This is an optimization exercise on Yosys and OpenROAD, whose aim is small area, a short achievable clock period and few clock cycles per item, not a production implementation.
The series may have gaps, and a smaller design here may also do less where the tests do not look.
Function was not checked in any run shown here: the RTL went through the layout flow alone.
Power is estimated from default activity; no workload was simulated.

Run 1, path with the least slack:
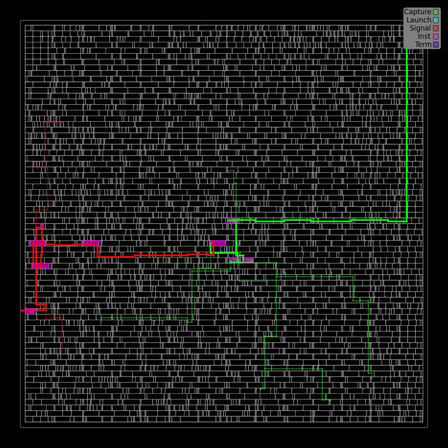
Run 1, layout detail:
Region (83, 83) to (113, 113) µm. Cells in gray, sequential cells in the stronger gray; small squares are vias.
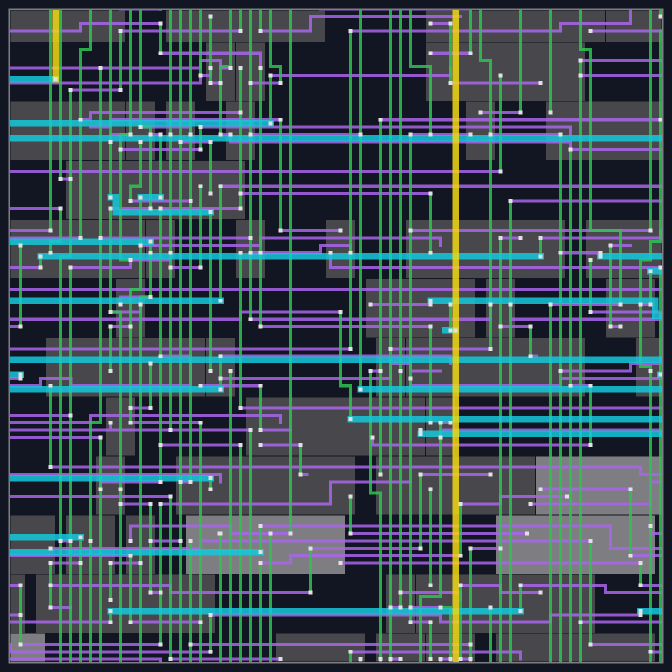
Run 1, sizing map:
Scale bar: 50 µm.
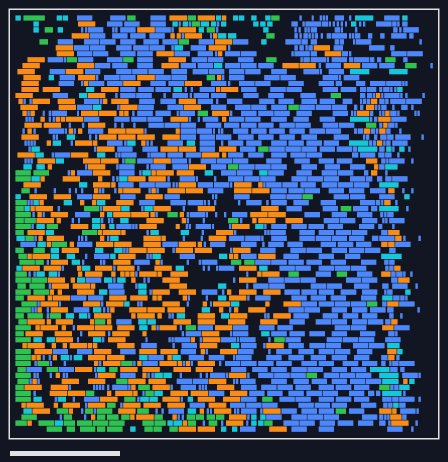
## flow/flow/run.sh

```bash
#!/bin/bash
# Layout flow: the standard ORFS flow (standard.sh), with these changes:
#  - port buffers: at the start of global placement, flow/pre_gpl.tcl removes the
#    synthesis buffers (as the standard flow does there) and puts a
#    sky130_fd_sc_hd__buf_4 on every input port and a sky130_fd_sc_hd__buf_1 on every
#    output port, in place of the standard buffer_ports call; they are kept through
#    the step's own remove_buffers and released for timing repair by
#    flow/post_gpl.tcl;
#  - clock tree synthesis arguments: -sink_clustering_enable -repair_clock_nets -dont_use_dummy_load -buf_list sky130_fd_sc_hd__clkbuf_8 -sink_clustering_size 15 -sink_clustering_max_diameter 60
# The whole make output goes to flow_make.log in the work folder; ORFS also keeps
# each step's own log under orfs/logs/.
set -euo pipefail
export CTS_ARGS="-sink_clustering_enable -repair_clock_nets -dont_use_dummy_load -buf_list sky130_fd_sc_hd__clkbuf_8 -sink_clustering_size 15 -sink_clustering_max_diameter 60"
bash standard.sh "DONT_BUFFER_PORTS=1" "PRE_GLOBAL_PLACE_TCL=$PWD/flow/pre_gpl.tcl" "POST_GLOBAL_PLACE_TCL=$PWD/flow/post_gpl.tcl" "CTS_ARGS=$CTS_ARGS" finish > flow_make.log 2>&1
```

## flow/flow/post_gpl.tcl

```tcl
# Let timing repair resize the port buffers again.
unset_dont_touch [get_cells {input* output*}]
```

## flow/flow/pre_gpl.tcl

```tcl
# Buffer every input and output port (the standard flow's buffer_ports, with chosen cells).
remove_buffers
buffer_ports -inputs -buffer_cell sky130_fd_sc_hd__buf_4
buffer_ports -outputs -buffer_cell sky130_fd_sc_hd__buf_1
set_dont_touch [get_cells {input* output*}]
puts "port buffers: [llength [get_cells {input* output*}]]"
```

## flow/standard.sh

```bash
#!/bin/bash
# synth_recipe.tcl (not shown) runs the flow's synth.tcl, then flattens the netlist and writes it again
# the make line also repeats each setting of config.mk as NAME=value (left out here)
make -C /OpenROAD-flow-scripts/flow DESIGN_CONFIG=/design/flow/config.mk WORK_HOME=/design/flow/orfs CLKGATE_MAP_FILE= SYNTH_SCRIPT=/design/flow/synth_recipe.tcl "${@:-finish}"
```

## flow/config.mk

```make
export PLATFORM = sky130hd
export DESIGN_NAME = top_module
export DESIGN_NICKNAME = top_module
export VERILOG_FILES = /design/flow/design.v
export SDC_FILE = /design/flow/constraint.sdc
export NUM_CORES = 4
export LEC_CHECK = 0
export CAP_MARGIN = 20
export CORE_MARGIN = 2
export CORE_UTILIZATION = 55
export PLACE_DENSITY = 0.75
export SETUP_SLACK_MARGIN = 3.55
export SLEW_MARGIN = 20
export SYNTH_HIERARCHICAL = 1
export SYNTH_MINIMUM_KEEP_SIZE = 0
```

## flow/constraint.sdc

```tcl
create_clock -name core_clock -period 6.0 [get_ports {clk}]
set_input_delay 1.2000 -clock core_clock [delete_from_list [all_inputs] [get_ports {clk}]]
set_output_delay 1.2000 -clock core_clock [all_outputs]
set_load 0.01 [all_outputs]
```

## flow/design.v

```verilog
module top_module(clk, reset, INIT, READY, DONE,
                  input_ram_en, input_ram_addr, input_ram_data,
                  filter_rom_en, filter_rom_addr, filter_rom_data,
                  conv_valid, conv_out);
input clk;
input reset;
input INIT;
output READY;
output DONE;
output input_ram_en;
output [9:0] input_ram_addr;
input [63:0] input_ram_data;
output filter_rom_en;
output filter_rom_addr;
input [63:0] filter_rom_data;
output conv_valid;
output [19:0] conv_out;
reg ready_q;
reg rd_en;
reg [9:0] rd_addr;
wire start = ready_q & INIT;
wire rd_last = (rd_addr == 10'd513);
always @(posedge clk) begin
    if (!reset) begin
        ready_q <= 1'b1;
        rd_en <= 1'b0;
        rd_addr <= 10'd0;
    end else begin
        if (start) begin
            ready_q <= 1'b0;
            rd_en <= 1'b1;
            rd_addr <= 10'd0;
        end else if (rd_en) begin
            rd_addr <= rd_addr + 10'd1;
            if (rd_last) rd_en <= 1'b0;
        end
        if (DONE) ready_q <= 1'b1;
    end
end
assign READY = ready_q;
assign input_ram_en = rd_en;
assign input_ram_addr = rd_addr;
assign filter_rom_en = rd_en;
assign filter_rom_addr = rd_addr[0];
reg [4:0] vo_p;
reg [4:0] last_p;
always @(posedge clk) begin
    if (!reset) begin
        vo_p <= 5'd0;
        last_p <= 5'd0;
    end else begin
        vo_p <= {vo_p[3:0], rd_en & rd_addr[0]};
        last_p <= {last_p[3:0], rd_en & rd_last};
    end
end
assign conv_valid = vo_p[4];
assign DONE = last_p[4];
reg [0:0] g_q;
always @(posedge clk)
    g_q <= {1{vo_p[2]}};
reg [19:0] acc;
wire p1;
wire p2;
wire p3;
wire p4;
wire p5;
wire p6;
wire p7;
wire p8;
wire p9;
wire p10;
wire p11;
wire p12;
wire p13;
wire p14;
wire p15;
wire p16;
wire p17;
wire p18;
wire p19;
wire p20;
wire p21;
wire p22;
wire p23;
wire p24;
wire p25;
wire p26;
wire p27;
wire p28;
wire p29;
wire p30;
wire p31;
wire p32;
wire p33;
wire p34;
wire p35;
wire p36;
wire p37;
wire p38;
wire p39;
wire p40;
wire p41;
wire p42;
wire p43;
wire p44;
wire p45;
wire p46;
wire p47;
wire p48;
wire p49;
wire p50;
wire p51;
wire p52;
wire p53;
wire p54;
wire p55;
wire p56;
wire p57;
wire p58;
wire p59;
wire p60;
wire p61;
wire p62;
wire p63;
wire p64;
wire p65;
wire p66;
wire p67;
wire p68;
wire p69;
wire p70;
wire p71;
wire p72;
wire p73;
wire p74;
wire p75;
wire p76;
wire p77;
wire p78;
wire p79;
wire p80;
wire p81;
wire p82;
wire p83;
wire p84;
wire p85;
wire p86;
wire p87;
wire p88;
wire p89;
wire p90;
wire p91;
wire p92;
wire p93;
wire p94;
wire p95;
wire p96;
wire p97;
wire p98;
wire p99;
wire p100;
wire p101;
wire p102;
wire p103;
wire p104;
wire p105;
wire p106;
wire p107;
wire p108;
wire p109;
wire p110;
wire p111;
wire p112;
wire p113;
wire p114;
wire p115;
wire p116;
wire p117;
wire p118;
wire p119;
wire p120;
wire p121;
wire p122;
wire p123;
wire p124;
wire p125;
wire p126;
wire p127;
wire p128;
wire p129;
wire p130;
wire p131;
wire p132;
wire p133;
wire p134;
wire p135;
wire p136;
wire p137;
wire p138;
wire p139;
wire p140;
wire p141;
wire p142;
wire p143;
wire p144;
wire p145;
wire p146;
wire p147;
wire p148;
wire p149;
wire p150;
wire p151;
wire p152;
wire p153;
wire p154;
wire p155;
wire p156;
wire p157;
wire p158;
wire p159;
wire p160;
wire p161;
wire p162;
wire p163;
wire p164;
wire p165;
wire p166;
wire p167;
wire p168;
wire p169;
wire p170;
wire p171;
wire p172;
wire p173;
wire p174;
wire p175;
wire p176;
wire p177;
wire p178;
wire p179;
wire p180;
wire p181;
wire p182;
wire p183;
wire p184;
wire p185;
wire p186;
wire p187;
wire p188;
wire p189;
wire p190;
wire p191;
wire p192;
wire p193;
wire p194;
wire p195;
wire p196;
wire p197;
wire p198;
wire p199;
wire p200;
wire p201;
wire p202;
wire p203;
wire p204;
wire p205;
wire p206;
wire p207;
wire p208;
wire p209;
wire p210;
wire p211;
wire p212;
wire p213;
wire p214;
wire p215;
wire p216;
wire p217;
wire p218;
wire p219;
wire p220;
wire p221;
wire p222;
wire p223;
wire p224;
wire p225;
wire p226;
wire p227;
wire p228;
wire p229;
wire p230;
wire p231;
wire p232;
wire p233;
wire p234;
wire p235;
wire p236;
wire p237;
wire p238;
wire p239;
wire p240;
wire p241;
wire p242;
wire p243;
wire p244;
wire p245;
wire p246;
wire p247;
wire p248;
wire p249;
wire p250;
wire p251;
wire p252;
wire p253;
wire p254;
wire p255;
wire p256;
wire p257;
wire p258;
wire p259;
wire p260;
wire p261;
wire p262;
wire p263;
wire p264;
wire p265;
wire p266;
wire p267;
wire p268;
wire p269;
wire p270;
wire p271;
wire p272;
wire p273;
wire p274;
wire p275;
wire p276;
wire p277;
wire p278;
wire p279;
wire p280;
wire p281;
wire p282;
wire p283;
wire p284;
wire p285;
wire p286;
wire p287;
wire p288;
wire p289;
wire p290;
wire p291;
wire p292;
wire p293;
wire p294;
wire p295;
wire p296;
wire p297;
wire p298;
wire p299;
wire p300;
wire p301;
wire p302;
wire p303;
wire p304;
wire p305;
wire p306;
wire p307;
wire p308;
wire p309;
wire p310;
wire p311;
wire p312;
wire p313;
wire p314;
wire p315;
wire p316;
wire p317;
wire p318;
wire p319;
wire p320;
wire p321;
wire p322;
wire p323;
wire p324;
wire p325;
wire p326;
wire p327;
wire p328;
wire p329;
wire p330;
wire p331;
wire p332;
wire p333;
wire p334;
wire p335;
wire p336;
wire p337;
wire p338;
wire p339;
wire p340;
wire p341;
wire p342;
wire p343;
wire p344;
wire p345;
wire p346;
wire p347;
wire p348;
wire p349;
wire p350;
wire p351;
wire p352;
wire p353;
wire p354;
wire p355;
wire p356;
wire p357;
wire p358;
wire p359;
wire p360;
wire p361;
wire p362;
wire p363;
wire p364;
wire p365;
wire p366;
wire p367;
wire p368;
wire p369;
wire p370;
wire p371;
wire p372;
wire p373;
wire p374;
wire p375;
wire p376;
wire p377;
wire p378;
wire p379;
wire p380;
wire p381;
wire p382;
wire p383;
wire p384;
wire p385;
wire p386;
wire p387;
wire p388;
wire p389;
wire p390;
wire p391;
wire p392;
wire p393;
wire p394;
wire p395;
wire p396;
wire p397;
wire p398;
wire p399;
wire p400;
wire p401;
wire p402;
wire p403;
wire p404;
wire p405;
wire p406;
wire p407;
wire p408;
wire p409;
wire p410;
wire p411;
wire p412;
wire p413;
wire p414;
wire p415;
wire p416;
wire p417;
wire p418;
wire p419;
wire p420;
wire p421;
wire p422;
wire p423;
wire p424;
wire p425;
wire p426;
wire p427;
wire p428;
wire p429;
wire p430;
wire p431;
wire p432;
wire p433;
wire p434;
wire p435;
wire p436;
wire p437;
wire p438;
wire p439;
wire p440;
wire p441;
wire p442;
wire p443;
wire p444;
wire p445;
wire p446;
wire p447;
wire p448;
wire p449;
wire p450;
wire p451;
wire p452;
wire p453;
wire p454;
wire p455;
wire p456;
wire p457;
wire p458;
wire p459;
wire p460;
wire p461;
wire p462;
wire p463;
wire p464;
wire p465;
wire p466;
wire p467;
wire p468;
wire p469;
wire p470;
wire p471;
wire p472;
wire p473;
wire p474;
wire p475;
wire p476;
wire p477;
wire p478;
wire p479;
wire p480;
wire p481;
wire p482;
wire p483;
wire p484;
wire p485;
wire p486;
wire p487;
wire p488;
wire p489;
wire p490;
wire p491;
wire p492;
wire p493;
wire p494;
wire p495;
wire p496;
wire p497;
wire p498;
wire p499;
wire p500;
wire p501;
wire p502;
wire p503;
wire p504;
wire p505;
wire p506;
wire p507;
wire p508;
wire p509;
wire p510;
wire p511;
wire p512;
wire s513;
wire c514;
wire s515;
wire c516;
wire s517;
wire c518;
wire s519;
wire c520;
wire s521;
wire c522;
wire s523;
wire c524;
wire s525;
wire c526;
wire s527;
wire c528;
wire s529;
wire c530;
wire s531;
wire c532;
wire s533;
wire c534;
wire s535;
wire c536;
wire s537;
wire c538;
wire s539;
wire c540;
wire s541;
wire c542;
wire s543;
wire c544;
wire s545;
wire c546;
wire s547;
wire c548;
wire s549;
wire c550;
wire s551;
wire c552;
wire s553;
wire c554;
wire s555;
wire c556;
wire s557;
wire c558;
wire s559;
wire c560;
wire s561;
wire c562;
wire s563;
wire c564;
wire s565;
wire c566;
wire s567;
wire c568;
wire s569;
wire c570;
wire s571;
wire c572;
wire s573;
wire c574;
wire s575;
wire c576;
wire s577;
wire c578;
wire s579;
wire c580;
wire s581;
wire c582;
wire s583;
wire c584;
wire s585;
wire c586;
wire s587;
wire c588;
wire s589;
wire c590;
wire s591;
wire c592;
wire s593;
wire c594;
wire s595;
wire c596;
wire s597;
wire c598;
wire s599;
wire c600;
wire s601;
wire c602;
wire s603;
wire c604;
wire s605;
wire c606;
wire s607;
wire c608;
wire s609;
wire c610;
wire s611;
wire c612;
wire s613;
wire c614;
wire s615;
wire c616;
wire s617;
wire c618;
wire s619;
wire c620;
wire s621;
wire c622;
wire s623;
wire c624;
wire s625;
wire c626;
wire s627;
wire c628;
wire s629;
wire c630;
wire s631;
wire c632;
wire s633;
wire c634;
wire s635;
wire c636;
wire s637;
wire c638;
wire s639;
wire c640;
wire s641;
wire c642;
wire s643;
wire c644;
wire s645;
wire c646;
wire s647;
wire c648;
wire s649;
wire c650;
wire s651;
wire c652;
wire s653;
wire c654;
wire s655;
wire c656;
wire s657;
wire c658;
wire s659;
wire c660;
wire s661;
wire c662;
wire s663;
wire c664;
wire s665;
wire c666;
wire s667;
wire c668;
wire s669;
wire c670;
wire s671;
wire c672;
wire s673;
wire c674;
wire s675;
wire c676;
wire s677;
wire c678;
wire s679;
wire c680;
wire s681;
wire c682;
wire s683;
wire c684;
wire s685;
wire c686;
wire s687;
wire c688;
wire s689;
wire c690;
wire s691;
wire c692;
wire s693;
wire c694;
wire s695;
wire c696;
wire s697;
wire c698;
wire s699;
wire c700;
wire s701;
wire c702;
wire s703;
wire c704;
wire s705;
wire c706;
wire s707;
wire c708;
wire s709;
wire c710;
wire s711;
wire c712;
wire s713;
wire c714;
wire s715;
wire c716;
wire s717;
wire c718;
wire s719;
wire c720;
wire s721;
wire c722;
wire s723;
wire c724;
wire s725;
wire c726;
wire s727;
wire c728;
wire s729;
wire c730;
wire s731;
wire c732;
wire s733;
wire c734;
wire s735;
wire c736;
wire s737;
wire c738;
wire s739;
wire c740;
wire s741;
wire c742;
wire s743;
wire c744;
wire s745;
wire c746;
wire s747;
wire c748;
wire s749;
wire c750;
wire s751;
wire c752;
wire s753;
wire c754;
wire s755;
wire c756;
wire s757;
wire c758;
wire s759;
wire c760;
wire s761;
wire c762;
wire s763;
wire c764;
wire s765;
wire c766;
wire s767;
wire c768;
wire s769;
wire c770;
wire s771;
wire c772;
wire s773;
wire c774;
wire s775;
wire c776;
wire s777;
wire c778;
wire s779;
wire c780;
wire s781;
wire c782;
wire s783;
wire c784;
wire s785;
wire c786;
wire s787;
wire c788;
wire s789;
wire c790;
wire s791;
wire c792;
wire s793;
wire c794;
wire s795;
wire c796;
wire s797;
wire c798;
wire s799;
wire c800;
wire s801;
wire c802;
wire s803;
wire c804;
wire s805;
wire c806;
wire s807;
wire c808;
wire s809;
wire c810;
wire s811;
wire c812;
wire s813;
wire c814;
wire s815;
wire c816;
wire s817;
wire c818;
wire s819;
wire c820;
wire s821;
wire c822;
wire s823;
wire c824;
wire s825;
wire c826;
wire s827;
wire c828;
wire s829;
wire c830;
wire s831;
wire c832;
wire s833;
wire c834;
wire s835;
wire c836;
wire s837;
wire c838;
wire s839;
wire c840;
wire s841;
wire c842;
wire s843;
wire c844;
wire s845;
wire c846;
wire s847;
wire c848;
wire s849;
wire c850;
wire s851;
wire c852;
wire s853;
wire c854;
wire s855;
wire c856;
wire s857;
wire c858;
wire s859;
wire c860;
wire s861;
wire c862;
wire s863;
wire c864;
wire s865;
wire c866;
wire s867;
wire c868;
wire s869;
wire c870;
wire s871;
wire c872;
wire s873;
wire c874;
wire s875;
wire c876;
wire s877;
wire c878;
wire s879;
wire c880;
wire s881;
wire c882;
wire s883;
wire c884;
wire s885;
wire c886;
wire s887;
wire c888;
wire s889;
wire c890;
wire s891;
wire c892;
wire s893;
wire c894;
wire s895;
wire c896;
wire s897;
wire c898;
wire s899;
wire c900;
wire s901;
wire c902;
wire s903;
wire c904;
wire s905;
wire c906;
wire s907;
wire c908;
wire s909;
wire c910;
wire s911;
wire c912;
wire s913;
wire c914;
wire s915;
wire c916;
wire s917;
wire c918;
wire s919;
wire c920;
wire s921;
wire c922;
wire s923;
wire c924;
wire s925;
wire c926;
wire s927;
wire c928;
wire s929;
wire c930;
wire s931;
wire c932;
wire s933;
wire c934;
wire s935;
wire c936;
wire s937;
wire c938;
wire s939;
wire c940;
wire s941;
wire c942;
wire s943;
wire c944;
wire s945;
wire c946;
wire s947;
wire c948;
wire s949;
wire c950;
wire s951;
wire c952;
wire s953;
wire c954;
wire s955;
wire c956;
wire s957;
wire c958;
wire s959;
wire c960;
wire s961;
wire c962;
wire s963;
wire c964;
wire s965;
wire c966;
wire s967;
wire c968;
wire s969;
wire c970;
wire s971;
wire c972;
wire s973;
wire c974;
wire s975;
wire c976;
wire s977;
wire c978;
wire s979;
wire c980;
wire s981;
wire c982;
wire s983;
wire c984;
wire s985;
wire c986;
wire s987;
wire c988;
wire s989;
wire c990;
wire s991;
wire c992;
wire s993;
wire c994;
wire s995;
wire c996;
wire s997;
wire c998;
wire s999;
wire c1000;
wire s1001;
wire c1002;
wire s1003;
wire c1004;
wire s1005;
wire c1006;
wire s1007;
wire c1008;
wire s1009;
wire c1010;
wire s1011;
wire c1012;
wire s1013;
wire c1014;
wire s1015;
wire c1016;
wire s1017;
wire c1018;
wire s1019;
wire c1020;
wire s1021;
wire c1022;
wire s1023;
wire c1024;
wire s1025;
wire c1026;
wire s1027;
wire c1028;
wire s1029;
wire c1030;
wire s1031;
wire c1032;
wire s1033;
wire c1034;
wire s1035;
wire c1036;
wire s1037;
wire c1038;
wire s1039;
wire c1040;
wire s1041;
wire c1042;
wire s1043;
wire c1044;
wire s1045;
wire c1046;
wire s1047;
wire c1048;
wire s1049;
wire c1050;
wire s1051;
wire c1052;
wire s1053;
wire c1054;
wire s1055;
wire c1056;
wire s1057;
wire c1058;
wire s1059;
wire c1060;
wire s1061;
wire c1062;
wire s1063;
wire c1064;
wire s1065;
wire c1066;
wire s1067;
wire c1068;
wire s1069;
wire c1070;
wire s1071;
wire c1072;
wire s1073;
wire c1074;
wire s1075;
wire c1076;
wire s1077;
wire c1078;
wire s1079;
wire c1080;
wire s1081;
wire c1082;
wire s1083;
wire c1084;
wire s1085;
wire c1086;
wire s1087;
wire c1088;
wire s1089;
wire c1090;
wire s1091;
wire c1092;
wire s1093;
wire c1094;
wire s1095;
wire c1096;
wire s1097;
wire c1098;
wire s1099;
wire c1100;
wire s1101;
wire c1102;
wire s1103;
wire c1104;
wire s1105;
wire c1106;
wire s1107;
wire c1108;
wire s1109;
wire c1110;
wire s1111;
wire c1112;
wire s1113;
wire c1114;
wire s1115;
wire c1116;
wire s1117;
wire c1118;
wire s1119;
wire c1120;
wire s1121;
wire c1122;
wire s1123;
wire c1124;
wire s1125;
wire c1126;
wire s1127;
wire c1128;
wire s1129;
wire c1130;
wire s1131;
wire c1132;
wire s1133;
wire c1134;
wire s1135;
wire c1136;
wire s1137;
wire c1138;
wire s1139;
wire c1140;
wire s1141;
wire c1142;
wire s1143;
wire c1144;
wire s1145;
wire c1146;
wire s1147;
wire c1148;
wire s1149;
wire c1150;
wire s1151;
wire c1152;
wire s1153;
wire c1154;
wire s1155;
wire c1156;
wire s1157;
wire c1158;
wire s1159;
wire c1160;
wire s1161;
wire c1162;
wire s1163;
wire c1164;
wire s1165;
wire c1166;
wire s1167;
wire c1168;
wire s1169;
wire c1170;
wire s1171;
wire c1172;
wire s1355;
wire c1356;
wire s1357;
wire c1358;
wire s1359;
wire c1360;
wire s1361;
wire c1362;
wire s1363;
wire c1364;
wire s1365;
wire c1366;
wire s1367;
wire c1368;
wire s1369;
wire c1370;
wire s1371;
wire c1372;
wire s1373;
wire c1374;
wire s1375;
wire c1376;
wire s1377;
wire c1378;
wire s1379;
wire c1380;
wire s1381;
wire c1382;
wire s1383;
wire c1384;
wire s1385;
wire c1386;
wire s1387;
wire c1388;
wire s1389;
wire c1390;
wire s1391;
wire c1392;
wire s1393;
wire c1394;
wire s1395;
wire c1396;
wire s1397;
wire c1398;
wire s1399;
wire c1400;
wire s1401;
wire c1402;
wire s1403;
wire c1404;
wire s1405;
wire c1406;
wire s1407;
wire c1408;
wire s1409;
wire c1410;
wire s1411;
wire c1412;
wire s1413;
wire c1414;
wire s1415;
wire c1416;
wire s1417;
wire c1418;
wire s1419;
wire c1420;
wire s1421;
wire c1422;
wire s1423;
wire c1424;
wire s1425;
wire c1426;
wire s1427;
wire c1428;
wire s1429;
wire c1430;
wire s1431;
wire c1432;
wire s1433;
wire c1434;
wire s1435;
wire c1436;
wire s1437;
wire c1438;
wire s1439;
wire c1440;
wire s1441;
wire c1442;
wire s1443;
wire c1444;
wire s1445;
wire c1446;
wire s1447;
wire c1448;
wire s1449;
wire c1450;
wire s1451;
wire c1452;
wire s1453;
wire c1454;
wire s1455;
wire c1456;
wire s1457;
wire c1458;
wire s1459;
wire c1460;
wire s1461;
wire c1462;
wire s1463;
wire c1464;
wire s1465;
wire c1466;
wire s1467;
wire c1468;
wire s1469;
wire c1470;
wire s1471;
wire c1472;
wire s1473;
wire c1474;
wire s1475;
wire c1476;
wire s1477;
wire c1478;
wire s1479;
wire c1480;
wire s1481;
wire c1482;
wire s1483;
wire c1484;
wire s1485;
wire c1486;
wire s1487;
wire c1488;
wire s1489;
wire c1490;
wire s1491;
wire c1492;
wire s1493;
wire c1494;
wire s1495;
wire c1496;
wire s1497;
wire c1498;
wire s1499;
wire c1500;
wire s1501;
wire c1502;
wire s1503;
wire c1504;
wire s1505;
wire c1506;
wire s1507;
wire c1508;
wire s1509;
wire c1510;
wire s1511;
wire c1512;
wire s1513;
wire c1514;
wire s1515;
wire c1516;
wire s1517;
wire c1518;
wire s1519;
wire c1520;
wire s1521;
wire c1522;
wire s1523;
wire c1524;
wire s1525;
wire c1526;
wire s1527;
wire c1528;
wire s1529;
wire c1530;
wire s1531;
wire c1532;
wire s1533;
wire c1534;
wire s1535;
wire c1536;
wire s1537;
wire c1538;
wire s1539;
wire c1540;
wire s1541;
wire c1542;
wire s1543;
wire c1544;
wire s1545;
wire c1546;
wire s1547;
wire c1548;
wire s1549;
wire c1550;
wire s1551;
wire c1552;
wire s1553;
wire c1554;
wire s1555;
wire c1556;
wire s1557;
wire c1558;
wire s1559;
wire c1560;
wire s1561;
wire c1562;
wire s1563;
wire c1564;
wire s1565;
wire c1566;
wire s1567;
wire c1568;
wire s1569;
wire c1570;
wire s1571;
wire c1572;
wire s1573;
wire c1574;
wire s1575;
wire c1576;
wire s1577;
wire c1578;
wire s1579;
wire c1580;
wire s1581;
wire c1582;
wire s1583;
wire c1584;
wire s1585;
wire c1586;
wire s1587;
wire c1588;
wire s1589;
wire c1590;
wire s1591;
wire c1592;
wire s1593;
wire c1594;
wire s1595;
wire c1596;
wire s1597;
wire c1598;
wire s1599;
wire c1600;
wire s1660;
wire c1661;
wire s1662;
wire c1663;
wire s1664;
wire c1665;
wire s1666;
wire c1667;
wire s1668;
wire c1669;
wire s1670;
wire c1671;
wire s1672;
wire c1673;
wire s1674;
wire c1675;
wire s1676;
wire c1677;
wire s1678;
wire c1679;
wire s1680;
wire c1681;
wire s1682;
wire c1683;
wire s1684;
wire c1685;
wire s1686;
wire c1687;
wire s1688;
wire c1689;
wire s1690;
wire c1691;
wire s1692;
wire c1693;
wire s1694;
wire c1695;
wire s1696;
wire c1697;
wire s1698;
wire c1699;
wire s1700;
wire c1701;
wire s1702;
wire c1703;
wire s1704;
wire c1705;
wire s1706;
wire c1707;
wire s1708;
wire c1709;
wire s1710;
wire c1711;
wire s1712;
wire c1713;
wire s1714;
wire c1715;
wire s1716;
wire c1717;
wire a1748;
wire a1749;
wire a1750;
wire a1751;
wire a1752;
wire a1753;
wire a1754;
wire a1755;
wire a1756;
wire a1757;
wire a1758;
wire a1759;
wire a1760;
wire a1761;
wire a1762;
wire a1763;
wire a1764;
wire a1765;
wire a1766;
wire a1767;
wire s1768;
wire c1769;
wire s1770;
wire c1771;
wire s1772;
wire c1773;
wire s1774;
wire c1775;
wire s1776;
wire c1777;
wire s1778;
wire c1779;
wire s1780;
wire c1781;
wire s1782;
wire c1783;
wire s1784;
wire c1785;
wire s1786;
wire c1787;
wire s1788;
wire c1789;
wire s1790;
wire c1791;
wire s1792;
wire c1793;
wire s1794;
wire c1795;
wire s1796;
wire c1797;
wire s1798;
wire c1799;
wire s1800;
wire c1801;
wire s1802;
wire c1803;
wire s1804;
wire c1805;
wire s1806;
wire c1807;
wire s1808;
wire c1809;
wire s1810;
wire c1811;
assign p1 = ~(input_ram_data[0] & filter_rom_data[0]);
assign p2 = ~(input_ram_data[0] & filter_rom_data[1]);
assign p3 = ~(input_ram_data[0] & filter_rom_data[2]);
assign p4 = ~(input_ram_data[0] & filter_rom_data[3]);
assign p5 = ~(input_ram_data[0] & filter_rom_data[4]);
assign p6 = ~(input_ram_data[0] & filter_rom_data[5]);
assign p7 = ~(input_ram_data[0] & filter_rom_data[6]);
assign p8 = ~(input_ram_data[0] & filter_rom_data[7]);
assign p9 = ~(input_ram_data[1] & filter_rom_data[0]);
assign p10 = ~(input_ram_data[1] & filter_rom_data[1]);
assign p11 = ~(input_ram_data[1] & filter_rom_data[2]);
assign p12 = ~(input_ram_data[1] & filter_rom_data[3]);
assign p13 = ~(input_ram_data[1] & filter_rom_data[4]);
assign p14 = ~(input_ram_data[1] & filter_rom_data[5]);
assign p15 = ~(input_ram_data[1] & filter_rom_data[6]);
assign p16 = ~(input_ram_data[1] & filter_rom_data[7]);
assign p17 = ~(input_ram_data[2] & filter_rom_data[0]);
assign p18 = ~(input_ram_data[2] & filter_rom_data[1]);
assign p19 = ~(input_ram_data[2] & filter_rom_data[2]);
assign p20 = ~(input_ram_data[2] & filter_rom_data[3]);
assign p21 = ~(input_ram_data[2] & filter_rom_data[4]);
assign p22 = ~(input_ram_data[2] & filter_rom_data[5]);
assign p23 = ~(input_ram_data[2] & filter_rom_data[6]);
assign p24 = ~(input_ram_data[2] & filter_rom_data[7]);
assign p25 = ~(input_ram_data[3] & filter_rom_data[0]);
assign p26 = ~(input_ram_data[3] & filter_rom_data[1]);
assign p27 = ~(input_ram_data[3] & filter_rom_data[2]);
assign p28 = ~(input_ram_data[3] & filter_rom_data[3]);
assign p29 = ~(input_ram_data[3] & filter_rom_data[4]);
assign p30 = ~(input_ram_data[3] & filter_rom_data[5]);
assign p31 = ~(input_ram_data[3] & filter_rom_data[6]);
assign p32 = ~(input_ram_data[3] & filter_rom_data[7]);
assign p33 = ~(input_ram_data[4] & filter_rom_data[0]);
assign p34 = ~(input_ram_data[4] & filter_rom_data[1]);
assign p35 = ~(input_ram_data[4] & filter_rom_data[2]);
assign p36 = ~(input_ram_data[4] & filter_rom_data[3]);
assign p37 = ~(input_ram_data[4] & filter_rom_data[4]);
assign p38 = ~(input_ram_data[4] & filter_rom_data[5]);
assign p39 = ~(input_ram_data[4] & filter_rom_data[6]);
assign p40 = ~(input_ram_data[4] & filter_rom_data[7]);
assign p41 = ~(input_ram_data[5] & filter_rom_data[0]);
assign p42 = ~(input_ram_data[5] & filter_rom_data[1]);
assign p43 = ~(input_ram_data[5] & filter_rom_data[2]);
assign p44 = ~(input_ram_data[5] & filter_rom_data[3]);
assign p45 = ~(input_ram_data[5] & filter_rom_data[4]);
assign p46 = ~(input_ram_data[5] & filter_rom_data[5]);
assign p47 = ~(input_ram_data[5] & filter_rom_data[6]);
assign p48 = ~(input_ram_data[5] & filter_rom_data[7]);
assign p49 = ~(input_ram_data[6] & filter_rom_data[0]);
assign p50 = ~(input_ram_data[6] & filter_rom_data[1]);
assign p51 = ~(input_ram_data[6] & filter_rom_data[2]);
assign p52 = ~(input_ram_data[6] & filter_rom_data[3]);
assign p53 = ~(input_ram_data[6] & filter_rom_data[4]);
assign p54 = ~(input_ram_data[6] & filter_rom_data[5]);
assign p55 = ~(input_ram_data[6] & filter_rom_data[6]);
assign p56 = ~(input_ram_data[6] & filter_rom_data[7]);
assign p57 = ~(input_ram_data[7] & filter_rom_data[0]);
assign p58 = ~(input_ram_data[7] & filter_rom_data[1]);
assign p59 = ~(input_ram_data[7] & filter_rom_data[2]);
assign p60 = ~(input_ram_data[7] & filter_rom_data[3]);
assign p61 = ~(input_ram_data[7] & filter_rom_data[4]);
assign p62 = ~(input_ram_data[7] & filter_rom_data[5]);
assign p63 = ~(input_ram_data[7] & filter_rom_data[6]);
assign p64 = ~(input_ram_data[7] & filter_rom_data[7]);
assign p65 = ~(input_ram_data[8] & filter_rom_data[8]);
assign p66 = ~(input_ram_data[8] & filter_rom_data[9]);
assign p67 = ~(input_ram_data[8] & filter_rom_data[10]);
assign p68 = ~(input_ram_data[8] & filter_rom_data[11]);
assign p69 = ~(input_ram_data[8] & filter_rom_data[12]);
assign p70 = ~(input_ram_data[8] & filter_rom_data[13]);
assign p71 = ~(input_ram_data[8] & filter_rom_data[14]);
assign p72 = ~(input_ram_data[8] & filter_rom_data[15]);
assign p73 = ~(input_ram_data[9] & filter_rom_data[8]);
assign p74 = ~(input_ram_data[9] & filter_rom_data[9]);
assign p75 = ~(input_ram_data[9] & filter_rom_data[10]);
assign p76 = ~(input_ram_data[9] & filter_rom_data[11]);
assign p77 = ~(input_ram_data[9] & filter_rom_data[12]);
assign p78 = ~(input_ram_data[9] & filter_rom_data[13]);
assign p79 = ~(input_ram_data[9] & filter_rom_data[14]);
assign p80 = ~(input_ram_data[9] & filter_rom_data[15]);
assign p81 = ~(input_ram_data[10] & filter_rom_data[8]);
assign p82 = ~(input_ram_data[10] & filter_rom_data[9]);
assign p83 = ~(input_ram_data[10] & filter_rom_data[10]);
assign p84 = ~(input_ram_data[10] & filter_rom_data[11]);
assign p85 = ~(input_ram_data[10] & filter_rom_data[12]);
assign p86 = ~(input_ram_data[10] & filter_rom_data[13]);
assign p87 = ~(input_ram_data[10] & filter_rom_data[14]);
assign p88 = ~(input_ram_data[10] & filter_rom_data[15]);
assign p89 = ~(input_ram_data[11] & filter_rom_data[8]);
assign p90 = ~(input_ram_data[11] & filter_rom_data[9]);
assign p91 = ~(input_ram_data[11] & filter_rom_data[10]);
assign p92 = ~(input_ram_data[11] & filter_rom_data[11]);
assign p93 = ~(input_ram_data[11] & filter_rom_data[12]);
assign p94 = ~(input_ram_data[11] & filter_rom_data[13]);
assign p95 = ~(input_ram_data[11] & filter_rom_data[14]);
assign p96 = ~(input_ram_data[11] & filter_rom_data[15]);
assign p97 = ~(input_ram_data[12] & filter_rom_data[8]);
assign p98 = ~(input_ram_data[12] & filter_rom_data[9]);
assign p99 = ~(input_ram_data[12] & filter_rom_data[10]);
assign p100 = ~(input_ram_data[12] & filter_rom_data[11]);
assign p101 = ~(input_ram_data[12] & filter_rom_data[12]);
assign p102 = ~(input_ram_data[12] & filter_rom_data[13]);
assign p103 = ~(input_ram_data[12] & filter_rom_data[14]);
assign p104 = ~(input_ram_data[12] & filter_rom_data[15]);
assign p105 = ~(input_ram_data[13] & filter_rom_data[8]);
assign p106 = ~(input_ram_data[13] & filter_rom_data[9]);
assign p107 = ~(input_ram_data[13] & filter_rom_data[10]);
assign p108 = ~(input_ram_data[13] & filter_rom_data[11]);
assign p109 = ~(input_ram_data[13] & filter_rom_data[12]);
assign p110 = ~(input_ram_data[13] & filter_rom_data[13]);
assign p111 = ~(input_ram_data[13] & filter_rom_data[14]);
assign p112 = ~(input_ram_data[13] & filter_rom_data[15]);
assign p113 = ~(input_ram_data[14] & filter_rom_data[8]);
assign p114 = ~(input_ram_data[14] & filter_rom_data[9]);
assign p115 = ~(input_ram_data[14] & filter_rom_data[10]);
assign p116 = ~(input_ram_data[14] & filter_rom_data[11]);
assign p117 = ~(input_ram_data[14] & filter_rom_data[12]);
assign p118 = ~(input_ram_data[14] & filter_rom_data[13]);
assign p119 = ~(input_ram_data[14] & filter_rom_data[14]);
assign p120 = ~(input_ram_data[14] & filter_rom_data[15]);
assign p121 = ~(input_ram_data[15] & filter_rom_data[8]);
assign p122 = ~(input_ram_data[15] & filter_rom_data[9]);
assign p123 = ~(input_ram_data[15] & filter_rom_data[10]);
assign p124 = ~(input_ram_data[15] & filter_rom_data[11]);
assign p125 = ~(input_ram_data[15] & filter_rom_data[12]);
assign p126 = ~(input_ram_data[15] & filter_rom_data[13]);
assign p127 = ~(input_ram_data[15] & filter_rom_data[14]);
assign p128 = ~(input_ram_data[15] & filter_rom_data[15]);
assign p129 = ~(input_ram_data[16] & filter_rom_data[16]);
assign p130 = ~(input_ram_data[16] & filter_rom_data[17]);
assign p131 = ~(input_ram_data[16] & filter_rom_data[18]);
assign p132 = ~(input_ram_data[16] & filter_rom_data[19]);
assign p133 = ~(input_ram_data[16] & filter_rom_data[20]);
assign p134 = ~(input_ram_data[16] & filter_rom_data[21]);
assign p135 = ~(input_ram_data[16] & filter_rom_data[22]);
assign p136 = ~(input_ram_data[16] & filter_rom_data[23]);
assign p137 = ~(input_ram_data[17] & filter_rom_data[16]);
assign p138 = ~(input_ram_data[17] & filter_rom_data[17]);
assign p139 = ~(input_ram_data[17] & filter_rom_data[18]);
assign p140 = ~(input_ram_data[17] & filter_rom_data[19]);
assign p141 = ~(input_ram_data[17] & filter_rom_data[20]);
assign p142 = ~(input_ram_data[17] & filter_rom_data[21]);
assign p143 = ~(input_ram_data[17] & filter_rom_data[22]);
assign p144 = ~(input_ram_data[17] & filter_rom_data[23]);
assign p145 = ~(input_ram_data[18] & filter_rom_data[16]);
assign p146 = ~(input_ram_data[18] & filter_rom_data[17]);
assign p147 = ~(input_ram_data[18] & filter_rom_data[18]);
assign p148 = ~(input_ram_data[18] & filter_rom_data[19]);
assign p149 = ~(input_ram_data[18] & filter_rom_data[20]);
assign p150 = ~(input_ram_data[18] & filter_rom_data[21]);
assign p151 = ~(input_ram_data[18] & filter_rom_data[22]);
assign p152 = ~(input_ram_data[18] & filter_rom_data[23]);
assign p153 = ~(input_ram_data[19] & filter_rom_data[16]);
assign p154 = ~(input_ram_data[19] & filter_rom_data[17]);
assign p155 = ~(input_ram_data[19] & filter_rom_data[18]);
assign p156 = ~(input_ram_data[19] & filter_rom_data[19]);
assign p157 = ~(input_ram_data[19] & filter_rom_data[20]);
assign p158 = ~(input_ram_data[19] & filter_rom_data[21]);
assign p159 = ~(input_ram_data[19] & filter_rom_data[22]);
assign p160 = ~(input_ram_data[19] & filter_rom_data[23]);
assign p161 = ~(input_ram_data[20] & filter_rom_data[16]);
assign p162 = ~(input_ram_data[20] & filter_rom_data[17]);
assign p163 = ~(input_ram_data[20] & filter_rom_data[18]);
assign p164 = ~(input_ram_data[20] & filter_rom_data[19]);
assign p165 = ~(input_ram_data[20] & filter_rom_data[20]);
assign p166 = ~(input_ram_data[20] & filter_rom_data[21]);
assign p167 = ~(input_ram_data[20] & filter_rom_data[22]);
assign p168 = ~(input_ram_data[20] & filter_rom_data[23]);
assign p169 = ~(input_ram_data[21] & filter_rom_data[16]);
assign p170 = ~(input_ram_data[21] & filter_rom_data[17]);
assign p171 = ~(input_ram_data[21] & filter_rom_data[18]);
assign p172 = ~(input_ram_data[21] & filter_rom_data[19]);
assign p173 = ~(input_ram_data[21] & filter_rom_data[20]);
assign p174 = ~(input_ram_data[21] & filter_rom_data[21]);
assign p175 = ~(input_ram_data[21] & filter_rom_data[22]);
assign p176 = ~(input_ram_data[21] & filter_rom_data[23]);
assign p177 = ~(input_ram_data[22] & filter_rom_data[16]);
assign p178 = ~(input_ram_data[22] & filter_rom_data[17]);
assign p179 = ~(input_ram_data[22] & filter_rom_data[18]);
assign p180 = ~(input_ram_data[22] & filter_rom_data[19]);
assign p181 = ~(input_ram_data[22] & filter_rom_data[20]);
assign p182 = ~(input_ram_data[22] & filter_rom_data[21]);
assign p183 = ~(input_ram_data[22] & filter_rom_data[22]);
assign p184 = ~(input_ram_data[22] & filter_rom_data[23]);
assign p185 = ~(input_ram_data[23] & filter_rom_data[16]);
assign p186 = ~(input_ram_data[23] & filter_rom_data[17]);
assign p187 = ~(input_ram_data[23] & filter_rom_data[18]);
assign p188 = ~(input_ram_data[23] & filter_rom_data[19]);
assign p189 = ~(input_ram_data[23] & filter_rom_data[20]);
assign p190 = ~(input_ram_data[23] & filter_rom_data[21]);
assign p191 = ~(input_ram_data[23] & filter_rom_data[22]);
assign p192 = ~(input_ram_data[23] & filter_rom_data[23]);
assign p193 = ~(input_ram_data[24] & filter_rom_data[24]);
assign p194 = ~(input_ram_data[24] & filter_rom_data[25]);
assign p195 = ~(input_ram_data[24] & filter_rom_data[26]);
assign p196 = ~(input_ram_data[24] & filter_rom_data[27]);
assign p197 = ~(input_ram_data[24] & filter_rom_data[28]);
assign p198 = ~(input_ram_data[24] & filter_rom_data[29]);
assign p199 = ~(input_ram_data[24] & filter_rom_data[30]);
assign p200 = ~(input_ram_data[24] & filter_rom_data[31]);
assign p201 = ~(input_ram_data[25] & filter_rom_data[24]);
assign p202 = ~(input_ram_data[25] & filter_rom_data[25]);
assign p203 = ~(input_ram_data[25] & filter_rom_data[26]);
assign p204 = ~(input_ram_data[25] & filter_rom_data[27]);
assign p205 = ~(input_ram_data[25] & filter_rom_data[28]);
assign p206 = ~(input_ram_data[25] & filter_rom_data[29]);
assign p207 = ~(input_ram_data[25] & filter_rom_data[30]);
assign p208 = ~(input_ram_data[25] & filter_rom_data[31]);
assign p209 = ~(input_ram_data[26] & filter_rom_data[24]);
assign p210 = ~(input_ram_data[26] & filter_rom_data[25]);
assign p211 = ~(input_ram_data[26] & filter_rom_data[26]);
assign p212 = ~(input_ram_data[26] & filter_rom_data[27]);
assign p213 = ~(input_ram_data[26] & filter_rom_data[28]);
assign p214 = ~(input_ram_data[26] & filter_rom_data[29]);
assign p215 = ~(input_ram_data[26] & filter_rom_data[30]);
assign p216 = ~(input_ram_data[26] & filter_rom_data[31]);
assign p217 = ~(input_ram_data[27] & filter_rom_data[24]);
assign p218 = ~(input_ram_data[27] & filter_rom_data[25]);
assign p219 = ~(input_ram_data[27] & filter_rom_data[26]);
assign p220 = ~(input_ram_data[27] & filter_rom_data[27]);
assign p221 = ~(input_ram_data[27] & filter_rom_data[28]);
assign p222 = ~(input_ram_data[27] & filter_rom_data[29]);
assign p223 = ~(input_ram_data[27] & filter_rom_data[30]);
assign p224 = ~(input_ram_data[27] & filter_rom_data[31]);
assign p225 = ~(input_ram_data[28] & filter_rom_data[24]);
assign p226 = ~(input_ram_data[28] & filter_rom_data[25]);
assign p227 = ~(input_ram_data[28] & filter_rom_data[26]);
assign p228 = ~(input_ram_data[28] & filter_rom_data[27]);
assign p229 = ~(input_ram_data[28] & filter_rom_data[28]);
assign p230 = ~(input_ram_data[28] & filter_rom_data[29]);
assign p231 = ~(input_ram_data[28] & filter_rom_data[30]);
assign p232 = ~(input_ram_data[28] & filter_rom_data[31]);
assign p233 = ~(input_ram_data[29] & filter_rom_data[24]);
assign p234 = ~(input_ram_data[29] & filter_rom_data[25]);
assign p235 = ~(input_ram_data[29] & filter_rom_data[26]);
assign p236 = ~(input_ram_data[29] & filter_rom_data[27]);
assign p237 = ~(input_ram_data[29] & filter_rom_data[28]);
assign p238 = ~(input_ram_data[29] & filter_rom_data[29]);
assign p239 = ~(input_ram_data[29] & filter_rom_data[30]);
assign p240 = ~(input_ram_data[29] & filter_rom_data[31]);
assign p241 = ~(input_ram_data[30] & filter_rom_data[24]);
assign p242 = ~(input_ram_data[30] & filter_rom_data[25]);
assign p243 = ~(input_ram_data[30] & filter_rom_data[26]);
assign p244 = ~(input_ram_data[30] & filter_rom_data[27]);
assign p245 = ~(input_ram_data[30] & filter_rom_data[28]);
assign p246 = ~(input_ram_data[30] & filter_rom_data[29]);
assign p247 = ~(input_ram_data[30] & filter_rom_data[30]);
assign p248 = ~(input_ram_data[30] & filter_rom_data[31]);
assign p249 = ~(input_ram_data[31] & filter_rom_data[24]);
assign p250 = ~(input_ram_data[31] & filter_rom_data[25]);
assign p251 = ~(input_ram_data[31] & filter_rom_data[26]);
assign p252 = ~(input_ram_data[31] & filter_rom_data[27]);
assign p253 = ~(input_ram_data[31] & filter_rom_data[28]);
assign p254 = ~(input_ram_data[31] & filter_rom_data[29]);
assign p255 = ~(input_ram_data[31] & filter_rom_data[30]);
assign p256 = ~(input_ram_data[31] & filter_rom_data[31]);
assign p257 = ~(input_ram_data[32] & filter_rom_data[32]);
assign p258 = ~(input_ram_data[32] & filter_rom_data[33]);
assign p259 = ~(input_ram_data[32] & filter_rom_data[34]);
assign p260 = ~(input_ram_data[32] & filter_rom_data[35]);
assign p261 = ~(input_ram_data[32] & filter_rom_data[36]);
assign p262 = ~(input_ram_data[32] & filter_rom_data[37]);
assign p263 = ~(input_ram_data[32] & filter_rom_data[38]);
assign p264 = ~(input_ram_data[32] & filter_rom_data[39]);
assign p265 = ~(input_ram_data[33] & filter_rom_data[32]);
assign p266 = ~(input_ram_data[33] & filter_rom_data[33]);
assign p267 = ~(input_ram_data[33] & filter_rom_data[34]);
assign p268 = ~(input_ram_data[33] & filter_rom_data[35]);
assign p269 = ~(input_ram_data[33] & filter_rom_data[36]);
assign p270 = ~(input_ram_data[33] & filter_rom_data[37]);
assign p271 = ~(input_ram_data[33] & filter_rom_data[38]);
assign p272 = ~(input_ram_data[33] & filter_rom_data[39]);
assign p273 = ~(input_ram_data[34] & filter_rom_data[32]);
assign p274 = ~(input_ram_data[34] & filter_rom_data[33]);
assign p275 = ~(input_ram_data[34] & filter_rom_data[34]);
assign p276 = ~(input_ram_data[34] & filter_rom_data[35]);
assign p277 = ~(input_ram_data[34] & filter_rom_data[36]);
assign p278 = ~(input_ram_data[34] & filter_rom_data[37]);
assign p279 = ~(input_ram_data[34] & filter_rom_data[38]);
assign p280 = ~(input_ram_data[34] & filter_rom_data[39]);
assign p281 = ~(input_ram_data[35] & filter_rom_data[32]);
assign p282 = ~(input_ram_data[35] & filter_rom_data[33]);
assign p283 = ~(input_ram_data[35] & filter_rom_data[34]);
assign p284 = ~(input_ram_data[35] & filter_rom_data[35]);
assign p285 = ~(input_ram_data[35] & filter_rom_data[36]);
assign p286 = ~(input_ram_data[35] & filter_rom_data[37]);
assign p287 = ~(input_ram_data[35] & filter_rom_data[38]);
assign p288 = ~(input_ram_data[35] & filter_rom_data[39]);
assign p289 = ~(input_ram_data[36] & filter_rom_data[32]);
assign p290 = ~(input_ram_data[36] & filter_rom_data[33]);
assign p291 = ~(input_ram_data[36] & filter_rom_data[34]);
assign p292 = ~(input_ram_data[36] & filter_rom_data[35]);
assign p293 = ~(input_ram_data[36] & filter_rom_data[36]);
assign p294 = ~(input_ram_data[36] & filter_rom_data[37]);
assign p295 = ~(input_ram_data[36] & filter_rom_data[38]);
assign p296 = ~(input_ram_data[36] & filter_rom_data[39]);
assign p297 = ~(input_ram_data[37] & filter_rom_data[32]);
assign p298 = ~(input_ram_data[37] & filter_rom_data[33]);
assign p299 = ~(input_ram_data[37] & filter_rom_data[34]);
assign p300 = ~(input_ram_data[37] & filter_rom_data[35]);
assign p301 = ~(input_ram_data[37] & filter_rom_data[36]);
assign p302 = ~(input_ram_data[37] & filter_rom_data[37]);
assign p303 = ~(input_ram_data[37] & filter_rom_data[38]);
assign p304 = ~(input_ram_data[37] & filter_rom_data[39]);
assign p305 = ~(input_ram_data[38] & filter_rom_data[32]);
assign p306 = ~(input_ram_data[38] & filter_rom_data[33]);
assign p307 = ~(input_ram_data[38] & filter_rom_data[34]);
assign p308 = ~(input_ram_data[38] & filter_rom_data[35]);
assign p309 = ~(input_ram_data[38] & filter_rom_data[36]);
assign p310 = ~(input_ram_data[38] & filter_rom_data[37]);
assign p311 = ~(input_ram_data[38] & filter_rom_data[38]);
assign p312 = ~(input_ram_data[38] & filter_rom_data[39]);
assign p313 = ~(input_ram_data[39] & filter_rom_data[32]);
assign p314 = ~(input_ram_data[39] & filter_rom_data[33]);
assign p315 = ~(input_ram_data[39] & filter_rom_data[34]);
assign p316 = ~(input_ram_data[39] & filter_rom_data[35]);
assign p317 = ~(input_ram_data[39] & filter_rom_data[36]);
assign p318 = ~(input_ram_data[39] & filter_rom_data[37]);
assign p319 = ~(input_ram_data[39] & filter_rom_data[38]);
assign p320 = ~(input_ram_data[39] & filter_rom_data[39]);
assign p321 = ~(input_ram_data[40] & filter_rom_data[40]);
assign p322 = ~(input_ram_data[40] & filter_rom_data[41]);
assign p323 = ~(input_ram_data[40] & filter_rom_data[42]);
assign p324 = ~(input_ram_data[40] & filter_rom_data[43]);
assign p325 = ~(input_ram_data[40] & filter_rom_data[44]);
assign p326 = ~(input_ram_data[40] & filter_rom_data[45]);
assign p327 = ~(input_ram_data[40] & filter_rom_data[46]);
assign p328 = ~(input_ram_data[40] & filter_rom_data[47]);
assign p329 = ~(input_ram_data[41] & filter_rom_data[40]);
assign p330 = ~(input_ram_data[41] & filter_rom_data[41]);
assign p331 = ~(input_ram_data[41] & filter_rom_data[42]);
assign p332 = ~(input_ram_data[41] & filter_rom_data[43]);
assign p333 = ~(input_ram_data[41] & filter_rom_data[44]);
assign p334 = ~(input_ram_data[41] & filter_rom_data[45]);
assign p335 = ~(input_ram_data[41] & filter_rom_data[46]);
assign p336 = ~(input_ram_data[41] & filter_rom_data[47]);
assign p337 = ~(input_ram_data[42] & filter_rom_data[40]);
assign p338 = ~(input_ram_data[42] & filter_rom_data[41]);
assign p339 = ~(input_ram_data[42] & filter_rom_data[42]);
assign p340 = ~(input_ram_data[42] & filter_rom_data[43]);
assign p341 = ~(input_ram_data[42] & filter_rom_data[44]);
assign p342 = ~(input_ram_data[42] & filter_rom_data[45]);
assign p343 = ~(input_ram_data[42] & filter_rom_data[46]);
assign p344 = ~(input_ram_data[42] & filter_rom_data[47]);
assign p345 = ~(input_ram_data[43] & filter_rom_data[40]);
assign p346 = ~(input_ram_data[43] & filter_rom_data[41]);
assign p347 = ~(input_ram_data[43] & filter_rom_data[42]);
assign p348 = ~(input_ram_data[43] & filter_rom_data[43]);
assign p349 = ~(input_ram_data[43] & filter_rom_data[44]);
assign p350 = ~(input_ram_data[43] & filter_rom_data[45]);
assign p351 = ~(input_ram_data[43] & filter_rom_data[46]);
assign p352 = ~(input_ram_data[43] & filter_rom_data[47]);
assign p353 = ~(input_ram_data[44] & filter_rom_data[40]);
assign p354 = ~(input_ram_data[44] & filter_rom_data[41]);
assign p355 = ~(input_ram_data[44] & filter_rom_data[42]);
assign p356 = ~(input_ram_data[44] & filter_rom_data[43]);
assign p357 = ~(input_ram_data[44] & filter_rom_data[44]);
assign p358 = ~(input_ram_data[44] & filter_rom_data[45]);
assign p359 = ~(input_ram_data[44] & filter_rom_data[46]);
assign p360 = ~(input_ram_data[44] & filter_rom_data[47]);
assign p361 = ~(input_ram_data[45] & filter_rom_data[40]);
assign p362 = ~(input_ram_data[45] & filter_rom_data[41]);
assign p363 = ~(input_ram_data[45] & filter_rom_data[42]);
assign p364 = ~(input_ram_data[45] & filter_rom_data[43]);
assign p365 = ~(input_ram_data[45] & filter_rom_data[44]);
assign p366 = ~(input_ram_data[45] & filter_rom_data[45]);
assign p367 = ~(input_ram_data[45] & filter_rom_data[46]);
assign p368 = ~(input_ram_data[45] & filter_rom_data[47]);
assign p369 = ~(input_ram_data[46] & filter_rom_data[40]);
assign p370 = ~(input_ram_data[46] & filter_rom_data[41]);
assign p371 = ~(input_ram_data[46] & filter_rom_data[42]);
assign p372 = ~(input_ram_data[46] & filter_rom_data[43]);
assign p373 = ~(input_ram_data[46] & filter_rom_data[44]);
assign p374 = ~(input_ram_data[46] & filter_rom_data[45]);
assign p375 = ~(input_ram_data[46] & filter_rom_data[46]);
assign p376 = ~(input_ram_data[46] & filter_rom_data[47]);
assign p377 = ~(input_ram_data[47] & filter_rom_data[40]);
assign p378 = ~(input_ram_data[47] & filter_rom_data[41]);
assign p379 = ~(input_ram_data[47] & filter_rom_data[42]);
assign p380 = ~(input_ram_data[47] & filter_rom_data[43]);
assign p381 = ~(input_ram_data[47] & filter_rom_data[44]);
assign p382 = ~(input_ram_data[47] & filter_rom_data[45]);
assign p383 = ~(input_ram_data[47] & filter_rom_data[46]);
assign p384 = ~(input_ram_data[47] & filter_rom_data[47]);
assign p385 = ~(input_ram_data[48] & filter_rom_data[48]);
assign p386 = ~(input_ram_data[48] & filter_rom_data[49]);
assign p387 = ~(input_ram_data[48] & filter_rom_data[50]);
assign p388 = ~(input_ram_data[48] & filter_rom_data[51]);
assign p389 = ~(input_ram_data[48] & filter_rom_data[52]);
assign p390 = ~(input_ram_data[48] & filter_rom_data[53]);
assign p391 = ~(input_ram_data[48] & filter_rom_data[54]);
assign p392 = ~(input_ram_data[48] & filter_rom_data[55]);
assign p393 = ~(input_ram_data[49] & filter_rom_data[48]);
assign p394 = ~(input_ram_data[49] & filter_rom_data[49]);
assign p395 = ~(input_ram_data[49] & filter_rom_data[50]);
assign p396 = ~(input_ram_data[49] & filter_rom_data[51]);
assign p397 = ~(input_ram_data[49] & filter_rom_data[52]);
assign p398 = ~(input_ram_data[49] & filter_rom_data[53]);
assign p399 = ~(input_ram_data[49] & filter_rom_data[54]);
assign p400 = ~(input_ram_data[49] & filter_rom_data[55]);
assign p401 = ~(input_ram_data[50] & filter_rom_data[48]);
assign p402 = ~(input_ram_data[50] & filter_rom_data[49]);
assign p403 = ~(input_ram_data[50] & filter_rom_data[50]);
assign p404 = ~(input_ram_data[50] & filter_rom_data[51]);
assign p405 = ~(input_ram_data[50] & filter_rom_data[52]);
assign p406 = ~(input_ram_data[50] & filter_rom_data[53]);
assign p407 = ~(input_ram_data[50] & filter_rom_data[54]);
assign p408 = ~(input_ram_data[50] & filter_rom_data[55]);
assign p409 = ~(input_ram_data[51] & filter_rom_data[48]);
assign p410 = ~(input_ram_data[51] & filter_rom_data[49]);
assign p411 = ~(input_ram_data[51] & filter_rom_data[50]);
assign p412 = ~(input_ram_data[51] & filter_rom_data[51]);
assign p413 = ~(input_ram_data[51] & filter_rom_data[52]);
assign p414 = ~(input_ram_data[51] & filter_rom_data[53]);
assign p415 = ~(input_ram_data[51] & filter_rom_data[54]);
assign p416 = ~(input_ram_data[51] & filter_rom_data[55]);
assign p417 = ~(input_ram_data[52] & filter_rom_data[48]);
assign p418 = ~(input_ram_data[52] & filter_rom_data[49]);
assign p419 = ~(input_ram_data[52] & filter_rom_data[50]);
assign p420 = ~(input_ram_data[52] & filter_rom_data[51]);
assign p421 = ~(input_ram_data[52] & filter_rom_data[52]);
assign p422 = ~(input_ram_data[52] & filter_rom_data[53]);
assign p423 = ~(input_ram_data[52] & filter_rom_data[54]);
assign p424 = ~(input_ram_data[52] & filter_rom_data[55]);
assign p425 = ~(input_ram_data[53] & filter_rom_data[48]);
assign p426 = ~(input_ram_data[53] & filter_rom_data[49]);
assign p427 = ~(input_ram_data[53] & filter_rom_data[50]);
assign p428 = ~(input_ram_data[53] & filter_rom_data[51]);
assign p429 = ~(input_ram_data[53] & filter_rom_data[52]);
assign p430 = ~(input_ram_data[53] & filter_rom_data[53]);
assign p431 = ~(input_ram_data[53] & filter_rom_data[54]);
assign p432 = ~(input_ram_data[53] & filter_rom_data[55]);
assign p433 = ~(input_ram_data[54] & filter_rom_data[48]);
assign p434 = ~(input_ram_data[54] & filter_rom_data[49]);
assign p435 = ~(input_ram_data[54] & filter_rom_data[50]);
assign p436 = ~(input_ram_data[54] & filter_rom_data[51]);
assign p437 = ~(input_ram_data[54] & filter_rom_data[52]);
assign p438 = ~(input_ram_data[54] & filter_rom_data[53]);
assign p439 = ~(input_ram_data[54] & filter_rom_data[54]);
assign p440 = ~(input_ram_data[54] & filter_rom_data[55]);
assign p441 = ~(input_ram_data[55] & filter_rom_data[48]);
assign p442 = ~(input_ram_data[55] & filter_rom_data[49]);
assign p443 = ~(input_ram_data[55] & filter_rom_data[50]);
assign p444 = ~(input_ram_data[55] & filter_rom_data[51]);
assign p445 = ~(input_ram_data[55] & filter_rom_data[52]);
assign p446 = ~(input_ram_data[55] & filter_rom_data[53]);
assign p447 = ~(input_ram_data[55] & filter_rom_data[54]);
assign p448 = ~(input_ram_data[55] & filter_rom_data[55]);
assign p449 = ~(input_ram_data[56] & filter_rom_data[56]);
assign p450 = ~(input_ram_data[56] & filter_rom_data[57]);
assign p451 = ~(input_ram_data[56] & filter_rom_data[58]);
assign p452 = ~(input_ram_data[56] & filter_rom_data[59]);
assign p453 = ~(input_ram_data[56] & filter_rom_data[60]);
assign p454 = ~(input_ram_data[56] & filter_rom_data[61]);
assign p455 = ~(input_ram_data[56] & filter_rom_data[62]);
assign p456 = ~(input_ram_data[56] & filter_rom_data[63]);
assign p457 = ~(input_ram_data[57] & filter_rom_data[56]);
assign p458 = ~(input_ram_data[57] & filter_rom_data[57]);
assign p459 = ~(input_ram_data[57] & filter_rom_data[58]);
assign p460 = ~(input_ram_data[57] & filter_rom_data[59]);
assign p461 = ~(input_ram_data[57] & filter_rom_data[60]);
assign p462 = ~(input_ram_data[57] & filter_rom_data[61]);
assign p463 = ~(input_ram_data[57] & filter_rom_data[62]);
assign p464 = ~(input_ram_data[57] & filter_rom_data[63]);
assign p465 = ~(input_ram_data[58] & filter_rom_data[56]);
assign p466 = ~(input_ram_data[58] & filter_rom_data[57]);
assign p467 = ~(input_ram_data[58] & filter_rom_data[58]);
assign p468 = ~(input_ram_data[58] & filter_rom_data[59]);
assign p469 = ~(input_ram_data[58] & filter_rom_data[60]);
assign p470 = ~(input_ram_data[58] & filter_rom_data[61]);
assign p471 = ~(input_ram_data[58] & filter_rom_data[62]);
assign p472 = ~(input_ram_data[58] & filter_rom_data[63]);
assign p473 = ~(input_ram_data[59] & filter_rom_data[56]);
assign p474 = ~(input_ram_data[59] & filter_rom_data[57]);
assign p475 = ~(input_ram_data[59] & filter_rom_data[58]);
assign p476 = ~(input_ram_data[59] & filter_rom_data[59]);
assign p477 = ~(input_ram_data[59] & filter_rom_data[60]);
assign p478 = ~(input_ram_data[59] & filter_rom_data[61]);
assign p479 = ~(input_ram_data[59] & filter_rom_data[62]);
assign p480 = ~(input_ram_data[59] & filter_rom_data[63]);
assign p481 = ~(input_ram_data[60] & filter_rom_data[56]);
assign p482 = ~(input_ram_data[60] & filter_rom_data[57]);
assign p483 = ~(input_ram_data[60] & filter_rom_data[58]);
assign p484 = ~(input_ram_data[60] & filter_rom_data[59]);
assign p485 = ~(input_ram_data[60] & filter_rom_data[60]);
assign p486 = ~(input_ram_data[60] & filter_rom_data[61]);
assign p487 = ~(input_ram_data[60] & filter_rom_data[62]);
assign p488 = ~(input_ram_data[60] & filter_rom_data[63]);
assign p489 = ~(input_ram_data[61] & filter_rom_data[56]);
assign p490 = ~(input_ram_data[61] & filter_rom_data[57]);
assign p491 = ~(input_ram_data[61] & filter_rom_data[58]);
assign p492 = ~(input_ram_data[61] & filter_rom_data[59]);
assign p493 = ~(input_ram_data[61] & filter_rom_data[60]);
assign p494 = ~(input_ram_data[61] & filter_rom_data[61]);
assign p495 = ~(input_ram_data[61] & filter_rom_data[62]);
assign p496 = ~(input_ram_data[61] & filter_rom_data[63]);
assign p497 = ~(input_ram_data[62] & filter_rom_data[56]);
assign p498 = ~(input_ram_data[62] & filter_rom_data[57]);
assign p499 = ~(input_ram_data[62] & filter_rom_data[58]);
assign p500 = ~(input_ram_data[62] & filter_rom_data[59]);
assign p501 = ~(input_ram_data[62] & filter_rom_data[60]);
assign p502 = ~(input_ram_data[62] & filter_rom_data[61]);
assign p503 = ~(input_ram_data[62] & filter_rom_data[62]);
assign p504 = ~(input_ram_data[62] & filter_rom_data[63]);
assign p505 = ~(input_ram_data[63] & filter_rom_data[56]);
assign p506 = ~(input_ram_data[63] & filter_rom_data[57]);
assign p507 = ~(input_ram_data[63] & filter_rom_data[58]);
assign p508 = ~(input_ram_data[63] & filter_rom_data[59]);
assign p509 = ~(input_ram_data[63] & filter_rom_data[60]);
assign p510 = ~(input_ram_data[63] & filter_rom_data[61]);
assign p511 = ~(input_ram_data[63] & filter_rom_data[62]);
assign p512 = ~(input_ram_data[63] & filter_rom_data[63]);
fa_cell u_s513 (.a(p1), .b(p129), .c(p193), .s(s513), .co(c514));
fa_cell u_s515 (.a(p257), .b(p321), .c(p385), .s(s515), .co(c516));
fa_cell u_s517 (.a(p449), .b(p65), .c(s513), .s(s517), .co(c518));
fa_cell u_s519 (.a(p130), .b(p137), .c(p194), .s(s519), .co(c520));
fa_cell u_s521 (.a(p2), .b(p201), .c(p258), .s(s521), .co(c522));
fa_cell u_s523 (.a(p265), .b(p322), .c(p329), .s(s523), .co(c524));
fa_cell u_s525 (.a(p386), .b(p393), .c(p450), .s(s525), .co(c526));
fa_cell u_s527 (.a(p457), .b(p66), .c(p73), .s(s527), .co(c528));
fa_cell u_s529 (.a(p9), .b(c514), .c(c516), .s(s529), .co(c530));
fa_cell u_s531 (.a(s519), .b(s521), .c(s523), .s(s531), .co(c532));
fa_cell u_s533 (.a(s525), .b(s527), .c(c518), .s(s533), .co(c534));
fa_cell u_s535 (.a(p10), .b(p131), .c(p138), .s(s535), .co(c536));
fa_cell u_s537 (.a(p145), .b(p17), .c(p195), .s(s537), .co(c538));
fa_cell u_s539 (.a(p202), .b(p209), .c(p259), .s(s539), .co(c540));
fa_cell u_s541 (.a(p266), .b(p273), .c(p3), .s(s541), .co(c542));
fa_cell u_s543 (.a(p323), .b(p330), .c(p337), .s(s543), .co(c544));
fa_cell u_s545 (.a(p387), .b(p394), .c(p401), .s(s545), .co(c546));
fa_cell u_s547 (.a(p451), .b(p458), .c(p465), .s(s547), .co(c548));
fa_cell u_s549 (.a(p67), .b(p74), .c(p81), .s(s549), .co(c550));
fa_cell u_s551 (.a(c520), .b(c522), .c(c524), .s(s551), .co(c552));
fa_cell u_s553 (.a(c526), .b(c528), .c(s535), .s(s553), .co(c554));
fa_cell u_s555 (.a(s537), .b(s539), .c(s541), .s(s555), .co(c556));
fa_cell u_s557 (.a(s543), .b(s545), .c(s547), .s(s557), .co(c558));
fa_cell u_s559 (.a(s549), .b(c530), .c(c532), .s(s559), .co(c560));
fa_cell u_s561 (.a(p11), .b(p132), .c(p139), .s(s561), .co(c562));
fa_cell u_s563 (.a(p146), .b(p153), .c(p18), .s(s563), .co(c564));
fa_cell u_s565 (.a(p196), .b(p203), .c(p210), .s(s565), .co(c566));
fa_cell u_s567 (.a(p217), .b(p25), .c(p260), .s(s567), .co(c568));
fa_cell u_s569 (.a(p267), .b(p274), .c(p281), .s(s569), .co(c570));
fa_cell u_s571 (.a(p324), .b(p331), .c(p338), .s(s571), .co(c572));
fa_cell u_s573 (.a(p345), .b(p388), .c(p395), .s(s573), .co(c574));
fa_cell u_s575 (.a(p4), .b(p402), .c(p409), .s(s575), .co(c576));
fa_cell u_s577 (.a(p452), .b(p459), .c(p466), .s(s577), .co(c578));
fa_cell u_s579 (.a(p473), .b(p68), .c(p75), .s(s579), .co(c580));
fa_cell u_s581 (.a(p82), .b(p89), .c(c536), .s(s581), .co(c582));
fa_cell u_s583 (.a(c538), .b(c540), .c(c542), .s(s583), .co(c584));
fa_cell u_s585 (.a(c544), .b(c546), .c(c548), .s(s585), .co(c586));
fa_cell u_s587 (.a(c550), .b(s561), .c(s563), .s(s587), .co(c588));
fa_cell u_s589 (.a(s565), .b(s567), .c(s569), .s(s589), .co(c590));
fa_cell u_s591 (.a(s571), .b(s573), .c(s575), .s(s591), .co(c592));
fa_cell u_s593 (.a(s577), .b(s579), .c(c552), .s(s593), .co(c594));
fa_cell u_s595 (.a(c554), .b(c556), .c(c558), .s(s595), .co(c596));
fa_cell u_s597 (.a(s581), .b(s583), .c(s585), .s(s597), .co(c598));
fa_cell u_s599 (.a(p12), .b(p133), .c(p140), .s(s599), .co(c600));
fa_cell u_s601 (.a(p147), .b(p154), .c(p161), .s(s601), .co(c602));
fa_cell u_s603 (.a(p19), .b(p197), .c(p204), .s(s603), .co(c604));
fa_cell u_s605 (.a(p211), .b(p218), .c(p225), .s(s605), .co(c606));
fa_cell u_s607 (.a(p26), .b(p261), .c(p268), .s(s607), .co(c608));
fa_cell u_s609 (.a(p275), .b(p282), .c(p289), .s(s609), .co(c610));
fa_cell u_s611 (.a(p325), .b(p33), .c(p332), .s(s611), .co(c612));
fa_cell u_s613 (.a(p339), .b(p346), .c(p353), .s(s613), .co(c614));
fa_cell u_s615 (.a(p389), .b(p396), .c(p403), .s(s615), .co(c616));
fa_cell u_s617 (.a(p410), .b(p417), .c(p453), .s(s617), .co(c618));
fa_cell u_s619 (.a(p460), .b(p467), .c(p474), .s(s619), .co(c620));
fa_cell u_s621 (.a(p481), .b(p5), .c(p69), .s(s621), .co(c622));
fa_cell u_s623 (.a(p76), .b(p83), .c(p90), .s(s623), .co(c624));
fa_cell u_s625 (.a(p97), .b(c562), .c(c564), .s(s625), .co(c626));
fa_cell u_s627 (.a(c566), .b(c568), .c(c570), .s(s627), .co(c628));
fa_cell u_s629 (.a(c572), .b(c574), .c(c576), .s(s629), .co(c630));
fa_cell u_s631 (.a(c578), .b(c580), .c(s599), .s(s631), .co(c632));
fa_cell u_s633 (.a(s601), .b(s603), .c(s605), .s(s633), .co(c634));
fa_cell u_s635 (.a(s607), .b(s609), .c(s611), .s(s635), .co(c636));
fa_cell u_s637 (.a(s613), .b(s615), .c(s617), .s(s637), .co(c638));
fa_cell u_s639 (.a(s619), .b(s621), .c(s623), .s(s639), .co(c640));
fa_cell u_s641 (.a(c582), .b(c584), .c(c586), .s(s641), .co(c642));
fa_cell u_s643 (.a(c588), .b(c590), .c(c592), .s(s643), .co(c644));
fa_cell u_s645 (.a(s625), .b(s627), .c(s629), .s(s645), .co(c646));
fa_cell u_s647 (.a(p105), .b(p13), .c(p134), .s(s647), .co(c648));
fa_cell u_s649 (.a(p141), .b(p148), .c(p155), .s(s649), .co(c650));
fa_cell u_s651 (.a(p162), .b(p169), .c(p198), .s(s651), .co(c652));
fa_cell u_s653 (.a(p20), .b(p205), .c(p212), .s(s653), .co(c654));
fa_cell u_s655 (.a(p219), .b(p226), .c(p233), .s(s655), .co(c656));
fa_cell u_s657 (.a(p262), .b(p269), .c(p27), .s(s657), .co(c658));
fa_cell u_s659 (.a(p276), .b(p283), .c(p290), .s(s659), .co(c660));
fa_cell u_s661 (.a(p297), .b(p326), .c(p333), .s(s661), .co(c662));
fa_cell u_s663 (.a(p34), .b(p340), .c(p347), .s(s663), .co(c664));
fa_cell u_s665 (.a(p354), .b(p361), .c(p390), .s(s665), .co(c666));
fa_cell u_s667 (.a(p397), .b(p404), .c(p41), .s(s667), .co(c668));
fa_cell u_s669 (.a(p411), .b(p418), .c(p425), .s(s669), .co(c670));
fa_cell u_s671 (.a(p454), .b(p461), .c(p468), .s(s671), .co(c672));
fa_cell u_s673 (.a(p475), .b(p482), .c(p489), .s(s673), .co(c674));
fa_cell u_s675 (.a(p6), .b(p70), .c(p77), .s(s675), .co(c676));
fa_cell u_s677 (.a(p84), .b(p91), .c(p98), .s(s677), .co(c678));
fa_cell u_s679 (.a(c600), .b(c602), .c(c604), .s(s679), .co(c680));
fa_cell u_s681 (.a(c606), .b(c608), .c(c610), .s(s681), .co(c682));
fa_cell u_s683 (.a(c612), .b(c614), .c(c616), .s(s683), .co(c684));
fa_cell u_s685 (.a(c618), .b(c620), .c(c622), .s(s685), .co(c686));
fa_cell u_s687 (.a(c624), .b(s647), .c(s649), .s(s687), .co(c688));
fa_cell u_s689 (.a(s651), .b(s653), .c(s655), .s(s689), .co(c690));
fa_cell u_s691 (.a(s657), .b(s659), .c(s661), .s(s691), .co(c692));
fa_cell u_s693 (.a(s663), .b(s665), .c(s667), .s(s693), .co(c694));
fa_cell u_s695 (.a(s669), .b(s671), .c(s673), .s(s695), .co(c696));
fa_cell u_s697 (.a(s675), .b(s677), .c(c626), .s(s697), .co(c698));
fa_cell u_s699 (.a(c628), .b(c630), .c(c632), .s(s699), .co(c700));
fa_cell u_s701 (.a(c634), .b(c636), .c(c638), .s(s701), .co(c702));
fa_cell u_s703 (.a(c640), .b(s679), .c(s681), .s(s703), .co(c704));
fa_cell u_s705 (.a(p106), .b(p113), .c(p135), .s(s705), .co(c706));
fa_cell u_s707 (.a(p14), .b(p142), .c(p149), .s(s707), .co(c708));
fa_cell u_s709 (.a(p156), .b(p163), .c(p170), .s(s709), .co(c710));
fa_cell u_s711 (.a(p177), .b(p199), .c(p206), .s(s711), .co(c712));
fa_cell u_s713 (.a(p21), .b(p213), .c(p220), .s(s713), .co(c714));
fa_cell u_s715 (.a(p227), .b(p234), .c(p241), .s(s715), .co(c716));
fa_cell u_s717 (.a(p263), .b(p270), .c(p277), .s(s717), .co(c718));
fa_cell u_s719 (.a(p28), .b(p284), .c(p291), .s(s719), .co(c720));
fa_cell u_s721 (.a(p298), .b(p305), .c(p327), .s(s721), .co(c722));
fa_cell u_s723 (.a(p334), .b(p341), .c(p348), .s(s723), .co(c724));
fa_cell u_s725 (.a(p35), .b(p355), .c(p362), .s(s725), .co(c726));
fa_cell u_s727 (.a(p369), .b(p391), .c(p398), .s(s727), .co(c728));
fa_cell u_s729 (.a(p405), .b(p412), .c(p419), .s(s729), .co(c730));
fa_cell u_s731 (.a(p42), .b(p426), .c(p433), .s(s731), .co(c732));
fa_cell u_s733 (.a(p455), .b(p462), .c(p469), .s(s733), .co(c734));
fa_cell u_s735 (.a(p476), .b(p483), .c(p49), .s(s735), .co(c736));
fa_cell u_s737 (.a(p490), .b(p497), .c(p7), .s(s737), .co(c738));
fa_cell u_s739 (.a(p71), .b(p78), .c(p85), .s(s739), .co(c740));
fa_cell u_s741 (.a(p92), .b(p99), .c(c648), .s(s741), .co(c742));
fa_cell u_s743 (.a(c650), .b(c652), .c(c654), .s(s743), .co(c744));
fa_cell u_s745 (.a(c656), .b(c658), .c(c660), .s(s745), .co(c746));
fa_cell u_s747 (.a(c662), .b(c664), .c(c666), .s(s747), .co(c748));
fa_cell u_s749 (.a(c668), .b(c670), .c(c672), .s(s749), .co(c750));
fa_cell u_s751 (.a(c674), .b(c676), .c(c678), .s(s751), .co(c752));
fa_cell u_s753 (.a(s705), .b(s707), .c(s709), .s(s753), .co(c754));
fa_cell u_s755 (.a(s711), .b(s713), .c(s715), .s(s755), .co(c756));
fa_cell u_s757 (.a(s717), .b(s719), .c(s721), .s(s757), .co(c758));
fa_cell u_s759 (.a(s723), .b(s725), .c(s727), .s(s759), .co(c760));
fa_cell u_s761 (.a(s729), .b(s731), .c(s733), .s(s761), .co(c762));
fa_cell u_s763 (.a(s735), .b(s737), .c(s739), .s(s763), .co(c764));
fa_cell u_s765 (.a(c680), .b(c682), .c(c684), .s(s765), .co(c766));
fa_cell u_s767 (.a(c686), .b(c688), .c(c690), .s(s767), .co(c768));
fa_cell u_s769 (.a(c692), .b(c694), .c(c696), .s(s769), .co(c770));
fa_cell u_s771 (.a(s741), .b(s743), .c(s745), .s(s771), .co(c772));
fa_cell u_s773 (.a(s747), .b(s749), .c(s751), .s(s773), .co(c774));
fa_cell u_s775 (.a(p100), .b(p107), .c(p114), .s(s775), .co(c776));
fa_cell u_s777 (.a(p121), .b(p136), .c(p143), .s(s777), .co(c778));
fa_cell u_s779 (.a(p15), .b(p150), .c(p157), .s(s779), .co(c780));
fa_cell u_s781 (.a(p164), .b(p171), .c(p178), .s(s781), .co(c782));
fa_cell u_s783 (.a(p185), .b(p200), .c(p207), .s(s783), .co(c784));
fa_cell u_s785 (.a(p214), .b(p22), .c(p221), .s(s785), .co(c786));
fa_cell u_s787 (.a(p228), .b(p235), .c(p242), .s(s787), .co(c788));
fa_cell u_s789 (.a(p249), .b(p264), .c(p271), .s(s789), .co(c790));
fa_cell u_s791 (.a(p278), .b(p285), .c(p29), .s(s791), .co(c792));
fa_cell u_s793 (.a(p292), .b(p299), .c(p306), .s(s793), .co(c794));
fa_cell u_s795 (.a(p313), .b(p328), .c(p335), .s(s795), .co(c796));
fa_cell u_s797 (.a(p342), .b(p349), .c(p356), .s(s797), .co(c798));
fa_cell u_s799 (.a(p36), .b(p363), .c(p370), .s(s799), .co(c800));
fa_cell u_s801 (.a(p377), .b(p392), .c(p399), .s(s801), .co(c802));
fa_cell u_s803 (.a(p406), .b(p413), .c(p420), .s(s803), .co(c804));
fa_cell u_s805 (.a(p427), .b(p43), .c(p434), .s(s805), .co(c806));
fa_cell u_s807 (.a(p441), .b(p456), .c(p463), .s(s807), .co(c808));
fa_cell u_s809 (.a(p470), .b(p477), .c(p484), .s(s809), .co(c810));
fa_cell u_s811 (.a(p491), .b(p498), .c(p50), .s(s811), .co(c812));
fa_cell u_s813 (.a(p505), .b(p57), .c(p72), .s(s813), .co(c814));
fa_cell u_s815 (.a(p79), .b(p8), .c(p86), .s(s815), .co(c816));
fa_cell u_s817 (.a(p93), .b(c706), .c(c708), .s(s817), .co(c818));
fa_cell u_s819 (.a(c710), .b(c712), .c(c714), .s(s819), .co(c820));
fa_cell u_s821 (.a(c716), .b(c718), .c(c720), .s(s821), .co(c822));
fa_cell u_s823 (.a(c722), .b(c724), .c(c726), .s(s823), .co(c824));
fa_cell u_s825 (.a(c728), .b(c730), .c(c732), .s(s825), .co(c826));
fa_cell u_s827 (.a(c734), .b(c736), .c(c738), .s(s827), .co(c828));
fa_cell u_s829 (.a(c740), .b(s775), .c(s777), .s(s829), .co(c830));
fa_cell u_s831 (.a(s779), .b(s781), .c(s783), .s(s831), .co(c832));
fa_cell u_s833 (.a(s785), .b(s787), .c(s789), .s(s833), .co(c834));
fa_cell u_s835 (.a(s791), .b(s793), .c(s795), .s(s835), .co(c836));
fa_cell u_s837 (.a(s797), .b(s799), .c(s801), .s(s837), .co(c838));
fa_cell u_s839 (.a(s803), .b(s805), .c(s807), .s(s839), .co(c840));
fa_cell u_s841 (.a(s809), .b(s811), .c(s813), .s(s841), .co(c842));
fa_cell u_s843 (.a(s815), .b(c742), .c(c744), .s(s843), .co(c844));
fa_cell u_s845 (.a(c746), .b(c748), .c(c750), .s(s845), .co(c846));
fa_cell u_s847 (.a(c752), .b(c754), .c(c756), .s(s847), .co(c848));
fa_cell u_s849 (.a(c758), .b(c760), .c(c762), .s(s849), .co(c850));
fa_cell u_s851 (.a(c764), .b(s817), .c(s819), .s(s851), .co(c852));
fa_cell u_s853 (.a(s821), .b(s823), .c(s825), .s(s853), .co(c854));
fa_cell u_s855 (.a(p101), .b(p108), .c(p115), .s(s855), .co(c856));
fa_cell u_s857 (.a(p122), .b(p144), .c(p151), .s(s857), .co(c858));
fa_cell u_s859 (.a(p158), .b(p16), .c(p165), .s(s859), .co(c860));
fa_cell u_s861 (.a(p172), .b(p179), .c(p186), .s(s861), .co(c862));
fa_cell u_s863 (.a(p208), .b(p215), .c(p222), .s(s863), .co(c864));
fa_cell u_s865 (.a(p229), .b(p23), .c(p236), .s(s865), .co(c866));
fa_cell u_s867 (.a(p243), .b(p250), .c(p272), .s(s867), .co(c868));
fa_cell u_s869 (.a(p279), .b(p286), .c(p293), .s(s869), .co(c870));
fa_cell u_s871 (.a(p30), .b(p300), .c(p307), .s(s871), .co(c872));
fa_cell u_s873 (.a(p314), .b(p336), .c(p343), .s(s873), .co(c874));
fa_cell u_s875 (.a(p350), .b(p357), .c(p364), .s(s875), .co(c876));
fa_cell u_s877 (.a(p37), .b(p371), .c(p378), .s(s877), .co(c878));
fa_cell u_s879 (.a(p400), .b(p407), .c(p414), .s(s879), .co(c880));
fa_cell u_s881 (.a(p421), .b(p428), .c(p435), .s(s881), .co(c882));
fa_cell u_s883 (.a(p44), .b(p442), .c(p464), .s(s883), .co(c884));
fa_cell u_s885 (.a(p471), .b(p478), .c(p485), .s(s885), .co(c886));
fa_cell u_s887 (.a(p492), .b(p499), .c(p506), .s(s887), .co(c888));
fa_cell u_s889 (.a(p51), .b(p58), .c(p80), .s(s889), .co(c890));
fa_cell u_s891 (.a(p87), .b(p94), .c(c776), .s(s891), .co(c892));
fa_cell u_s893 (.a(c778), .b(c780), .c(c782), .s(s893), .co(c894));
fa_cell u_s895 (.a(c784), .b(c786), .c(c788), .s(s895), .co(c896));
fa_cell u_s897 (.a(c790), .b(c792), .c(c794), .s(s897), .co(c898));
fa_cell u_s899 (.a(c796), .b(c798), .c(c800), .s(s899), .co(c900));
fa_cell u_s901 (.a(c802), .b(c804), .c(c806), .s(s901), .co(c902));
fa_cell u_s903 (.a(c808), .b(c810), .c(c812), .s(s903), .co(c904));
fa_cell u_s905 (.a(c814), .b(c816), .c(s855), .s(s905), .co(c906));
fa_cell u_s907 (.a(s857), .b(s859), .c(s861), .s(s907), .co(c908));
fa_cell u_s909 (.a(s863), .b(s865), .c(s867), .s(s909), .co(c910));
fa_cell u_s911 (.a(s869), .b(s871), .c(s873), .s(s911), .co(c912));
fa_cell u_s913 (.a(s875), .b(s877), .c(s879), .s(s913), .co(c914));
fa_cell u_s915 (.a(s881), .b(s883), .c(s885), .s(s915), .co(c916));
fa_cell u_s917 (.a(s887), .b(s889), .c(c818), .s(s917), .co(c918));
fa_cell u_s919 (.a(c820), .b(c822), .c(c824), .s(s919), .co(c920));
fa_cell u_s921 (.a(c826), .b(c828), .c(c830), .s(s921), .co(c922));
fa_cell u_s923 (.a(c832), .b(c834), .c(c836), .s(s923), .co(c924));
fa_cell u_s925 (.a(c838), .b(c840), .c(c842), .s(s925), .co(c926));
fa_cell u_s927 (.a(s891), .b(s893), .c(s895), .s(s927), .co(c928));
fa_cell u_s929 (.a(s897), .b(s899), .c(s901), .s(s929), .co(c930));
fa_cell u_s931 (.a(p102), .b(p109), .c(p116), .s(s931), .co(c932));
fa_cell u_s933 (.a(p123), .b(p152), .c(p159), .s(s933), .co(c934));
fa_cell u_s935 (.a(p166), .b(p173), .c(p180), .s(s935), .co(c936));
fa_cell u_s937 (.a(p187), .b(p216), .c(p223), .s(s937), .co(c938));
fa_cell u_s939 (.a(p230), .b(p237), .c(p24), .s(s939), .co(c940));
fa_cell u_s941 (.a(p244), .b(p251), .c(p280), .s(s941), .co(c942));
fa_cell u_s943 (.a(p287), .b(p294), .c(p301), .s(s943), .co(c944));
fa_cell u_s945 (.a(p308), .b(p31), .c(p315), .s(s945), .co(c946));
fa_cell u_s947 (.a(p344), .b(p351), .c(p358), .s(s947), .co(c948));
fa_cell u_s949 (.a(p365), .b(p372), .c(p379), .s(s949), .co(c950));
fa_cell u_s951 (.a(p38), .b(p408), .c(p415), .s(s951), .co(c952));
fa_cell u_s953 (.a(p422), .b(p429), .c(p436), .s(s953), .co(c954));
fa_cell u_s955 (.a(p443), .b(p45), .c(p472), .s(s955), .co(c956));
fa_cell u_s957 (.a(p479), .b(p486), .c(p493), .s(s957), .co(c958));
fa_cell u_s959 (.a(p500), .b(p507), .c(p52), .s(s959), .co(c960));
fa_cell u_s961 (.a(p59), .b(p88), .c(p95), .s(s961), .co(c962));
fa_cell u_s963 (.a(c856), .b(c858), .c(c860), .s(s963), .co(c964));
fa_cell u_s965 (.a(c862), .b(c864), .c(c866), .s(s965), .co(c966));
fa_cell u_s967 (.a(c868), .b(c870), .c(c872), .s(s967), .co(c968));
fa_cell u_s969 (.a(c874), .b(c876), .c(c878), .s(s969), .co(c970));
fa_cell u_s971 (.a(c880), .b(c882), .c(c884), .s(s971), .co(c972));
fa_cell u_s973 (.a(c886), .b(c888), .c(c890), .s(s973), .co(c974));
fa_cell u_s975 (.a(s931), .b(s933), .c(s935), .s(s975), .co(c976));
fa_cell u_s977 (.a(s937), .b(s939), .c(s941), .s(s977), .co(c978));
fa_cell u_s979 (.a(s943), .b(s945), .c(s947), .s(s979), .co(c980));
fa_cell u_s981 (.a(s949), .b(s951), .c(s953), .s(s981), .co(c982));
fa_cell u_s983 (.a(s955), .b(s957), .c(s959), .s(s983), .co(c984));
fa_cell u_s985 (.a(s961), .b(c892), .c(c894), .s(s985), .co(c986));
fa_cell u_s987 (.a(c896), .b(c898), .c(c900), .s(s987), .co(c988));
fa_cell u_s989 (.a(c902), .b(c904), .c(c906), .s(s989), .co(c990));
fa_cell u_s991 (.a(c908), .b(c910), .c(c912), .s(s991), .co(c992));
fa_cell u_s993 (.a(c914), .b(c916), .c(s963), .s(s993), .co(c994));
fa_cell u_s995 (.a(s965), .b(s967), .c(s969), .s(s995), .co(c996));
fa_cell u_s997 (.a(p103), .b(p110), .c(p117), .s(s997), .co(c998));
fa_cell u_s999 (.a(p124), .b(p160), .c(p167), .s(s999), .co(c1000));
fa_cell u_s1001 (.a(p174), .b(p181), .c(p188), .s(s1001), .co(c1002));
fa_cell u_s1003 (.a(p224), .b(p231), .c(p238), .s(s1003), .co(c1004));
fa_cell u_s1005 (.a(p245), .b(p252), .c(p288), .s(s1005), .co(c1006));
fa_cell u_s1007 (.a(p295), .b(p302), .c(p309), .s(s1007), .co(c1008));
fa_cell u_s1009 (.a(p316), .b(p32), .c(p352), .s(s1009), .co(c1010));
fa_cell u_s1011 (.a(p359), .b(p366), .c(p373), .s(s1011), .co(c1012));
fa_cell u_s1013 (.a(p380), .b(p39), .c(p416), .s(s1013), .co(c1014));
fa_cell u_s1015 (.a(p423), .b(p430), .c(p437), .s(s1015), .co(c1016));
fa_cell u_s1017 (.a(p444), .b(p46), .c(p480), .s(s1017), .co(c1018));
fa_cell u_s1019 (.a(p487), .b(p494), .c(p501), .s(s1019), .co(c1020));
fa_cell u_s1021 (.a(p508), .b(p53), .c(p60), .s(s1021), .co(c1022));
fa_cell u_s1023 (.a(p96), .b(c932), .c(c934), .s(s1023), .co(c1024));
fa_cell u_s1025 (.a(c936), .b(c938), .c(c940), .s(s1025), .co(c1026));
fa_cell u_s1027 (.a(c942), .b(c944), .c(c946), .s(s1027), .co(c1028));
fa_cell u_s1029 (.a(c948), .b(c950), .c(c952), .s(s1029), .co(c1030));
fa_cell u_s1031 (.a(c954), .b(c956), .c(c958), .s(s1031), .co(c1032));
fa_cell u_s1033 (.a(c960), .b(c962), .c(s1001), .s(s1033), .co(c1034));
fa_cell u_s1035 (.a(s1003), .b(s1005), .c(s1007), .s(s1035), .co(c1036));
fa_cell u_s1037 (.a(s1009), .b(s1011), .c(s1013), .s(s1037), .co(c1038));
fa_cell u_s1039 (.a(s1015), .b(s1017), .c(s1019), .s(s1039), .co(c1040));
fa_cell u_s1041 (.a(s1021), .b(s997), .c(s999), .s(s1041), .co(c1042));
fa_cell u_s1043 (.a(c964), .b(c966), .c(c968), .s(s1043), .co(c1044));
fa_cell u_s1045 (.a(c970), .b(c972), .c(c974), .s(s1045), .co(c1046));
fa_cell u_s1047 (.a(c976), .b(c978), .c(c980), .s(s1047), .co(c1048));
fa_cell u_s1049 (.a(c982), .b(c984), .c(s1023), .s(s1049), .co(c1050));
fa_cell u_s1051 (.a(s1025), .b(s1027), .c(s1029), .s(s1051), .co(c1052));
fa_cell u_s1053 (.a(p104), .b(p111), .c(p118), .s(s1053), .co(c1054));
fa_cell u_s1055 (.a(p125), .b(p168), .c(p175), .s(s1055), .co(c1056));
fa_cell u_s1057 (.a(p182), .b(p189), .c(p232), .s(s1057), .co(c1058));
fa_cell u_s1059 (.a(p239), .b(p246), .c(p253), .s(s1059), .co(c1060));
fa_cell u_s1061 (.a(p296), .b(p303), .c(p310), .s(s1061), .co(c1062));
fa_cell u_s1063 (.a(p317), .b(p360), .c(p367), .s(s1063), .co(c1064));
fa_cell u_s1065 (.a(p374), .b(p381), .c(p40), .s(s1065), .co(c1066));
fa_cell u_s1067 (.a(p424), .b(p431), .c(p438), .s(s1067), .co(c1068));
fa_cell u_s1069 (.a(p445), .b(p47), .c(p488), .s(s1069), .co(c1070));
fa_cell u_s1071 (.a(p495), .b(p502), .c(p509), .s(s1071), .co(c1072));
fa_cell u_s1073 (.a(p54), .b(p61), .c(c1000), .s(s1073), .co(c1074));
fa_cell u_s1075 (.a(c1002), .b(c1004), .c(c1006), .s(s1075), .co(c1076));
fa_cell u_s1077 (.a(c1008), .b(c1010), .c(c1012), .s(s1077), .co(c1078));
fa_cell u_s1079 (.a(c1014), .b(c1016), .c(c1018), .s(s1079), .co(c1080));
fa_cell u_s1081 (.a(c1020), .b(c1022), .c(c998), .s(s1081), .co(c1082));
fa_cell u_s1083 (.a(s1053), .b(s1055), .c(s1057), .s(s1083), .co(c1084));
fa_cell u_s1085 (.a(s1059), .b(s1061), .c(s1063), .s(s1085), .co(c1086));
fa_cell u_s1087 (.a(s1065), .b(s1067), .c(s1069), .s(s1087), .co(c1088));
fa_cell u_s1089 (.a(s1071), .b(c1024), .c(c1026), .s(s1089), .co(c1090));
fa_cell u_s1091 (.a(c1028), .b(c1030), .c(c1032), .s(s1091), .co(c1092));
fa_cell u_s1093 (.a(c1034), .b(c1036), .c(c1038), .s(s1093), .co(c1094));
fa_cell u_s1095 (.a(c1040), .b(c1042), .c(s1073), .s(s1095), .co(c1096));
fa_cell u_s1097 (.a(s1075), .b(s1077), .c(s1079), .s(s1097), .co(c1098));
fa_cell u_s1099 (.a(p112), .b(p119), .c(p126), .s(s1099), .co(c1100));
fa_cell u_s1101 (.a(p176), .b(p183), .c(p190), .s(s1101), .co(c1102));
fa_cell u_s1103 (.a(p240), .b(p247), .c(p254), .s(s1103), .co(c1104));
fa_cell u_s1105 (.a(p304), .b(p311), .c(p318), .s(s1105), .co(c1106));
fa_cell u_s1107 (.a(p368), .b(p375), .c(p382), .s(s1107), .co(c1108));
fa_cell u_s1109 (.a(p432), .b(p439), .c(p446), .s(s1109), .co(c1110));
fa_cell u_s1111 (.a(p48), .b(p496), .c(p503), .s(s1111), .co(c1112));
fa_cell u_s1113 (.a(p510), .b(p55), .c(p62), .s(s1113), .co(c1114));
fa_cell u_s1115 (.a(c1054), .b(c1056), .c(c1058), .s(s1115), .co(c1116));
fa_cell u_s1117 (.a(c1060), .b(c1062), .c(c1064), .s(s1117), .co(c1118));
fa_cell u_s1119 (.a(c1066), .b(c1068), .c(c1070), .s(s1119), .co(c1120));
fa_cell u_s1121 (.a(c1072), .b(s1099), .c(s1101), .s(s1121), .co(c1122));
fa_cell u_s1123 (.a(s1103), .b(s1105), .c(s1107), .s(s1123), .co(c1124));
fa_cell u_s1125 (.a(s1109), .b(s1111), .c(s1113), .s(s1125), .co(c1126));
fa_cell u_s1127 (.a(c1074), .b(c1076), .c(c1078), .s(s1127), .co(c1128));
fa_cell u_s1129 (.a(c1080), .b(c1082), .c(c1084), .s(s1129), .co(c1130));
fa_cell u_s1131 (.a(c1086), .b(c1088), .c(s1115), .s(s1131), .co(c1132));
fa_cell u_s1133 (.a(p120), .b(p127), .c(p184), .s(s1133), .co(c1134));
fa_cell u_s1135 (.a(p191), .b(p248), .c(p255), .s(s1135), .co(c1136));
fa_cell u_s1137 (.a(p312), .b(p319), .c(p376), .s(s1137), .co(c1138));
fa_cell u_s1139 (.a(p383), .b(p440), .c(p447), .s(s1139), .co(c1140));
fa_cell u_s1141 (.a(p504), .b(p511), .c(p56), .s(s1141), .co(c1142));
fa_cell u_s1143 (.a(p63), .b(c1100), .c(c1102), .s(s1143), .co(c1144));
fa_cell u_s1145 (.a(c1104), .b(c1106), .c(c1108), .s(s1145), .co(c1146));
fa_cell u_s1147 (.a(c1110), .b(c1112), .c(c1114), .s(s1147), .co(c1148));
fa_cell u_s1149 (.a(s1133), .b(s1135), .c(s1137), .s(s1149), .co(c1150));
fa_cell u_s1151 (.a(s1139), .b(s1141), .c(c1116), .s(s1151), .co(c1152));
fa_cell u_s1153 (.a(c1118), .b(c1120), .c(c1122), .s(s1153), .co(c1154));
fa_cell u_s1155 (.a(c1124), .b(c1126), .c(s1143), .s(s1155), .co(c1156));
fa_cell u_s1157 (.a(p128), .b(p192), .c(p256), .s(s1157), .co(c1158));
fa_cell u_s1159 (.a(p320), .b(p384), .c(p448), .s(s1159), .co(c1160));
fa_cell u_s1161 (.a(p512), .b(p64), .c(c1134), .s(s1161), .co(c1162));
fa_cell u_s1163 (.a(c1136), .b(c1138), .c(c1140), .s(s1163), .co(c1164));
fa_cell u_s1165 (.a(c1142), .b(s1157), .c(s1159), .s(s1165), .co(c1166));
fa_cell u_s1167 (.a(c1144), .b(c1146), .c(c1148), .s(s1167), .co(c1168));
fa_cell u_s1169 (.a(c1150), .b(s1161), .c(s1163), .s(s1169), .co(c1170));
fa_cell u_s1171 (.a(c1158), .b(c1160), .c(c1162), .s(s1171), .co(c1172));
fa_cell u_s1355 (.a(k1_1175), .b(k1_1176), .c(k1_1177), .s(s1355), .co(c1356));
fa_cell u_s1357 (.a(k1_1178), .b(k1_1179), .c(k1_1180), .s(s1357), .co(c1358));
fa_cell u_s1359 (.a(k1_1181), .b(k1_1182), .c(k1_1183), .s(s1359), .co(c1360));
fa_cell u_s1361 (.a(c1356), .b(s1357), .c(s1359), .s(s1361), .co(c1362));
fa_cell u_s1363 (.a(k1_1184), .b(k1_1185), .c(k1_1186), .s(s1363), .co(c1364));
fa_cell u_s1365 (.a(k1_1187), .b(k1_1188), .c(k1_1189), .s(s1365), .co(c1366));
fa_cell u_s1367 (.a(k1_1190), .b(c1358), .c(c1360), .s(s1367), .co(c1368));
fa_cell u_s1369 (.a(s1363), .b(s1365), .c(c1362), .s(s1369), .co(c1370));
fa_cell u_s1371 (.a(k1_1191), .b(k1_1192), .c(k1_1193), .s(s1371), .co(c1372));
fa_cell u_s1373 (.a(k1_1194), .b(k1_1195), .c(k1_1196), .s(s1373), .co(c1374));
fa_cell u_s1375 (.a(k1_1197), .b(k1_1198), .c(k1_1199), .s(s1375), .co(c1376));
fa_cell u_s1377 (.a(k1_1200), .b(k1_1201), .c(c1364), .s(s1377), .co(c1378));
fa_cell u_s1379 (.a(c1366), .b(s1371), .c(s1373), .s(s1379), .co(c1380));
fa_cell u_s1381 (.a(s1375), .b(c1368), .c(s1377), .s(s1381), .co(c1382));
fa_cell u_s1383 (.a(k1_1202), .b(k1_1203), .c(k1_1204), .s(s1383), .co(c1384));
fa_cell u_s1385 (.a(k1_1205), .b(k1_1206), .c(k1_1207), .s(s1385), .co(c1386));
fa_cell u_s1387 (.a(k1_1208), .b(k1_1209), .c(k1_1210), .s(s1387), .co(c1388));
fa_cell u_s1389 (.a(k1_1211), .b(k1_1212), .c(k1_1213), .s(s1389), .co(c1390));
fa_cell u_s1391 (.a(k1_1214), .b(k1_1215), .c(c1372), .s(s1391), .co(c1392));
fa_cell u_s1393 (.a(c1374), .b(c1376), .c(s1383), .s(s1393), .co(c1394));
fa_cell u_s1395 (.a(s1385), .b(s1387), .c(s1389), .s(s1395), .co(c1396));
fa_cell u_s1397 (.a(c1378), .b(c1380), .c(s1391), .s(s1397), .co(c1398));
fa_cell u_s1399 (.a(s1393), .b(s1395), .c(c1382), .s(s1399), .co(c1400));
fa_cell u_s1401 (.a(k1_1216), .b(k1_1217), .c(k1_1218), .s(s1401), .co(c1402));
fa_cell u_s1403 (.a(k1_1219), .b(k1_1220), .c(k1_1221), .s(s1403), .co(c1404));
fa_cell u_s1405 (.a(k1_1222), .b(k1_1223), .c(k1_1224), .s(s1405), .co(c1406));
fa_cell u_s1407 (.a(k1_1225), .b(k1_1226), .c(k1_1227), .s(s1407), .co(c1408));
fa_cell u_s1409 (.a(k1_1228), .b(k1_1229), .c(k1_1230), .s(s1409), .co(c1410));
fa_cell u_s1411 (.a(c1384), .b(c1386), .c(c1388), .s(s1411), .co(c1412));
fa_cell u_s1413 (.a(c1390), .b(s1401), .c(s1403), .s(s1413), .co(c1414));
fa_cell u_s1415 (.a(s1405), .b(s1407), .c(s1409), .s(s1415), .co(c1416));
fa_cell u_s1417 (.a(c1392), .b(c1394), .c(c1396), .s(s1417), .co(c1418));
fa_cell u_s1419 (.a(s1411), .b(s1413), .c(s1415), .s(s1419), .co(c1420));
fa_cell u_s1421 (.a(k1_1231), .b(k1_1232), .c(k1_1233), .s(s1421), .co(c1422));
fa_cell u_s1423 (.a(k1_1234), .b(k1_1235), .c(k1_1236), .s(s1423), .co(c1424));
fa_cell u_s1425 (.a(k1_1237), .b(k1_1238), .c(k1_1239), .s(s1425), .co(c1426));
fa_cell u_s1427 (.a(k1_1240), .b(k1_1241), .c(k1_1242), .s(s1427), .co(c1428));
fa_cell u_s1429 (.a(k1_1243), .b(k1_1244), .c(k1_1245), .s(s1429), .co(c1430));
fa_cell u_s1431 (.a(k1_1246), .b(k1_1247), .c(k1_1248), .s(s1431), .co(c1432));
fa_cell u_s1433 (.a(k1_1249), .b(c1402), .c(c1404), .s(s1433), .co(c1434));
fa_cell u_s1435 (.a(c1406), .b(c1408), .c(c1410), .s(s1435), .co(c1436));
fa_cell u_s1437 (.a(s1421), .b(s1423), .c(s1425), .s(s1437), .co(c1438));
fa_cell u_s1439 (.a(s1427), .b(s1429), .c(s1431), .s(s1439), .co(c1440));
fa_cell u_s1441 (.a(c1412), .b(c1414), .c(c1416), .s(s1441), .co(c1442));
fa_cell u_s1443 (.a(s1433), .b(s1435), .c(s1437), .s(s1443), .co(c1444));
fa_cell u_s1445 (.a(k1_1250), .b(k1_1251), .c(k1_1252), .s(s1445), .co(c1446));
fa_cell u_s1447 (.a(k1_1253), .b(k1_1254), .c(k1_1255), .s(s1447), .co(c1448));
fa_cell u_s1449 (.a(k1_1256), .b(k1_1257), .c(k1_1258), .s(s1449), .co(c1450));
fa_cell u_s1451 (.a(k1_1259), .b(k1_1260), .c(k1_1261), .s(s1451), .co(c1452));
fa_cell u_s1453 (.a(k1_1262), .b(k1_1263), .c(k1_1264), .s(s1453), .co(c1454));
fa_cell u_s1455 (.a(k1_1265), .b(k1_1266), .c(k1_1267), .s(s1455), .co(c1456));
fa_cell u_s1457 (.a(k1_1268), .b(k1_1269), .c(c1422), .s(s1457), .co(c1458));
fa_cell u_s1459 (.a(c1424), .b(c1426), .c(c1428), .s(s1459), .co(c1460));
fa_cell u_s1461 (.a(c1430), .b(c1432), .c(s1445), .s(s1461), .co(c1462));
fa_cell u_s1463 (.a(s1447), .b(s1449), .c(s1451), .s(s1463), .co(c1464));
fa_cell u_s1465 (.a(s1453), .b(s1455), .c(c1434), .s(s1465), .co(c1466));
fa_cell u_s1467 (.a(c1436), .b(c1438), .c(c1440), .s(s1467), .co(c1468));
fa_cell u_s1469 (.a(s1457), .b(s1459), .c(s1461), .s(s1469), .co(c1470));
fa_cell u_s1471 (.a(s1463), .b(c1442), .c(s1465), .s(s1471), .co(c1472));
fa_cell u_s1473 (.a(k1_1270), .b(k1_1271), .c(k1_1272), .s(s1473), .co(c1474));
fa_cell u_s1475 (.a(k1_1273), .b(k1_1274), .c(k1_1275), .s(s1475), .co(c1476));
fa_cell u_s1477 (.a(k1_1276), .b(k1_1277), .c(k1_1278), .s(s1477), .co(c1478));
fa_cell u_s1479 (.a(k1_1279), .b(k1_1280), .c(k1_1281), .s(s1479), .co(c1480));
fa_cell u_s1481 (.a(k1_1282), .b(k1_1283), .c(k1_1284), .s(s1481), .co(c1482));
fa_cell u_s1483 (.a(k1_1285), .b(k1_1286), .c(k1_1287), .s(s1483), .co(c1484));
fa_cell u_s1485 (.a(k1_1288), .b(k1_1289), .c(c1446), .s(s1485), .co(c1486));
fa_cell u_s1487 (.a(c1448), .b(c1450), .c(c1452), .s(s1487), .co(c1488));
fa_cell u_s1489 (.a(c1454), .b(c1456), .c(s1473), .s(s1489), .co(c1490));
fa_cell u_s1491 (.a(s1475), .b(s1477), .c(s1479), .s(s1491), .co(c1492));
fa_cell u_s1493 (.a(s1481), .b(s1483), .c(c1458), .s(s1493), .co(c1494));
fa_cell u_s1495 (.a(c1460), .b(c1462), .c(c1464), .s(s1495), .co(c1496));
fa_cell u_s1497 (.a(s1485), .b(s1487), .c(s1489), .s(s1497), .co(c1498));
fa_cell u_s1499 (.a(s1491), .b(c1466), .c(c1468), .s(s1499), .co(c1500));
fa_cell u_s1501 (.a(k1_1290), .b(k1_1291), .c(k1_1292), .s(s1501), .co(c1502));
fa_cell u_s1503 (.a(k1_1293), .b(k1_1294), .c(k1_1295), .s(s1503), .co(c1504));
fa_cell u_s1505 (.a(k1_1296), .b(k1_1297), .c(k1_1298), .s(s1505), .co(c1506));
fa_cell u_s1507 (.a(k1_1299), .b(k1_1300), .c(k1_1301), .s(s1507), .co(c1508));
fa_cell u_s1509 (.a(k1_1302), .b(k1_1303), .c(k1_1304), .s(s1509), .co(c1510));
fa_cell u_s1511 (.a(k1_1305), .b(k1_1306), .c(c1474), .s(s1511), .co(c1512));
fa_cell u_s1513 (.a(c1476), .b(c1478), .c(c1480), .s(s1513), .co(c1514));
fa_cell u_s1515 (.a(c1482), .b(c1484), .c(s1501), .s(s1515), .co(c1516));
fa_cell u_s1517 (.a(s1503), .b(s1505), .c(s1507), .s(s1517), .co(c1518));
fa_cell u_s1519 (.a(s1509), .b(c1486), .c(c1488), .s(s1519), .co(c1520));
fa_cell u_s1521 (.a(c1490), .b(c1492), .c(s1511), .s(s1521), .co(c1522));
fa_cell u_s1523 (.a(s1513), .b(s1515), .c(s1517), .s(s1523), .co(c1524));
fa_cell u_s1525 (.a(c1494), .b(c1496), .c(s1519), .s(s1525), .co(c1526));
fa_cell u_s1527 (.a(k1_1307), .b(k1_1308), .c(k1_1309), .s(s1527), .co(c1528));
fa_cell u_s1529 (.a(k1_1310), .b(k1_1311), .c(k1_1312), .s(s1529), .co(c1530));
fa_cell u_s1531 (.a(k1_1313), .b(k1_1314), .c(k1_1315), .s(s1531), .co(c1532));
fa_cell u_s1533 (.a(k1_1316), .b(k1_1317), .c(k1_1318), .s(s1533), .co(c1534));
fa_cell u_s1535 (.a(k1_1319), .b(k1_1320), .c(c1502), .s(s1535), .co(c1536));
fa_cell u_s1537 (.a(c1504), .b(c1506), .c(c1508), .s(s1537), .co(c1538));
fa_cell u_s1539 (.a(c1510), .b(s1527), .c(s1529), .s(s1539), .co(c1540));
fa_cell u_s1541 (.a(s1531), .b(s1533), .c(c1512), .s(s1541), .co(c1542));
fa_cell u_s1543 (.a(c1514), .b(c1516), .c(c1518), .s(s1543), .co(c1544));
fa_cell u_s1545 (.a(s1535), .b(s1537), .c(s1539), .s(s1545), .co(c1546));
fa_cell u_s1547 (.a(c1520), .b(c1522), .c(s1541), .s(s1547), .co(c1548));
fa_cell u_s1549 (.a(k1_1321), .b(k1_1322), .c(k1_1323), .s(s1549), .co(c1550));
fa_cell u_s1551 (.a(k1_1324), .b(k1_1325), .c(k1_1326), .s(s1551), .co(c1552));
fa_cell u_s1553 (.a(k1_1327), .b(k1_1328), .c(k1_1329), .s(s1553), .co(c1554));
fa_cell u_s1555 (.a(k1_1330), .b(k1_1331), .c(k1_1332), .s(s1555), .co(c1556));
fa_cell u_s1557 (.a(k1_1333), .b(c1528), .c(c1530), .s(s1557), .co(c1558));
fa_cell u_s1559 (.a(c1532), .b(c1534), .c(s1549), .s(s1559), .co(c1560));
fa_cell u_s1561 (.a(s1551), .b(s1553), .c(s1555), .s(s1561), .co(c1562));
fa_cell u_s1563 (.a(c1536), .b(c1538), .c(c1540), .s(s1563), .co(c1564));
fa_cell u_s1565 (.a(s1557), .b(s1559), .c(s1561), .s(s1565), .co(c1566));
fa_cell u_s1567 (.a(k1_1334), .b(k1_1335), .c(k1_1336), .s(s1567), .co(c1568));
fa_cell u_s1569 (.a(k1_1337), .b(k1_1338), .c(k1_1339), .s(s1569), .co(c1570));
fa_cell u_s1571 (.a(k1_1340), .b(k1_1341), .c(k1_1342), .s(s1571), .co(c1572));
fa_cell u_s1573 (.a(c1550), .b(c1552), .c(c1554), .s(s1573), .co(c1574));
fa_cell u_s1575 (.a(c1556), .b(s1567), .c(s1569), .s(s1575), .co(c1576));
fa_cell u_s1577 (.a(s1571), .b(c1558), .c(c1560), .s(s1577), .co(c1578));
fa_cell u_s1579 (.a(c1562), .b(s1573), .c(s1575), .s(s1579), .co(c1580));
fa_cell u_s1581 (.a(k1_1343), .b(k1_1344), .c(k1_1345), .s(s1581), .co(c1582));
fa_cell u_s1583 (.a(k1_1346), .b(k1_1347), .c(k1_1348), .s(s1583), .co(c1584));
fa_cell u_s1585 (.a(c1568), .b(c1570), .c(c1572), .s(s1585), .co(c1586));
fa_cell u_s1587 (.a(s1581), .b(s1583), .c(c1574), .s(s1587), .co(c1588));
fa_cell u_s1589 (.a(c1576), .b(s1585), .c(c1578), .s(s1589), .co(c1590));
fa_cell u_s1591 (.a(k1_1349), .b(k1_1350), .c(k1_1351), .s(s1591), .co(c1592));
fa_cell u_s1593 (.a(k1_1352), .b(k1_1353), .c(c1582), .s(s1593), .co(c1594));
fa_cell u_s1595 (.a(c1584), .b(s1591), .c(c1586), .s(s1595), .co(c1596));
fa_cell u_s1597 (.a(s1593), .b(c1588), .c(s1595), .s(s1597), .co(c1598));
fa_cell u_s1599 (.a(k1_1354), .b(c1592), .c(c1594), .s(s1599), .co(c1600));
fa_cell u_s1660 (.a(k2_1607), .b(k2_1608), .c(k2_1609), .s(s1660), .co(c1661));
fa_cell u_s1662 (.a(k2_1610), .b(k2_1611), .c(c1661), .s(s1662), .co(c1663));
fa_cell u_s1664 (.a(k2_1612), .b(k2_1613), .c(k2_1614), .s(s1664), .co(c1665));
fa_cell u_s1666 (.a(k2_1615), .b(s1664), .c(c1663), .s(s1666), .co(c1667));
fa_cell u_s1668 (.a(k2_1616), .b(k2_1617), .c(k2_1618), .s(s1668), .co(c1669));
fa_cell u_s1670 (.a(k2_1619), .b(k2_1620), .c(c1665), .s(s1670), .co(c1671));
fa_cell u_s1672 (.a(s1668), .b(s1670), .c(c1667), .s(s1672), .co(c1673));
fa_cell u_s1674 (.a(k2_1621), .b(k2_1622), .c(k2_1623), .s(s1674), .co(c1675));
fa_cell u_s1676 (.a(k2_1624), .b(c1669), .c(s1674), .s(s1676), .co(c1677));
fa_cell u_s1678 (.a(k2_1625), .b(k2_1626), .c(k2_1627), .s(s1678), .co(c1679));
fa_cell u_s1680 (.a(k2_1628), .b(k2_1629), .c(k2_1630), .s(s1680), .co(c1681));
fa_cell u_s1682 (.a(c1675), .b(s1678), .c(s1680), .s(s1682), .co(c1683));
fa_cell u_s1684 (.a(k2_1631), .b(k2_1632), .c(k2_1633), .s(s1684), .co(c1685));
fa_cell u_s1686 (.a(k2_1634), .b(k2_1635), .c(c1679), .s(s1686), .co(c1687));
fa_cell u_s1688 (.a(c1681), .b(s1684), .c(c1683), .s(s1688), .co(c1689));
fa_cell u_s1690 (.a(k2_1636), .b(k2_1637), .c(k2_1638), .s(s1690), .co(c1691));
fa_cell u_s1692 (.a(k2_1639), .b(k2_1640), .c(c1685), .s(s1692), .co(c1693));
fa_cell u_s1694 (.a(s1690), .b(c1687), .c(s1692), .s(s1694), .co(c1695));
fa_cell u_s1696 (.a(k2_1641), .b(k2_1642), .c(k2_1643), .s(s1696), .co(c1697));
fa_cell u_s1698 (.a(k2_1644), .b(k2_1645), .c(k2_1646), .s(s1698), .co(c1699));
fa_cell u_s1700 (.a(c1691), .b(s1696), .c(s1698), .s(s1700), .co(c1701));
fa_cell u_s1702 (.a(c1693), .b(s1700), .c(c1695), .s(s1702), .co(c1703));
fa_cell u_s1704 (.a(k2_1647), .b(k2_1648), .c(k2_1649), .s(s1704), .co(c1705));
fa_cell u_s1706 (.a(k2_1650), .b(c1697), .c(c1699), .s(s1706), .co(c1707));
fa_cell u_s1708 (.a(s1704), .b(c1701), .c(s1706), .s(s1708), .co(c1709));
fa_cell u_s1710 (.a(k2_1651), .b(k2_1652), .c(k2_1653), .s(s1710), .co(c1711));
fa_cell u_s1712 (.a(c1705), .b(s1710), .c(c1707), .s(s1712), .co(c1713));
fa_cell u_s1714 (.a(k2_1654), .b(k2_1655), .c(c1711), .s(s1714), .co(c1715));
fa_cell u_s1716 (.a(k2_1656), .b(k2_1657), .c(k2_1658), .s(s1716), .co(c1717));
assign a1748 = ~(acc[0] & g_q[0]);
assign a1749 = ~(acc[1] & g_q[0]);
assign a1750 = ~(acc[2] & g_q[0]);
assign a1751 = ~(acc[3] & g_q[0]);
assign a1752 = ~(acc[4] & g_q[0]);
assign a1753 = ~(acc[5] & g_q[0]);
assign a1754 = ~(acc[6] & g_q[0]);
assign a1755 = ~(acc[7] & g_q[0]);
assign a1756 = ~(acc[8] & g_q[0]);
assign a1757 = ~(acc[9] & g_q[0]);
assign a1758 = ~(acc[10] & g_q[0]);
assign a1759 = ~(acc[11] & g_q[0]);
assign a1760 = ~(acc[12] & g_q[0]);
assign a1761 = ~(acc[13] & g_q[0]);
assign a1762 = ~(acc[14] & g_q[0]);
assign a1763 = ~(acc[15] & g_q[0]);
assign a1764 = ~(acc[16] & g_q[0]);
assign a1765 = ~(acc[17] & g_q[0]);
assign a1766 = ~(acc[18] & g_q[0]);
assign a1767 = ~(acc[19] & g_q[0]);
xnor_cell u_s1768 (.a(k3_1728), .b(k3_1729), .y(s1768));
or_cell u_c1769 (.a(k3_1728), .b(k3_1729), .y(c1769));
xnor_cell u_s1770 (.a(k3_1731), .b(k3_1732), .y(s1770));
or_cell u_c1771 (.a(k3_1731), .b(k3_1732), .y(c1771));
xnor_cell u_s1772 (.a(k3_1733), .b(k3_1734), .y(s1772));
or_cell u_c1773 (.a(k3_1733), .b(k3_1734), .y(c1773));
xnor_cell u_s1774 (.a(k3_1735), .b(k3_1736), .y(s1774));
or_cell u_c1775 (.a(k3_1735), .b(k3_1736), .y(c1775));
xnor_cell u_s1776 (.a(k3_1718), .b(k3_1719), .y(s1776));
or_cell u_c1777 (.a(k3_1718), .b(k3_1719), .y(c1777));
xnor_cell u_s1778 (.a(k3_1720), .b(a1749), .y(s1778));
or_cell u_c1779 (.a(k3_1720), .b(a1749), .y(c1779));
xnor_cell u_s1780 (.a(k3_1721), .b(a1750), .y(s1780));
or_cell u_c1781 (.a(k3_1721), .b(a1750), .y(c1781));
fa_cell u_s1782 (.a(k3_1722), .b(k3_1723), .c(a1751), .s(s1782), .co(c1783));
xnor_cell u_s1784 (.a(k3_1724), .b(a1752), .y(s1784));
or_cell u_c1785 (.a(k3_1724), .b(a1752), .y(c1785));
xnor_cell u_s1786 (.a(k3_1725), .b(a1753), .y(s1786));
or_cell u_c1787 (.a(k3_1725), .b(a1753), .y(c1787));
xnor_cell u_s1788 (.a(k3_1726), .b(a1754), .y(s1788));
or_cell u_c1789 (.a(k3_1726), .b(a1754), .y(c1789));
xnor_cell u_s1790 (.a(k3_1727), .b(a1755), .y(s1790));
or_cell u_c1791 (.a(k3_1727), .b(a1755), .y(c1791));
fa_cell u_s1792 (.a(k3_1730), .b(a1756), .c(s1768), .s(s1792), .co(c1793));
fa_cell u_s1794 (.a(a1757), .b(c1769), .c(s1770), .s(s1794), .co(c1795));
fa_cell u_s1796 (.a(a1758), .b(c1771), .c(s1772), .s(s1796), .co(c1797));
fa_cell u_s1798 (.a(a1759), .b(c1773), .c(s1774), .s(s1798), .co(c1799));
fa_cell u_s1800 (.a(k3_1737), .b(a1760), .c(c1775), .s(s1800), .co(c1801));
fa_cell u_s1802 (.a(k3_1738), .b(k3_1739), .c(a1761), .s(s1802), .co(c1803));
fa_cell u_s1804 (.a(k3_1740), .b(k3_1741), .c(a1762), .s(s1804), .co(c1805));
fa_cell u_s1806 (.a(k3_1742), .b(k3_1743), .c(a1763), .s(s1806), .co(c1807));
fa_cell u_s1808 (.a(k3_1744), .b(k3_1745), .c(a1764), .s(s1808), .co(c1809));
fa_cell u_s1810 (.a(k3_1746), .b(k3_1747), .c(a1765), .s(s1810), .co(c1811));
reg k1_1173;
reg k1_1174;
reg k1_1175;
reg k1_1176;
reg k1_1177;
reg k1_1178;
reg k1_1179;
reg k1_1180;
reg k1_1181;
reg k1_1182;
reg k1_1183;
reg k1_1184;
reg k1_1185;
reg k1_1186;
reg k1_1187;
reg k1_1188;
reg k1_1189;
reg k1_1190;
reg k1_1191;
reg k1_1192;
reg k1_1193;
reg k1_1194;
reg k1_1195;
reg k1_1196;
reg k1_1197;
reg k1_1198;
reg k1_1199;
reg k1_1200;
reg k1_1201;
reg k1_1202;
reg k1_1203;
reg k1_1204;
reg k1_1205;
reg k1_1206;
reg k1_1207;
reg k1_1208;
reg k1_1209;
reg k1_1210;
reg k1_1211;
reg k1_1212;
reg k1_1213;
reg k1_1214;
reg k1_1215;
reg k1_1216;
reg k1_1217;
reg k1_1218;
reg k1_1219;
reg k1_1220;
reg k1_1221;
reg k1_1222;
reg k1_1223;
reg k1_1224;
reg k1_1225;
reg k1_1226;
reg k1_1227;
reg k1_1228;
reg k1_1229;
reg k1_1230;
reg k1_1231;
reg k1_1232;
reg k1_1233;
reg k1_1234;
reg k1_1235;
reg k1_1236;
reg k1_1237;
reg k1_1238;
reg k1_1239;
reg k1_1240;
reg k1_1241;
reg k1_1242;
reg k1_1243;
reg k1_1244;
reg k1_1245;
reg k1_1246;
reg k1_1247;
reg k1_1248;
reg k1_1249;
reg k1_1250;
reg k1_1251;
reg k1_1252;
reg k1_1253;
reg k1_1254;
reg k1_1255;
reg k1_1256;
reg k1_1257;
reg k1_1258;
reg k1_1259;
reg k1_1260;
reg k1_1261;
reg k1_1262;
reg k1_1263;
reg k1_1264;
reg k1_1265;
reg k1_1266;
reg k1_1267;
reg k1_1268;
reg k1_1269;
reg k1_1270;
reg k1_1271;
reg k1_1272;
reg k1_1273;
reg k1_1274;
reg k1_1275;
reg k1_1276;
reg k1_1277;
reg k1_1278;
reg k1_1279;
reg k1_1280;
reg k1_1281;
reg k1_1282;
reg k1_1283;
reg k1_1284;
reg k1_1285;
reg k1_1286;
reg k1_1287;
reg k1_1288;
reg k1_1289;
reg k1_1290;
reg k1_1291;
reg k1_1292;
reg k1_1293;
reg k1_1294;
reg k1_1295;
reg k1_1296;
reg k1_1297;
reg k1_1298;
reg k1_1299;
reg k1_1300;
reg k1_1301;
reg k1_1302;
reg k1_1303;
reg k1_1304;
reg k1_1305;
reg k1_1306;
reg k1_1307;
reg k1_1308;
reg k1_1309;
reg k1_1310;
reg k1_1311;
reg k1_1312;
reg k1_1313;
reg k1_1314;
reg k1_1315;
reg k1_1316;
reg k1_1317;
reg k1_1318;
reg k1_1319;
reg k1_1320;
reg k1_1321;
reg k1_1322;
reg k1_1323;
reg k1_1324;
reg k1_1325;
reg k1_1326;
reg k1_1327;
reg k1_1328;
reg k1_1329;
reg k1_1330;
reg k1_1331;
reg k1_1332;
reg k1_1333;
reg k1_1334;
reg k1_1335;
reg k1_1336;
reg k1_1337;
reg k1_1338;
reg k1_1339;
reg k1_1340;
reg k1_1341;
reg k1_1342;
reg k1_1343;
reg k1_1344;
reg k1_1345;
reg k1_1346;
reg k1_1347;
reg k1_1348;
reg k1_1349;
reg k1_1350;
reg k1_1351;
reg k1_1352;
reg k1_1353;
reg k1_1354;
reg k2_1601;
reg k2_1602;
reg k2_1603;
reg k2_1604;
reg k2_1605;
reg k2_1606;
reg k2_1607;
reg k2_1608;
reg k2_1609;
reg k2_1610;
reg k2_1611;
reg k2_1612;
reg k2_1613;
reg k2_1614;
reg k2_1615;
reg k2_1616;
reg k2_1617;
reg k2_1618;
reg k2_1619;
reg k2_1620;
reg k2_1621;
reg k2_1622;
reg k2_1623;
reg k2_1624;
reg k2_1625;
reg k2_1626;
reg k2_1627;
reg k2_1628;
reg k2_1629;
reg k2_1630;
reg k2_1631;
reg k2_1632;
reg k2_1633;
reg k2_1634;
reg k2_1635;
reg k2_1636;
reg k2_1637;
reg k2_1638;
reg k2_1639;
reg k2_1640;
reg k2_1641;
reg k2_1642;
reg k2_1643;
reg k2_1644;
reg k2_1645;
reg k2_1646;
reg k2_1647;
reg k2_1648;
reg k2_1649;
reg k2_1650;
reg k2_1651;
reg k2_1652;
reg k2_1653;
reg k2_1654;
reg k2_1655;
reg k2_1656;
reg k2_1657;
reg k2_1658;
reg k2_1659;
reg k3_1718;
reg k3_1719;
reg k3_1720;
reg k3_1721;
reg k3_1722;
reg k3_1723;
reg k3_1724;
reg k3_1725;
reg k3_1726;
reg k3_1727;
reg k3_1728;
reg k3_1729;
reg k3_1730;
reg k3_1731;
reg k3_1732;
reg k3_1733;
reg k3_1734;
reg k3_1735;
reg k3_1736;
reg k3_1737;
reg k3_1738;
reg k3_1739;
reg k3_1740;
reg k3_1741;
reg k3_1742;
reg k3_1743;
reg k3_1744;
reg k3_1745;
reg k3_1746;
reg k3_1747;
always @(posedge clk) begin
    k1_1173 <= s515;
    k1_1174 <= s517;
    k1_1175 <= s529;
    k1_1176 <= s531;
    k1_1177 <= s533;
    k1_1178 <= s551;
    k1_1179 <= s553;
    k1_1180 <= s555;
    k1_1181 <= s557;
    k1_1182 <= c534;
    k1_1183 <= s559;
    k1_1184 <= s587;
    k1_1185 <= s589;
    k1_1186 <= s591;
    k1_1187 <= c560;
    k1_1188 <= s593;
    k1_1189 <= s595;
    k1_1190 <= s597;
    k1_1191 <= s631;
    k1_1192 <= s633;
    k1_1193 <= s635;
    k1_1194 <= s637;
    k1_1195 <= s639;
    k1_1196 <= c594;
    k1_1197 <= c596;
    k1_1198 <= c598;
    k1_1199 <= s641;
    k1_1200 <= s643;
    k1_1201 <= s645;
    k1_1202 <= s683;
    k1_1203 <= s685;
    k1_1204 <= s687;
    k1_1205 <= s689;
    k1_1206 <= s691;
    k1_1207 <= s693;
    k1_1208 <= s695;
    k1_1209 <= c642;
    k1_1210 <= c644;
    k1_1211 <= c646;
    k1_1212 <= s697;
    k1_1213 <= s699;
    k1_1214 <= s701;
    k1_1215 <= s703;
    k1_1216 <= s753;
    k1_1217 <= s755;
    k1_1218 <= s757;
    k1_1219 <= s759;
    k1_1220 <= s761;
    k1_1221 <= s763;
    k1_1222 <= c698;
    k1_1223 <= c700;
    k1_1224 <= c702;
    k1_1225 <= c704;
    k1_1226 <= s765;
    k1_1227 <= s767;
    k1_1228 <= s769;
    k1_1229 <= s771;
    k1_1230 <= s773;
    k1_1231 <= s827;
    k1_1232 <= s829;
    k1_1233 <= s831;
    k1_1234 <= s833;
    k1_1235 <= s835;
    k1_1236 <= s837;
    k1_1237 <= s839;
    k1_1238 <= s841;
    k1_1239 <= c766;
    k1_1240 <= c768;
    k1_1241 <= c770;
    k1_1242 <= c772;
    k1_1243 <= c774;
    k1_1244 <= s843;
    k1_1245 <= s845;
    k1_1246 <= s847;
    k1_1247 <= s849;
    k1_1248 <= s851;
    k1_1249 <= s853;
    k1_1250 <= s903;
    k1_1251 <= s905;
    k1_1252 <= s907;
    k1_1253 <= s909;
    k1_1254 <= s911;
    k1_1255 <= s913;
    k1_1256 <= s915;
    k1_1257 <= c844;
    k1_1258 <= c846;
    k1_1259 <= c848;
    k1_1260 <= c850;
    k1_1261 <= c852;
    k1_1262 <= c854;
    k1_1263 <= s917;
    k1_1264 <= s919;
    k1_1265 <= s921;
    k1_1266 <= s923;
    k1_1267 <= s925;
    k1_1268 <= s927;
    k1_1269 <= s929;
    k1_1270 <= s971;
    k1_1271 <= s973;
    k1_1272 <= s975;
    k1_1273 <= s977;
    k1_1274 <= s979;
    k1_1275 <= s981;
    k1_1276 <= s983;
    k1_1277 <= c918;
    k1_1278 <= c920;
    k1_1279 <= c922;
    k1_1280 <= c924;
    k1_1281 <= c926;
    k1_1282 <= c928;
    k1_1283 <= c930;
    k1_1284 <= s985;
    k1_1285 <= s987;
    k1_1286 <= s989;
    k1_1287 <= s991;
    k1_1288 <= s993;
    k1_1289 <= s995;
    k1_1290 <= s1031;
    k1_1291 <= s1033;
    k1_1292 <= s1035;
    k1_1293 <= s1037;
    k1_1294 <= s1039;
    k1_1295 <= s1041;
    k1_1296 <= c986;
    k1_1297 <= c988;
    k1_1298 <= c990;
    k1_1299 <= c992;
    k1_1300 <= c994;
    k1_1301 <= c996;
    k1_1302 <= s1043;
    k1_1303 <= s1045;
    k1_1304 <= s1047;
    k1_1305 <= s1049;
    k1_1306 <= s1051;
    k1_1307 <= s1081;
    k1_1308 <= s1083;
    k1_1309 <= s1085;
    k1_1310 <= s1087;
    k1_1311 <= c1044;
    k1_1312 <= c1046;
    k1_1313 <= c1048;
    k1_1314 <= c1050;
    k1_1315 <= c1052;
    k1_1316 <= s1089;
    k1_1317 <= s1091;
    k1_1318 <= s1093;
    k1_1319 <= s1095;
    k1_1320 <= s1097;
    k1_1321 <= s1117;
    k1_1322 <= s1119;
    k1_1323 <= s1121;
    k1_1324 <= s1123;
    k1_1325 <= s1125;
    k1_1326 <= c1090;
    k1_1327 <= c1092;
    k1_1328 <= c1094;
    k1_1329 <= c1096;
    k1_1330 <= c1098;
    k1_1331 <= s1127;
    k1_1332 <= s1129;
    k1_1333 <= s1131;
    k1_1334 <= s1145;
    k1_1335 <= s1147;
    k1_1336 <= s1149;
    k1_1337 <= c1128;
    k1_1338 <= c1130;
    k1_1339 <= c1132;
    k1_1340 <= s1151;
    k1_1341 <= s1153;
    k1_1342 <= s1155;
    k1_1343 <= s1165;
    k1_1344 <= c1152;
    k1_1345 <= c1154;
    k1_1346 <= c1156;
    k1_1347 <= s1167;
    k1_1348 <= s1169;
    k1_1349 <= c1164;
    k1_1350 <= c1166;
    k1_1351 <= c1168;
    k1_1352 <= c1170;
    k1_1353 <= s1171;
    k1_1354 <= c1172;
    k2_1601 <= k1_1173;
    k2_1602 <= k1_1174;
    k2_1603 <= s1355;
    k2_1604 <= s1361;
    k2_1605 <= s1367;
    k2_1606 <= s1369;
    k2_1607 <= s1379;
    k2_1608 <= c1370;
    k2_1609 <= s1381;
    k2_1610 <= s1397;
    k2_1611 <= s1399;
    k2_1612 <= c1398;
    k2_1613 <= s1417;
    k2_1614 <= s1419;
    k2_1615 <= c1400;
    k2_1616 <= s1439;
    k2_1617 <= c1418;
    k2_1618 <= c1420;
    k2_1619 <= s1441;
    k2_1620 <= s1443;
    k2_1621 <= c1444;
    k2_1622 <= s1467;
    k2_1623 <= s1469;
    k2_1624 <= s1471;
    k2_1625 <= s1493;
    k2_1626 <= c1470;
    k2_1627 <= s1495;
    k2_1628 <= s1497;
    k2_1629 <= c1472;
    k2_1630 <= s1499;
    k2_1631 <= c1498;
    k2_1632 <= s1521;
    k2_1633 <= s1523;
    k2_1634 <= c1500;
    k2_1635 <= s1525;
    k2_1636 <= c1524;
    k2_1637 <= s1543;
    k2_1638 <= s1545;
    k2_1639 <= c1526;
    k2_1640 <= s1547;
    k2_1641 <= c1542;
    k2_1642 <= c1544;
    k2_1643 <= c1546;
    k2_1644 <= s1563;
    k2_1645 <= s1565;
    k2_1646 <= c1548;
    k2_1647 <= c1564;
    k2_1648 <= c1566;
    k2_1649 <= s1577;
    k2_1650 <= s1579;
    k2_1651 <= s1587;
    k2_1652 <= c1580;
    k2_1653 <= s1589;
    k2_1654 <= c1590;
    k2_1655 <= s1597;
    k2_1656 <= c1596;
    k2_1657 <= s1599;
    k2_1658 <= c1598;
    k2_1659 <= c1600;
    k3_1718 <= k2_1601;
    k3_1719 <= k2_1602;
    k3_1720 <= k2_1603;
    k3_1721 <= k2_1604;
    k3_1722 <= k2_1605;
    k3_1723 <= k2_1606;
    k3_1724 <= s1660;
    k3_1725 <= s1662;
    k3_1726 <= s1666;
    k3_1727 <= s1672;
    k3_1728 <= c1671;
    k3_1729 <= s1676;
    k3_1730 <= c1673;
    k3_1731 <= c1677;
    k3_1732 <= s1682;
    k3_1733 <= s1686;
    k3_1734 <= s1688;
    k3_1735 <= c1689;
    k3_1736 <= s1694;
    k3_1737 <= s1702;
    k3_1738 <= s1708;
    k3_1739 <= c1703;
    k3_1740 <= c1709;
    k3_1741 <= s1712;
    k3_1742 <= s1714;
    k3_1743 <= c1713;
    k3_1744 <= s1716;
    k3_1745 <= c1715;
    k3_1746 <= k2_1659;
    k3_1747 <= c1717;
end
always @(posedge clk)
    acc <= ~({a1767, a1766, s1810, s1808, s1806, s1804, s1802, s1800, s1798, s1796, s1794, s1792, s1790, s1788, s1786, s1784, s1782, s1780, s1778, s1776} + {1'b1, c1811, c1809, c1807, c1805, c1803, c1801, c1799, c1797, c1795, c1793, c1791, c1789, c1787, c1785, c1783, c1781, c1779, c1777, a1748} + 20'd1);
assign conv_out = acc;
endmodule
module fa_cell(input a, input b, input c, output s, output co);
assign s = a ^ b ^ c;
assign co = (a & b) | (a & c) | (b & c);
endmodule
module xnor_cell(input a, input b, output y);
assign y = ~(a ^ b);
endmodule
module or_cell(input a, input b, output y);
assign y = a | b;
endmodule
```

==> reports/results.tsv, run 1 <==
metric	value	unit
Critical Path RT	6.38	ns
DRC	0	
share of cells above drive strength 1	0.3934	
clock slew at reported path FFs	0.10	ns
root buffer cell	clkbuf_8	
Synth cell types	47	
XOR/XNOR share of the synthesized area	0.01565	
top cells by area, synth	fa_1 (49%), dfxtp_1 (31%), nand2_1 (10%)	
status	no timing/DRC/antenna violations	
P&R area growth vs syn	21.60	%
WL/cell	26.59	µm
clock sinks	314	
Initial Util	0.5545	
switching fraction of total power	0.4088	
Synth top area share	0.4907	
pin count of the biggest net entering global routing	16	
Mapped Cells	1686	
area occupied by multi-input gates	15170	µm²
critical path's slowest cell	fa_1	
Synth Area per Inst	11.95	µm²
reg-to-reg setup timing slack	3.53	ns
DR iter-0 viols	1094	
Worst setup EP type	flip-flop	
multi-input gate share of the layout cell area	0.6191	
synthesis warning total	7	
Mapped Area	20150	µm²
tap cells	468	
Clk pwr share	0.100	
CTS max path bufs	3	
sequential share of power	0.321	
most common cell in the netlist	nand2_1	
power density over the cells	446.5	nW/µm²
worst hold-check path type	reg -> reg	
Post-Synth Simple-Gate Area	0.1218	
power after layout	10.94	mW
Hold Path Depth	0	
Final Setup Violations	0	
Leak Pwr	8.805	nW
CP max FO	8	
CP bufs+invs	1	
I/O pin total	167	
largest family of logic cells by synthesized area	adder cells	
Non-Clock Buffer Area Fraction	0.08297	
About 'path with the least slack':
setup_tns: 0 ns
fin cells: 2232

About 'layout detail':
color	layer
purple	M1
cyan	M3
yellow	M4
green	M2
cells with their middle in the window	40
most frequent	nand2_1 (18), fa_2 (8), fa_1 (8)
sequential cells in the window	3

About 'sizing map':
color	size	cells
green	x6 and larger	129
cyan	x3 and x4	158
orange	x2	407
blue	x1 and smaller	1070
Design Area, Final: 24510 µm²
final setup margin: 3.526 ns

[run 1: power groups by stage]
stage	sequential, mW	combinational (mW)	clock, mW
after floorplan	3.46	4.11	0
after global placement	3.53	5.66	0
after detailed placement	3.56	5.88	0
after CTS	3.51	6.09	1.11
after global routing	3.60	7.14	1.19
final	3.51	6.34	1.09
[run 1: cells in the final DEF, fill, tap and decap left out, types with 34 or more instances in the layout]
master	count
buf_1	36
buf_12	34
buf_4	49
buf_6	45
dfxtp_1	307
fa_1	247
fa_2	247
nand2_1	334
nand2_2	126
nand2_4	92
[run 1: registers in the layout, summed over array words and instances, names as in the netlist, 5 cells and up]
signal	flops
last_p	5
rd_addr	10
vo_p	5
acc	20
[run 1: per-layer routing]
| layer | track usage | vias to the layer above | share of wire |
|---|---|---|---|
| met2 | 0.5276 | 647 | 0.48 |
| li1 | - | 5214 | - |
| met5 | 0 | - | 0 |
| met3 | 0.07098 | 138 | 0.095 |
| met1 | 0.4272 | 6593 | 0.39 |
| met4 | 0.09924 | 0 | 0.030 |
Run 1, cells colored by class:
Scale bar: 50 µm.
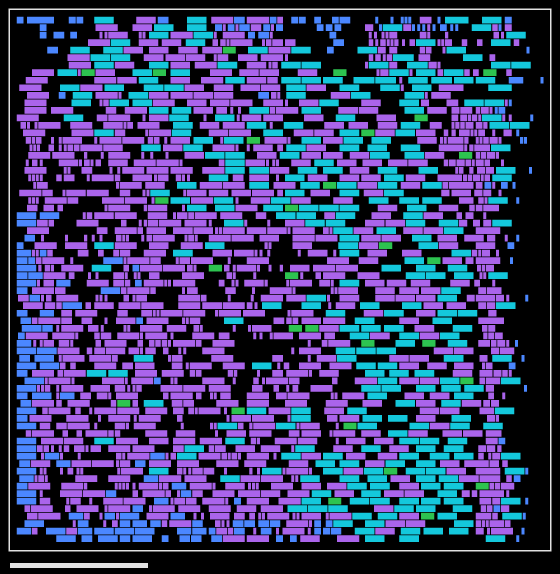

==> run 2: too many edits to list; what changed since run 1 <==
flow/design.v: 3206 -> 2945 lines; modules unchanged: 1
  top_module: edited, 3196 -> 2937 lines
  hai_cell: new, 4 lines
  removed: xnor_cell, or_cell
==> module hai_cell as of run 2 <==
module hai_cell(input a, input b, output s, output co);
assign s = ~(a ^ b);
assign co = a | b;
endmodule
==> flow/run.sh (new file) <==
#!/bin/bash
# synth_recipe.tcl (not shown) runs the flow's synth.tcl, then flattens the netlist and writes it again
# the make line also repeats each setting of config.mk as NAME=value (left out here)
make -C /OpenROAD-flow-scripts/flow DESIGN_CONFIG=/design/flow/config.mk WORK_HOME=/design/flow/orfs CLKGATE_MAP_FILE= SYNTH_SCRIPT=/design/flow/synth_recipe.tcl finish
--- a/flow/config.mk
+++ b/flow/config.mk
@@ -8,7 +8,7 @@
 export CAP_MARGIN = 20
 export CORE_MARGIN = 2
-export CORE_UTILIZATION = 55
-export PLACE_DENSITY = 0.75
-export SETUP_SLACK_MARGIN = 3.55
+export CORE_UTILIZATION = 40
+export PLACE_DENSITY = 0.6
+export SETUP_SLACK_MARGIN = 3.0
 export SLEW_MARGIN = 20
 export SYNTH_HIERARCHICAL = 1
removed: flow/flow/run.sh
removed: flow/flow/post_gpl.tcl
removed: flow/flow/pre_gpl.tcl
removed: flow/standard.sh
Run 2, cells colored by class:
Scale bar: 50 µm.
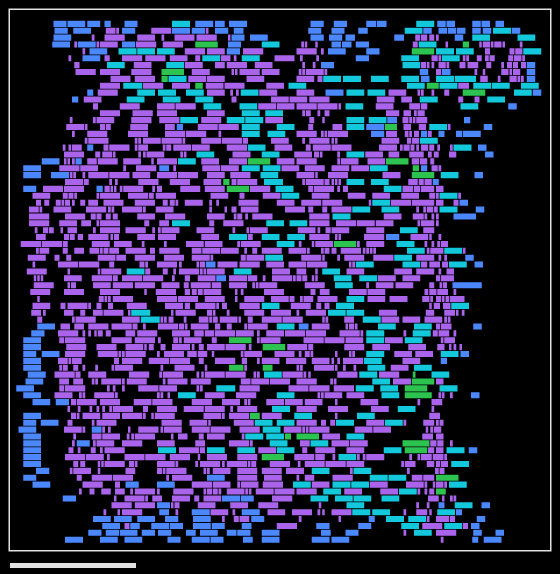
color	class	cells	share of their area
blue	remaining buffers and delay cells	191	13%
purple	remaining logic cells	1236	67%
cyan	sequential cells	188	17%
green	clock drivers and dummy loads	32	2.8%
Core Box Area: 43170 µm²
fraction of area in registers: 0.1656
Layout Utilization: 0.5278
Design Area, Final: 22790 µm²
FP Rows: 76

Run 2, the whole layout, all layers:
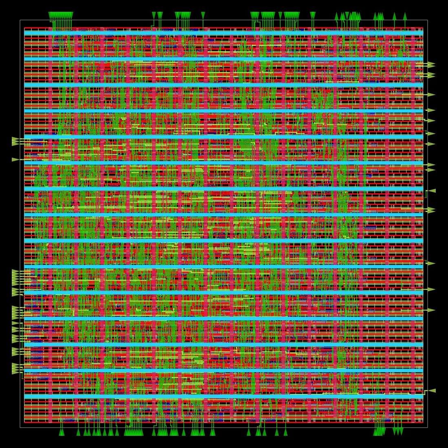
die height: 213.6 µm
Routed Wire Length: 53160 µm
Die ar.: 45610 µm²

==> run 2 against run 1 <==
- wire length is 10% lower
- die area rose by 19%
- combinational power rose by 28%
- non-clock buffer count increased by 5
- synthesized area down 13%
- total power increased by 6.2%
- sequential power down 34%
- sequential share of layout area fell by 9.1 points
- sequential cell count is 126 lower
- global-route usage decreased by 7.4 points
- via count down 9.1%
- setup slack lost 0.69 ns
- largest cell class unchanged
==> reports/results.tsv, run 2 <==
metric	value	unit	change
Hold Path Depth	0		unchanged
Worst setup EP type	flip-flop		unchanged
share of cells above drive strength 1	0.4214		was 0.3934
synthesis warning total	7		unchanged
power after layout	11.62	mW	was 10.94 mW
Mapped Area	17570	µm²	was 20150 µm²
Mapped Cells	1558		was 1686
critical path's slowest cell	fa_2		was fa_1
Fin. Hold Viols	0		unchanged
P&R area growth vs syn	29.72	%	was 21.60%
top cells by area, synth	fa_1 (56%), dfxtp_1 (21%), nand2_1 (12%)		was fa_1 (49%), dfxtp_1 (31%), nand2_1 (10%)
reg-to-reg setup timing slack	3.01	ns	was 3.53 ns
met3 WL	3293	µm	was 5627 µm
area occupied by multi-input gates	14700	µm²	was 15170 µm²
commonest non-fill, non-tap cell in the layout	nand2_1		unchanged
Synth Flop Type	dfxtp_1		unchanged
setup_tns	0	ns	unchanged
Reg with most FFs	acc		unchanged
multi-input gate share of the layout cell area	0.6450		was 0.6191
DR iter-0 viols	619		was 1094
met2 WL post-DR	27950	µm	was 28730 µm
pin count of the biggest net entering global routing	18		was 16
met1 usage	0.2993		was 0.4272
tap cells	585		was 468
CP max FO	8		unchanged
root buffer cell	clkbuf_16		was clkbuf_8
Post-Synth Simple-Gate Area	0.1324		was 0.1218
DRC	0		unchanged
most common cell in the netlist	nand2_1		unchanged
WL/cell	23.82	µm	was 26.59 µm
busiest grt layer	met2		unchanged
Critical Path RT	6.34	ns	was 6.38 ns
I/O pin total	167		unchanged
largest registers	acc: 20 flops, rd_addr: 10 flops		unchanged
XOR/XNOR share of the synthesized area	0.01296		was 0.01565
Synth cell types	39		was 47
M3 GR Usage	0.05302		was 0.07098
fin cells	2232		unchanged
worst hold-check path type	reg -> reg		unchanged
met2 Use GR	0.4360		was 0.5276
Non-Clock Buffer Area Fraction	0.1228		was 0.08297
clock slew at reported path FFs	0.07	ns	was 0.10 ns
status	no timing/DRC/antenna violations		unchanged
largest family of logic cells by synthesized area	adder cells		unchanged
Final Setup Violations	0		unchanged
clock sinks	188		was 314
CP bufs+invs	1		unchanged
Initial Util	0.4069		was 0.5545
Synth Area per Inst	11.27	µm²	was 11.95 µm²
run 2: cell types whose count changed after synthesis, sizes merged, moves of 7 or more:
cell,before,now
nor2,22,15
dfxtp,314,188
or2,13,1
xnor2,21,11
inv,8,46
a21oi,19,12
ha,21,30
run 2: power by group:
part / leakage, nW / switching, mW / internal, mW / total, mW
Combinational: 6.22 / 4.22 / 3.90 / 8.12
Clock: 0.284 / 0.552 / 0.649 / 1.20
Sequential: 1.57 / 0.303 / 1.99 / 2.30
Total: 8.08 / 5.07 / 6.54 / 11.6
run 2: per-module statistics from Yosys, one instance, submodules excluded:
module / cell area (µm²) / cells / flops+latches
top_module: 7401 / 1014 / 188
hai_cell: 27.53 / 5 / 0
fa_cell: 20.02 / 1 / 0
run 2: stage by stage:
stage | instance area [µm²] | worst slack (ns)
2_1_floorplan | 20000 | 2.531
3_3_place_gp | 20240 | 1.584
3_5_place_dp | 20240 | 1.575
4_1_cts | 21980 | 2.863
5_1_grt | 22790 | 2.830
6_report | 22790 | 2.836
run 2: repair_timing:
action / in CTS / in global routing
hold buffers: 0 / 0
resized for setup: 1140 / 211
endpoints found under the setup margin: 116 / 69
cloned: 1 / 1
pin swaps: 142 / 177
buffers inserted: 11 / 11
Run 2, sizing map:
Scale bar: 50 µm.
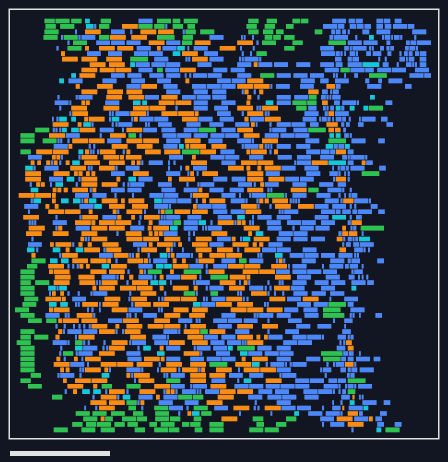

==> inputs of run 3 (changes only) <==
--- a/flow/config.mk
+++ b/flow/config.mk
@@ -8,6 +8,8 @@
 export CAP_MARGIN = 20
 export CORE_MARGIN = 2
 export CORE_UTILIZATION = 40
+export CTS_BUF_LIST = sky130_fd_sc_hd__clkbuf_8
+export CTS_CLUSTER_SIZE = 20
 export PLACE_DENSITY = 0.6
 export SETUP_SLACK_MARGIN = 3.0
 export SLEW_MARGIN = 20
Run 3, sizing map:
Scale bar: 50 µm.
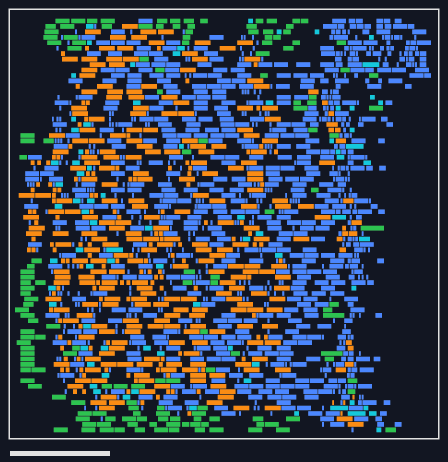
color	size	cells
orange	x2	398
cyan	x3 and x4	78
green	x6 and larger	152
blue	x1 and smaller	1012
final setup margin: 2.912 ns
bufs w/o clock: 184
Design Area, Final: 22230 µm²

==> run 3 against run 2 <==
- still clean on timing, DRC and antenna
- sequential share of layout area increased by 0.43 points
- combinational power decreased by 0.6%
- non-clock buffer count decreased by 7
- core utilization decreased by 1.3 points
- total power decreased by 2.8%
==> reports/results.tsv, run 3 <==
metric	value	unit	change
status	no timing/DRC/antenna violations		unchanged
pin count of the biggest net entering global routing	18		unchanged
Layout Utilization	0.5148		was 0.5278
Leak Pwr	7.880	nW	was 8.079 nW
worst hold-check path type	reg -> reg		unchanged
Fin. Hold Viols	0		unchanged
Final Setup Violations	0		unchanged
largest registers	acc: 20 flops, rd_addr: 10 flops		unchanged
Worst setup EP type	flip-flop		unchanged
M3 GR Usage	0.04994		was 0.05302
Core Box Area	43170	µm²	unchanged
DR iter-0 viols	601		was 619
root buffer cell	clkbuf_8		was clkbuf_16
clock sinks	188		unchanged
Critical Path RT	6.39	ns	was 6.34 ns
WL/cell	23.83	µm	was 23.82 µm
met2 Use GR	0.4358		was 0.4360
CTS max path bufs	2		unchanged
busiest grt layer	met2		unchanged
share of cells above drive strength 1	0.3829		was 0.4214
power after layout	11.29	mW	was 11.62 mW
most common cell in the netlist	nand2_1		unchanged
Reg with most FFs	acc		unchanged
Synth Flop Type	dfxtp_1		unchanged
Initial Util	0.4069		unchanged
Hold Path Depth	0		unchanged
synthesis warning total	7		unchanged
Run 3, the whole layout, all layers:
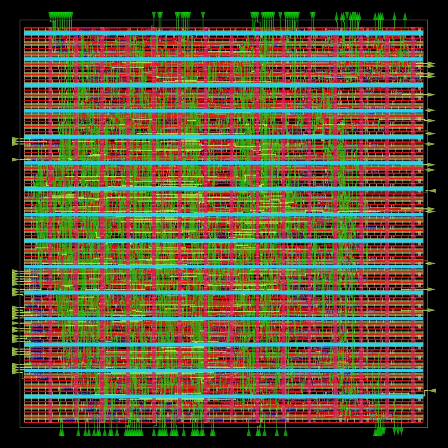
I/O pin total: 167
die width: 213.6 µm
Routed Wire Length: 53050 µm

## run 3: cell types whose count changed in the layout (fill, tap and decap cells not counted), sizes merged
cell / change
diode: +1
inv: +1
clkbuf: -1
buf: -7
## run 3: power breakdown
group	internal (mW)	total [mW]	switching (mW)
Combinational	3.87	8.07	4.20
Sequential	1.99	2.29	0.302
Clock	0.403	0.924	0.521
## run 3: modules after synthesis, one instance, submodules excluded
module / copies in the design / flip-flops and latches
fa_cell: 494 / 0
hai_cell: 10 / 0
top_module: 1 / 188
## run 3: final cells by class
type | count | area [µm²]
clock buffers | 19 | 261.5
repair buffers | 184 | 2616
fillers | 3759 | 20950
clock inverters | 13 | 160.2
multi-input cells | 1190 | 14500
flip-flops and latches | 188 | 3777
well taps | 585 | 732.0
inverters | 46 | 172.7
diodes | 1 | 2.502
## run 3: cell families after synthesis
kind of cell / Yosys count / share of synthesized area
and+or+nand+nor: 598 / 0.1324
adders and majority gates: 525 / 0.5855
DFF: 188 / 0.2143
buffers and inverters: 180 / 0.03896
AOI/OAI and AO/OA: 41 / 0.01589
xor gates and xnor gates: 26 / 0.01296
Run 3, cells colored by class:
Scale bar: 50 µm.
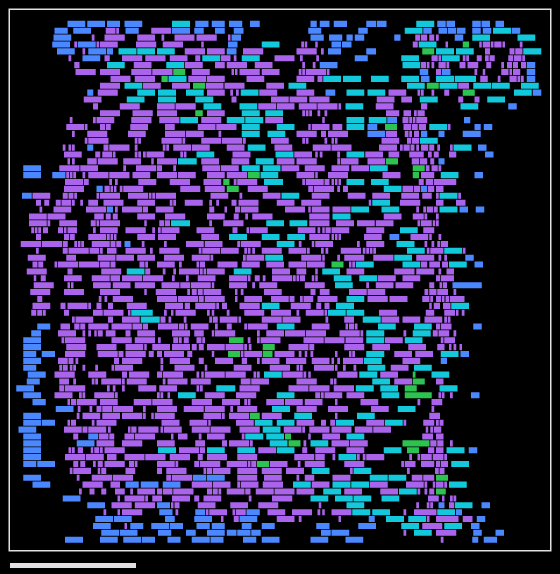

--- run 4: outline of the changes from run 3 ---
flow/design.v: 2945 -> 3009 lines; modules unchanged: 2
  top_module: edited, 2937 -> 3001 lines
--- a/flow/config.mk
+++ b/flow/config.mk
@@ -10,5 +10,5 @@
 export CORE_UTILIZATION = 40
 export CTS_BUF_LIST = sky130_fd_sc_hd__clkbuf_8
-export CTS_CLUSTER_SIZE = 20
+export CTS_CLUSTER_SIZE = 16
 export PLACE_DENSITY = 0.6
 export SETUP_SLACK_MARGIN = 3.0
Run 4, cells colored by class:
Scale bar: 50 µm.
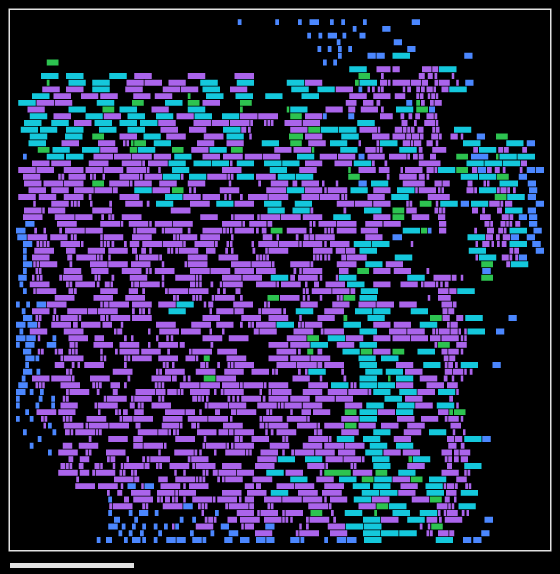
color	class	cells	share of their area
purple	remaining logic cells	1266	69%
blue	remaining buffers and delay cells	169	6.3%
green	clock drivers and dummy loads	69	3.8%
cyan	sequential cells	220	21%
Design Area, Final: 21880 µm²
FP Rows: 78
fraction of area in registers: 0.2013

Run 4, the whole layout, all layers:
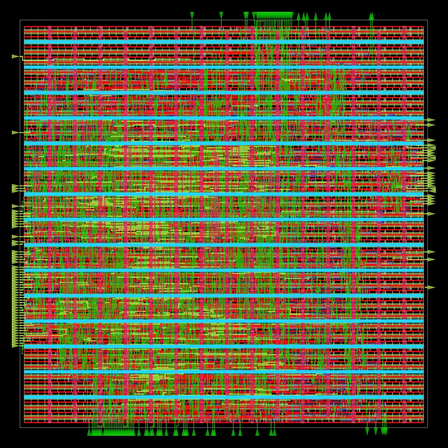
die width: 218.4 µm
fin cells: 2325
Layout Utilization: 0.4822

==> run 4 against run 3 <==
- still clean on timing, DRC and antenna
- final area is 1.5% lower
- critical path type unchanged
- sequential power is 14% higher
- synthesized cell count is 4.1% higher
- wire length is 17% higher
- sequential share of layout area is 3.1 points higher
==> reports/results.tsv, run 4 <==
metric	value	unit	change
switching fraction of total power	0.4426		was 0.4450
status	no timing/DRC/antenna violations		unchanged
Initial Util	0.4053		was 0.4069
fill count	4075		was 3759
Routed Wire Length	62150	µm	was 53050 µm
Top Layer Used	met4		unchanged
WL/cell	26.73	µm	was 23.83 µm
max FFs per register	20		unchanged
I/O pin total	167		unchanged
DP Area	21350	µm²	was 20240 µm²
Worst setup EP type	flip-flop		unchanged
pin count of the biggest net entering global routing	21		was 18
Final Setup Violations	0		unchanged
commonest non-fill, non-tap cell in the layout	nand2_1		unchanged
largest family of logic cells by synthesized area	adder cells		unchanged
met2 Use GR	0.4578		was 0.4358
Main power group	combinational cells		unchanged
DRC	0		unchanged
reg-to-reg setup timing slack	3.09	ns	was 3.01 ns
pre-CTS WS	1.728	ns	was 1.575 ns
busiest grt layer	met2		unchanged
Clock Power	1.44	mW	was 0.924 mW
clock slew at reported path FFs	0.06	ns	was 0.10 ns
Synth Flop Type	dfxtp_1		unchanged
met1 usage	0.3331		was 0.3033
Net Sw Power	5.502	mW	was 5.024 mW
most frequent cells in the layout	nand2_1 (460), fa_2 (267), fa_1 (227)		was nand2_1 (370), fa_1 (257), fa_2 (238)
Synth cell types	46		was 39
Mapped Cells	1622		was 1558
CP max FO	8		unchanged
power after layout	12.43	mW	was 11.29 mW
P_int	6.929	mW	was 6.267 mW
Comb pwr share	0.673		was 0.715
Synth Area per Inst	11.34	µm²	was 11.27 µm²
final setup margin	2.984	ns	was 2.912 ns
post-synthesis compound-gate area fraction	0.02143		was 0.01588
Critical Path RT	6.52	ns	was 6.39 ns
Fin. Hold Viols	0		unchanged
share of cells above drive strength 1	0.3329		was 0.3829
worst hold-check path type	reg -> reg		unchanged
met1 wire length	23620	µm	was 20740 µm
critical path's slowest cell	fa_2		unchanged
CP bufs+invs	1		unchanged
P_seq	2.62	mW	was 2.29 mW
combinational power	8.37	mW	was 8.07 mW
Die ar.	47710	µm²	was 45610 µm²
clock sinks	220		was 188
Core Box Area	45380	µm²	was 43170 µm²
synthesis warning total	7		unchanged
Clk pwr share	0.116		was 0.082
XOR/XNOR share of the synthesized area	0.01190		was 0.01296
register area	4405	µm²	was 3777 µm²
power density over the cells	568.1	nW/µm²	was 508.0 nW/µm²
most common cell in the netlist	nand2_1		unchanged
Post-Synth Adder-Cell Area	0.5595		was 0.5855
sequential share of power	0.211		was 0.203
Post-Synth Simple-Gate Area	0.1288		was 0.1324
[run 4: cell types whose count changed after synthesis, moves of 3 or more]
cell / before / now
o21ai_0: 4 / 10
nor2_1: 15 / 20
dfxtp_1: 188 / 220
and3_1: 6 / 3
a21oi_1: 9 / 15
a211oi_1: 4 / 1
nand4_1: 7 / 3
a31oi_1: 0 / 4
nand2_1: 548 / 552
inv_1: 46 / 52
nand2b_1: 2 / 5
a21o_1: 7 / 3
[run 4: worst max-delay path by stage]
| stage | to | depth (start not counted) |
|---|---|---|
| after floorplan | k1_1308 | 6 |
| after global placement | k1_1273 | 6 |
| after detailed placement | k1_1284 | 6 |
| after CTS | k1_1352 | 6 |
| after global routing | acc[15] | 10 |
| final | k1_1337 | 6 |
[run 4: what timing repair did]
action,in CTS,in global routing
setup endpoints to repair,139,31
gates cloned,0,0
gates resized for setup,457,127
setup buffers,1,1
pin swaps,2,2
[run 4: area by class of cell]
type,instances,area share
repair buffers,169,0.06038
diodes,1,0.0001144
multi-input cells,1214,0.6584
well taps,600,0.03431
inverters,52,0.008920
clock buffers,48,0.03019
flip-flops and latches,220,0.2013
clock inverters,21,0.006404

## what the ideal ports hide
The flow's constraints put no driver on any port. The routed layouts listed below were extracted and timed again, unchanged, in two steps. Step 1 assumes that a clkbuf_16 drives the clock port and a buf_2 every other input. Step 2 adds t to the input delays and takes it off the output delays; t is the mean of the earliest and latest rising clock arrival at the registers after step 1. Input paths then give back, and output paths get back, about the clock's delay inside the block. a / b / c = no drivers / after step 1 / after step 2; a / b = the first two.
run | shift t [ns] | setup WS [ns] | slew at the worst register clock pin (ns) | cell pins on the clock port's net
run 1 | 0.619 | 3.526 / 3.504 / 2.885 | 0.10 / 0.10 | 1
run 2 | 0.518 | 2.836 / 2.826 / 2.308 | 0.08 / 0.08 | 1
run 3 | 0.558 | 2.912 / 2.892 / 2.334 | 0.12 / 0.12 | 1
run 4 | 0.641 | 2.984 / 2.987 / 2.346 | 0.07 / 0.07 | 1
After both steps every run listed still meets setup and hold. For run 1, which loses most, drivers alone change the setup slack by -0.022 ns; drivers and shift together by -0.641 ns.
